Source: an optimization exercise on an open RTL-to-GDS flow (aim: small area). Production flows keep margins and buffers that such runs may drop.
In this exercise RTL edits were held to simulation tests only and were not proved equivalent to the original.
Some runs may be left out. An edit can pass the tests and still lose a function that they never use.
The flow treats the clock pin as an ideal source, which a real chip does not have.
Power and IR drop assume default switching activity.

<file path="flow/design.v">
module HastiBus(input clk, input reset,
    input [31:0] io_master_haddr,
    input  io_master_hwrite,
    input [2:0] io_master_hsize,
    input [2:0] io_master_hburst,
    input [3:0] io_master_hprot,
    input [1:0] io_master_htrans,
    input  io_master_hmastlock,
    input [31:0] io_master_hwdata,
    output[31:0] io_master_hrdata,
    output io_master_hready,
    output io_master_hresp,
    output[31:0] io_slaves_1_haddr,
    output io_slaves_1_hwrite,
    output[2:0] io_slaves_1_hsize,
    output[2:0] io_slaves_1_hburst,
    output[3:0] io_slaves_1_hprot,
    output[1:0] io_slaves_1_htrans,
    output io_slaves_1_hmastlock,
    output[31:0] io_slaves_1_hwdata,
    input [31:0] io_slaves_1_hrdata,
    output io_slaves_1_hsel,
    output io_slaves_1_hreadyin,
    input  io_slaves_1_hreadyout,
    input  io_slaves_1_hresp,
    output[31:0] io_slaves_0_haddr,
    output io_slaves_0_hwrite,
    output[2:0] io_slaves_0_hsize,
    output[2:0] io_slaves_0_hburst,
    output[3:0] io_slaves_0_hprot,
    output[1:0] io_slaves_0_htrans,
    output io_slaves_0_hmastlock,
    output[31:0] io_slaves_0_hwdata,
    input [31:0] io_slaves_0_hrdata,
    output io_slaves_0_hsel,
    output io_slaves_0_hreadyin,
    input  io_slaves_0_hreadyout,
    input  io_slaves_0_hresp
);
  wire T0;
  reg  skb_valid;
  wire T47;
  wire T1;
  wire T2;
  wire T3;
  wire T4;
  wire T5;
  wire T6;
  wire[1:0] T7;
  wire[1:0] T8;
  wire T9;
  wire T10;
  wire[1:0] master_htrans;
  reg [1:0] skb_htrans;
  wire[1:0] T11;
  wire T12;
  wire T13;
  wire[3:0] T14;
  wire[31:0] master_haddr;
  reg [31:0] skb_haddr;
  wire[31:0] T15;
  wire T16;
  wire T17;
  wire T18;
  wire[3:0] T19;
  wire T20;
  wire T21;
  wire T22;
  wire T23;
  reg  R24;
  wire T48;
  wire T25;
  reg  R26;
  wire T49;
  wire T27;
  wire master_hready;
  wire T28;
  wire T29;
  wire T30;
  wire T31;
  wire T32;
  wire[31:0] master_hwdata;
  wire master_hmastlock;
  reg  skb_hmastlock;
  wire T33;
  wire[3:0] master_hprot;
  reg [3:0] skb_hprot;
  wire[3:0] T34;
  wire[2:0] master_hburst;
  reg [2:0] skb_hburst;
  wire[2:0] T35;
  wire[2:0] master_hsize;
  reg [2:0] skb_hsize;
  wire[2:0] T36;
  wire master_hwrite;
  reg  skb_hwrite;
  wire T37;
  wire T38;
  wire T39;
  wire T40;
  wire T41;
  wire T42;
  wire T43;
  wire[31:0] T44;
  wire[31:0] T45;
  wire[31:0] T46;
  assign io_slaves_0_hreadyin = T0;
  assign T0 = skb_valid | io_master_hready;
  assign T47 = reset ? 1'h0 : T1;
  assign T1 = master_hready ? T2 : skb_valid;
  assign T2 = T23 & T3;
  assign T3 = T20 | T4;
  assign T4 = T6 & T5;
  assign T5 = io_slaves_1_hreadyout ^ 1'h1;
  assign T6 = T7[1];
  assign T7 = T16 ? 2'h1 : T8;
  assign T8 = T9 ? 2'h2 : 2'h0;
  assign T9 = T13 & T10;
  assign T10 = master_htrans != 2'h0;
  assign master_htrans = skb_valid ? skb_htrans : io_master_htrans;
  assign T11 = T12 ? io_master_htrans : skb_htrans;
  assign T12 = master_hready & T2;
  assign T13 = T14 == 4'h0;
  assign T14 = master_haddr[31:28];
  assign master_haddr = skb_valid ? skb_haddr : io_master_haddr;
  assign T15 = T12 ? io_master_haddr : skb_haddr;
  assign T16 = T18 & T17;
  assign T17 = master_htrans != 2'h0;
  assign T18 = T19 == 4'h2;
  assign T19 = master_haddr[31:28];
  assign T20 = T22 & T21;
  assign T21 = io_slaves_0_hreadyout ^ 1'h1;
  assign T22 = T7[0];
  assign T23 = R26 | R24;
  assign T48 = reset ? 1'h0 : T25;
  assign T25 = master_hready ? T6 : R24;
  assign T49 = reset ? 1'h0 : T27;
  assign T27 = master_hready ? T22 : R26;
  assign master_hready = T31 | T28;
  assign T28 = T30 | T29;
  assign T29 = R24 ? io_slaves_1_hreadyout : 1'h0;
  assign T30 = R26 ? io_slaves_0_hreadyout : 1'h0;
  assign T31 = T32 == 1'h0;
  assign T32 = R26 | R24;
  assign io_slaves_0_hsel = T22;
  assign io_slaves_0_hwdata = master_hwdata;
  assign master_hwdata = io_master_hwdata;
  assign io_slaves_0_hmastlock = master_hmastlock;
  assign master_hmastlock = skb_valid ? skb_hmastlock : io_master_hmastlock;
  assign T33 = T12 ? io_master_hmastlock : skb_hmastlock;
  assign io_slaves_0_htrans = master_htrans;
  assign io_slaves_0_hprot = master_hprot;
  assign master_hprot = skb_valid ? skb_hprot : io_master_hprot;
  assign T34 = T12 ? io_master_hprot : skb_hprot;
  assign io_slaves_0_hburst = master_hburst;
  assign master_hburst = skb_valid ? skb_hburst : io_master_hburst;
  assign T35 = T12 ? io_master_hburst : skb_hburst;
  assign io_slaves_0_hsize = master_hsize;
  assign master_hsize = skb_valid ? skb_hsize : io_master_hsize;
  assign T36 = T12 ? io_master_hsize : skb_hsize;
  assign io_slaves_0_hwrite = master_hwrite;
  assign master_hwrite = skb_valid ? skb_hwrite : io_master_hwrite;
  assign T37 = T12 ? io_master_hwrite : skb_hwrite;
  assign io_slaves_0_haddr = master_haddr;
  assign io_slaves_1_hreadyin = T38;
  assign T38 = skb_valid | io_master_hready;
  assign io_slaves_1_hsel = T6;
  assign io_slaves_1_hwdata = master_hwdata;
  assign io_slaves_1_hmastlock = master_hmastlock;
  assign io_slaves_1_htrans = master_htrans;
  assign io_slaves_1_hprot = master_hprot;
  assign io_slaves_1_hburst = master_hburst;
  assign io_slaves_1_hsize = master_hsize;
  assign io_slaves_1_hwrite = master_hwrite;
  assign io_slaves_1_haddr = master_haddr;
  assign io_master_hresp = T39;
  assign T39 = T41 | T40;
  assign T40 = R24 ? io_slaves_1_hresp : 1'h0;
  assign T41 = R26 ? io_slaves_0_hresp : 1'h0;
  assign io_master_hready = T42;
  assign T42 = T43 & master_hready;
  assign T43 = skb_valid ^ 1'h1;
  assign io_master_hrdata = T44;
  assign T44 = T46 | T45;
  assign T45 = R24 ? io_slaves_1_hrdata : 32'h0;
  assign T46 = R26 ? io_slaves_0_hrdata : 32'h0;
  always @(posedge clk) begin
    if(reset) begin
      skb_valid <= 1'h0;
    end else if(master_hready) begin
      skb_valid <= T2;
    end
    if(T12) begin
      skb_htrans <= io_master_htrans;
    end
    if(T12) begin
      skb_haddr <= io_master_haddr;
    end
    if(reset) begin
      R24 <= 1'h0;
    end else if(master_hready) begin
      R24 <= T6;
    end
    if(reset) begin
      R26 <= 1'h0;
    end else if(master_hready) begin
      R26 <= T22;
    end
    if(T12) begin
      skb_hmastlock <= io_master_hmastlock;
    end
    if(T12) begin
      skb_hprot <= io_master_hprot;
    end
    if(T12) begin
      skb_hburst <= io_master_hburst;
    end
    if(T12) begin
      skb_hsize <= io_master_hsize;
    end
    if(T12) begin
      skb_hwrite <= io_master_hwrite;
    end
  end
endmodule
module HastiSlaveMux(input clk, input reset,
    input [31:0] io_ins_2_haddr,
    input  io_ins_2_hwrite,
    input [2:0] io_ins_2_hsize,
    input [2:0] io_ins_2_hburst,
    input [3:0] io_ins_2_hprot,
    input [1:0] io_ins_2_htrans,
    input  io_ins_2_hmastlock,
    input [31:0] io_ins_2_hwdata,
    output[31:0] io_ins_2_hrdata,
    input  io_ins_2_hsel,
    input  io_ins_2_hreadyin,
    output io_ins_2_hreadyout,
    output io_ins_2_hresp,
    input [31:0] io_ins_1_haddr,
    input  io_ins_1_hwrite,
    input [2:0] io_ins_1_hsize,
    input [2:0] io_ins_1_hburst,
    input [3:0] io_ins_1_hprot,
    input [1:0] io_ins_1_htrans,
    input  io_ins_1_hmastlock,
    input [31:0] io_ins_1_hwdata,
    output[31:0] io_ins_1_hrdata,
    input  io_ins_1_hsel,
    input  io_ins_1_hreadyin,
    output io_ins_1_hreadyout,
    output io_ins_1_hresp,
    input [31:0] io_ins_0_haddr,
    input  io_ins_0_hwrite,
    input [2:0] io_ins_0_hsize,
    input [2:0] io_ins_0_hburst,
    input [3:0] io_ins_0_hprot,
    input [1:0] io_ins_0_htrans,
    input  io_ins_0_hmastlock,
    input [31:0] io_ins_0_hwdata,
    output[31:0] io_ins_0_hrdata,
    input  io_ins_0_hsel,
    input  io_ins_0_hreadyin,
    output io_ins_0_hreadyout,
    output io_ins_0_hresp,
    output[31:0] io_out_haddr,
    output io_out_hwrite,
    output[2:0] io_out_hsize,
    output[2:0] io_out_hburst,
    output[3:0] io_out_hprot,
    output[1:0] io_out_htrans,
    output io_out_hmastlock,
    output[31:0] io_out_hwdata,
    input [31:0] io_out_hrdata,
    output io_out_hsel,
    output io_out_hreadyin,
    input  io_out_hreadyout,
    input  io_out_hresp
);
  wire T0;
  wire T1;
  wire[2:0] T2;
  wire[2:0] T3;
  wire[2:0] T4;
  wire requests_2;
  reg  R5;
  wire T168;
  wire T6;
  wire T7;
  wire T8;
  wire T9;
  wire T10;
  wire T11;
  wire T12;
  wire T13;
  wire T14;
  wire requests_1;
  reg  R15;
  wire T169;
  wire T16;
  wire T17;
  wire T18;
  wire T19;
  wire T20;
  wire T21;
  wire T22;
  wire T23;
  wire T24;
  wire T25;
  wire requests_0;
  reg  R26;
  wire T170;
  wire T27;
  wire T28;
  wire T29;
  wire T30;
  wire T31;
  wire T32;
  wire T33;
  wire T34;
  wire T35;
  wire T36;
  wire T37;
  wire[31:0] T38;
  wire[31:0] T39;
  reg  R40;
  wire T171;
  wire T41;
  wire[31:0] T42;
  wire[31:0] T43;
  reg  R44;
  wire T172;
  wire T45;
  wire[31:0] T46;
  reg  R47;
  wire T173;
  wire T48;
  wire T49;
  wire T50;
  wire T51;
  reg  R52;
  wire T53;
  wire T54;
  wire T55;
  wire T56;
  wire T57;
  reg  R58;
  wire T59;
  wire T60;
  wire T61;
  wire T62;
  reg  R63;
  wire T64;
  wire T65;
  wire[1:0] T66;
  wire[1:0] T67;
  wire[1:0] T68;
  reg [1:0] R69;
  wire[1:0] T70;
  wire[1:0] T71;
  wire[1:0] T72;
  wire[1:0] T73;
  reg [1:0] R74;
  wire[1:0] T75;
  wire[1:0] T76;
  wire[1:0] T77;
  reg [1:0] R78;
  wire[1:0] T79;
  wire[3:0] T80;
  wire[3:0] T81;
  wire[3:0] T82;
  reg [3:0] R83;
  wire[3:0] T84;
  wire[3:0] T85;
  wire[3:0] T86;
  wire[3:0] T87;
  reg [3:0] R88;
  wire[3:0] T89;
  wire[3:0] T90;
  wire[3:0] T91;
  reg [3:0] R92;
  wire[3:0] T93;
  wire[2:0] T94;
  wire[2:0] T95;
  wire[2:0] T96;
  reg [2:0] R97;
  wire[2:0] T98;
  wire[2:0] T99;
  wire[2:0] T100;
  wire[2:0] T101;
  reg [2:0] R102;
  wire[2:0] T103;
  wire[2:0] T104;
  wire[2:0] T105;
  reg [2:0] R106;
  wire[2:0] T107;
  wire[2:0] T108;
  wire[2:0] T109;
  wire[2:0] T110;
  reg [2:0] R111;
  wire[2:0] T112;
  wire[2:0] T113;
  wire[2:0] T114;
  wire[2:0] T115;
  reg [2:0] R116;
  wire[2:0] T117;
  wire[2:0] T118;
  wire[2:0] T119;
  reg [2:0] R120;
  wire[2:0] T121;
  wire T122;
  wire T123;
  wire T124;
  reg  R125;
  wire T126;
  wire T127;
  wire T128;
  wire T129;
  reg  R130;
  wire T131;
  wire T132;
  wire T133;
  reg  R134;
  wire T135;
  wire[31:0] T136;
  wire[31:0] T137;
  wire[31:0] T138;
  reg [31:0] R139;
  wire[31:0] T140;
  wire[31:0] T141;
  wire[31:0] T142;
  wire[31:0] T143;
  reg [31:0] R144;
  wire[31:0] T145;
  wire[31:0] T146;
  wire[31:0] T147;
  reg [31:0] R148;
  wire[31:0] T149;
  wire T150;
  wire T151;
  wire T152;
  wire T153;
  wire[31:0] T154;
  wire[31:0] T155;
  wire[31:0] T174;
  wire T156;
  wire T157;
  wire T158;
  wire T159;
  wire[31:0] T160;
  wire[31:0] T161;
  wire[31:0] T175;
  wire T162;
  wire T163;
  wire T164;
  wire T165;
  wire[31:0] T166;
  wire[31:0] T167;
  wire[31:0] T176;
  assign io_out_hreadyin = io_out_hreadyout;
  assign io_out_hsel = T0;
  assign T0 = T37 | T1;
  assign T1 = T2[2];
  assign T2 = requests_0 ? 3'h1 : T3;
  assign T3 = requests_1 ? 3'h2 : T4;
  assign T4 = requests_2 ? 3'h4 : 3'h0;
  assign requests_2 = T14 | R5;
  assign T168 = reset ? 1'h0 : T6;
  assign T6 = T10 ? T9 : T7;
  assign T7 = T8 ? 1'h0 : R5;
  assign T8 = io_out_hreadyout & T1;
  assign T9 = io_ins_2_hsel & io_ins_2_hreadyin;
  assign T10 = io_out_hreadyout & T11;
  assign T11 = T13 & T12;
  assign T12 = R5 ^ 1'h1;
  assign T13 = T1 ^ 1'h1;
  assign T14 = io_ins_2_hsel & io_ins_2_hreadyin;
  assign requests_1 = T25 | R15;
  assign T169 = reset ? 1'h0 : T16;
  assign T16 = T21 ? T20 : T17;
  assign T17 = T18 ? 1'h0 : R15;
  assign T18 = io_out_hreadyout & T19;
  assign T19 = T2[1];
  assign T20 = io_ins_1_hsel & io_ins_1_hreadyin;
  assign T21 = io_out_hreadyout & T22;
  assign T22 = T24 & T23;
  assign T23 = R15 ^ 1'h1;
  assign T24 = T19 ^ 1'h1;
  assign T25 = io_ins_1_hsel & io_ins_1_hreadyin;
  assign requests_0 = T36 | R26;
  assign T170 = reset ? 1'h0 : T27;
  assign T27 = T32 ? T31 : T28;
  assign T28 = T29 ? 1'h0 : R26;
  assign T29 = io_out_hreadyout & T30;
  assign T30 = T2[0];
  assign T31 = io_ins_0_hsel & io_ins_0_hreadyin;
  assign T32 = io_out_hreadyout & T33;
  assign T33 = T35 & T34;
  assign T34 = R26 ^ 1'h1;
  assign T35 = T30 ^ 1'h1;
  assign T36 = io_ins_0_hsel & io_ins_0_hreadyin;
  assign T37 = T30 | T19;
  assign io_out_hwdata = T38;
  assign T38 = T42 | T39;
  assign T39 = R40 ? io_ins_2_hwdata : 32'h0;
  assign T171 = reset ? 1'h1 : T41;
  assign T41 = io_out_hreadyout ? T1 : R40;
  assign T42 = T46 | T43;
  assign T43 = R44 ? io_ins_1_hwdata : 32'h0;
  assign T172 = reset ? 1'h1 : T45;
  assign T45 = io_out_hreadyout ? T19 : R44;
  assign T46 = R47 ? io_ins_0_hwdata : 32'h0;
  assign T173 = reset ? 1'h1 : T48;
  assign T48 = io_out_hreadyout ? T30 : R47;
  assign io_out_hmastlock = T49;
  assign T49 = T55 | T50;
  assign T50 = T1 ? T51 : 1'h0;
  assign T51 = R5 ? R52 : io_ins_2_hmastlock;
  assign T53 = T54 ? io_ins_2_hmastlock : R52;
  assign T54 = T10 & T9;
  assign T55 = T61 | T56;
  assign T56 = T19 ? T57 : 1'h0;
  assign T57 = R15 ? R58 : io_ins_1_hmastlock;
  assign T59 = T60 ? io_ins_1_hmastlock : R58;
  assign T60 = T21 & T20;
  assign T61 = T30 ? T62 : 1'h0;
  assign T62 = R26 ? R63 : io_ins_0_hmastlock;
  assign T64 = T65 ? io_ins_0_hmastlock : R63;
  assign T65 = T32 & T31;
  assign io_out_htrans = T66;
  assign T66 = T71 | T67;
  assign T67 = T1 ? T68 : 2'h0;
  assign T68 = R5 ? R69 : io_ins_2_htrans;
  assign T70 = T54 ? io_ins_2_htrans : R69;
  assign T71 = T76 | T72;
  assign T72 = T19 ? T73 : 2'h0;
  assign T73 = R15 ? R74 : io_ins_1_htrans;
  assign T75 = T60 ? io_ins_1_htrans : R74;
  assign T76 = T30 ? T77 : 2'h0;
  assign T77 = R26 ? R78 : io_ins_0_htrans;
  assign T79 = T65 ? io_ins_0_htrans : R78;
  assign io_out_hprot = T80;
  assign T80 = T85 | T81;
  assign T81 = T1 ? T82 : 4'h0;
  assign T82 = R5 ? R83 : io_ins_2_hprot;
  assign T84 = T54 ? io_ins_2_hprot : R83;
  assign T85 = T90 | T86;
  assign T86 = T19 ? T87 : 4'h0;
  assign T87 = R15 ? R88 : io_ins_1_hprot;
  assign T89 = T60 ? io_ins_1_hprot : R88;
  assign T90 = T30 ? T91 : 4'h0;
  assign T91 = R26 ? R92 : io_ins_0_hprot;
  assign T93 = T65 ? io_ins_0_hprot : R92;
  assign io_out_hburst = T94;
  assign T94 = T99 | T95;
  assign T95 = T1 ? T96 : 3'h0;
  assign T96 = R5 ? R97 : io_ins_2_hburst;
  assign T98 = T54 ? io_ins_2_hburst : R97;
  assign T99 = T104 | T100;
  assign T100 = T19 ? T101 : 3'h0;
  assign T101 = R15 ? R102 : io_ins_1_hburst;
  assign T103 = T60 ? io_ins_1_hburst : R102;
  assign T104 = T30 ? T105 : 3'h0;
  assign T105 = R26 ? R106 : io_ins_0_hburst;
  assign T107 = T65 ? io_ins_0_hburst : R106;
  assign io_out_hsize = T108;
  assign T108 = T113 | T109;
  assign T109 = T1 ? T110 : 3'h0;
  assign T110 = R5 ? R111 : io_ins_2_hsize;
  assign T112 = T54 ? io_ins_2_hsize : R111;
  assign T113 = T118 | T114;
  assign T114 = T19 ? T115 : 3'h0;
  assign T115 = R15 ? R116 : io_ins_1_hsize;
  assign T117 = T60 ? io_ins_1_hsize : R116;
  assign T118 = T30 ? T119 : 3'h0;
  assign T119 = R26 ? R120 : io_ins_0_hsize;
  assign T121 = T65 ? io_ins_0_hsize : R120;
  assign io_out_hwrite = T122;
  assign T122 = T127 | T123;
  assign T123 = T1 ? T124 : 1'h0;
  assign T124 = R5 ? R125 : io_ins_2_hwrite;
  assign T126 = T54 ? io_ins_2_hwrite : R125;
  assign T127 = T132 | T128;
  assign T128 = T19 ? T129 : 1'h0;
  assign T129 = R15 ? R130 : io_ins_1_hwrite;
  assign T131 = T60 ? io_ins_1_hwrite : R130;
  assign T132 = T30 ? T133 : 1'h0;
  assign T133 = R26 ? R134 : io_ins_0_hwrite;
  assign T135 = T65 ? io_ins_0_hwrite : R134;
  assign io_out_haddr = T136;
  assign T136 = T141 | T137;
  assign T137 = T1 ? T138 : 32'h0;
  assign T138 = R5 ? R139 : io_ins_2_haddr;
  assign T140 = T54 ? io_ins_2_haddr : R139;
  assign T141 = T146 | T142;
  assign T142 = T19 ? T143 : 32'h0;
  assign T143 = R15 ? R144 : io_ins_1_haddr;
  assign T145 = T60 ? io_ins_1_haddr : R144;
  assign T146 = T30 ? T147 : 32'h0;
  assign T147 = R26 ? R148 : io_ins_0_haddr;
  assign T149 = T65 ? io_ins_0_haddr : R148;
  assign io_ins_0_hresp = T150;
  assign T150 = R47 & io_out_hresp;
  assign io_ins_0_hreadyout = T151;
  assign T151 = io_out_hreadyout & T152;
  assign T152 = T153 | R47;
  assign T153 = R26 ^ 1'h1;
  assign io_ins_0_hrdata = T154;
  assign T154 = T155 & io_out_hrdata;
  assign T155 = 32'h0 - T174;
  assign T174 = {31'h0, R47};
  assign io_ins_1_hresp = T156;
  assign T156 = R44 & io_out_hresp;
  assign io_ins_1_hreadyout = T157;
  assign T157 = io_out_hreadyout & T158;
  assign T158 = T159 | R44;
  assign T159 = R15 ^ 1'h1;
  assign io_ins_1_hrdata = T160;
  assign T160 = T161 & io_out_hrdata;
  assign T161 = 32'h0 - T175;
  assign T175 = {31'h0, R44};
  assign io_ins_2_hresp = T162;
  assign T162 = R40 & io_out_hresp;
  assign io_ins_2_hreadyout = T163;
  assign T163 = io_out_hreadyout & T164;
  assign T164 = T165 | R40;
  assign T165 = R5 ^ 1'h1;
  assign io_ins_2_hrdata = T166;
  assign T166 = T167 & io_out_hrdata;
  assign T167 = 32'h0 - T176;
  assign T176 = {31'h0, R40};
  always @(posedge clk) begin
    if(reset) begin
      R5 <= 1'h0;
    end else if(T10) begin
      R5 <= T9;
    end else if(T8) begin
      R5 <= 1'h0;
    end
    if(reset) begin
      R15 <= 1'h0;
    end else if(T21) begin
      R15 <= T20;
    end else if(T18) begin
      R15 <= 1'h0;
    end
    if(reset) begin
      R26 <= 1'h0;
    end else if(T32) begin
      R26 <= T31;
    end else if(T29) begin
      R26 <= 1'h0;
    end
    if(reset) begin
      R40 <= 1'h1;
    end else if(io_out_hreadyout) begin
      R40 <= T1;
    end
    if(reset) begin
      R44 <= 1'h1;
    end else if(io_out_hreadyout) begin
      R44 <= T19;
    end
    if(reset) begin
      R47 <= 1'h1;
    end else if(io_out_hreadyout) begin
      R47 <= T30;
    end
    if(T54) begin
      R52 <= io_ins_2_hmastlock;
    end
    if(T60) begin
      R58 <= io_ins_1_hmastlock;
    end
    if(T65) begin
      R63 <= io_ins_0_hmastlock;
    end
    if(T54) begin
      R69 <= io_ins_2_htrans;
    end
    if(T60) begin
      R74 <= io_ins_1_htrans;
    end
    if(T65) begin
      R78 <= io_ins_0_htrans;
    end
    if(T54) begin
      R83 <= io_ins_2_hprot;
    end
    if(T60) begin
      R88 <= io_ins_1_hprot;
    end
    if(T65) begin
      R92 <= io_ins_0_hprot;
    end
    if(T54) begin
      R97 <= io_ins_2_hburst;
    end
    if(T60) begin
      R102 <= io_ins_1_hburst;
    end
    if(T65) begin
      R106 <= io_ins_0_hburst;
    end
    if(T54) begin
      R111 <= io_ins_2_hsize;
    end
    if(T60) begin
      R116 <= io_ins_1_hsize;
    end
    if(T65) begin
      R120 <= io_ins_0_hsize;
    end
    if(T54) begin
      R125 <= io_ins_2_hwrite;
    end
    if(T60) begin
      R130 <= io_ins_1_hwrite;
    end
    if(T65) begin
      R134 <= io_ins_0_hwrite;
    end
    if(T54) begin
      R139 <= io_ins_2_haddr;
    end
    if(T60) begin
      R144 <= io_ins_1_haddr;
    end
    if(T65) begin
      R148 <= io_ins_0_haddr;
    end
  end
endmodule
module HastiXbar(input clk, input reset,
    input [31:0] io_masters_2_haddr,
    input  io_masters_2_hwrite,
    input [2:0] io_masters_2_hsize,
    input [2:0] io_masters_2_hburst,
    input [3:0] io_masters_2_hprot,
    input [1:0] io_masters_2_htrans,
    input  io_masters_2_hmastlock,
    input [31:0] io_masters_2_hwdata,
    output[31:0] io_masters_2_hrdata,
    output io_masters_2_hready,
    output io_masters_2_hresp,
    input [31:0] io_masters_1_haddr,
    input  io_masters_1_hwrite,
    input [2:0] io_masters_1_hsize,
    input [2:0] io_masters_1_hburst,
    input [3:0] io_masters_1_hprot,
    input [1:0] io_masters_1_htrans,
    input  io_masters_1_hmastlock,
    input [31:0] io_masters_1_hwdata,
    output[31:0] io_masters_1_hrdata,
    output io_masters_1_hready,
    output io_masters_1_hresp,
    input [31:0] io_masters_0_haddr,
    input  io_masters_0_hwrite,
    input [2:0] io_masters_0_hsize,
    input [2:0] io_masters_0_hburst,
    input [3:0] io_masters_0_hprot,
    input [1:0] io_masters_0_htrans,
    input  io_masters_0_hmastlock,
    input [31:0] io_masters_0_hwdata,
    output[31:0] io_masters_0_hrdata,
    output io_masters_0_hready,
    output io_masters_0_hresp,
    output[31:0] io_slaves_1_haddr,
    output io_slaves_1_hwrite,
    output[2:0] io_slaves_1_hsize,
    output[2:0] io_slaves_1_hburst,
    output[3:0] io_slaves_1_hprot,
    output[1:0] io_slaves_1_htrans,
    output io_slaves_1_hmastlock,
    output[31:0] io_slaves_1_hwdata,
    input [31:0] io_slaves_1_hrdata,
    output io_slaves_1_hsel,
    output io_slaves_1_hreadyin,
    input  io_slaves_1_hreadyout,
    input  io_slaves_1_hresp,
    output[31:0] io_slaves_0_haddr,
    output io_slaves_0_hwrite,
    output[2:0] io_slaves_0_hsize,
    output[2:0] io_slaves_0_hburst,
    output[3:0] io_slaves_0_hprot,
    output[1:0] io_slaves_0_htrans,
    output io_slaves_0_hmastlock,
    output[31:0] io_slaves_0_hwdata,
    input [31:0] io_slaves_0_hrdata,
    output io_slaves_0_hsel,
    output io_slaves_0_hreadyin,
    input  io_slaves_0_hreadyout,
    input  io_slaves_0_hresp
);
  wire[31:0] HastiBus_io_master_hrdata;
  wire HastiBus_io_master_hready;
  wire HastiBus_io_master_hresp;
  wire[31:0] HastiBus_io_slaves_1_haddr;
  wire HastiBus_io_slaves_1_hwrite;
  wire[2:0] HastiBus_io_slaves_1_hsize;
  wire[2:0] HastiBus_io_slaves_1_hburst;
  wire[3:0] HastiBus_io_slaves_1_hprot;
  wire[1:0] HastiBus_io_slaves_1_htrans;
  wire HastiBus_io_slaves_1_hmastlock;
  wire[31:0] HastiBus_io_slaves_1_hwdata;
  wire HastiBus_io_slaves_1_hsel;
  wire HastiBus_io_slaves_1_hreadyin;
  wire[31:0] HastiBus_io_slaves_0_haddr;
  wire HastiBus_io_slaves_0_hwrite;
  wire[2:0] HastiBus_io_slaves_0_hsize;
  wire[2:0] HastiBus_io_slaves_0_hburst;
  wire[3:0] HastiBus_io_slaves_0_hprot;
  wire[1:0] HastiBus_io_slaves_0_htrans;
  wire HastiBus_io_slaves_0_hmastlock;
  wire[31:0] HastiBus_io_slaves_0_hwdata;
  wire HastiBus_io_slaves_0_hsel;
  wire HastiBus_io_slaves_0_hreadyin;
  wire[31:0] HastiBus_1_io_master_hrdata;
  wire HastiBus_1_io_master_hready;
  wire HastiBus_1_io_master_hresp;
  wire[31:0] HastiBus_1_io_slaves_1_haddr;
  wire HastiBus_1_io_slaves_1_hwrite;
  wire[2:0] HastiBus_1_io_slaves_1_hsize;
  wire[2:0] HastiBus_1_io_slaves_1_hburst;
  wire[3:0] HastiBus_1_io_slaves_1_hprot;
  wire[1:0] HastiBus_1_io_slaves_1_htrans;
  wire HastiBus_1_io_slaves_1_hmastlock;
  wire[31:0] HastiBus_1_io_slaves_1_hwdata;
  wire HastiBus_1_io_slaves_1_hsel;
  wire HastiBus_1_io_slaves_1_hreadyin;
  wire[31:0] HastiBus_1_io_slaves_0_haddr;
  wire HastiBus_1_io_slaves_0_hwrite;
  wire[2:0] HastiBus_1_io_slaves_0_hsize;
  wire[2:0] HastiBus_1_io_slaves_0_hburst;
  wire[3:0] HastiBus_1_io_slaves_0_hprot;
  wire[1:0] HastiBus_1_io_slaves_0_htrans;
  wire HastiBus_1_io_slaves_0_hmastlock;
  wire[31:0] HastiBus_1_io_slaves_0_hwdata;
  wire HastiBus_1_io_slaves_0_hsel;
  wire HastiBus_1_io_slaves_0_hreadyin;
  wire[31:0] HastiBus_2_io_master_hrdata;
  wire HastiBus_2_io_master_hready;
  wire HastiBus_2_io_master_hresp;
  wire[31:0] HastiBus_2_io_slaves_1_haddr;
  wire HastiBus_2_io_slaves_1_hwrite;
  wire[2:0] HastiBus_2_io_slaves_1_hsize;
  wire[2:0] HastiBus_2_io_slaves_1_hburst;
  wire[3:0] HastiBus_2_io_slaves_1_hprot;
  wire[1:0] HastiBus_2_io_slaves_1_htrans;
  wire HastiBus_2_io_slaves_1_hmastlock;
  wire[31:0] HastiBus_2_io_slaves_1_hwdata;
  wire HastiBus_2_io_slaves_1_hsel;
  wire HastiBus_2_io_slaves_1_hreadyin;
  wire[31:0] HastiBus_2_io_slaves_0_haddr;
  wire HastiBus_2_io_slaves_0_hwrite;
  wire[2:0] HastiBus_2_io_slaves_0_hsize;
  wire[2:0] HastiBus_2_io_slaves_0_hburst;
  wire[3:0] HastiBus_2_io_slaves_0_hprot;
  wire[1:0] HastiBus_2_io_slaves_0_htrans;
  wire HastiBus_2_io_slaves_0_hmastlock;
  wire[31:0] HastiBus_2_io_slaves_0_hwdata;
  wire HastiBus_2_io_slaves_0_hsel;
  wire HastiBus_2_io_slaves_0_hreadyin;
  wire[31:0] HastiSlaveMux_io_ins_2_hrdata;
  wire HastiSlaveMux_io_ins_2_hreadyout;
  wire HastiSlaveMux_io_ins_2_hresp;
  wire[31:0] HastiSlaveMux_io_ins_1_hrdata;
  wire HastiSlaveMux_io_ins_1_hreadyout;
  wire HastiSlaveMux_io_ins_1_hresp;
  wire[31:0] HastiSlaveMux_io_ins_0_hrdata;
  wire HastiSlaveMux_io_ins_0_hreadyout;
  wire HastiSlaveMux_io_ins_0_hresp;
  wire[31:0] HastiSlaveMux_io_out_haddr;
  wire HastiSlaveMux_io_out_hwrite;
  wire[2:0] HastiSlaveMux_io_out_hsize;
  wire[2:0] HastiSlaveMux_io_out_hburst;
  wire[3:0] HastiSlaveMux_io_out_hprot;
  wire[1:0] HastiSlaveMux_io_out_htrans;
  wire HastiSlaveMux_io_out_hmastlock;
  wire[31:0] HastiSlaveMux_io_out_hwdata;
  wire HastiSlaveMux_io_out_hsel;
  wire HastiSlaveMux_io_out_hreadyin;
  wire[31:0] HastiSlaveMux_1_io_ins_2_hrdata;
  wire HastiSlaveMux_1_io_ins_2_hreadyout;
  wire HastiSlaveMux_1_io_ins_2_hresp;
  wire[31:0] HastiSlaveMux_1_io_ins_1_hrdata;
  wire HastiSlaveMux_1_io_ins_1_hreadyout;
  wire HastiSlaveMux_1_io_ins_1_hresp;
  wire[31:0] HastiSlaveMux_1_io_ins_0_hrdata;
  wire HastiSlaveMux_1_io_ins_0_hreadyout;
  wire HastiSlaveMux_1_io_ins_0_hresp;
  wire[31:0] HastiSlaveMux_1_io_out_haddr;
  wire HastiSlaveMux_1_io_out_hwrite;
  wire[2:0] HastiSlaveMux_1_io_out_hsize;
  wire[2:0] HastiSlaveMux_1_io_out_hburst;
  wire[3:0] HastiSlaveMux_1_io_out_hprot;
  wire[1:0] HastiSlaveMux_1_io_out_htrans;
  wire HastiSlaveMux_1_io_out_hmastlock;
  wire[31:0] HastiSlaveMux_1_io_out_hwdata;
  wire HastiSlaveMux_1_io_out_hsel;
  wire HastiSlaveMux_1_io_out_hreadyin;
  assign io_slaves_0_hreadyin = HastiSlaveMux_io_out_hreadyin;
  assign io_slaves_0_hsel = HastiSlaveMux_io_out_hsel;
  assign io_slaves_0_hwdata = HastiSlaveMux_io_out_hwdata;
  assign io_slaves_0_hmastlock = HastiSlaveMux_io_out_hmastlock;
  assign io_slaves_0_htrans = HastiSlaveMux_io_out_htrans;
  assign io_slaves_0_hprot = HastiSlaveMux_io_out_hprot;
  assign io_slaves_0_hburst = HastiSlaveMux_io_out_hburst;
  assign io_slaves_0_hsize = HastiSlaveMux_io_out_hsize;
  assign io_slaves_0_hwrite = HastiSlaveMux_io_out_hwrite;
  assign io_slaves_0_haddr = HastiSlaveMux_io_out_haddr;
  assign io_slaves_1_hreadyin = HastiSlaveMux_1_io_out_hreadyin;
  assign io_slaves_1_hsel = HastiSlaveMux_1_io_out_hsel;
  assign io_slaves_1_hwdata = HastiSlaveMux_1_io_out_hwdata;
  assign io_slaves_1_hmastlock = HastiSlaveMux_1_io_out_hmastlock;
  assign io_slaves_1_htrans = HastiSlaveMux_1_io_out_htrans;
  assign io_slaves_1_hprot = HastiSlaveMux_1_io_out_hprot;
  assign io_slaves_1_hburst = HastiSlaveMux_1_io_out_hburst;
  assign io_slaves_1_hsize = HastiSlaveMux_1_io_out_hsize;
  assign io_slaves_1_hwrite = HastiSlaveMux_1_io_out_hwrite;
  assign io_slaves_1_haddr = HastiSlaveMux_1_io_out_haddr;
  assign io_masters_0_hresp = HastiBus_io_master_hresp;
  assign io_masters_0_hready = HastiBus_io_master_hready;
  assign io_masters_0_hrdata = HastiBus_io_master_hrdata;
  assign io_masters_1_hresp = HastiBus_1_io_master_hresp;
  assign io_masters_1_hready = HastiBus_1_io_master_hready;
  assign io_masters_1_hrdata = HastiBus_1_io_master_hrdata;
  assign io_masters_2_hresp = HastiBus_2_io_master_hresp;
  assign io_masters_2_hready = HastiBus_2_io_master_hready;
  assign io_masters_2_hrdata = HastiBus_2_io_master_hrdata;
  HastiBus HastiBus(.clk(clk), .reset(reset),
       .io_master_haddr( io_masters_0_haddr ),
       .io_master_hwrite( io_masters_0_hwrite ),
       .io_master_hsize( io_masters_0_hsize ),
       .io_master_hburst( io_masters_0_hburst ),
       .io_master_hprot( io_masters_0_hprot ),
       .io_master_htrans( io_masters_0_htrans ),
       .io_master_hmastlock( io_masters_0_hmastlock ),
       .io_master_hwdata( io_masters_0_hwdata ),
       .io_master_hrdata( HastiBus_io_master_hrdata ),
       .io_master_hready( HastiBus_io_master_hready ),
       .io_master_hresp( HastiBus_io_master_hresp ),
       .io_slaves_1_haddr( HastiBus_io_slaves_1_haddr ),
       .io_slaves_1_hwrite( HastiBus_io_slaves_1_hwrite ),
       .io_slaves_1_hsize( HastiBus_io_slaves_1_hsize ),
       .io_slaves_1_hburst( HastiBus_io_slaves_1_hburst ),
       .io_slaves_1_hprot( HastiBus_io_slaves_1_hprot ),
       .io_slaves_1_htrans( HastiBus_io_slaves_1_htrans ),
       .io_slaves_1_hmastlock( HastiBus_io_slaves_1_hmastlock ),
       .io_slaves_1_hwdata( HastiBus_io_slaves_1_hwdata ),
       .io_slaves_1_hrdata( HastiSlaveMux_1_io_ins_0_hrdata ),
       .io_slaves_1_hsel( HastiBus_io_slaves_1_hsel ),
       .io_slaves_1_hreadyin( HastiBus_io_slaves_1_hreadyin ),
       .io_slaves_1_hreadyout( HastiSlaveMux_1_io_ins_0_hreadyout ),
       .io_slaves_1_hresp( HastiSlaveMux_1_io_ins_0_hresp ),
       .io_slaves_0_haddr( HastiBus_io_slaves_0_haddr ),
       .io_slaves_0_hwrite( HastiBus_io_slaves_0_hwrite ),
       .io_slaves_0_hsize( HastiBus_io_slaves_0_hsize ),
       .io_slaves_0_hburst( HastiBus_io_slaves_0_hburst ),
       .io_slaves_0_hprot( HastiBus_io_slaves_0_hprot ),
       .io_slaves_0_htrans( HastiBus_io_slaves_0_htrans ),
       .io_slaves_0_hmastlock( HastiBus_io_slaves_0_hmastlock ),
       .io_slaves_0_hwdata( HastiBus_io_slaves_0_hwdata ),
       .io_slaves_0_hrdata( HastiSlaveMux_io_ins_0_hrdata ),
       .io_slaves_0_hsel( HastiBus_io_slaves_0_hsel ),
       .io_slaves_0_hreadyin( HastiBus_io_slaves_0_hreadyin ),
       .io_slaves_0_hreadyout( HastiSlaveMux_io_ins_0_hreadyout ),
       .io_slaves_0_hresp( HastiSlaveMux_io_ins_0_hresp )
  );
  HastiBus HastiBus_1(.clk(clk), .reset(reset),
       .io_master_haddr( io_masters_1_haddr ),
       .io_master_hwrite( io_masters_1_hwrite ),
       .io_master_hsize( io_masters_1_hsize ),
       .io_master_hburst( io_masters_1_hburst ),
       .io_master_hprot( io_masters_1_hprot ),
       .io_master_htrans( io_masters_1_htrans ),
       .io_master_hmastlock( io_masters_1_hmastlock ),
       .io_master_hwdata( io_masters_1_hwdata ),
       .io_master_hrdata( HastiBus_1_io_master_hrdata ),
       .io_master_hready( HastiBus_1_io_master_hready ),
       .io_master_hresp( HastiBus_1_io_master_hresp ),
       .io_slaves_1_haddr( HastiBus_1_io_slaves_1_haddr ),
       .io_slaves_1_hwrite( HastiBus_1_io_slaves_1_hwrite ),
       .io_slaves_1_hsize( HastiBus_1_io_slaves_1_hsize ),
       .io_slaves_1_hburst( HastiBus_1_io_slaves_1_hburst ),
       .io_slaves_1_hprot( HastiBus_1_io_slaves_1_hprot ),
       .io_slaves_1_htrans( HastiBus_1_io_slaves_1_htrans ),
       .io_slaves_1_hmastlock( HastiBus_1_io_slaves_1_hmastlock ),
       .io_slaves_1_hwdata( HastiBus_1_io_slaves_1_hwdata ),
       .io_slaves_1_hrdata( HastiSlaveMux_1_io_ins_1_hrdata ),
       .io_slaves_1_hsel( HastiBus_1_io_slaves_1_hsel ),
       .io_slaves_1_hreadyin( HastiBus_1_io_slaves_1_hreadyin ),
       .io_slaves_1_hreadyout( HastiSlaveMux_1_io_ins_1_hreadyout ),
       .io_slaves_1_hresp( HastiSlaveMux_1_io_ins_1_hresp ),
       .io_slaves_0_haddr( HastiBus_1_io_slaves_0_haddr ),
       .io_slaves_0_hwrite( HastiBus_1_io_slaves_0_hwrite ),
       .io_slaves_0_hsize( HastiBus_1_io_slaves_0_hsize ),
       .io_slaves_0_hburst( HastiBus_1_io_slaves_0_hburst ),
       .io_slaves_0_hprot( HastiBus_1_io_slaves_0_hprot ),
       .io_slaves_0_htrans( HastiBus_1_io_slaves_0_htrans ),
       .io_slaves_0_hmastlock( HastiBus_1_io_slaves_0_hmastlock ),
       .io_slaves_0_hwdata( HastiBus_1_io_slaves_0_hwdata ),
       .io_slaves_0_hrdata( HastiSlaveMux_io_ins_1_hrdata ),
       .io_slaves_0_hsel( HastiBus_1_io_slaves_0_hsel ),
       .io_slaves_0_hreadyin( HastiBus_1_io_slaves_0_hreadyin ),
       .io_slaves_0_hreadyout( HastiSlaveMux_io_ins_1_hreadyout ),
       .io_slaves_0_hresp( HastiSlaveMux_io_ins_1_hresp )
  );
  HastiBus HastiBus_2(.clk(clk), .reset(reset),
       .io_master_haddr( io_masters_2_haddr ),
       .io_master_hwrite( io_masters_2_hwrite ),
       .io_master_hsize( io_masters_2_hsize ),
       .io_master_hburst( io_masters_2_hburst ),
       .io_master_hprot( io_masters_2_hprot ),
       .io_master_htrans( io_masters_2_htrans ),
       .io_master_hmastlock( io_masters_2_hmastlock ),
       .io_master_hwdata( io_masters_2_hwdata ),
       .io_master_hrdata( HastiBus_2_io_master_hrdata ),
       .io_master_hready( HastiBus_2_io_master_hready ),
       .io_master_hresp( HastiBus_2_io_master_hresp ),
       .io_slaves_1_haddr( HastiBus_2_io_slaves_1_haddr ),
       .io_slaves_1_hwrite( HastiBus_2_io_slaves_1_hwrite ),
       .io_slaves_1_hsize( HastiBus_2_io_slaves_1_hsize ),
       .io_slaves_1_hburst( HastiBus_2_io_slaves_1_hburst ),
       .io_slaves_1_hprot( HastiBus_2_io_slaves_1_hprot ),
       .io_slaves_1_htrans( HastiBus_2_io_slaves_1_htrans ),
       .io_slaves_1_hmastlock( HastiBus_2_io_slaves_1_hmastlock ),
       .io_slaves_1_hwdata( HastiBus_2_io_slaves_1_hwdata ),
       .io_slaves_1_hrdata( HastiSlaveMux_1_io_ins_2_hrdata ),
       .io_slaves_1_hsel( HastiBus_2_io_slaves_1_hsel ),
       .io_slaves_1_hreadyin( HastiBus_2_io_slaves_1_hreadyin ),
       .io_slaves_1_hreadyout( HastiSlaveMux_1_io_ins_2_hreadyout ),
       .io_slaves_1_hresp( HastiSlaveMux_1_io_ins_2_hresp ),
       .io_slaves_0_haddr( HastiBus_2_io_slaves_0_haddr ),
       .io_slaves_0_hwrite( HastiBus_2_io_slaves_0_hwrite ),
       .io_slaves_0_hsize( HastiBus_2_io_slaves_0_hsize ),
       .io_slaves_0_hburst( HastiBus_2_io_slaves_0_hburst ),
       .io_slaves_0_hprot( HastiBus_2_io_slaves_0_hprot ),
       .io_slaves_0_htrans( HastiBus_2_io_slaves_0_htrans ),
       .io_slaves_0_hmastlock( HastiBus_2_io_slaves_0_hmastlock ),
       .io_slaves_0_hwdata( HastiBus_2_io_slaves_0_hwdata ),
       .io_slaves_0_hrdata( HastiSlaveMux_io_ins_2_hrdata ),
       .io_slaves_0_hsel( HastiBus_2_io_slaves_0_hsel ),
       .io_slaves_0_hreadyin( HastiBus_2_io_slaves_0_hreadyin ),
       .io_slaves_0_hreadyout( HastiSlaveMux_io_ins_2_hreadyout ),
       .io_slaves_0_hresp( HastiSlaveMux_io_ins_2_hresp )
  );
  HastiSlaveMux HastiSlaveMux(.clk(clk), .reset(reset),
       .io_ins_2_haddr( HastiBus_2_io_slaves_0_haddr ),
       .io_ins_2_hwrite( HastiBus_2_io_slaves_0_hwrite ),
       .io_ins_2_hsize( HastiBus_2_io_slaves_0_hsize ),
       .io_ins_2_hburst( HastiBus_2_io_slaves_0_hburst ),
       .io_ins_2_hprot( HastiBus_2_io_slaves_0_hprot ),
       .io_ins_2_htrans( HastiBus_2_io_slaves_0_htrans ),
       .io_ins_2_hmastlock( HastiBus_2_io_slaves_0_hmastlock ),
       .io_ins_2_hwdata( HastiBus_2_io_slaves_0_hwdata ),
       .io_ins_2_hrdata( HastiSlaveMux_io_ins_2_hrdata ),
       .io_ins_2_hsel( HastiBus_2_io_slaves_0_hsel ),
       .io_ins_2_hreadyin( HastiBus_2_io_slaves_0_hreadyin ),
       .io_ins_2_hreadyout( HastiSlaveMux_io_ins_2_hreadyout ),
       .io_ins_2_hresp( HastiSlaveMux_io_ins_2_hresp ),
       .io_ins_1_haddr( HastiBus_1_io_slaves_0_haddr ),
       .io_ins_1_hwrite( HastiBus_1_io_slaves_0_hwrite ),
       .io_ins_1_hsize( HastiBus_1_io_slaves_0_hsize ),
       .io_ins_1_hburst( HastiBus_1_io_slaves_0_hburst ),
       .io_ins_1_hprot( HastiBus_1_io_slaves_0_hprot ),
       .io_ins_1_htrans( HastiBus_1_io_slaves_0_htrans ),
       .io_ins_1_hmastlock( HastiBus_1_io_slaves_0_hmastlock ),
       .io_ins_1_hwdata( HastiBus_1_io_slaves_0_hwdata ),
       .io_ins_1_hrdata( HastiSlaveMux_io_ins_1_hrdata ),
       .io_ins_1_hsel( HastiBus_1_io_slaves_0_hsel ),
       .io_ins_1_hreadyin( HastiBus_1_io_slaves_0_hreadyin ),
       .io_ins_1_hreadyout( HastiSlaveMux_io_ins_1_hreadyout ),
       .io_ins_1_hresp( HastiSlaveMux_io_ins_1_hresp ),
       .io_ins_0_haddr( HastiBus_io_slaves_0_haddr ),
       .io_ins_0_hwrite( HastiBus_io_slaves_0_hwrite ),
       .io_ins_0_hsize( HastiBus_io_slaves_0_hsize ),
       .io_ins_0_hburst( HastiBus_io_slaves_0_hburst ),
       .io_ins_0_hprot( HastiBus_io_slaves_0_hprot ),
       .io_ins_0_htrans( HastiBus_io_slaves_0_htrans ),
       .io_ins_0_hmastlock( HastiBus_io_slaves_0_hmastlock ),
       .io_ins_0_hwdata( HastiBus_io_slaves_0_hwdata ),
       .io_ins_0_hrdata( HastiSlaveMux_io_ins_0_hrdata ),
       .io_ins_0_hsel( HastiBus_io_slaves_0_hsel ),
       .io_ins_0_hreadyin( HastiBus_io_slaves_0_hreadyin ),
       .io_ins_0_hreadyout( HastiSlaveMux_io_ins_0_hreadyout ),
       .io_ins_0_hresp( HastiSlaveMux_io_ins_0_hresp ),
       .io_out_haddr( HastiSlaveMux_io_out_haddr ),
       .io_out_hwrite( HastiSlaveMux_io_out_hwrite ),
       .io_out_hsize( HastiSlaveMux_io_out_hsize ),
       .io_out_hburst( HastiSlaveMux_io_out_hburst ),
       .io_out_hprot( HastiSlaveMux_io_out_hprot ),
       .io_out_htrans( HastiSlaveMux_io_out_htrans ),
       .io_out_hmastlock( HastiSlaveMux_io_out_hmastlock ),
       .io_out_hwdata( HastiSlaveMux_io_out_hwdata ),
       .io_out_hrdata( io_slaves_0_hrdata ),
       .io_out_hsel( HastiSlaveMux_io_out_hsel ),
       .io_out_hreadyin( HastiSlaveMux_io_out_hreadyin ),
       .io_out_hreadyout( io_slaves_0_hreadyout ),
       .io_out_hresp( io_slaves_0_hresp )
  );
  HastiSlaveMux HastiSlaveMux_1(.clk(clk), .reset(reset),
       .io_ins_2_haddr( HastiBus_2_io_slaves_1_haddr ),
       .io_ins_2_hwrite( HastiBus_2_io_slaves_1_hwrite ),
       .io_ins_2_hsize( HastiBus_2_io_slaves_1_hsize ),
       .io_ins_2_hburst( HastiBus_2_io_slaves_1_hburst ),
       .io_ins_2_hprot( HastiBus_2_io_slaves_1_hprot ),
       .io_ins_2_htrans( HastiBus_2_io_slaves_1_htrans ),
       .io_ins_2_hmastlock( HastiBus_2_io_slaves_1_hmastlock ),
       .io_ins_2_hwdata( HastiBus_2_io_slaves_1_hwdata ),
       .io_ins_2_hrdata( HastiSlaveMux_1_io_ins_2_hrdata ),
       .io_ins_2_hsel( HastiBus_2_io_slaves_1_hsel ),
       .io_ins_2_hreadyin( HastiBus_2_io_slaves_1_hreadyin ),
       .io_ins_2_hreadyout( HastiSlaveMux_1_io_ins_2_hreadyout ),
       .io_ins_2_hresp( HastiSlaveMux_1_io_ins_2_hresp ),
       .io_ins_1_haddr( HastiBus_1_io_slaves_1_haddr ),
       .io_ins_1_hwrite( HastiBus_1_io_slaves_1_hwrite ),
       .io_ins_1_hsize( HastiBus_1_io_slaves_1_hsize ),
       .io_ins_1_hburst( HastiBus_1_io_slaves_1_hburst ),
       .io_ins_1_hprot( HastiBus_1_io_slaves_1_hprot ),
       .io_ins_1_htrans( HastiBus_1_io_slaves_1_htrans ),
       .io_ins_1_hmastlock( HastiBus_1_io_slaves_1_hmastlock ),
       .io_ins_1_hwdata( HastiBus_1_io_slaves_1_hwdata ),
       .io_ins_1_hrdata( HastiSlaveMux_1_io_ins_1_hrdata ),
       .io_ins_1_hsel( HastiBus_1_io_slaves_1_hsel ),
       .io_ins_1_hreadyin( HastiBus_1_io_slaves_1_hreadyin ),
       .io_ins_1_hreadyout( HastiSlaveMux_1_io_ins_1_hreadyout ),
       .io_ins_1_hresp( HastiSlaveMux_1_io_ins_1_hresp ),
       .io_ins_0_haddr( HastiBus_io_slaves_1_haddr ),
       .io_ins_0_hwrite( HastiBus_io_slaves_1_hwrite ),
       .io_ins_0_hsize( HastiBus_io_slaves_1_hsize ),
       .io_ins_0_hburst( HastiBus_io_slaves_1_hburst ),
       .io_ins_0_hprot( HastiBus_io_slaves_1_hprot ),
       .io_ins_0_htrans( HastiBus_io_slaves_1_htrans ),
       .io_ins_0_hmastlock( HastiBus_io_slaves_1_hmastlock ),
       .io_ins_0_hwdata( HastiBus_io_slaves_1_hwdata ),
       .io_ins_0_hrdata( HastiSlaveMux_1_io_ins_0_hrdata ),
       .io_ins_0_hsel( HastiBus_io_slaves_1_hsel ),
       .io_ins_0_hreadyin( HastiBus_io_slaves_1_hreadyin ),
       .io_ins_0_hreadyout( HastiSlaveMux_1_io_ins_0_hreadyout ),
       .io_ins_0_hresp( HastiSlaveMux_1_io_ins_0_hresp ),
       .io_out_haddr( HastiSlaveMux_1_io_out_haddr ),
       .io_out_hwrite( HastiSlaveMux_1_io_out_hwrite ),
       .io_out_hsize( HastiSlaveMux_1_io_out_hsize ),
       .io_out_hburst( HastiSlaveMux_1_io_out_hburst ),
       .io_out_hprot( HastiSlaveMux_1_io_out_hprot ),
       .io_out_htrans( HastiSlaveMux_1_io_out_htrans ),
       .io_out_hmastlock( HastiSlaveMux_1_io_out_hmastlock ),
       .io_out_hwdata( HastiSlaveMux_1_io_out_hwdata ),
       .io_out_hrdata( io_slaves_1_hrdata ),
       .io_out_hsel( HastiSlaveMux_1_io_out_hsel ),
       .io_out_hreadyin( HastiSlaveMux_1_io_out_hreadyin ),
       .io_out_hreadyout( io_slaves_1_hreadyout ),
       .io_out_hresp( io_slaves_1_hresp )
  );
endmodule
module Ahbmli(input clk, input reset,
    input [31:0] io_jtag_haddr,
    input  io_jtag_hwrite,
    input [2:0] io_jtag_hsize,
    input [2:0] io_jtag_hburst,
    input [3:0] io_jtag_hprot,
    input [1:0] io_jtag_htrans,
    input  io_jtag_hmastlock,
    input [31:0] io_jtag_hwdata,
    output[31:0] io_jtag_hrdata,
    output io_jtag_hready,
    output io_jtag_hresp,
    input [31:0] io_dmem_haddr,
    input  io_dmem_hwrite,
    input [2:0] io_dmem_hsize,
    input [2:0] io_dmem_hburst,
    input [3:0] io_dmem_hprot,
    input [1:0] io_dmem_htrans,
    input  io_dmem_hmastlock,
    input [31:0] io_dmem_hwdata,
    output[31:0] io_dmem_hrdata,
    output io_dmem_hready,
    output io_dmem_hresp,
    input [31:0] io_imem_haddr,
    input  io_imem_hwrite,
    input [2:0] io_imem_hsize,
    input [2:0] io_imem_hburst,
    input [3:0] io_imem_hprot,
    input [1:0] io_imem_htrans,
    input  io_imem_hmastlock,
    input [31:0] io_imem_hwdata,
    output[31:0] io_imem_hrdata,
    output io_imem_hready,
    output io_imem_hresp,
    output[31:0] io_datamem_haddr,
    output io_datamem_hwrite,
    output[2:0] io_datamem_hsize,
    output[2:0] io_datamem_hburst,
    output[3:0] io_datamem_hprot,
    output[1:0] io_datamem_htrans,
    output io_datamem_hmastlock,
    output[31:0] io_datamem_hwdata,
    input [31:0] io_datamem_hrdata,
    output io_datamem_hsel,
    output io_datamem_hreadyin,
    input  io_datamem_hreadyout,
    input  io_datamem_hresp,
    output[31:0] io_codemem_haddr,
    output io_codemem_hwrite,
    output[2:0] io_codemem_hsize,
    output[2:0] io_codemem_hburst,
    output[3:0] io_codemem_hprot,
    output[1:0] io_codemem_htrans,
    output io_codemem_hmastlock,
    output[31:0] io_codemem_hwdata,
    input [31:0] io_codemem_hrdata,
    output io_codemem_hsel,
    output io_codemem_hreadyin,
    input  io_codemem_hreadyout,
    input  io_codemem_hresp
);
  wire[31:0] xbar_io_masters_2_hrdata;
  wire xbar_io_masters_2_hready;
  wire xbar_io_masters_2_hresp;
  wire[31:0] xbar_io_masters_1_hrdata;
  wire xbar_io_masters_1_hready;
  wire xbar_io_masters_1_hresp;
  wire[31:0] xbar_io_masters_0_hrdata;
  wire xbar_io_masters_0_hready;
  wire xbar_io_masters_0_hresp;
  wire[31:0] xbar_io_slaves_1_haddr;
  wire xbar_io_slaves_1_hwrite;
  wire[2:0] xbar_io_slaves_1_hsize;
  wire[2:0] xbar_io_slaves_1_hburst;
  wire[3:0] xbar_io_slaves_1_hprot;
  wire[1:0] xbar_io_slaves_1_htrans;
  wire xbar_io_slaves_1_hmastlock;
  wire[31:0] xbar_io_slaves_1_hwdata;
  wire xbar_io_slaves_1_hsel;
  wire xbar_io_slaves_1_hreadyin;
  wire[31:0] xbar_io_slaves_0_haddr;
  wire xbar_io_slaves_0_hwrite;
  wire[2:0] xbar_io_slaves_0_hsize;
  wire[2:0] xbar_io_slaves_0_hburst;
  wire[3:0] xbar_io_slaves_0_hprot;
  wire[1:0] xbar_io_slaves_0_htrans;
  wire xbar_io_slaves_0_hmastlock;
  wire[31:0] xbar_io_slaves_0_hwdata;
  wire xbar_io_slaves_0_hsel;
  wire xbar_io_slaves_0_hreadyin;
  assign io_codemem_hreadyin = xbar_io_slaves_1_hreadyin;
  assign io_codemem_hsel = xbar_io_slaves_1_hsel;
  assign io_codemem_hwdata = xbar_io_slaves_1_hwdata;
  assign io_codemem_hmastlock = xbar_io_slaves_1_hmastlock;
  assign io_codemem_htrans = xbar_io_slaves_1_htrans;
  assign io_codemem_hprot = xbar_io_slaves_1_hprot;
  assign io_codemem_hburst = xbar_io_slaves_1_hburst;
  assign io_codemem_hsize = xbar_io_slaves_1_hsize;
  assign io_codemem_hwrite = xbar_io_slaves_1_hwrite;
  assign io_codemem_haddr = xbar_io_slaves_1_haddr;
  assign io_datamem_hreadyin = xbar_io_slaves_0_hreadyin;
  assign io_datamem_hsel = xbar_io_slaves_0_hsel;
  assign io_datamem_hwdata = xbar_io_slaves_0_hwdata;
  assign io_datamem_hmastlock = xbar_io_slaves_0_hmastlock;
  assign io_datamem_htrans = xbar_io_slaves_0_htrans;
  assign io_datamem_hprot = xbar_io_slaves_0_hprot;
  assign io_datamem_hburst = xbar_io_slaves_0_hburst;
  assign io_datamem_hsize = xbar_io_slaves_0_hsize;
  assign io_datamem_hwrite = xbar_io_slaves_0_hwrite;
  assign io_datamem_haddr = xbar_io_slaves_0_haddr;
  assign io_imem_hresp = xbar_io_masters_2_hresp;
  assign io_imem_hready = xbar_io_masters_2_hready;
  assign io_imem_hrdata = xbar_io_masters_2_hrdata;
  assign io_dmem_hresp = xbar_io_masters_1_hresp;
  assign io_dmem_hready = xbar_io_masters_1_hready;
  assign io_dmem_hrdata = xbar_io_masters_1_hrdata;
  assign io_jtag_hresp = xbar_io_masters_0_hresp;
  assign io_jtag_hready = xbar_io_masters_0_hready;
  assign io_jtag_hrdata = xbar_io_masters_0_hrdata;
  HastiXbar xbar(.clk(clk), .reset(reset),
       .io_masters_2_haddr( io_imem_haddr ),
       .io_masters_2_hwrite( io_imem_hwrite ),
       .io_masters_2_hsize( io_imem_hsize ),
       .io_masters_2_hburst( io_imem_hburst ),
       .io_masters_2_hprot( io_imem_hprot ),
       .io_masters_2_htrans( io_imem_htrans ),
       .io_masters_2_hmastlock( io_imem_hmastlock ),
       .io_masters_2_hwdata( io_imem_hwdata ),
       .io_masters_2_hrdata( xbar_io_masters_2_hrdata ),
       .io_masters_2_hready( xbar_io_masters_2_hready ),
       .io_masters_2_hresp( xbar_io_masters_2_hresp ),
       .io_masters_1_haddr( io_dmem_haddr ),
       .io_masters_1_hwrite( io_dmem_hwrite ),
       .io_masters_1_hsize( io_dmem_hsize ),
       .io_masters_1_hburst( io_dmem_hburst ),
       .io_masters_1_hprot( io_dmem_hprot ),
       .io_masters_1_htrans( io_dmem_htrans ),
       .io_masters_1_hmastlock( io_dmem_hmastlock ),
       .io_masters_1_hwdata( io_dmem_hwdata ),
       .io_masters_1_hrdata( xbar_io_masters_1_hrdata ),
       .io_masters_1_hready( xbar_io_masters_1_hready ),
       .io_masters_1_hresp( xbar_io_masters_1_hresp ),
       .io_masters_0_haddr( io_jtag_haddr ),
       .io_masters_0_hwrite( io_jtag_hwrite ),
       .io_masters_0_hsize( io_jtag_hsize ),
       .io_masters_0_hburst( io_jtag_hburst ),
       .io_masters_0_hprot( io_jtag_hprot ),
       .io_masters_0_htrans( io_jtag_htrans ),
       .io_masters_0_hmastlock( io_jtag_hmastlock ),
       .io_masters_0_hwdata( io_jtag_hwdata ),
       .io_masters_0_hrdata( xbar_io_masters_0_hrdata ),
       .io_masters_0_hready( xbar_io_masters_0_hready ),
       .io_masters_0_hresp( xbar_io_masters_0_hresp ),
       .io_slaves_1_haddr( xbar_io_slaves_1_haddr ),
       .io_slaves_1_hwrite( xbar_io_slaves_1_hwrite ),
       .io_slaves_1_hsize( xbar_io_slaves_1_hsize ),
       .io_slaves_1_hburst( xbar_io_slaves_1_hburst ),
       .io_slaves_1_hprot( xbar_io_slaves_1_hprot ),
       .io_slaves_1_htrans( xbar_io_slaves_1_htrans ),
       .io_slaves_1_hmastlock( xbar_io_slaves_1_hmastlock ),
       .io_slaves_1_hwdata( xbar_io_slaves_1_hwdata ),
       .io_slaves_1_hrdata( io_codemem_hrdata ),
       .io_slaves_1_hsel( xbar_io_slaves_1_hsel ),
       .io_slaves_1_hreadyin( xbar_io_slaves_1_hreadyin ),
       .io_slaves_1_hreadyout( io_codemem_hreadyout ),
       .io_slaves_1_hresp( io_codemem_hresp ),
       .io_slaves_0_haddr( xbar_io_slaves_0_haddr ),
       .io_slaves_0_hwrite( xbar_io_slaves_0_hwrite ),
       .io_slaves_0_hsize( xbar_io_slaves_0_hsize ),
       .io_slaves_0_hburst( xbar_io_slaves_0_hburst ),
       .io_slaves_0_hprot( xbar_io_slaves_0_hprot ),
       .io_slaves_0_htrans( xbar_io_slaves_0_htrans ),
       .io_slaves_0_hmastlock( xbar_io_slaves_0_hmastlock ),
       .io_slaves_0_hwdata( xbar_io_slaves_0_hwdata ),
       .io_slaves_0_hrdata( io_datamem_hrdata ),
       .io_slaves_0_hsel( xbar_io_slaves_0_hsel ),
       .io_slaves_0_hreadyin( xbar_io_slaves_0_hreadyin ),
       .io_slaves_0_hreadyout( io_datamem_hreadyout ),
       .io_slaves_0_hresp( io_datamem_hresp )
  );
endmodule
</file>
<file path="flow/run.sh">
#!/bin/bash
# synth_recipe.tcl (not shown) runs the flow's synth.tcl, then flattens the netlist and writes it again
# the make line also repeats each setting of config.mk as NAME=value (left out here)
make -C /OpenROAD-flow-scripts/flow DESIGN_CONFIG=/design/flow/config.mk WORK_HOME=/design/flow/orfs CLKGATE_MAP_FILE= SYNTH_SCRIPT=/design/flow/synth_recipe.tcl finish
</file>
<file path="flow/config.mk">
export PLATFORM = sky130hd
export DESIGN_NAME = Ahbmli
export DESIGN_NICKNAME = Ahbmli
export VERILOG_FILES = /design/flow/design.v
export SDC_FILE = /design/flow/constraint.sdc
export NUM_CORES = 4
export LEC_CHECK = 0
export CAP_MARGIN = 20
export CORE_MARGIN = 2
export CORE_UTILIZATION = 40
export SLEW_MARGIN = 20
</file>
<file path="flow/constraint.sdc">
create_clock -name core_clock -period 8.0 [get_ports {clk}]
set_input_delay 1.6000 -clock core_clock [delete_from_list [all_inputs] [get_ports {clk}]]
set_output_delay 1.6000 -clock core_clock [all_outputs]
set_load 0.01 [all_outputs]
</file>
==> impl_metrics.json, run 1 <==
{
  "grt_max_degree": 96,
  "synth-main-ff-cell": "edfxtp_1",
  "drt-wirelength-per-cell_um": 27.74,
  "leakagePower_nw": 10.57,
  "hold_path.startpoint": "xbar.HastiSlaveMux_1.R26$_SDFFE_PP0P_",
  "gp_congestion": 0.9490,
  "startpoint": "io_datamem_hreadyout",
  "viasPerCell": 5.672,
  "cp-start-kind": "input port",
  "required_ns": 6.40,
  "slew_violations": 0,
  "synth_compound_area_share_pct": 21.31,
  "drt_iter0_drc": 1792,
  "post-route-period-util_pct": 88.84,
  "avgSynthCellArea_um2": 11.83,
  "multiInputGateArea_um2": 7918,
  "grt_pass1_vias": 17837,
  "layout_common_cells": "clkdlybuf4s50_1 (565), edfxtp_1 (414), nor2_1 (272)",
  "grt_use_total_pct": 30.13,
  "cts_resized": 0,
  "cts_root_buf": "clkbuf_16",
  "crit_chain": "clkdlybuf4s50_1 -> o211a_1 -> o31a_2 -> buf_4 -> a2111oi_4 -> o21ai_4 -> buf_4 -> o221ai_2 -> clkdlybuf4s50_1",
  "critPathMaxFanout": 23,
  "cts_tree": "done",
  "setup_violations": 0,
  "synth_area_um2": 21910,
  "yosysWarnings": 2,
  "cts_buffers": 47,
  "synth_xor_area_share_pct": 0,
  "syn2layout_area_growth_pct": 36.86,
  "fp-row-count": 85,
  "synth_simple_gate_area_share_pct": 6.395,
  "r2r-start": "xbar.HastiBus.skb_valid$_SDFFE_PP0P_",
  "dp.final_hpwl_um": 63610,
  "antenna_found_initial": 25,
  "vias": 17998,
  "synth_edf_count": 414,
  "drive_above_1_share_pct": 8.685,
  "path_class": "in2out",
  "worst_slack_ns": 0.8929,
  "drt_wl_total_um": 88010,
  "initial_core_util_pct": 40.56,
  "hold_violations": 0,
  "post_cts_buffers": 0,
  "synth_adder_area_share_pct": 0,
  "antenna_left": 0,
  "worst_skew_pair.late_latency_ns": 0.58,
  "core_um2": 54030,
  "pwr_density_cell_nw_per_um2": 183.7,
  "rr_worst_depth": 7,
  "worstMarginPinSlew_ns": 1.134,
  "ir_drop_mv": 0.1678,
  "hold_class": "reg2reg",
  "cts_hold_buf": 0,
  "r2r_slack_ns": 4.07,
  "r2r-end": "xbar.HastiSlaveMux.R144[12]$_DFFE_PP_",
  "synth_cell_types": 59,
  "clockBufferDepth": 3,
  "dpl_worst_slack_ns": 0.8983,
  "final_common_cell": "clkdlybuf4s50_1",
  "clkSinkCount": 435,
  "grt_overflow": 0,
  "fin_worst_skew_ns": 0.02162,
  "nFillCells": 4666,
  "grt_pass1_wl_um": 124100,
  "syn_inst": 1853,
  "slew_headroom_pct": 24.08,
  "ys_ff_latch": 435,
  "drv_cap": 0,
  "synth_seq_area_share_pct": 58.65,
  "htree_num_levels": 2,
  "tns_ns": 0,
  "period_needed_ns": 7.107,
  "synthMuxAreaShare_pct": 6.612,
  "route.detailed.drc": 0,
  "async_flop_share_pct": 0,
  "cp-endpoint": "io_codemem_haddr[26]",
  "nets": 2733,
  "cp-end-kind": "output port",
  "cpPeakStageDelay_ns": 0.71,
  "cp.arrival_ns": 5.51,
  "seqCellArea_um2": 12890,
  "fmax_mhz": 140.7,
  "status": "no timing/DRC/antenna violations",
  "synth_top_family_by_area": "compound AO/OA/AOI/OAI gates",
  "rsz0062_at_grt": "false",
  "crit_slowest_cell": "clkdlybuf4s50_1",
  "cts.clk_slew.worst_paths_ns": 0.06,
  "drt_first_pass_iters": 8
}
[run 1: how the worst min path moves through the flow]
stage | slack, ns | endpoint | cells after the start
3_3_place_gp | 0.47 | xbar.HastiSlaveMux_1.R26$_SDFFE_PP0P_ | 2
2_1_floorplan | 0.48 | xbar.HastiSlaveMux_1.R26$_SDFFE_PP0P_ | 2
3_5_place_dp | 0.47 | xbar.HastiSlaveMux_1.R26$_SDFFE_PP0P_ | 2
6_report | 0.48 | xbar.HastiSlaveMux_1.R26$_SDFFE_PP0P_ | 2
5_1_grt | 0.51 | xbar.HastiSlaveMux_1.R26$_SDFFE_PP0P_ | 2
4_1_cts | 0.48 | xbar.HastiSlaveMux_1.R26$_SDFFE_PP0P_ | 2
[run 1: cell type report]
class	instances	share of cell area, %
inverter	204	2.553
sequential	435	42.98
clock buffer	57	4.047
antenna	13	0.1085
multi-input combinational	1142	26.40
timing repair buffer	599	19.82
clock inverter	27	1.189
tap	696	2.904
[run 1: registers in the layout (all words and copies together), names as in the netlist, 32 cells and up]
signal / cells
xbar.HastiBus.skb_haddr: 32
xbar.HastiBus_1.skb_haddr: 32
xbar.HastiBus_2.skb_haddr: 32
xbar.HastiSlaveMux.R139: 32
xbar.HastiSlaveMux.R144: 32
xbar.HastiSlaveMux.R148: 32
xbar.HastiSlaveMux_1.R139: 32
xbar.HastiSlaveMux_1.R144: 32
xbar.HastiSlaveMux_1.R148: 32
[run 1: metrics by stage]
stage / total power [mW] / instances / hold slack [ns] / area (um^2) / util, %
after floorplan: 2.865 / 1944 / 0.4772 / 22260 / -
after global placement: 3.275 / 3076 / 0.4654 / 28380 / 52.53
after detailed placement: 3.284 / 3076 / 0.4682 / 28380 / 52.53
after global routing: 5.690 / 3171 / 0.5077 / 29990 / 55.50
final: 5.510 / 3173 / 0.4815 / 29990 / 55.51
after CTS: 5.547 / 3160 / 0.4774 / 29950 / 55.44
[run 1: metal layers]
layer  part of all wire [%]  track usage, %
met3                    7.4           6.386
met2                     48           49.60
met5                   0.20               0
met1                     40           38.53
met4                    4.2           12.95
[run 1: synth_stat cells, types with 2 or more instances]
| cell | number | share of area, % |
|---|---|---|
| a2111oi_4 | 4 | 0.50 |
| a21boi_0 | 2 | 0.068 |
| a21oi_1 | 186 | 4.2 |
| a221oi_1 | 3 | 0.12 |
| a222oi_1 | 64 | 2.9 |
| a22o_1 | 99 | 4.0 |
| a22oi_1 | 87 | 3.0 |
| a31oi_1 | 2 | 0.057 |
| and2_1 | 6 | 0.17 |
| and3_1 | 2 | 0.057 |
| and4_1 | 2 | 0.080 |
| buf_1 | 8 | 0.14 |
| buf_2 | 7 | 0.16 |
| buf_4 | 12 | 0.41 |
| buf_6 | 8 | 0.41 |
| buf_8 | 4 | 0.27 |
| clkbuf_1 | 124 | 2.1 |
| dfxtp_1 | 21 | 1.9 |
| edfxtp_1 | 414 | 57 |
| inv_1 | 203 | 3.5 |
| mux2_2 | 8 | 0.41 |
| mux2i_1 | 133 | 6.1 |
| mux2i_2 | 2 | 0.13 |
| nand2_1 | 23 | 0.39 |
| nand2b_1 | 4 | 0.11 |
| nand3_1 | 10 | 0.23 |
| nor2_1 | 273 | 4.7 |
| nor3_1 | 9 | 0.21 |
| nor4_1 | 3 | 0.086 |
| o211a_1 | 2 | 0.091 |
| o211ai_1 | 6 | 0.21 |
| o21a_1 | 2 | 0.068 |
| o21ai_0 | 5 | 0.11 |
| o21ai_1 | 4 | 0.091 |
| o21bai_1 | 2 | 0.068 |
| o221ai_1 | 18 | 0.72 |
| o221ai_2 | 67 | 4.6 |
| or2_2 | 3 | 0.086 |
[run 1: kinds of logic after synthesis]
logic type	after synthesis
compound gates	565
flops	435
buf+inv	367
simple gates	342
mux	143
other cells	1
[run 1: critical path: cells and delay by family]
family          cells  cell delay, ns
compound gates      5            1.93
buf+inv             4            1.94
[run 1: power by group]
part           switching, mW  internal [mW]  leakage (nW)
clock network          0.899           1.37         0.767
logic                  0.349          0.340          5.83
registers             0.0321           2.52          3.97
total                   1.28           4.23          10.6
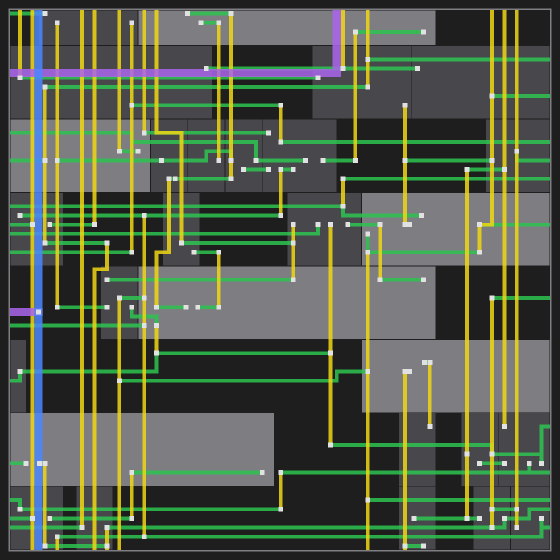
Run 1: close-up of the layout
Region (50, 169) to (70, 189) um. Cells in grey, sequential cells in the stronger grey; small squares are vias.
layer	colour
M4	blue
M3	purple
M2	yellow
M1	green
most frequent	a22oi_1 (6)
netlist names of flops here include	xbar.HastiSlaveMux.R148 (3), xbar.HastiBus.skb_haddr (1)
cells with their middle in the window	24
sequential cells in the window	4

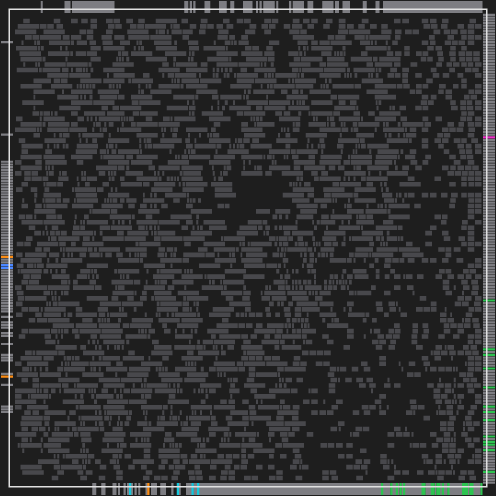
Run 1: pin map
Drawn at 2 px/um. Pins as bars across the die edge, other pins in grey.
port	colour	pins	direction	edge
io_dmem_hburst	orange	3	input	2 left, 1 bottom
io_dmem_htrans	blue	2	input	left
io_codemem_hprot	cyan	4	output	bottom
io_codemem_hwdata	green	32	output	19 bottom, 13 right
io_dmem_hresp	magenta	1	output	right
all pins by edge	185 bottom, 173 right, 134 top, 74 left
die height: 238.1 um
Die X: 238.1 um
IO Port Bufs: 565

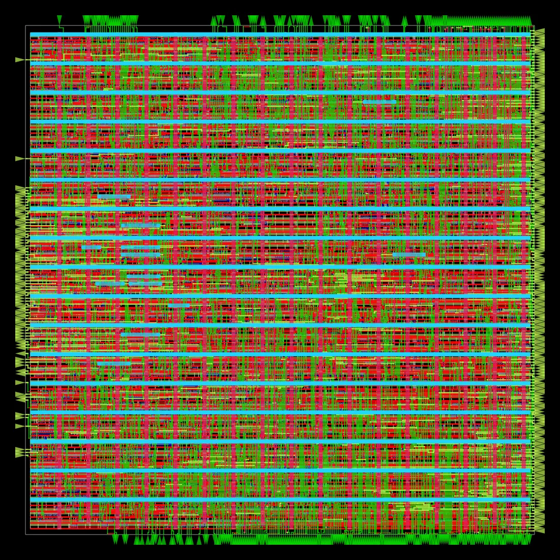
Run 1: final layout
die footprint: 56670 um^2
final std cells w/o fill: 3173

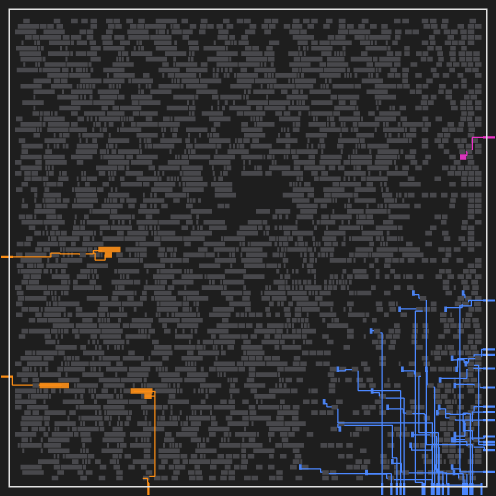
Run 1: nets reached from selected ports
Drawn at 2 px/um.
port	colour	bits	direction	edge	end cells	buffers	wire
io_codemem_hwdata	blue	32	output	19 bottom, 13 right	32	32	1430 um
io_dmem_hresp	magenta	1	output	right	1	1	15.6 um
io_dmem_hburst	orange	3	input	2 left, 1 bottom	6	3	152 um
IO Pins: 566

==> run 2: a larger rewrite; changed files in full <==
==> flow/design.v <==
module Ahbmli(input clk, input reset,
    input [31:0] io_jtag_haddr,
    input  io_jtag_hwrite,
    input [2:0] io_jtag_hsize,
    input [2:0] io_jtag_hburst,
    input [3:0] io_jtag_hprot,
    input [1:0] io_jtag_htrans,
    input  io_jtag_hmastlock,
    input [31:0] io_jtag_hwdata,
    output[31:0] io_jtag_hrdata,
    output io_jtag_hready,
    output io_jtag_hresp,
    input [31:0] io_dmem_haddr,
    input  io_dmem_hwrite,
    input [2:0] io_dmem_hsize,
    input [2:0] io_dmem_hburst,
    input [3:0] io_dmem_hprot,
    input [1:0] io_dmem_htrans,
    input  io_dmem_hmastlock,
    input [31:0] io_dmem_hwdata,
    output[31:0] io_dmem_hrdata,
    output io_dmem_hready,
    output io_dmem_hresp,
    input [31:0] io_imem_haddr,
    input  io_imem_hwrite,
    input [2:0] io_imem_hsize,
    input [2:0] io_imem_hburst,
    input [3:0] io_imem_hprot,
    input [1:0] io_imem_htrans,
    input  io_imem_hmastlock,
    input [31:0] io_imem_hwdata,
    output[31:0] io_imem_hrdata,
    output io_imem_hready,
    output io_imem_hresp,
    output[31:0] io_datamem_haddr,
    output io_datamem_hwrite,
    output[2:0] io_datamem_hsize,
    output[2:0] io_datamem_hburst,
    output[3:0] io_datamem_hprot,
    output[1:0] io_datamem_htrans,
    output io_datamem_hmastlock,
    output[31:0] io_datamem_hwdata,
    input [31:0] io_datamem_hrdata,
    output io_datamem_hsel,
    output io_datamem_hreadyin,
    input  io_datamem_hreadyout,
    input  io_datamem_hresp,
    output[31:0] io_codemem_haddr,
    output io_codemem_hwrite,
    output[2:0] io_codemem_hsize,
    output[2:0] io_codemem_hburst,
    output[3:0] io_codemem_hprot,
    output[1:0] io_codemem_htrans,
    output io_codemem_hmastlock,
    output[31:0] io_codemem_hwdata,
    input [31:0] io_codemem_hrdata,
    output io_codemem_hsel,
    output io_codemem_hreadyin,
    input  io_codemem_hreadyout,
    input  io_codemem_hresp
);
  wire [42:0] in0 = {io_jtag_hmastlock, io_jtag_hprot, io_jtag_hburst, io_jtag_hsize,
                     io_jtag_hwrite, io_jtag_htrans, io_jtag_haddr[29], io_jtag_haddr[27:0]};
  wire [42:0] in1 = {io_dmem_hmastlock, io_dmem_hprot, io_dmem_hburst, io_dmem_hsize,
                     io_dmem_hwrite, io_dmem_htrans, io_dmem_haddr[29], io_dmem_haddr[27:0]};
  wire [42:0] in2 = {io_imem_hmastlock, io_imem_hprot, io_imem_hburst, io_imem_hsize,
                     io_imem_hwrite, io_imem_htrans, io_imem_haddr[29], io_imem_haddr[27:0]};
  wire in0_act = io_jtag_htrans != 2'h0;
  wire in1_act = io_dmem_htrans != 2'h0;
  wire in2_act = io_imem_htrans != 2'h0;
  wire in0_t0 = in0_act & (io_jtag_haddr[31:28] == 4'h2);
  wire in0_t1 = in0_act & (io_jtag_haddr[31:28] == 4'h0);
  wire in1_t0 = in1_act & (io_dmem_haddr[31:28] == 4'h2);
  wire in1_t1 = in1_act & (io_dmem_haddr[31:28] == 4'h0);
  wire in2_t0 = in2_act & (io_imem_haddr[31:28] == 4'h2);
  wire in2_t1 = in2_act & (io_imem_haddr[31:28] == 4'h0);
  reg skb0, skb1, skb2;           
  reg dp00, dp01, dp02;           
  reg dp10, dp11, dp12;           
  reg [42:0] S0, S1, S2;          
  reg h01, h02, h11, h12;         
  reg o00, o01, o02, o10, o11, o12;  
  wire t00 = skb0 ? S0[28] : in0_t0;    
  wire t01 = skb1 ? S1[28] : in1_t0;
  wire t02 = skb2 ? S2[28] : in2_t0;
  wire t10 = skb0 ? ~S0[28] : in0_t1;    
  wire t11 = skb1 ? ~S1[28] : in1_t1;
  wire t12 = skb2 ? ~S2[28] : in2_t1;
  wire r00 = io_datamem_hreadyout;
  wire r01 = io_datamem_hreadyout & (~h01 | o01);
  wire r02 = io_datamem_hreadyout & (~h02 | o02);
  wire r10 = io_codemem_hreadyout;
  wire r11 = io_codemem_hreadyout & (~h11 | o11);
  wire r12 = io_codemem_hreadyout & (~h12 | o12);
  wire mh0 = ~(dp00 | dp10) | (dp00 & r00) | (dp10 & r10);
  wire mh1 = ~(dp01 | dp11) | (dp01 & r01) | (dp11 & r11);
  wire mh2 = ~(dp02 | dp12) | (dp02 & r02) | (dp12 & r12);
  wire full0 = (dp00 | dp10) & ((t00 & ~r00) | (t10 & ~r10));
  wire full1 = (dp01 | dp11) & ((t01 & ~r01) | (t11 & ~r11));
  wire full2 = (dp02 | dp12) & ((t02 & ~r02) | (t12 & ~r12));
  wire ld0 = mh0 & full0;    
  wire ld1 = mh1 & full1;
  wire ld2 = mh2 & full2;
  wire hri0 = skb0 | mh0;    
  wire hri1 = skb1 | mh1;
  wire hri2 = skb2 | mh2;
  assign io_jtag_hready = ~skb0 & mh0;
  assign io_dmem_hready = ~skb1 & mh1;
  assign io_imem_hready = ~skb2 & mh2;
  assign io_jtag_hresp = (dp00 & o00 & io_datamem_hresp) | (dp10 & o10 & io_codemem_hresp);
  assign io_dmem_hresp = (dp01 & o01 & io_datamem_hresp) | (dp11 & o11 & io_codemem_hresp);
  assign io_imem_hresp = (dp02 & o02 & io_datamem_hresp) | (dp12 & o12 & io_codemem_hresp);
  assign io_jtag_hrdata = ({32{dp00 & o00}} & io_datamem_hrdata) | ({32{dp10 & o10}} & io_codemem_hrdata);
  assign io_dmem_hrdata = ({32{dp01 & o01}} & io_datamem_hrdata) | ({32{dp11 & o11}} & io_codemem_hrdata);
  assign io_imem_hrdata = ({32{dp02 & o02}} & io_datamem_hrdata) | ({32{dp12 & o12}} & io_codemem_hrdata);
  wire q00 = t00 & hri0;     
  wire q01 = t01 & hri1;
  wire q02 = t02 & hri2;
  wire q10 = t10 & hri0;
  wire q11 = t11 & hri1;
  wire q12 = t12 & hri2;
  wire g00 = q00;                           
  wire g01 = ~q00 & (q01 | h01);
  wire g02 = ~q00 & ~(q01 | h01) & (q02 | h02);
  wire g10 = q10;
  wire g11 = ~q10 & (q11 | h11);
  wire g12 = ~q10 & ~(q11 | h11) & (q12 | h12);
  wire k01 = io_datamem_hreadyout & ~g01 & ~h01 & q01;
  wire k02 = io_datamem_hreadyout & ~g02 & ~h02 & q02;
  wire k11 = io_codemem_hreadyout & ~g11 & ~h11 & q11;
  wire k12 = io_codemem_hreadyout & ~g12 & ~h12 & q12;
  assign io_datamem_hsel = q00 | q01 | h01 | q02 | h02;
  assign io_codemem_hsel = q10 | q11 | h11 | q12 | h12;
  assign io_datamem_hreadyin = io_datamem_hreadyout;
  assign io_codemem_hreadyin = io_codemem_hreadyout;
  wire [42:0] e0 = skb0 ? S0 : in0;
  wire [42:0] e1 = (skb1 | h01 | h11) ? S1 : in1;
  wire [42:0] e2 = (skb2 | h02 | h12) ? S2 : in2;
  wire [42:0] w0 = g00 ? e0 : (g01 ? e1 : e2);
  wire [42:0] w1 = g10 ? e0 : (g11 ? e1 : e2);
  assign io_datamem_haddr = {4'h2, w0[27:0]};
  assign io_datamem_htrans = w0[30:29];
  assign io_datamem_hwrite = w0[31];
  assign io_datamem_hsize = w0[34:32];
  assign io_datamem_hburst = w0[37:35];
  assign io_datamem_hprot = w0[41:38];
  assign io_datamem_hmastlock = w0[42];
  assign io_codemem_haddr = {4'h0, w1[27:0]};
  assign io_codemem_htrans = w1[30:29];
  assign io_codemem_hwrite = w1[31];
  assign io_codemem_hsize = w1[34:32];
  assign io_codemem_hburst = w1[37:35];
  assign io_codemem_hprot = w1[41:38];
  assign io_codemem_hmastlock = w1[42];
  assign io_datamem_hwdata = ({32{o00}} & io_jtag_hwdata) | ({32{o01}} & io_dmem_hwdata) | ({32{o02}} & io_imem_hwdata);
  assign io_codemem_hwdata = ({32{o10}} & io_jtag_hwdata) | ({32{o11}} & io_dmem_hwdata) | ({32{o12}} & io_imem_hwdata);
  always @(posedge clk) begin
    if (reset) begin
      skb0 <= 1'b0; dp00 <= 1'b0; dp10 <= 1'b0;
    end else if (mh0) begin
      skb0 <= full0; dp00 <= t00; dp10 <= t10;
    end
    if (reset) begin
      skb1 <= 1'b0; dp01 <= 1'b0; dp11 <= 1'b0;
    end else if (mh1) begin
      skb1 <= full1; dp01 <= t01; dp11 <= t11;
    end
    if (reset) begin
      skb2 <= 1'b0; dp02 <= 1'b0; dp12 <= 1'b0;
    end else if (mh2) begin
      skb2 <= full2; dp02 <= t02; dp12 <= t12;
    end
    if (reset) begin
      h01 <= 1'b0; h02 <= 1'b0;
      o00 <= 1'b1; o01 <= 1'b1; o02 <= 1'b1;
    end else if (io_datamem_hreadyout) begin
      h01 <= k01 | (h01 & ~g01);
      h02 <= k02 | (h02 & ~g02);
      o00 <= g00; o01 <= g01; o02 <= g02;
    end
    if (reset) begin
      h11 <= 1'b0; h12 <= 1'b0;
      o10 <= 1'b1; o11 <= 1'b1; o12 <= 1'b1;
    end else if (io_codemem_hreadyout) begin
      h11 <= k11 | (h11 & ~g11);
      h12 <= k12 | (h12 & ~g12);
      o10 <= g10; o11 <= g11; o12 <= g12;
    end
    S0 <= e0;
    S1 <= e1;
    S2 <= e2;
  end
endmodule
==> run 2 against run 1 <==
  * The run now fails in 3_2_place_iop
  * Area after synthesis shrank 58%
  * Synthesized cell count shrank 43%
==> impl_metrics.json, run 2 <==
{
  "status": "aborted with a tool error",
  "lastStage": "3_2_place_iop",
  "error_line": "[ERROR PPL-0024] Number of IO pins (566) exceeds maximum number of available positions (558). Increase the die perimeter from 624.04um to 769.76um.",
  "ys_ff_latch": 148,
  "yosysWarnings": 1,
  "synth_seq_area_share_pct": 32.38,
  "avgSynthCellArea_um2": 8.728,
  "netlist.area_leader.share_pct": 31.41,
  "synth_top_cells_by_count": "dfxtp_1 (145), mux2_2 (126), a21oi_1 (103), a22o_1 (99), clkbuf_1 (89)",
  "synth_edf_count": 3,
  "synth_cell_types": 55,
  "synth_area_um2": 9243,
  "synth_most_common_cell": "dfxtp_1",
  "syn_inst": 1059,
  "fp.dieH_um": 156.0,
  "synth-main-ff-cell": "dfxtp_1",
  "fp-row-count": 55,
  "async_flop_share_pct": 0,
  "synth_area_leaders": "dfxtp_1 (31%), mux2_2 (15%), a22o_1 (9.4%)",
  "initial_core_util_pct": 40.82,
  "synth_largest_area_cell": "dfxtp_1",
  "die_x_um": 156.0
}
[run 2: cell count changes after synthesis, sizes merged, moves of 45 or more]
cell	before	now
mux2	8	126
inv	204	69
o31ai	0	45
a22oi	87	1
mux2i	135	44
a21oi	186	103
dfxtp	21	145
o221ai	85	0
edfxtp	414	3
nor2	273	57
[run 2: kinds of logic after synthesis]
| group | Yosys count | share of synthesized area (%) |
|---|---|---|
| compound gates | 393 | 31.16 |
| buf+inv | 190 | 8.826 |
| flops | 148 | 32.38 |
| mux | 170 | 20.12 |
| other cells | 2 | 0.08125 |
| simple gates | 156 | 7.432 |
--- run 3 (diff from run 2) ---
--- a/flow/design.v
+++ b/flow/design.v
@@ -82,8 +82,8 @@
   reg o00, o01, o02, o10, o11, o12;  
-  wire t00 = skb0 ? S0[28] : in0_t0;    
-  wire t01 = skb1 ? S1[28] : in1_t0;
-  wire t02 = skb2 ? S2[28] : in2_t0;
-  wire t10 = skb0 ? ~S0[28] : in0_t1;    
-  wire t11 = skb1 ? ~S1[28] : in1_t1;
-  wire t12 = skb2 ? ~S2[28] : in2_t1;
+  wire t00 = skb0 ? dp00 : in0_t0;    
+  wire t01 = skb1 ? dp01 : in1_t0;
+  wire t02 = skb2 ? dp02 : in2_t0;
+  wire t10 = skb0 ? dp10 : in0_t1;    
+  wire t11 = skb1 ? dp11 : in1_t1;
+  wire t12 = skb2 ? dp12 : in2_t1;
   wire r00 = io_datamem_hreadyout;
--- a/flow/config.mk
+++ b/flow/config.mk
@@ -8,4 +8,5 @@
 export CAP_MARGIN = 20
-export CORE_MARGIN = 2
-export CORE_UTILIZATION = 40
+export CORE_AREA = 2 2 258 98
+export DIE_AREA = 0 0 260 100
+export PLACE_DENSITY = 0.72
 export SLEW_MARGIN = 20
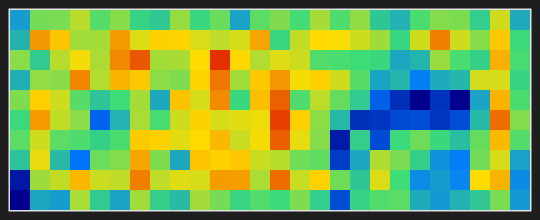
Run 3: cell density map
Drawn at 2 px/um. The die is cut into 26 by 10 equal tiles; dark blue is low, red is high, 0 to 100% covered.
fullest tile	95%
nearly empty tiles	1.2%
emptiest ninth of the die	middle right
mean over tiles	57%
tiles over 75% full	20%
Initial Util: 36.39%
Final Util: 62.29%
CORE AREA: 24300 um^2

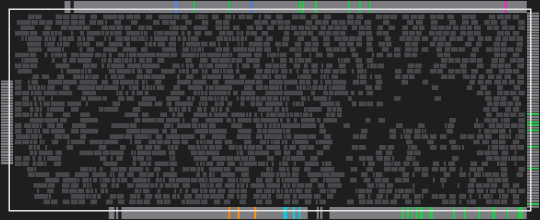
Run 3: pin map
Drawn at 2 px/um. Pins as bars across the die edge, other pins in grey.
port	colour	pins	direction	edge
io_dmem_htrans	blue	2	input	top
io_codemem_hwdata	green	32	output	17 bottom, 8 top, 7 right
io_dmem_hburst	orange	3	input	bottom
io_dmem_hresp	magenta	1	output	top
io_codemem_hprot	cyan	4	output	bottom

==> run 3 against run 2 <==
  * Now clean on timing, DRC and antenna
  * Area after synthesis shrank 4.3%
  * Synthesized cell count is 1.6% lower
==> impl_metrics.json, run 3 <==
{
  "status": "no timing/DRC/antenna violations",
  "yosysWarnings": 1,
  "nets": 1835,
  "synth_area_leaders": "dfxtp_1 (33%), mux2_2 (11%), a22o_1 (9.9%)",
  "setup_violations": 0,
  "syn_inst": 1042,
  "layout_common_cells": "clkdlybuf4s50_1 (557), dfxtp_1 (144), inv_1 (113)",
  "antenna_left": 0,
  "fp-row-count": 35,
  "synth_edf_count": 0,
  "cts_tree": "done",
  "synth_cell_types": 51,
  "cp-end-kind": "output port",
  "post-route-period-util_pct": 81.66,
  "drt-wirelength-per-cell_um": 21.97,
  "slew_headroom_pct": 25.64,
  "route.detailed.drc": 0,
  "worst_skew_pair.late_latency_ns": 0.42,
  "rr_worst_depth": 6,
  "switching_power_mw": 0.6303,
  "rsz0062_at_grt": "false",
  "htree_num_levels": 4,
  "worstMarginPinSlew_ns": 1.115,
  "synth_most_common_cell": "dfxtp_1",
  "ys_ff_latch": 145,
  "design_area_um2": 15140,
  "drv_cap": 0,
  "grt_pass1_vias": 9904,
  "grt_pass1_wl_um": 60370,
  "grt_max_degree": 52,
  "slew_violations": 0,
  "synth_area_um2": 8843,
  "p_sw_share_pct": 29.06,
  "clkSinkCount": 145,
  "cts_buffers": 17,
  "cts_hold_buf": 0,
  "r2r_slack_ns": 5.37,
  "drt_first_pass_iters": 9,
  "hold_class": "reg2reg",
  "dp.final_hpwl_um": 31030,
  "grt_overflow": 0,
  "leakagePower_nw": 5.786,
  "viasPerCell": 5.659,
  "synth_seq_area_share_pct": 32.82,
  "tns_ns": 0,
  "vias": 10638,
  "nFillCells": 2038,
  "cts_root_buf": "clkbuf_16",
  "ir_drop_mv": 0.1028,
  "io_pins": 566,
  "gp_congestion": 0.9290,
  "synth-main-ff-cell": "dfxtp_1",
  "synth_top_cells_by_count": "dfxtp_1 (145), inv_1 (113), a22o_1 (100), nor2_1 (95), o21ai_0 (86)",
  "cts.clk_slew.worst_paths_ns": 0.06,
  "critPathMaxFanout": 49,
  "avgSynthCellArea_um2": 8.487,
  "hold-path-endpoint": "S2[30]$_DFF_P_",
  "antenna_found_initial": 3,
  "required_ns": 6.40,
  "die_x_um": 260,
  "path_class": "in2out",
  "placed_area_um2": 14540,
  "post_cts_buffers": 0,
  "clockBufferDepth": 2,
  "async_flop_share_pct": 0,
  "cp.arrival_ns": 4.93,
  "hold_path.startpoint": "S2[30]$_DFF_P_",
  "period_needed_ns": 6.533,
  "cp-start-kind": "input port",
  "r2r-end": "o12$_SDFFE_PP1P_",
  "holdPathStages": 1,
  "drive_above_1_share_pct": 10.10,
  "top_regs": "S0 (42), S1 (42), S2 (42)",
  "cts_resized": 0,
  "r2r-start": "skb0$_SDFFE_PP0P_",
  "grt_use_total_pct": 29.68,
  "p_int_mw": 1.539,
  "synth_largest_area_cell": "dfxtp_1",
  "pwr-share-clk_pct": 35.0,
  "fin_worst_skew_ns": 0.01646,
  "final_common_cell": "clkdlybuf4s50_1",
  "netlist.area_leader.share_pct": 32.82,
  "pwr_density_cell_nw_per_um2": 143.3,
  "hold_violations": 0,
  "combPwrFrac_pct": 29.1,
  "fp.dieH_um": 100,
  "fmax_mhz": 153.1,
  "drt_iter0_drc": 1305,
  "syn2layout_area_growth_pct": 71.18,
  "drt_wl_total_um": 41300,
  "pwr-share-seq_pct": 35.9
}
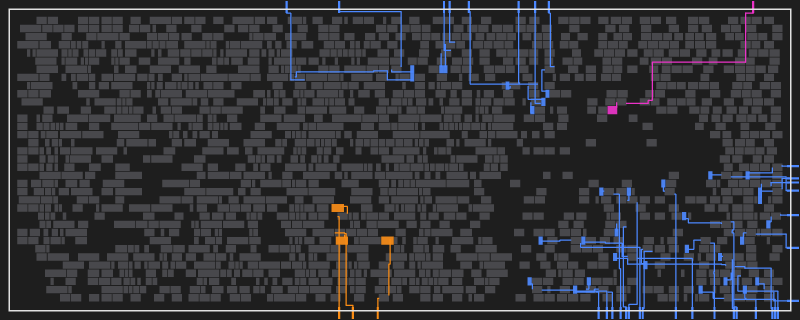
Run 3: nets reached from selected ports
Drawn at 3 px/um.
port	colour	bits	direction	edge	end cells	buffers	wire
io_dmem_hburst	orange	3	input	bottom	3	3	91.4 um
io_dmem_hresp	magenta	1	output	top	1	1	74.8 um
io_codemem_hwdata	blue	32	output	17 bottom, 8 top, 7 right	32	32	975 um
IO Port Bufs: 557

## run 3: cell families after synthesis
kind of cell | Yosys count | share of synthesized area [%]
AOI/OAI and AO/OA | 402 | 33.52
DFF | 145 | 32.82
muxes | 127 | 15.56
buffers and inverters | 229 | 10.98
and+or+nand+nor | 137 | 7.032
other | 2 | 0.08492
## run 3: cell type report
cell class                      count  area, um^2  area share, %
Antenna cell                        3       7.507        0.04959
Clock buffer                       19       442.9          2.926
Clock inverter                     13       117.6         0.7769
Inverter                          113       424.2          2.802
Multi-Input combinational cell    674        5034          33.25
Sequential cell                   145        2904          19.18
Tap cell                          333       416.7          2.752
Timing Repair Buffer              580        5792          38.26
## run 3: how the worst max path moves through the flow
stage,from,endpoint,slack (ns),cells past startpoint
finish,io_datamem_hreadyout,io_codemem_hprot[3],1.47,8
CTS,io_datamem_hreadyout,io_codemem_haddr[6],1.50,8
global route,io_datamem_hreadyout,io_codemem_haddr[6],1.26,8
floorplan,io_jtag_haddr[28],io_codemem_haddr[23],3.57,7
global placement,io_datamem_hreadyout,io_codemem_hsize[1],1.68,8
detailed placement,io_datamem_hreadyout,io_codemem_haddr[6],1.53,8
## run 3: per-stage QoR
step	power (mW)	hold slack, ns	std cells	setup WS [ns]	utilization [%]
final	2.169	0.4840	1880	1.467	62.29
after global placement	1.408	0.4600	1842	1.680	59.73
after detailed placement	1.416	0.4740	1844	1.529	59.84
after CTS	2.170	0.4882	1876	1.502	62.14
after global routing	2.247	0.5049	1878	1.262	62.27
after floorplan	1.029	0.4481	1048	3.571	-
## run 3: metal layers
metal | track usage, % | routed length (um)
met5 | 0 | 0
met4 | 6.631 | 651
met3 | 3.485 | 2695
met2 | 51.33 | 20110
met1 | 39.94 | 17840
## run 3: power by group through the flow
stage / clock network [mW] / registers, mW / logic (mW)
floorplan: 0 / 0.788 / 0.241
global placement: 0 / 0.792 / 0.615
detailed placement: 0 / 0.794 / 0.622
CTS: 0.767 / 0.778 / 0.625
global route: 0.798 / 0.782 / 0.667
finish: 0.759 / 0.778 / 0.632
## run 3: critical path, stage by stage
cell             delay, ns
clkdlybuf4s50_1       0.74
a22oi_2               0.39
o21a_1                0.21
o31a_2                0.73
buf_12                0.30
o21ai_0               0.14
o22ai_1               0.17
clkdlybuf4s50_1       0.59
--- run 4 (diff from run 3) ---
==> flow/flow/run.sh (new file) <==
#!/bin/bash
# Standard ORFS layout, except that the port buffers are the smallest buffer
# cell (buf_1) rather than the one buffer_ports picks by default.
set -euo pipefail
export BUFFER_PORTS_ARGS="-buffer_cell sky130_fd_sc_hd__buf_1"
bash standard.sh > make.log 2>&1
==> flow/standard.sh (new file) <==
#!/bin/bash
# synth_recipe.tcl (not shown) runs the flow's synth.tcl, then flattens the netlist and writes it again
# the make line also repeats each setting of config.mk as NAME=value (left out here)
make -C /OpenROAD-flow-scripts/flow DESIGN_CONFIG=/design/flow/config.mk WORK_HOME=/design/flow/orfs CLKGATE_MAP_FILE= SYNTH_SCRIPT=/design/flow/synth_recipe.tcl "${@:-finish}"
--- a/flow/config.mk
+++ b/flow/config.mk
@@ -8,5 +8,4 @@
 export CAP_MARGIN = 20
-export CORE_AREA = 2 2 258 98
-export DIE_AREA = 0 0 260 100
-export PLACE_DENSITY = 0.72
+export CORE_MARGIN = 2
+export CORE_UTILIZATION = 40
 export SLEW_MARGIN = 20
removed: flow/run.sh
==> run 4 against run 3 <==
  * Area after synthesis did not move
  * The run now fails in 3_2_place_iop
  * Synthesized cell count unchanged
==> impl_metrics.json, run 4 <==
{
  "synth_area_um2": 8843,
  "fp-row-count": 54,
  "synth_edf_count": 0,
  "synth_top_cells_by_count": "dfxtp_1 (145), inv_1 (113), a22o_1 (100), nor2_1 (95), o21ai_0 (86)",
  "ys_ff_latch": 145,
  "yosysWarnings": 1,
  "synth_seq_area_share_pct": 32.82,
  "synth_area_leaders": "dfxtp_1 (33%), mux2_2 (11%), a22o_1 (9.9%)",
  "lastStage": "3_2_place_iop",
  "avgSynthCellArea_um2": 8.487,
  "synth_largest_area_cell": "dfxtp_1",
  "netlist.area_leader.share_pct": 32.82,
  "error_line": "[ERROR PPL-0024] Number of IO pins (566) exceeds maximum number of available positions (544). Increase the die perimeter from 610.76um to 769.76um.",
  "status": "aborted with a tool error",
  "die_x_um": 152.7,
  "async_flop_share_pct": 0,
  "initial_core_util_pct": 40.65,
  "synth_cell_types": 51,
  "synth-main-ff-cell": "dfxtp_1",
  "syn_inst": 1042,
  "fp.dieH_um": 152.7,
  "synth_most_common_cell": "dfxtp_1"
}
run 4: cell counts after synthesis:
No cell type changed its count.
run 4: kinds of logic after synthesis:
family | share of synthesized area, %
AO/OA/AOI/OAI | 33.52
other | 0.08492
flip-flops | 32.82
AND/OR/NAND/NOR | 7.032
multiplexers | 15.56
buffers and inverters | 10.98
--- run 5 (diff from run 4) ---
==> flow/flow/run.sh (replaced) <==
#!/bin/bash
# Layout flow: the standard synthesis, its combinational logic mapped again
# for area (flip-flops untouched), then the standard ORFS layout with the
# smallest buffer cell (buf_1) on the ports.
set -euo pipefail
HERE=$(pwd)
RES=$HERE/orfs/results/$FLOW_PLATFORM/Ahbmli/base
export BUFFER_PORTS_ARGS="-buffer_cell sky130_fd_sc_hd__buf_1"

bash standard.sh synth > make_synth.log 2>&1

cp $RES/1_2_yosys.v $HERE/1_2_yosys.std.v
export RS_LIB=$FLOW_HOME/platforms/$FLOW_PLATFORM/lib/sky130_fd_sc_hd__tt_025C_1v80.lib
export RS_IN=$HERE/1_2_yosys.std.v RS_OUT=$HERE/1_2_yosys.rs.v RS_TOP=$FLOW_TOP
export RS_SCRIPT=$HERE/flow/area.abc
yosys -c $HERE/flow/resynth.tcl > resynth.log 2>&1
cp $RS_OUT $RES/1_2_yosys.v
rm -f $RES/1_synth.odb $RES/1_synth.sdc

bash standard.sh > make.log 2>&1
==> flow/flow/area.abc (new file) <==
strash; dch -f; amap -F 5; stime -p
==> flow/flow/resynth.tcl (new file) <==
# Re-map the combinational logic of the standard synthesis netlist for area.
# The flip-flops are kept as they are (same instances, names and cells); only
# the gates between them are mapped again with an area-oriented ABC script.
set lib $::env(RS_LIB)
yosys read_liberty -ignore_miss_func $lib
yosys blackbox sky130_fd_sc_hd__dfxtp_1 sky130_fd_sc_hd__conb_1
yosys read_verilog $::env(RS_IN)
yosys hierarchy -top $::env(RS_TOP)
yosys flatten
yosys opt -purge
# drop the cell models; the cells ABC maps to are then library blackboxes
yosys hierarchy -top $::env(RS_TOP)
yosys delete sky130_fd_sc_hd__dfxtp_1 sky130_fd_sc_hd__conb_1
yosys read_liberty -lib $lib
set dont {}
foreach c {*probe* *lpflow* *clkbuf* *clkinv* *dlygate* *dlymetal* *clkdlybuf* *bleeder* *dfxbp* *sdf* *edf*} {
  lappend dont -dont_use $c
}
yosys abc -liberty $lib {*}$dont -script $::env(RS_SCRIPT)
yosys opt_clean -purge
yosys hilomap -singleton -hicell sky130_fd_sc_hd__conb_1 HI -locell sky130_fd_sc_hd__conb_1 LO
yosys splitnets
yosys opt_clean -purge
yosys check -assert -mapped
yosys tee -o $::env(RS_OUT).stat stat -liberty $lib
# left out here: hide names made inside functions
yosys write_verilog -noattr -nohex -nodec $::env(RS_OUT)
--- a/flow/config.mk
+++ b/flow/config.mk
@@ -8,4 +8,5 @@
 export CAP_MARGIN = 20
-export CORE_MARGIN = 2
-export CORE_UTILIZATION = 40
+export CORE_AREA = 2 2 278 108
+export DIE_AREA = 0 0 280 110
+export PLACE_DENSITY = 0.6
 export SLEW_MARGIN = 20
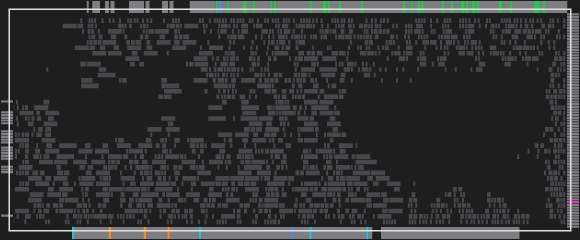
Run 5: pin map
Drawn at 2 px/um. Pins as bars across the die edge, other pins in grey.
port	colour	pins	direction	edge
io_dmem_hresp	magenta	1	output	right
io_codemem_hwdata	green	32	output	top
io_codemem_hprot	cyan	4	output	bottom
io_dmem_htrans	blue	2	input	1 top, 1 bottom
io_dmem_hburst	orange	3	input	bottom
all pins by edge	238 bottom, 229 top, 79 right, 20 left

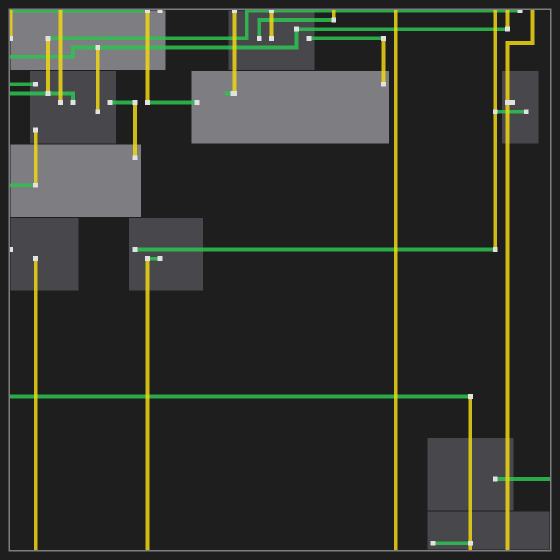
Run 5: close-up of the layout
Region (60, 72) to (80, 92) um. Cells in grey, sequential cells in the stronger grey; small squares are vias.
layer	colour
M1	green
M2	yellow
cells with their middle in the window	9
most frequent	dfxtp_1 (3), o22a_1 (2), buf_4 (2)
netlist names of flops here include	S2 (2), S1 (1)
sequential cells in the window	3

==> run 5 against run 4 <==
  * The run now finishes clean
  * Synthesized cell count down 11%
  * Area after synthesis down 14%
==> impl_metrics.json, run 5 <==
{
  "worst_skew_pair.late_latency_ns": 0.44,
  "drt_wl_total_um": 41550,
  "cp.arrival_ns": 4.34,
  "slew_violations": 0,
  "setup_violations": 0,
  "drv_cap": 0,
  "critPathMaxFanout": 36,
  "status": "no timing/DRC/antenna violations",
  "cts_hold_buf": 0,
  "hold-path-endpoint": "S0[13]$_DFF_P_",
  "grt_use_total_pct": 24.82,
  "core_um2": 28480,
  "tns_ns": 0,
  "pwr_density_cell_nw_per_um2": 247.1,
  "rr_worst_depth": 7,
  "crit_slowest_cell": "buf_4",
  "nets": 1839,
  "hold_class": "reg2reg",
  "yosysWarnings": 1,
  "htree_num_levels": 4,
  "period_needed_ns": 5.942,
  "dpl_worst_slack_ns": 1.532,
  "fp-row-count": 38,
  "worstMarginPinSlew_ns": 0.8208,
  "drt_first_pass_iters": 17,
  "grt_overflow": 0,
  "syn2layout_area_growth_pct": 44.83,
  "post-route-period-util_pct": 74.28,
  "cts.clk_slew.worst_paths_ns": 0.06,
  "cp-start-kind": "input port",
  "cts_resized": 0,
  "viasPerCell": 5.679,
  "slew_headroom_pct": 45.28,
  "antenna_found_initial": 10,
  "drive_above_1_share_pct": 4.134,
  "layout_common_cells": "buf_1 (557), o22ai_1 (208), inv_1 (177)",
  "syn_inst": 928,
  "top_regs": "S0 (42), S1 (42), S2 (42)",
  "ir_drop_mv": 0.1439,
  "required_ns": 6.40,
  "route.detailed.drc": 0,
  "grt_pass1_vias": 9233,
  "cpPeakStageDelay_ns": 0.42,
  "post_cts_buffers": 0,
  "holdPathStages": 2,
  "clockBufferDepth": 2,
  "hold_violations": 0,
  "worst_slack_ns": 2.058,
  "gp_congestion": 0.9290,
  "io_pins": 566,
  "r2r_slack_ns": 5.10,
  "drt_iter0_drc": 1626,
  "synth_area_um2": 7630,
  "r2r-start": "skb0$_SDFFE_PP0P_",
  "hold_ws_ns": 0.4746,
  "crit_chain": "buf_1 -> inv_1 -> nor2_1 -> nand2_1 -> o21ai_0 -> nor2_1 -> nor2_1 -> o21ai_0 -> nand3_2 -> clkinv_1 -> buf_4 -> o221ai_1 -> o21ai_0 -> buf_1",
  "grt_max_degree": 74,
  "grt_pass1_wl_um": 57590,
  "cts_buffers": 17,
  "vias": 10988,
  "fin_worst_skew_ns": 0.01637,
  "dieArea_um2": 30800,
  "avgSynthCellArea_um2": 8.222,
  "die_x_um": 280,
  "fmax_mhz": 168.3,
  "r2r-end": "h01$_SDFFE_PP0P_",
  "cp-end-kind": "output port",
  "port_buffers": 557,
  "antenna_left": 0,
  "clkSinkCount": 145,
  "drt-wirelength-per-cell_um": 21.47,
  "path_class": "in2out",
  "fp.dieH_um": 110,
  "rsz0062_at_grt": "false"
}
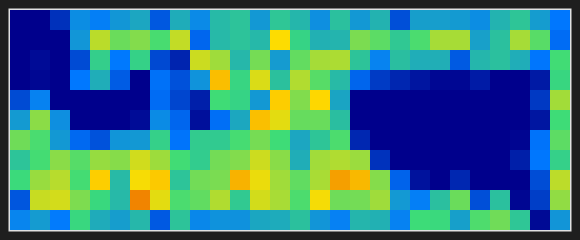
Run 5: cell density map
Drawn at 2 px/um. The die is cut into 28 by 11 equal tiles; dark blue is low, red is high, 0 to 100% covered.
tiles over 75% full	3.2%
mean over tiles	34%
emptiest ninth of the die	middle right
nearly empty tiles	20%
fullest tile	85%
Initial Util: 26.79%
Final Util: 38.80%

run 5: area by class of cell:
cell class	count	area, um^2
Antenna cell	7	17.52
Clock inverter	15	166.4
Inverter	180	675.6
Sequential cell	145	2904
Timing Repair Buffer	582	2278
Multi-Input combinational cell	609	4108
Clock buffer	17	425.4
Tap cell	380	475.5
Fill cell	3041	17430
run 5: per-stage QoR:
stage	instance area (um^2)	total power, mW	std cells
2_1_floorplan	7652	1.512	934
3_3_place_gp	10440	1.927	1896
3_5_place_dp	10440	1.931	1896
4_1_cts	11030	2.735	1928
5_1_grt	11040	2.876	1930
6_report	11050	2.731	1935
run 5: worst max-delay path, delay by kind of cell:
| family | cells | cell delay (ns) |
|---|---|---|
| buf+inv | 5 | 1.27 |
| compound gates | 4 | 0.80 |
| simple gates | 5 | 0.62 |
run 5: power by group:
part	switching, mW	total, mW	internal, mW
Clock	0.355	0.799	0.444
Sequential	0.0381	0.876	0.838
Combinational	0.671	1.06	0.385
run 5: worst max path at each step:
stage,from,to,slack [ns],depth (start not counted)
final,io_datamem_hreadyout,io_codemem_hsize[2],2.06,14
after global routing,io_datamem_hreadyout,io_codemem_hsize[2],1.79,14
after global placement,io_datamem_hreadyout,io_datamem_htrans[0],1.66,14
after detailed placement,io_datamem_hreadyout,io_datamem_htrans[0],1.53,14
after floorplan,io_datamem_hreadyout,io_datamem_haddr[10],0.56,6
after CTS,io_datamem_hreadyout,io_datamem_htrans[0],1.52,14
run 5: metal layers:
metal	part of all wire, %	track usage, %	wire length (um)
met1	39	31.10	16270
met2	47	39.62	19370
met3	11	8.093	4573
met4	3.1	10.43	1295
met5	0.091	0	38
--- run 6 (diff from run 5) ---
--- a/flow/flow/run.sh
+++ b/flow/flow/run.sh
@@ -3,3 +3,4 @@
 # for area (flip-flops untouched), then the standard ORFS layout with the
-# smallest buffer cell (buf_1) on the ports.
+# smallest buffer cell (buf_1) on the ports and a clock tree of fewer,
+# smaller buffers without dummy loads.
 set -euo pipefail
@@ -8,2 +9,3 @@
 export BUFFER_PORTS_ARGS="-buffer_cell sky130_fd_sc_hd__buf_1"
+export CTS_ARGS="-sink_clustering_enable -repair_clock_nets -root_buf sky130_fd_sc_hd__clkbuf_8 -buf_list sky130_fd_sc_hd__clkbuf_8 -dont_use_dummy_load -sink_clustering_size 40 -sink_clustering_max_diameter 120"
 
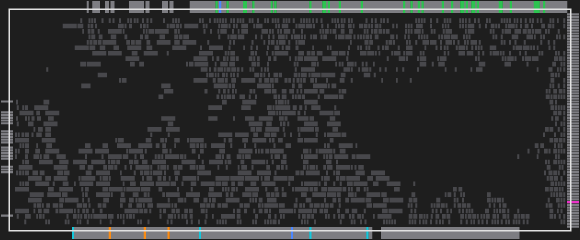
Run 6: pin map
Drawn at 2 px/um. Pins as bars across the die edge, other pins in grey.
port	colour	pins	direction	edge
io_dmem_hburst	orange	3	input	bottom
io_dmem_hresp	magenta	1	output	right
io_codemem_hwdata	green	32	output	top
io_codemem_hprot	cyan	4	output	bottom
io_dmem_htrans	blue	2	input	1 top, 1 bottom

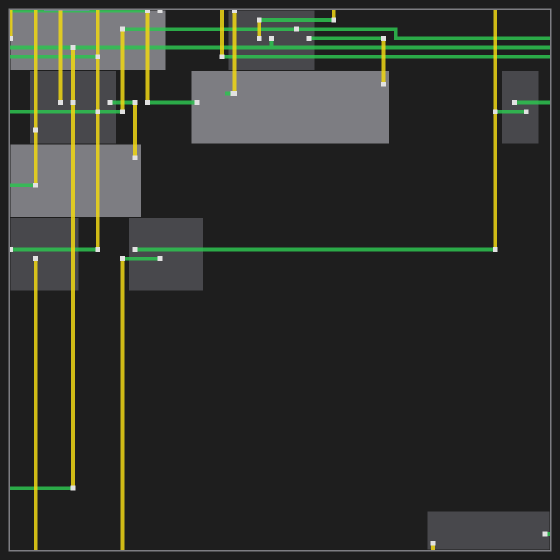
Run 6: close-up of the layout
Region (60, 72) to (80, 92) um. Cells in grey, sequential cells in the stronger grey; small squares are vias.
layer	colour
M3	purple
M1	green
M2	yellow
most frequent	dfxtp_1 (3), o22a_1 (2), buf_4 (2)
netlist names of flops here include	S2 (2), S1 (1)
sequential cells in the window	3
cells with their middle in the window	9

==> run 6 against run 5 <==
  * Clock power decreased by 45%
  * Critical path type unchanged
  * Sequential cell count unchanged
  * Largest power group unchanged
  * Area after synthesis stayed put
  * Sequential power about the same
  * Count of clock-buffer cells in the layout stayed put
  * Die area unchanged
  * Synthesized cell count did not move
  * Utilization shrank 1.2 points
  * Register-to-register slack about the same
  * Maximum frequency down 1.4%
==> impl_metrics.json, run 6 <==
{
  "dieArea_um2": 30800,
  "status": "no timing/DRC/antenna violations",
  "grtUsageMet2_pct": 39.21,
  "synth_area_um2": 7630,
  "cp-start-kind": "input port",
  "clkSinkCount": 145,
  "drt-wirelength-per-cell_um": 21.51,
  "initial_core_util_pct": 26.79,
  "io_pins": 566,
  "antenna_found_initial": 10,
  "dpl_worst_slack_ns": 1.532,
  "cp.arrival_ns": 4.43,
  "drt_wl_total_um": 41320,
  "path_class": "in2out",
  "final_common_cell": "buf_1",
  "hold_path.startpoint": "S0[38]$_DFF_P_",
  "top_regs": "S0 (42), S1 (42), S2 (42)",
  "grt_pass1_wl_um": 57460,
  "r2r-end": "h01$_SDFFE_PP0P_",
  "htree_num_levels": 4,
  "r2r-start": "skb0$_SDFFE_PP0P_",
  "grt_overflow": 0,
  "yosysWarnings": 1,
  "slew_violations": 0,
  "cts_hold_buf": 0,
  "avgSynthCellArea_um2": 8.222,
  "ir_drop_mv": 0.1116,
  "antenna_left": 0,
  "leakagePower_nw": 4.033,
  "rsz0062_at_grt": "false",
  "viasPerCell": 5.692,
  "fmax_mhz": 165.9,
  "cp-end-kind": "output port",
  "period_needed_ns": 6.027,
  "worst_slack_ns": 1.973,
  "hold-path-endpoint": "S0[38]$_DFF_P_",
  "required_ns": 6.40,
  "grt.met1_usage_pct": 30.86,
  "layout_common_cells": "buf_1 (557), o22ai_1 (208), inv_1 (177)",
  "grt_max_degree": 74,
  "holdPathStages": 2,
  "drive_above_1_share_pct": 3.196,
  "gp_congestion": 0.9290,
  "cts_resized": 0,
  "fin_worst_skew_ns": 0.03280,
  "dp.final_hpwl_um": 29670,
  "startpoint": "io_datamem_hreadyout",
  "met3_usage_pct": 8.472,
  "drv_cap": 0,
  "hold_class": "reg2reg",
  "cts_root_buf": "clkbuf_8",
  "post_cts_buffers": 0,
  "post-route-period-util_pct": 75.33,
  "r2r_slack_ns": 5.10,
  "nets": 1839,
  "slew_headroom_pct": 43.57,
  "cts.clk_slew.worst_paths_ns": 0.06,
  "tns_ns": 0,
  "syn_inst": 928,
  "fp.dieH_um": 110,
  "worstMarginPinSlew_ns": 0.8464,
  "drt_first_pass_iters": 14,
  "port_buffers": 557,
  "cts_tree": "done",
  "rr_worst_depth": 7,
  "die_x_um": 280,
  "cts_buffers": 17,
  "syn2layout_area_growth_pct": 40.18,
  "pwr_density_cell_nw_per_um2": 221.2,
  "drt_iter0_drc": 1685,
  "hold_violations": 0,
  "critPathMaxFanout": 36,
  "grt_use_total_pct": 24.77,
  "setup_violations": 0,
  "route.detailed.drc": 0,
  "clockBufferDepth": 2,
  "vias": 10935,
  "grt_pass1_vias": 9251,
  "power_mw": 2.365,
  "fp-row-count": 38,
  "top_usage_layer": "met2",
  "worst_skew_pair.late_latency_ns": 0.48
}
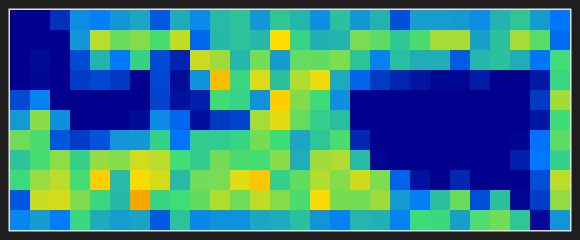
Run 6: cell density map
Drawn at 2 px/um. The die is cut into 28 by 11 equal tiles; dark blue is low, red is high, 0 to 100% covered.
tiles over 75% full	1.6%
mean over tiles	33%
nearly empty tiles	20%
fullest tile	81%
emptiest ninth of the die	middle right
CORE AREA: 28480 um^2
Final Util: 37.55%

-- run 6: per-stage QoR --
| stage | cells | instance area [um^2] | hold slack, ns |
|---|---|---|---|
| floorplan | 934 | 7652 | 0.4366 |
| global route | 1915 | 10680 | 0.5012 |
| global placement | 1896 | 10440 | 0.4537 |
| finish | 1921 | 10700 | 0.4775 |
| CTS | 1913 | 10680 | 0.4769 |
| detailed placement | 1896 | 10440 | 0.4599 |
-- run 6: final cells by class --
cell class                      count  area (um^2)
Timing Repair Buffer              582         2278
Tap cell                          380        475.5
Clock buffer                       17        234.0
Multi-Input combinational cell    609         4108
Fill cell                        3084        17780
Antenna cell                        8        20.02
Sequential cell                   145         2904
Inverter                          180        675.6
-- run 6: layer usage --
layer  vias up  part of all wire, %  routed length [um]
met1      5215                   40               16610
met3       118                   10                4166
met5         -                0.092                  38
met2       650                   46               19100
li1       4946                    -                   -
met4         6                  3.4                1413
-- run 6: power breakdown --
part,internal [mW],leakage [nW],switching [mW]
Sequential,0.838,1.22,0.0377
Combinational,0.385,2.69,0.669
Clock,0.187,0.122,0.249
-- run 6: worst max path at each step --
stage,end,cells past startpoint
3_5_place_dp,io_datamem_htrans[0],14
4_1_cts,io_datamem_htrans[0],14
3_3_place_gp,io_datamem_htrans[0],14
6_report,io_codemem_hsize[2],14
5_1_grt,io_codemem_hsize[2],14
2_1_floorplan,io_datamem_haddr[10],6
-- run 6: worst max-delay path: stages --
cell and delay [ns]:
buf_1 0.25, inv_1 0.12, nor2_1 0.18, nand2_1 0.06
o21ai_0 0.14, nor2_1 0.10, nor2_1 0.17, o21ai_0 0.14
nand3_2 0.12, clkinv_1 0.34, buf_4 0.43, o221ai_1 0.41
o21ai_0 0.16, buf_1 0.17
--- run 7 (diff from run 6) ---
--- a/flow/design.v
+++ b/flow/design.v
@@ -89,7 +89,7 @@
   wire r00 = io_datamem_hreadyout;
-  wire r01 = io_datamem_hreadyout & (~h01 | o01);
-  wire r02 = io_datamem_hreadyout & (~h02 | o02);
+  wire r01 = io_datamem_hreadyout & ~h01;
+  wire r02 = io_datamem_hreadyout & ~h02;
   wire r10 = io_codemem_hreadyout;
-  wire r11 = io_codemem_hreadyout & (~h11 | o11);
-  wire r12 = io_codemem_hreadyout & (~h12 | o12);
+  wire r11 = io_codemem_hreadyout & ~h11;
+  wire r12 = io_codemem_hreadyout & ~h12;
   wire mh0 = ~(dp00 | dp10) | (dp00 & r00) | (dp10 & r10);
@@ -97,5 +97,5 @@
   wire mh2 = ~(dp02 | dp12) | (dp02 & r02) | (dp12 & r12);
-  wire full0 = (dp00 | dp10) & ((t00 & ~r00) | (t10 & ~r10));
-  wire full1 = (dp01 | dp11) & ((t01 & ~r01) | (t11 & ~r11));
-  wire full2 = (dp02 | dp12) & ((t02 & ~r02) | (t12 & ~r12));
+  wire full0 = ~skb0 & (dp00 | dp10) & ((in0_t0 & ~r00) | (in0_t1 & ~r10));
+  wire full1 = ~skb1 & (dp01 | dp11) & ((in1_t0 & ~r01) | (in1_t1 & ~r11));
+  wire full2 = ~skb2 & (dp02 | dp12) & ((in2_t0 & ~r02) | (in2_t1 & ~r12));
   wire ld0 = mh0 & full0;    
--- a/flow/flow/run.sh
+++ b/flow/flow/run.sh
@@ -2,5 +2,7 @@
 # Layout flow: the standard synthesis, its combinational logic mapped again
-# for area (flip-flops untouched), then the standard ORFS layout with the
-# smallest buffer cell (buf_1) on the ports and a clock tree of fewer,
-# smaller buffers without dummy loads.
+# for area (flip-flops untouched), then the standard ORFS layout with
+#  - the smallest buffer cell (buf_1) on the ports,
+#  - the constant outputs sharing one tie cell per value,
+#  - a clock tree of clkbuf_8 without dummy loads, each clock buffer then
+#    sized down as far as the flip-flop clock-pin slew allows.
 set -euo pipefail
@@ -9,3 +11,5 @@
 export BUFFER_PORTS_ARGS="-buffer_cell sky130_fd_sc_hd__buf_1"
+export SKIP_REPAIR_TIE_FANOUT=1
 export CTS_ARGS="-sink_clustering_enable -repair_clock_nets -root_buf sky130_fd_sc_hd__clkbuf_8 -buf_list sky130_fd_sc_hd__clkbuf_8 -dont_use_dummy_load -sink_clustering_size 40 -sink_clustering_max_diameter 120"
+export POST_CTS_TCL=$HERE/flow/clock_downsize.tcl
 
==> flow/flow/clock_downsize.tcl (new file) <==
set limit 0.110
set sizes {sky130_fd_sc_hd__clkbuf_1 sky130_fd_sc_hd__clkbuf_2 sky130_fd_sc_hd__clkbuf_4 sky130_fd_sc_hd__clkbuf_8 sky130_fd_sc_hd__clkbuf_16}

proc clk_worst_slew {} {
  set mx 0
  foreach p [get_pins -of_objects [all_registers] -filter "name==CLK"] {
    set s [get_property $p slew_max]
    if { $s > $mx } { set mx $s }
  }
  return $mx
}

estimate_parasitics -placement
puts "clock_downsize: worst clock slew before [clk_worst_slew]"
foreach c [get_cells clkbuf_*] {
  set name [get_full_name $c]
  set orig [get_property $c ref_name]
  set oi [lsearch $sizes $orig]
  if { $oi < 0 } { continue }
  for { set i 0 } { $i < $oi } { incr i } {
    replace_cell $c [lindex $sizes $i]
    estimate_parasitics -placement
    if { [clk_worst_slew] <= $limit } { break }
    replace_cell $c $orig
    estimate_parasitics -placement
  }
  puts "clock_downsize: $name $orig -> [get_property $c ref_name]"
}
puts "clock_downsize: worst clock slew after [clk_worst_slew]"
--- a/flow/config.mk
+++ b/flow/config.mk
@@ -7,3 +7,3 @@
 export LEC_CHECK = 0
-export CAP_MARGIN = 20
+export CAP_MARGIN = 0
 export CORE_AREA = 2 2 278 108
@@ -11,2 +11,2 @@
 export PLACE_DENSITY = 0.6
-export SLEW_MARGIN = 20
+export SLEW_MARGIN = 0
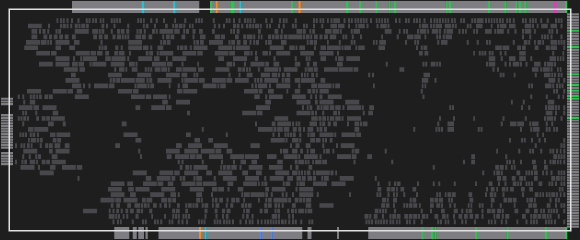
Run 7: pin map
Drawn at 2 px/um. Pins as bars across the die edge, other pins in grey.
port	colour	pins	direction	edge
io_dmem_hburst	orange	3	input	2 top, 1 bottom
io_dmem_hresp	magenta	1	output	top
io_codemem_hwdata	green	32	output	17 top, 8 right, 7 bottom
io_codemem_hprot	cyan	4	output	3 top, 1 bottom
io_dmem_htrans	blue	2	input	bottom
all pins by edge	263 top, 203 bottom, 79 right, 21 left

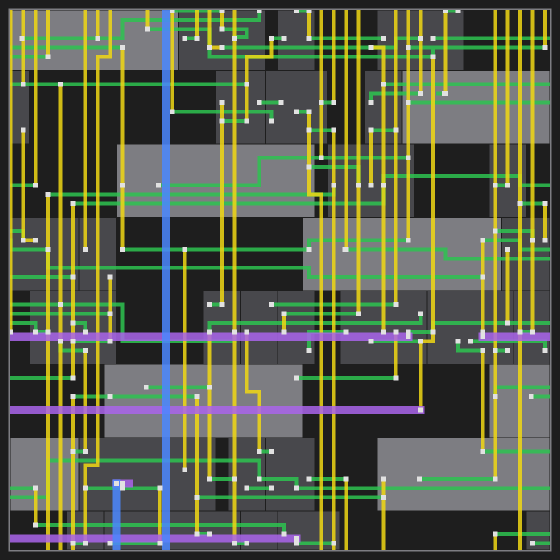
Run 7: close-up of the layout
Region (60, 72) to (80, 92) um. Cells in grey, sequential cells in the stronger grey; small squares are vias.
layer	colour
M3	purple
M1	green
M4	blue
M2	yellow
cells with their middle in the window	33
most frequent	buf_1 (11), a22o_1 (8), dfxtp_1 (6)
netlist names of flops here include	S0 (3), S1 (2)
sequential cells in the window	6

==> run 7 against run 6 <==
  * Combinational power down 57%
  * Worst hold slack better by 0.029 ns
  * Critical path depth down 2
  * Still clean
  * Setup slack worse by 0.16 ns
  * Utilization down 0.54 points
  * Routed wire length up 1.8%
  * Maximum frequency down 2.6%
  * Area after synthesis down 0.52%
  * Register-to-register slack worse by 0.64 ns
==> impl_metrics.json, run 7 <==
{
  "grt_pass1_wl_um": 57500,
  "gp_congestion": 0.9007,
  "required_ns": 6.40,
  "period_needed_ns": 6.185,
  "dp.final_hpwl_um": 30600,
  "rr_worst_depth": 5,
  "vias": 10777,
  "path_class": "in2out",
  "fp.dieH_um": 110,
  "design_area_um2": 10540,
  "cp-start-kind": "input port",
  "crit_chain": "buf_1 -> inv_1 -> nor2_1 -> a221oi_1 -> nor2_1 -> nand3b_1 -> nand2_2 -> buf_4 -> inv_2 -> o22ai_1 -> a21oi_1 -> buf_1",
  "crit_slowest_cell": "inv_2",
  "grt_max_degree": 58,
  "worstMarginPinSlew_ns": 1.133,
  "hold_ws_ns": 0.5067,
  "syn_inst": 932,
  "io_pins": 566,
  "leakagePower_nw": 4.052,
  "synth_area_um2": 7590,
  "r2r_slack_ns": 4.46,
  "cp.arrival_ns": 4.59,
  "pwr_density_cell_nw_per_um2": 151.5,
  "fmax_mhz": 161.7,
  "post-route-period-util_pct": 77.31,
  "drt_iter0_drc": 1656,
  "layout_common_cells": "buf_1 (557), o22ai_1 (187), inv_1 (150)",
  "setup_violations": 0,
  "dieArea_um2": 30800,
  "port_buffers": 557,
  "slew_violations": 0,
  "viasPerCell": 5.622,
  "syn2layout_area_growth_pct": 38.91,
  "status": "no timing/DRC/antenna violations",
  "fin_worst_skew_ns": 0.05050,
  "combPwrFrac_pct": 28.0,
  "slew_headroom_pct": 24.48,
  "hold_path.startpoint": "S2[25]$_DFF_P_",
  "pwr-share-clk_pct": 23.1,
  "pwr-share-seq_pct": 48.9,
  "cp-end-kind": "output port",
  "hold_class": "reg2reg",
  "nets": 1834,
  "holdPathStages": 1,
  "top_regs": "S0 (42), S1 (42), S2 (42)",
  "route.detailed.drc": 0,
  "drt_wl_total_um": 42070,
  "grt_overflow": 0,
  "rsz0062_at_grt": "false",
  "utilization_pct": 37.02,
  "drt_first_pass_iters": 12,
  "r2r-end": "o00$_SDFFE_PP1P_",
  "fp-row-count": 38,
  "critPathMaxFanout": 46,
  "tns_ns": 0,
  "p_sw_share_pct": 33.51,
  "cp_num_buf_inv": 5,
  "cp_top_family": "buffers and inverters",
  "hold-path-endpoint": "S2[25]$_DFF_P_",
  "power_mw": 1.598,
  "final_common_cell": "buf_1",
  "clkSinkCount": 145,
  "cts_tree": "done",
  "startpoint": "io_codemem_hreadyout",
  "drv_cap": 0,
  "drt-wirelength-per-cell_um": 21.95,
  "grt_pass1_vias": 9166,
  "avgSynthCellArea_um2": 8.144,
  "drive_above_1_share_pct": 3.141,
  "die_x_um": 280,
  "core_um2": 28480,
  "p_int_mw": 1.062,
  "initial_core_util_pct": 26.65,
  "cpPeakStageDelay_ns": 0.75,
  "hold_violations": 0,
  "antenna_found_initial": 8,
  "grt_use_total_pct": 24.63,
  "r2r-start": "skb0$_SDFFE_PP0P_",
  "placed_area_um2": 10350,
  "antenna_left": 0,
  "worst_skew_pair.late_latency_ns": 0.73,
  "ir_drop_mv": 0.06689,
  "switching_power_mw": 0.5353,
  "cts.clk_slew.worst_paths_ns": 0.09,
  "yosysWarnings": 1
}
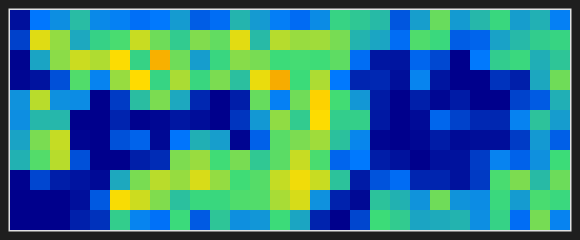
Run 7: cell density map
Drawn at 2 px/um. The die is cut into 28 by 11 equal tiles; dark blue is low, red is high, 0 to 100% covered.
fullest tile	81%
emptiest ninth of the die	middle right
mean over tiles	33%
nearly empty tiles	12%
tiles over 75% full	1.3%

## run 7: cell types whose count changed in the layout (fill, tap and decap cells not counted), sizes merged, moves of 11 or more
cell and change:
a21oi +50, a22o +107, a22oi -11, inv -24, nor2 +45, o21ai -34
o221ai -22, o22a -85, o22ai -21
## run 7: layer usage
layer | routed length (um) | vias up | track usage, %
li1 | - | 4918 | -
met1 | 16590 | 5107 | 31.39
met2 | 20240 | 651 | 40.31
met3 | 3772 | 97 | 5.606
met4 | 1442 | 4 | 11.04
met5 | 23 | - | 0
## run 7: power by group through the flow
stage	registers (mW)	logic (mW)	clock network [mW]
floorplan	0.806	0.225	0
global placement	0.797	0.439	0
detailed placement	0.797	0.438	0
global route	0.786	0.484	0.412
finish	0.781	0.447	0.369
## run 7: metrics by stage
stage	instances	worst slack, ns
final	1917	1.815
after global routing	1913	1.493
after detailed placement	1891	1.965
after floorplan	932	0.9393
after global placement	1891	1.926
## run 7: worst max-delay path by stage
stage,end,slack (ns),cells past startpoint
final,io_codemem_haddr[12],1.81,12
after global routing,io_codemem_haddr[6],1.49,10
after detailed placement,io_codemem_haddr[21],1.97,14
after global placement,io_codemem_haddr[21],1.93,14
after floorplan,io_datamem_hsel,0.94,8
## run 7: final cells by class
type	instances	area, um^2
diodes	9	22.52
well taps	380	475.5
clock buffers	17	172.7
flip-flops and latches	145	2904
multi-input cells	632	4130
repair buffers	579	2256
inverters	155	581.8
fillers	3137	17940
--- run 8 (diff from run 7) ---
--- a/flow/flow/run.sh
+++ b/flow/flow/run.sh
@@ -3,3 +3,3 @@
 # for area (flip-flops untouched), then the standard ORFS layout with
-#  - the smallest buffer cell (buf_1) on the ports,
+#  - the smallest buffer cell (buf_1) on the ports, pins one track apart,
 #  - the constant outputs sharing one tie cell per value,
@@ -12,2 +12,3 @@
 export SKIP_REPAIR_TIE_FANOUT=1
+export PLACE_PINS_ARGS="-min_distance 1 -min_distance_in_tracks"
 export CTS_ARGS="-sink_clustering_enable -repair_clock_nets -root_buf sky130_fd_sc_hd__clkbuf_8 -buf_list sky130_fd_sc_hd__clkbuf_8 -dont_use_dummy_load -sink_clustering_size 40 -sink_clustering_max_diameter 120"
--- a/flow/config.mk
+++ b/flow/config.mk
@@ -8,5 +8,5 @@
 export CAP_MARGIN = 0
-export CORE_AREA = 2 2 278 108
-export DIE_AREA = 0 0 280 110
-export PLACE_DENSITY = 0.6
+export CORE_AREA = 2 2 123 123
+export DIE_AREA = 0 0 125 125
+export PLACE_DENSITY = 0.75
 export SLEW_MARGIN = 0
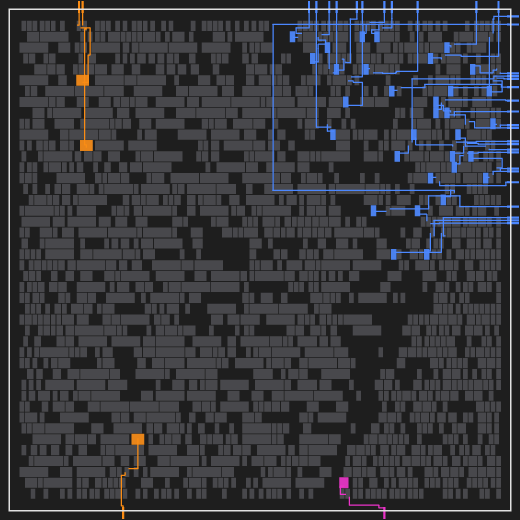
Run 8: nets reached from selected ports
Drawn at 4 px/um.
port	colour	bits	direction	edge	end cells	buffers	wire
io_dmem_hburst	orange	3	input	2 top, 1 bottom	3	3	76.0 um
io_dmem_hresp	magenta	1	output	bottom	1	1	16.0 um
io_codemem_hwdata	blue	32	output	21 right, 11 top	32	32	804 um

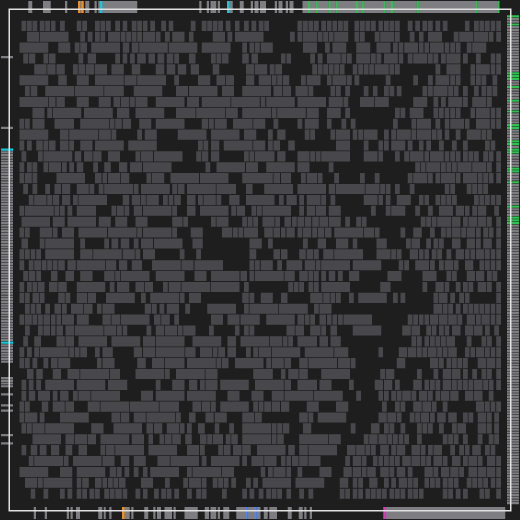
Run 8: pin map
Drawn at 4 px/um. Pins as bars across the die edge, other pins in grey.
port	colour	pins	direction	edge
io_codemem_hwdata	green	32	output	21 right, 11 top
io_dmem_htrans	blue	2	input	bottom
io_dmem_hresp	magenta	1	output	bottom
io_codemem_hprot	cyan	4	output	2 top, 2 left
io_dmem_hburst	orange	3	input	2 top, 1 bottom
all pins by edge	180 right, 164 top, 132 bottom, 90 left

==> run 8 against run 7 <==
  * Sequential power decreased by 0.5%
  * Die area decreased by 49%
  * Synthesized cell count unchanged
  * Still clean on timing, DRC and antenna
  * Power increased by 0.80%
  * Cell area decreased by 2.3%
  * Register-to-register slack improved by 0.05 ns
  * Worst hold slack got worse by 0.0022 ns
  * Routed wire length decreased by 18%
==> impl_metrics.json, run 8 <==
{
  "fmax_mhz": 153.8,
  "grt_pass1_wl_um": 51940,
  "combPwrFrac_pct": 27.0,
  "final_common_cell": "buf_1",
  "cts_tree": "done",
  "path_class": "reg2out",
  "r2r-end": "o02$_SDFFE_PP1P_",
  "r2r_slack_ns": 4.51,
  "grt_pass1_vias": 9374,
  "drt_iter0_drc": 1729,
  "r2r-start": "skb0$_SDFFE_PP0P_",
  "pwr_density_cell_nw_per_um2": 156.4,
  "dpl_worst_slack_ns": 1.957,
  "syn2layout_area_growth_pct": 35.69,
  "worst_slack_ns": 1.499,
  "grt_overflow": 0,
  "p_int_mw": 1.098,
  "top_regs": "S0 (42), S1 (42), S2 (42)",
  "die_x_um": 125,
  "slew_headroom_pct": 13.88,
  "nets": 1830,
  "syn_inst": 932,
  "instances_no_fill": 1714,
  "route.detailed.drc": 0,
  "layout_common_cells": "buf_1 (557), o22ai_1 (187), inv_1 (153)",
  "dp.final_hpwl_um": 23680,
  "hold-path-endpoint": "S1[25]$_DFF_P_",
  "p_sw_share_pct": 31.83,
  "hold_class": "reg2reg",
  "grt_max_degree": 63,
  "clkSinkCount": 145,
  "drt-wirelength-per-cell_um": 20.11,
  "avgSynthCellArea_um2": 8.144,
  "leakagePower_nw": 4.052,
  "fp-row-count": 44,
  "yosysWarnings": 1,
  "period_needed_ns": 6.501,
  "cp-end-kind": "output port",
  "pwr-share-clk_pct": 24.7,
  "startpoint": "skb0$_SDFFE_PP0P_",
  "critPathMaxFanout": 62,
  "synth_area_um2": 7590,
  "antenna_left": 0,
  "worstMarginPinSlew_ns": 1.289,
  "drv_cap": 0,
  "gp_congestion": 1.024,
  "antenna_found_initial": 5,
  "cp-start-kind": "register",
  "status": "no timing/DRC/antenna violations",
  "grt_use_total_pct": 41.08,
  "placedCellCount": 1691,
  "cts.clk_slew.worst_paths_ns": 0.09,
  "cp.arrival_ns": 4.90,
  "worst_skew_pair.late_latency_ns": 1.30,
  "core_um2": 14420,
  "switching_power_mw": 0.5126,
  "fin_worst_skew_ns": 0.04544,
  "slew_violations": 0,
  "setup_violations": 0,
  "rr_worst_depth": 8,
  "holdPathStages": 1,
  "required_ns": 6.40,
  "hold_path.startpoint": "S1[25]$_DFF_P_",
  "viasPerCell": 6.357,
  "initial_core_util_pct": 52.62,
  "io_pins": 566,
  "tns_ns": 0,
  "hold_violations": 0,
  "nFillCells": 1251,
  "vias": 10896,
  "pwr-share-seq_pct": 48.2,
  "post-route-period-util_pct": 81.27,
  "drt_first_pass_iters": 20,
  "design_area_um2": 10300,
  "rsz0062_at_grt": "false",
  "ir_drop_mv": 0.1464,
  "placed_area_um2": 10070,
  "dieArea_um2": 15630,
  "drt_wl_total_um": 34460,
  "port_buffers": 557,
  "fp.dieH_um": 125,
  "drive_above_1_share_pct": 2.690
}
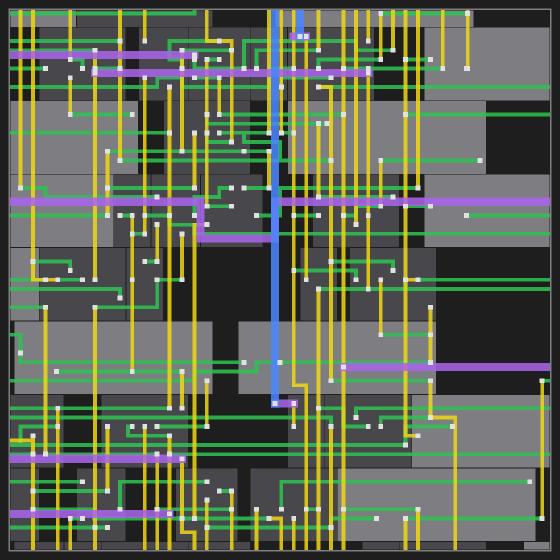
Run 8: close-up of the layout
Region (21, 84) to (41, 104) um. Cells in grey, sequential cells in the stronger grey; small squares are vias.
layer	colour
M2	yellow
M3	purple
M4	blue
M1	green
sequential cells in the window	9
most frequent	dfxtp_1 (9), a22o_1 (9)
cells with their middle in the window	31
netlist names of flops here include	S1 (4), S2 (4)

run 8: changes by cell type in the layout (fill, tap and decap cells not counted), moves of 2 or more:
cell,change
buf_4,-4
clkbuf_2,-2
clkbuf_4,-5
clkbuf_8,+6
diode_2,-3
inv_1,+3
inv_2,-2
run 8: per-stage QoR:
step                utilization (%)  hold WS, ns  total power, mW
finish                        71.40       0.5045            1.611
global route                  71.33       0.4814            1.682
floorplan                         -       0.4619            1.031
global placement              69.83       0.4776            1.208
detailed placement            69.83       0.4790            1.211
run 8: layout make-up:
| class | instances | area, um^2 | share of cell area (%) |
|---|---|---|---|
| tap | 184 | 230.2 | 2.235 |
| antenna | 6 | 15.01 | 0.1458 |
| inverter | 155 | 581.8 | 5.649 |
| multi-input combinational | 632 | 4130 | 40.10 |
| timing repair buffer | 575 | 2226 | 21.61 |
| sequential | 145 | 2904 | 28.20 |
| clock buffer | 17 | 211.5 | 2.053 |
run 8: worst max-delay path by stage:
| stage | endpoint | slack, ns | cells past startpoint |
|---|---|---|---|
| global route | io_codemem_haddr[12] | 1.07 | 8 |
| detailed placement | io_datamem_hsel | 1.96 | 11 |
| global placement | io_datamem_hsel | 1.97 | 11 |
| finish | io_codemem_haddr[12] | 1.50 | 8 |
| floorplan | io_datamem_hsel | 0.94 | 8 |
run 8: worst max-delay path, cell delays in order (launching register included):
cell     delay (ns)
dfxtp_2        0.63
inv_1          0.71
buf_4          0.45
o21ai_0        0.20
inv_2          0.82
buf_4          0.42
nor2_1         0.08
a21oi_1        0.14
buf_1          0.17
run 8: power groups by stage:
stage	Sequential [mW]	Clock, mW	Combinational (mW)
detailed placement	0.792	0	0.419
finish	0.777	0.399	0.435
global route	0.781	0.432	0.469
global placement	0.792	0	0.416
floorplan	0.806	0	0.225
run 8: layer usage:
layer	vias up	routed length (um)	track usage, %
li1	4923	-	-
met1	4902	12490	52.28
met2	876	14460	58.47
met3	191	5224	17.80
met4	4	2236	22.61
met5	-	49	0
--- run 9 (diff from run 8) ---
--- a/flow/config.mk
+++ b/flow/config.mk
@@ -8,5 +8,5 @@
 export CAP_MARGIN = 0
-export CORE_AREA = 2 2 123 123
-export DIE_AREA = 0 0 125 125
-export PLACE_DENSITY = 0.75
+export CORE_AREA = 2 2 158 158
+export DIE_AREA = 0 0 160 160
+export PLACE_DENSITY = 0.6
 export SLEW_MARGIN = 0
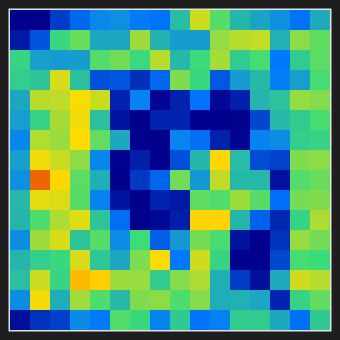
Run 9: cell density map
Drawn at 2 px/um. The die is cut into 16 by 16 equal tiles; dark blue is low, red is high, 0 to 100% covered.
emptiest ninth of the die	centre
nearly empty tiles	7.8%
densest ninth of the die	middle left
mean over tiles	39%

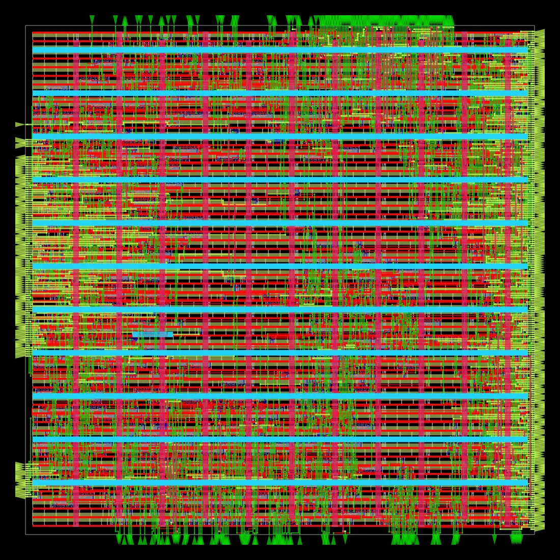
Run 9: final layout
design area: 10450 um^2
Row Count: 57

==> run 9 against run 8 <==
  * Maximum frequency rose by 7.6%
  * Still clean on timing, DRC and antenna
  * Global-route usage fell by 15 points
  * Synthesized cell count did not move
  * Combinational power barely moved
  * Critical path depth rose by 6
  * Power fell by 1.3%
  * Worst hold slack got worse by 0.00076 ns
  * Area after synthesis did not move
==> impl_metrics.json, run 9 <==
{
  "grt_use_total_pct": 25.97,
  "hold_class": "reg2reg",
  "top_regs": "S0 (42), S1 (42), S2 (42)",
  "tns_ns": 0,
  "nFillCells": 2535,
  "seqCellArea_um2": 2904,
  "dp.final_hpwl_um": 24850,
  "layout_common_cells": "buf_1 (557), o22ai_1 (187), inv_1 (150)",
  "cts.clk_slew.worst_paths_ns": 0.07,
  "fp.dieH_um": 160,
  "core_um2": 24110,
  "avgSynthCellArea_um2": 8.144,
  "cp.arrival_ns": 4.44,
  "leakagePower_nw": 4.050,
  "r2r-end": "o02$_SDFFE_PP1P_",
  "slew_headroom_pct": 14.47,
  "pwr_density_cell_nw_per_um2": 152.1,
  "vias": 10638,
  "nets": 1833,
  "cp_top_family": "buffers and inverters",
  "cpMostUsedCell": "nor2_1",
  "drive_above_1_share_pct": 3.078,
  "startpoint": "io_codemem_hreadyout",
  "drt_iter0_drc": 1423,
  "worstMarginPinSlew_ns": 1.280,
  "cp-start-kind": "input port",
  "multiInputGateArea_um2": 4130,
  "crit_slowest_cell": "inv_2",
  "grt_pass1_wl_um": 53790,
  "viasPerCell": 5.744,
  "ir_drop_mv": 0.06638,
  "drt_wl_total_um": 35640,
  "placed_area_um2": 10270,
  "cp-end-kind": "output port",
  "cts_tree": "done",
  "hold_violations": 0,
  "fmax_mhz": 165.5,
  "crit_chain": "buf_1 -> inv_1 -> o22ai_1 -> nor2_1 -> nor2_1 -> o211ai_1 -> nor2b_1 -> inv_1 -> o21ai_0 -> inv_2 -> buf_4 -> nor2_1 -> a21oi_1 -> buf_1",
  "period_needed_ns": 6.042,
  "grt_pass1_vias": 9811,
  "antenna_found_initial": 2,
  "clkSinkCount": 145,
  "cp_num_buf_inv": 6,
  "worst_skew_pair.late_latency_ns": 0.55,
  "die_x_um": 160,
  "post-route-period-util_pct": 75.53,
  "initial_core_util_pct": 31.49,
  "antenna_left": 0,
  "critPathMaxFanout": 51,
  "grt_max_degree": 52,
  "cp-endpoint": "io_datamem_hburst[2]",
  "fin_worst_skew_ns": 0.03388,
  "r2r-start": "skb0$_SDFFE_PP0P_",
  "final_common_cell": "buf_1",
  "yosysWarnings": 1,
  "synth_area_um2": 7590,
  "io_pins": 566,
  "drt_first_pass_iters": 14,
  "required_ns": 6.40,
  "grt_overflow": 0,
  "rr_worst_depth": 8,
  "syn_inst": 932,
  "status": "no timing/DRC/antenna violations",
  "port_buffers": 557,
  "setup_violations": 0,
  "cpPeakStageDelay_ns": 0.68,
  "syn2layout_area_growth_pct": 37.69,
  "r2r_slack_ns": 5.08,
  "rsz0062_at_grt": "false",
  "slew_violations": 0,
  "dieArea_um2": 25600,
  "path_depth": 14,
  "gp_congestion": 0.9393,
  "drv_cap": 0,
  "drt-wirelength-per-cell_um": 19.25,
  "route.detailed.drc": 0,
  "path_class": "in2out"
}
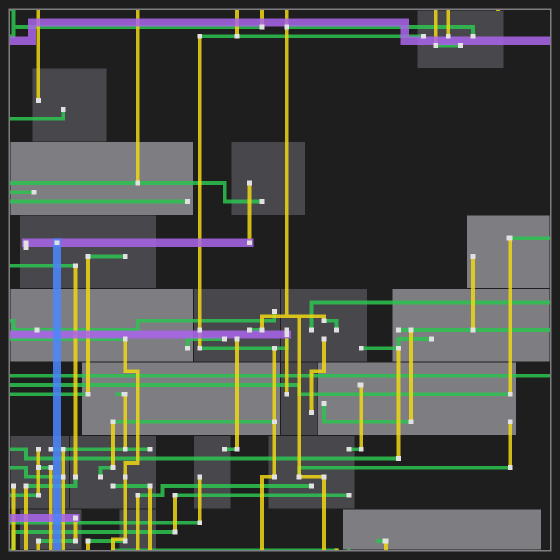
Run 9: close-up of the layout
Region (30, 110) to (50, 130) um. Cells in grey, sequential cells in the stronger grey; small squares are vias.
layer	colour
M1	green
M2	yellow
M3	purple
M4	blue
cells with their middle in the window	19
sequential cells in the window	6
netlist names of flops here include	S2 (4), S1 (2)
most frequent	dfxtp_1 (6), a22o_1 (5), buf_1 (3)

[run 9: changes by cell type in the layout (fill, tap and decap cells not counted)]
cell,previous run,this run
buf_4,18,21
clkbuf_1,1,0
clkbuf_4,2,9
clkbuf_8,14,8
clkinv_1,0,1
diode_2,6,1
inv_1,153,150
inv_2,2,4
[run 9: worst min path at each step]
stage | from | end | slack (ns) | depth (start not counted)
global route | S1[7]$_DFF_P_ | S1[7]$_DFF_P_ | 0.52 | 1
floorplan | S1[1]$_DFF_P_ | S1[1]$_DFF_P_ | 0.46 | 1
detailed placement | S1[12]$_DFF_P_ | S1[12]$_DFF_P_ | 0.48 | 1
global placement | S1[7]$_DFF_P_ | S1[7]$_DFF_P_ | 0.48 | 1
finish | S2[34]$_DFF_P_ | S2[34]$_DFF_P_ | 0.50 | 1
[run 9: routing by layer]
metal  vias to the layer above  track usage (%)  wire length (um)
met1                      4819            32.45             14470
met4                         2            10.57              1170
met3                        99            10.10              4550
li1                       4933                -                 -
met5                         -           0.7576                11
met2                       785            40.06             15440
[run 9: power breakdown]
part	internal (mW)	switching, mW
combinational	0.165	0.269
sequential	0.764	0.0131
clock	0.139	0.240
total	1.07	0.522
[run 9: layout make-up]
cell class,count,area share [%]
Clock buffer,17,1.700
Inverter,155,5.568
Antenna cell,1,0.02395
Tap cell,324,3.879
Multi-Input combinational cell,632,39.52
Timing Repair Buffer,578,21.52
Sequential cell,145,27.79
[run 9: metrics by stage]
stage	total power, mW	util [%]	std cells	setup WS [ns]	hold WS [ns]
after global placement	1.216	42.60	1834	2.045	0.4755
after global routing	1.674	43.34	1851	1.626	0.5241
after detailed placement	1.218	42.60	1834	1.978	0.4792
after floorplan	1.031	-	932	0.9393	0.4619
final	1.590	43.35	1852	1.958	0.5037
--- run 10 (diff from run 9) ---
--- a/flow/design.v
+++ b/flow/design.v
@@ -138,4 +138,4 @@
   wire [42:0] e2 = (skb2 | h02 | h12) ? S2 : in2;
-  wire [42:0] w0 = g00 ? e0 : (g01 ? e1 : e2);
-  wire [42:0] w1 = g10 ? e0 : (g11 ? e1 : e2);
+  wire [42:0] w0 = ({43{g00}} & e0) | ({43{g01}} & e1) | ({43{g02}} & e2);
+  wire [42:0] w1 = ({43{g10}} & e0) | ({43{g11}} & e1) | ({43{g12}} & e2);
   assign io_datamem_haddr = {4'h2, w0[27:0]};
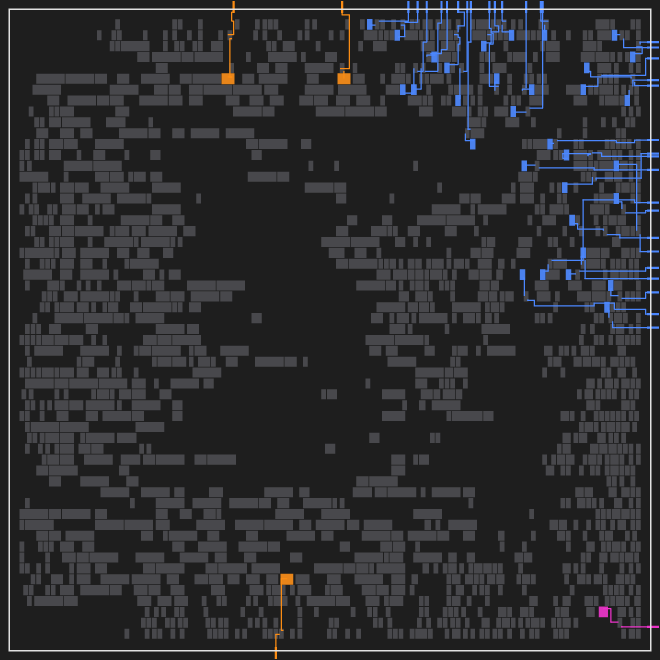
Run 10: nets reached from selected ports
Drawn at 4 px/um.
port	colour	bits	direction	edge	end cells	buffers	wire
io_dmem_hresp	magenta	1	output	right	1	1	13.9 um
io_dmem_hburst	orange	3	input	2 top, 1 bottom	3	3	59.4 um
io_codemem_hwdata	blue	32	output	18 right, 14 top	32	32	655 um

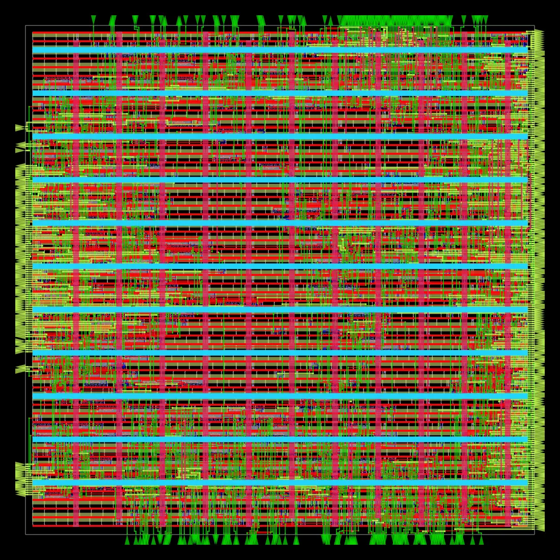
Run 10: final layout
die footprint: 25600 um^2
Final Util: 42.89%
design area: 10340 um^2
die height: 160 um
final wirelength: 35230 um

==> run 10 against run 9 <==
  * Clock skew is 0.010 ns lower
  * Register-to-register slack worse by 0.48 ns
  * Routed wire length is 1.2% lower
  * Still clean on timing, DRC and antenna
  * Utilization is 0.46 points lower
  * Die area stayed put
==> impl_metrics.json, run 10 <==
{
  "status": "no timing/DRC/antenna violations",
  "antenna_found_initial": 3,
  "period_needed_ns": 6.330,
  "cpMostUsedCell": "buf_4",
  "viasPerCell": 5.847,
  "critPathMaxFanout": 43,
  "cpPeakStageDelay_ns": 0.73,
  "holdPathStages": 1,
  "yosysWarnings": 1,
  "path_class": "in2out",
  "drt_iter0_drc": 1927,
  "route.detailed.drc": 0,
  "port_buffers": 557,
  "pwr_density_cell_nw_per_um2": 155.3,
  "slew_violations": 0,
  "avgSynthCellArea_um2": 8.873,
  "clkSinkCount": 145,
  "grt_overflow": 0,
  "worst_skew_pair.late_latency_ns": 0.51,
  "hold_violations": 0,
  "cp.arrival_ns": 4.73,
  "tns_ns": 0,
  "worstMarginPinSlew_ns": 1.272,
  "ir_drop_mv": 0.08381,
  "nFillCells": 2557,
  "setup_violations": 0,
  "crit_chain": "buf_1 -> inv_1 -> a2111oi_0 -> buf_4 -> nand3_1 -> o21ai_4 -> buf_4 -> nor3_2 -> buf_4 -> a222oi_1 -> inv_1 -> buf_1",
  "hold_class": "reg2reg",
  "r2r-end": "o02$_SDFFE_PP1P_",
  "fp-row-count": 57,
  "initial_core_util_pct": 31.03,
  "slew_headroom_pct": 14.98,
  "cp_num_buf_inv": 7,
  "die_x_um": 160,
  "drv_cap": 0,
  "grt_use_total_pct": 25.38,
  "r2r_slack_ns": 4.60,
  "grt_pass1_wl_um": 52220,
  "leakagePower_nw": 4.558,
  "syn_inst": 843,
  "top_regs": "S0 (42), S1 (42), S2 (42)",
  "hold-path-endpoint": "S2[36]$_DFF_P_",
  "cts.clk_slew.worst_paths_ns": 0.08,
  "vias": 10308,
  "crit_slowest_cell": "a2111oi_0",
  "instances_no_fill": 1763,
  "gp_congestion": 0.9534,
  "cts_tree": "done",
  "cp_top_family": "compound AO/OA/AOI/OAI gates",
  "grt_max_degree": 48,
  "placedCellCount": 1743,
  "post-route-period-util_pct": 79.12,
  "hold_path.startpoint": "S2[36]$_DFF_P_",
  "drt-wirelength-per-cell_um": 19.98,
  "layout_common_cells": "buf_1 (557), inv_1 (237), a222oi_1 (149)",
  "required_ns": 6.40,
  "grt_pass1_vias": 9515,
  "cp-start-kind": "input port",
  "fmax_mhz": 158.0,
  "io_pins": 566,
  "final_common_cell": "buf_1",
  "drive_above_1_share_pct": 3.203,
  "nets": 1742,
  "core_um2": 24110,
  "drt_first_pass_iters": 26,
  "dp.final_hpwl_um": 24330,
  "rsz0062_at_grt": "false",
  "rr_worst_depth": 7,
  "r2r-start": "skb0$_SDFFE_PP0P_",
  "antenna_left": 0,
  "cp-end-kind": "output port",
  "syn2layout_area_growth_pct": 38.24,
  "fin_worst_skew_ns": 0.02373,
  "synth_area_um2": 7480
}
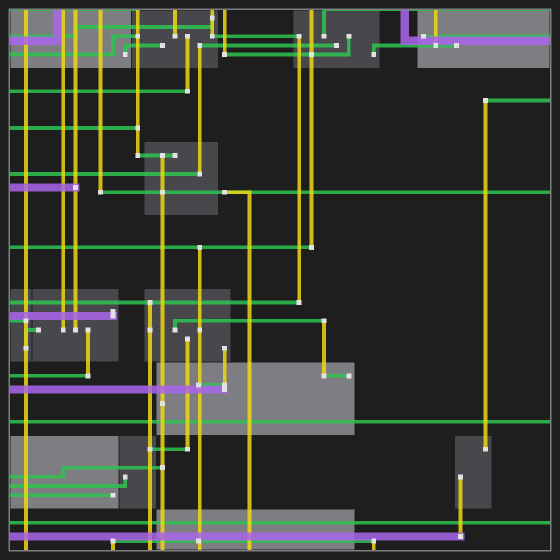
Run 10: close-up of the layout
Region (30, 110) to (50, 130) um. Cells in grey, sequential cells in the stronger grey; small squares are vias.
layer	colour
M2	yellow
M3	purple
M1	green
netlist names of flops here include	S2 (3), S1 (2)
cells with their middle in the window	13
most frequent	dfxtp_1 (5), a22o_1 (4), buf_1 (3)
sequential cells in the window	5

==> run 10: worst max path at each step <==
stage	startpoint	endpoint	slack [ns]	cells past startpoint
after floorplan	skb0$_SDFFE_PP0P_	io_codemem_haddr[12]	0.31	5
after global placement	io_codemem_hreadyout	io_codemem_haddr[25]	1.85	11
after detailed placement	io_jtag_htrans[0]	io_datamem_haddr[25]	1.73	12
after global routing	io_datamem_hreadyout	io_datamem_haddr[5]	1.50	14
final	io_jtag_htrans[0]	io_datamem_haddr[21]	1.67	12
==> run 10: area by class of cell <==
cell class	count	area, um^2	area share [%]
well taps	324	405.4	3.921
diodes	3	7.507	0.07260
clock buffers	17	152.6	1.476
inverters	238	893.4	8.640
multi-input cells	460	3744	36.21
repair buffers	576	2233	21.60
flip-flops and latches	145	2904	28.09
==> run 10: power by group <==
part	internal (mW)	switching, mW	leakage, nW	total (mW)
registers	0.764	0.0164	1.22	0.780
clock network	0.118	0.234	0.0886	0.353
logic	0.173	0.300	3.25	0.473
==> run 10: metrics by stage <==
step	hold slack, ns	total power, mW	setup slack [ns]	cell area, um^2
global placement	0.4795	1.256	1.846	10180
finish	0.5019	1.605	1.670	10340
floorplan	0.4585	1.053	0.3067	7480
global route	0.5212	1.688	1.497	10330
detailed placement	0.4772	1.257	1.730	10180
==> run 10: per-layer routing <==
| metal | GRT usage (%) | part of all wire (%) | routed length (um) |
|---|---|---|---|
| met5 | 0 | 0 | 0 |
| met4 | 8.272 | 2.4 | 857 |
| met3 | 8.961 | 13 | 4699 |
| met2 | 41.64 | 45 | 15800 |
| met1 | 31.12 | 39 | 13870 |
--- run 11 (diff from run 10) ---
--- a/flow/design.v
+++ b/flow/design.v
@@ -79,3 +79,3 @@
   reg dp10, dp11, dp12;           
-  reg [42:0] S0, S1, S2;          
+  reg [42:0] Sn0, Sn1, Sn2;       
   reg h01, h02, h11, h12;         
@@ -135,7 +135,20 @@
   assign io_codemem_hreadyin = io_codemem_hreadyout;
-  wire [42:0] e0 = skb0 ? S0 : in0;
-  wire [42:0] e1 = (skb1 | h01 | h11) ? S1 : in1;
-  wire [42:0] e2 = (skb2 | h02 | h12) ? S2 : in2;
-  wire [42:0] w0 = ({43{g00}} & e0) | ({43{g01}} & e1) | ({43{g02}} & e2);
-  wire [42:0] w1 = ({43{g10}} & e0) | ({43{g11}} & e1) | ({43{g12}} & e2);
+  wire sel0 = skb0;
+  wire sel1 = skb1 | h01 | h11;
+  wire sel2 = skb2 | h02 | h12;
+  wire [42:0] ne0, ne1, ne2, w0, w1;
+  assign ne0[28] = 1'b1; assign ne1[28] = 1'b1; assign ne2[28] = 1'b1;
+  assign w0[28] = 1'b1; assign w1[28] = 1'b1;
+  genvar i;
+  generate
+    for (i = 0; i < 43; i = i + 1) begin : bits
+      if (i != 28) begin : used
+        Ahbmli_ebit ebit_0 (.s(sel0), .a(Sn0[i]), .b(in0[i]), .y(ne0[i]));
+        Ahbmli_ebit ebit_1 (.s(sel1), .a(Sn1[i]), .b(in1[i]), .y(ne1[i]));
+        Ahbmli_ebit ebit_2 (.s(sel2), .a(Sn2[i]), .b(in2[i]), .y(ne2[i]));
+        Ahbmli_wbit wbit_0 (.g0(g00), .g1(g01), .g2(g02), .n0(ne0[i]), .n1(ne1[i]), .n2(ne2[i]), .y(w0[i]));
+        Ahbmli_wbit wbit_1 (.g0(g10), .g1(g11), .g2(g12), .n0(ne0[i]), .n1(ne1[i]), .n2(ne2[i]), .y(w1[i]));
+      end
+    end
+  endgenerate
   assign io_datamem_haddr = {4'h2, w0[27:0]};
@@ -188,6 +201,12 @@
     end
-    S0 <= e0;
-    S1 <= e1;
-    S2 <= e2;
+    Sn0 <= ne0;
+    Sn1 <= ne1;
+    Sn2 <= ne2;
   end
 endmodule
+module Ahbmli_ebit(input s, input a, input b, output y);
+  assign y = s ? a : ~b;
+endmodule
+module Ahbmli_wbit(input g0, input g1, input g2, input n0, input n1, input n2, output y);
+  assign y = ~((g0 & n0) | (g1 & n1) | (g2 & n2));
+endmodule
==> flow/flow/run.sh (replaced) <==
#!/bin/bash
# Layout flow:
#  1. the standard synthesis (standard.sh synth), unchanged;
#  3. the combinational logic outside the hand-mapped cells mapped again for
#     area (resynth.tcl; flip-flops untouched);
#  4. the standard ORFS layout with the smallest buffer cell (buf_1) on the
#     ports, the constant outputs sharing one tie cell
#     per value, and a clock tree of clkbuf_8 without dummy loads, each clock
#     buffer then sized down as far as the clock-pin slew allows.
set -euo pipefail
HERE=$(pwd)
RES=$HERE/orfs/results/$FLOW_PLATFORM/Ahbmli/base
export BUFFER_PORTS_ARGS="-buffer_cell sky130_fd_sc_hd__buf_1"
export SKIP_REPAIR_TIE_FANOUT=1

export CTS_ARGS="-sink_clustering_enable -repair_clock_nets -root_buf sky130_fd_sc_hd__clkbuf_8 -buf_list sky130_fd_sc_hd__clkbuf_8 -dont_use_dummy_load -sink_clustering_size 40 -sink_clustering_max_diameter 120"
export POST_CTS_TCL=$HERE/flow/clock_downsize.tcl

bash standard.sh synth > make_synth.log 2>&1
cp $RES/1_2_yosys.v $HERE/1_2_yosys.std.v

SRC=$HERE/1_2_yosys.std.v
if HANDMAP_V=$HERE/flow/handmap.v make -C $FLOW_HOME DESIGN_CONFIG=$HERE/config.mk \
     WORK_HOME=$HERE/orfs_h CLKGATE_MAP_FILE= SYNTH_SCRIPT=$HERE/flow/hier_synth.tcl \
     SYNTH_HIERARCHICAL=1 SYNTH_KEEP_MODULES="Ahbmli_ebit Ahbmli_wbit" synth \
     > make_hier_synth.log 2>&1; then
  HV=$HERE/orfs_h/results/$FLOW_PLATFORM/Ahbmli/base/1_2_yosys.v
  grep -E '^ *sky130_fd_sc_hd__d' $SRC | awk '{print $1, $2}' | sort > flops.std.txt
  grep -E '^ *sky130_fd_sc_hd__d' $HV | awk '{print $1, $2}' | sort > flops.hier.txt
  if cmp -s flops.std.txt flops.hier.txt; then
    cp $HV $HERE/1_2_yosys.hier.v
    SRC=$HERE/1_2_yosys.hier.v
  fi
fi
echo "resynth input: $SRC" > resynth_input.txt

export RS_LIB=$FLOW_HOME/platforms/$FLOW_PLATFORM/lib/sky130_fd_sc_hd__tt_025C_1v80.lib
export RS_IN=$SRC RS_OUT=$HERE/1_2_yosys.rs.v RS_TOP=$FLOW_TOP
export RS_SCRIPT=$HERE/flow/area.abc
yosys -c $HERE/flow/resynth.tcl > resynth.log 2>&1
cp $RS_OUT $RES/1_2_yosys.v
rm -f $RES/1_synth.odb $RES/1_synth.sdc

bash standard.sh > make.log 2>&1
==> flow/flow/handmap.v (new file) <==
// Hand-mapped cells for the two per-bit modules of the design.
// ebit: y = s ? a : ~b, as o2bb2ai (Y = (!B1 & !B2) | (A1_N & A2_N)).
module Ahbmli_ebit(input s, input a, input b, output y);
  sky130_fd_sc_hd__o2bb2ai_1 hm_ebit (.A1_N(s), .A2_N(a), .B1(s), .B2(b), .Y(y));
endmodule
// wbit: y = ~((g0 & n0) | (g1 & n1) | (g2 & n2)), as a222oi.
module Ahbmli_wbit(input g0, input g1, input g2, input n0, input n1, input n2, output y);
  sky130_fd_sc_hd__a222oi_1 hm_wbit (.A1(g0), .A2(n0), .B1(g1), .B2(n1), .C1(g2), .C2(n2), .Y(y));
endmodule
==> flow/flow/hier_synth.tcl (new file) <==
# The standard synthesis (synth_recipe.tcl) with the per-bit modules kept as
# hierarchy and replaced by hand-mapped cells before flattening.
proc synth {args} { yosys synth -nofsm -noshare {*}$args }
source $::env(SCRIPTS_DIR)/synth.tcl
delete Ahbmli_ebit Ahbmli_wbit
read_verilog $::env(HANDMAP_V)
hierarchy -top $::env(DESIGN_NAME)
# left out here: clear keep_hierarchy, flatten, clean up, hide names made inside functions, write 1_2_yosys.v
--- a/flow/flow/resynth.tcl
+++ b/flow/flow/resynth.tcl
@@ -8,2 +8,4 @@
 yosys hierarchy -top $::env(RS_TOP)
+# hand-mapped cells (named hm_*) are kept as they are
+yosys setattr -set keep_hierarchy 1 c:*hm_*
 yosys flatten
@@ -12,3 +14,3 @@
 yosys hierarchy -top $::env(RS_TOP)
-yosys delete sky130_fd_sc_hd__dfxtp_1 sky130_fd_sc_hd__conb_1
+yosys delete sky130_fd_sc_hd__*
 yosys read_liberty -lib $lib
--- a/flow/config.mk
+++ b/flow/config.mk
@@ -8,4 +8,4 @@
 export CAP_MARGIN = 0
-export CORE_AREA = 2 2 158 158
-export DIE_AREA = 0 0 160 160
+export CORE_AREA = 2 2 278 108
+export DIE_AREA = 0 0 280 110
 export PLACE_DENSITY = 0.6
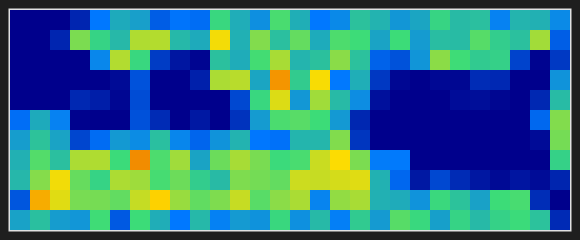
Run 11: cell density map
Drawn at 2 px/um. The die is cut into 28 by 11 equal tiles; dark blue is low, red is high, 0 to 100% covered.
tiles over 75% full	1.3%
nearly empty tiles	21%
fullest tile	84%
emptiest ninth of the die	middle right

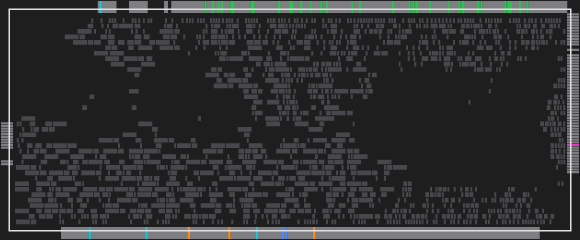
Run 11: pin map
Drawn at 2 px/um. Pins as bars across the die edge, other pins in grey.
port	colour	pins	direction	edge
io_dmem_htrans	blue	2	input	bottom
io_codemem_hwdata	green	32	output	top
io_dmem_hburst	orange	3	input	bottom
io_codemem_hprot	cyan	4	output	3 bottom, 1 top
io_dmem_hresp	magenta	1	output	right
all pins by edge	260 bottom, 237 top, 57 right, 12 left

==> run 11 against run 10 <==
  * Sequential share of layout area increased by 0.56 points
  * Critical path depth unchanged
  * Cell area shrank 1.9%
  * Global-route usage fell by 3.5 points
  * Area after synthesis shrank 4.3%
  * Synthesized cell count is 10% lower
  * Critical endpoint is now io_codemem_haddr[25]
  * Largest power group unchanged
  * Highest routed layer is now met5
==> impl_metrics.json, run 11 <==
{
  "status": "no timing/DRC/antenna violations",
  "slew_headroom_pct": 20.34,
  "top_regs": "Sn0 (42), Sn1 (42), Sn2 (42)",
  "port_buffers": 557,
  "cpMostUsedCell": "inv_1",
  "post-route-period-util_pct": 81.70,
  "antenna_found_initial": 10,
  "fp-row-count": 38,
  "cp-end-kind": "output port",
  "p_sw_share_pct": 32.17,
  "pwr-share-clk_pct": 24.8,
  "setup_violations": 0,
  "path_class": "in2out",
  "leakagePower_nw": 3.370,
  "drt_wl_total_um": 37620,
  "final_common_cell": "buf_1",
  "worstMarginPinSlew_ns": 1.192,
  "drv_cap": 0,
  "crit_chain": "buf_1 -> inv_1 -> o21ai_0 -> o21ai_0 -> inv_1 -> a22oi_1 -> inv_1 -> buf_4 -> nor3_2 -> buf_4 -> a222oi_1 -> buf_1",
  "cp.arrival_ns": 4.94,
  "yosysWarnings": 1,
  "route.detailed.drc": 0,
  "switching_power_mw": 0.4863,
  "clkSinkCount": 145,
  "grt_pass1_vias": 8008,
  "vias": 9808,
  "combPwrFrac_pct": 24.1,
  "slew_violations": 0,
  "synth_area_um2": 7158,
  "drt-wirelength-per-cell_um": 21.67,
  "crit_slowest_cell": "nor3_2",
  "syn_inst": 755,
  "cp-start-kind": "input port",
  "period_needed_ns": 6.536,
  "viasPerCell": 5.650,
  "rsz0062_at_grt": "false",
  "dpl_worst_slack_ns": 1.558,
  "layout_common_cells": "buf_1 (557), inv_1 (151), a222oi_1 (148)",
  "worst_skew_pair.late_latency_ns": 0.72,
  "placed_area_um2": 9937,
  "initial_core_util_pct": 25.13,
  "fin_worst_skew_ns": 0.03961,
  "worst_slack_ns": 1.464,
  "die_x_um": 280,
  "grt_pass1_wl_um": 51220,
  "grt_overflow": 0,
  "drt_first_pass_iters": 16,
  "utilization_pct": 35.60,
  "dp.final_hpwl_um": 28160,
  "fp.dieH_um": 110,
  "drive_above_1_share_pct": 3.264,
  "cpPeakStageDelay_ns": 0.67,
  "required_ns": 6.40,
  "syn2layout_area_growth_pct": 41.64,
  "fmax_mhz": 153.0,
  "antenna_left": 0,
  "critPathMaxFanout": 46,
  "pwr-share-seq_pct": 51.1,
  "hold_class": "reg2reg",
  "core_um2": 28480,
  "drt_iter0_drc": 2231,
  "p_int_mw": 1.025,
  "design_area_um2": 10140,
  "dieArea_um2": 30800,
  "hold_violations": 0,
  "grt_max_degree": 85,
  "cts.clk_slew.worst_paths_ns": 0.08,
  "ir_drop_mv": 0.07727,
  "nets": 1654,
  "io_pins": 566,
  "grt_use_total_pct": 21.86,
  "cts_tree": "done",
  "avgSynthCellArea_um2": 9.481,
  "tns_ns": 0,
  "pwr_density_cell_nw_per_um2": 149.1,
  "gp_congestion": 1.005
}
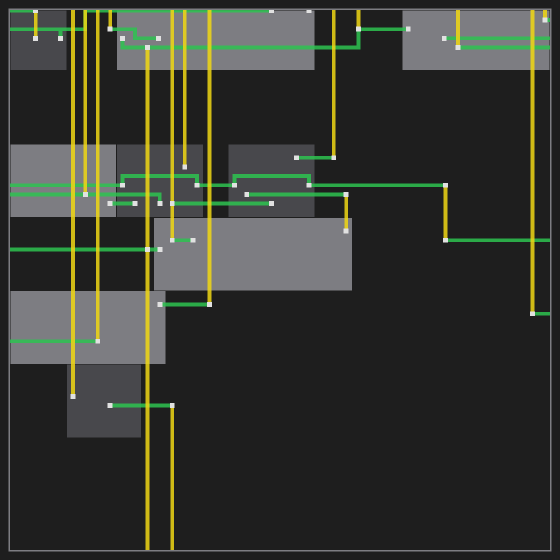
Run 11: close-up of the layout
Region (60, 72) to (80, 92) um. Cells in grey, sequential cells in the stronger grey; small squares are vias.
layer	colour
M2	yellow
M1	green
sequential cells in the window	5
most frequent	dfxtp_1 (5), o2bb2ai_1 (3), buf_4 (1)
netlist names of flops here include	Sn0 (2), Sn1 (2)
cells with their middle in the window	9

run 11: worst paths after layout:
kind / start / end / slack (ns) / cells after the start
min reg2reg: o10$_SDFFE_PP1P_ / o10$_SDFFE_PP1P_ / 0.49 / 1
max reg2reg: dp00$_SDFFE_PP0P_ / o11$_SDFFE_PP1P_ / 4.79 / 9
min: o10$_SDFFE_PP1P_ / o10$_SDFFE_PP1P_ / 0.49 / 1
max: io_datamem_hreadyout / io_codemem_haddr[25] / 1.46 / 12
run 11: power groups by stage:
stage | clock network (mW) | registers, mW | logic [mW]
after detailed placement | 0 | 0.789 | 0.351
final | 0.375 | 0.773 | 0.364
after floorplan | 0 | 0.802 | 0.163
after global placement | 0 | 0.789 | 0.352
after global routing | 0.415 | 0.776 | 0.390
run 11: routing by layer:
metal	track usage [%]	routed length, um	vias up
li1	-	-	4470
met1	28.91	15230	4577
met2	32.21	16990	666
met3	7.882	4405	91
met4	8.021	967	4
met5	4.487	28	-
run 11: through the flow:
step	power, mW	hold WS (ns)	std cells
floorplan	0.9646	0.4555	755
global placement	1.141	0.4588	1711
detailed placement	1.140	0.4661	1711
global route	1.582	0.5055	1733
finish	1.512	0.4883	1736
run 11: critical path: cells and delay by family:
kind / cells / cell delay (ns)
buffers and inverters: 7 / 1.53
and+or+nand+nor: 1 / 0.67
AOI/OAI and AO/OA: 4 / 1.10
run 11: layout make-up:
cell class | instances | area (um^2)
Timing Repair Buffer | 576 | 2233
Fill cell | 3084 | 18340
Tap cell | 380 | 475.5
Sequential cell | 145 | 2904
Clock buffer | 17 | 181.4
Inverter | 151 | 566.8
Antenna cell | 8 | 20.02
Multi-Input combinational cell | 459 | 3757

## re-timing with driven ports
No port has a modelled driver above. Below, the same layouts with a new extraction and two added sets of constraints.
Step 1 sets driving cells, clkbuf_16 on the clock port and buf_2 on the other inputs (assumed; they add their load-dependent delay and slew).
Step 2 also shifts input and output timing later by t, the mid clock arrival at the registers, as if the neighbouring blocks saw the same clock.
Three values: no drivers, after step 1, after step 2; two values: the first two.
run | t (ns) | slack for setup (ns) | hold slack, ns | latest minus earliest clock arrival (ns) | worst data-port slew with drivers (ns)
run 1 | 0.630 | 0.893 / 0.840 / 0.840 | 0.482 / 0.482 / 0.482 | 0.021 / 0.022 | 0.17
run 3 | 0.439 | 1.467 / 1.429 / 1.429 | 0.484 / 0.484 / 0.484 | 0.018 / 0.019 | 0.11
run 5 | 0.475 | 2.058 / 2.031 / 2.031 | 0.475 / 0.475 / 0.475 | 0.016 / 0.017 | 0.17
run 6 | 0.498 | 1.973 / 1.947 / 1.947 | 0.477 / 0.477 / 0.477 | 0.041 / 0.041 | 0.19
run 7 | 0.740 | 1.815 / 1.792 / 1.792 | 0.507 / 0.507 / 0.507 | 0.052 / 0.051 | 0.11
run 8 | 1.317 | 1.499 / 1.457 / 1.825 | 0.504 / 0.504 / 0.504 | 0.049 / 0.049 | 0.12
run 9 | 0.569 | 1.958 / 1.934 / 1.934 | 0.504 / 0.504 / 0.504 | 0.037 / 0.037 | 0.10
run 10 | 0.542 | 1.670 / 1.643 / 1.643 | 0.502 / 0.502 / 0.502 | 0.035 / 0.035 | 0.10
run 11 | 0.734 | 1.464 / 1.442 / 1.442 | 0.488 / 0.488 / 0.488 | 0.041 / 0.041 | 0.14
After both steps every run listed still meets setup and hold. The setup slack of run 1, which loses most, moves by -0.053 ns with the drivers and by -0.053 ns with both steps.
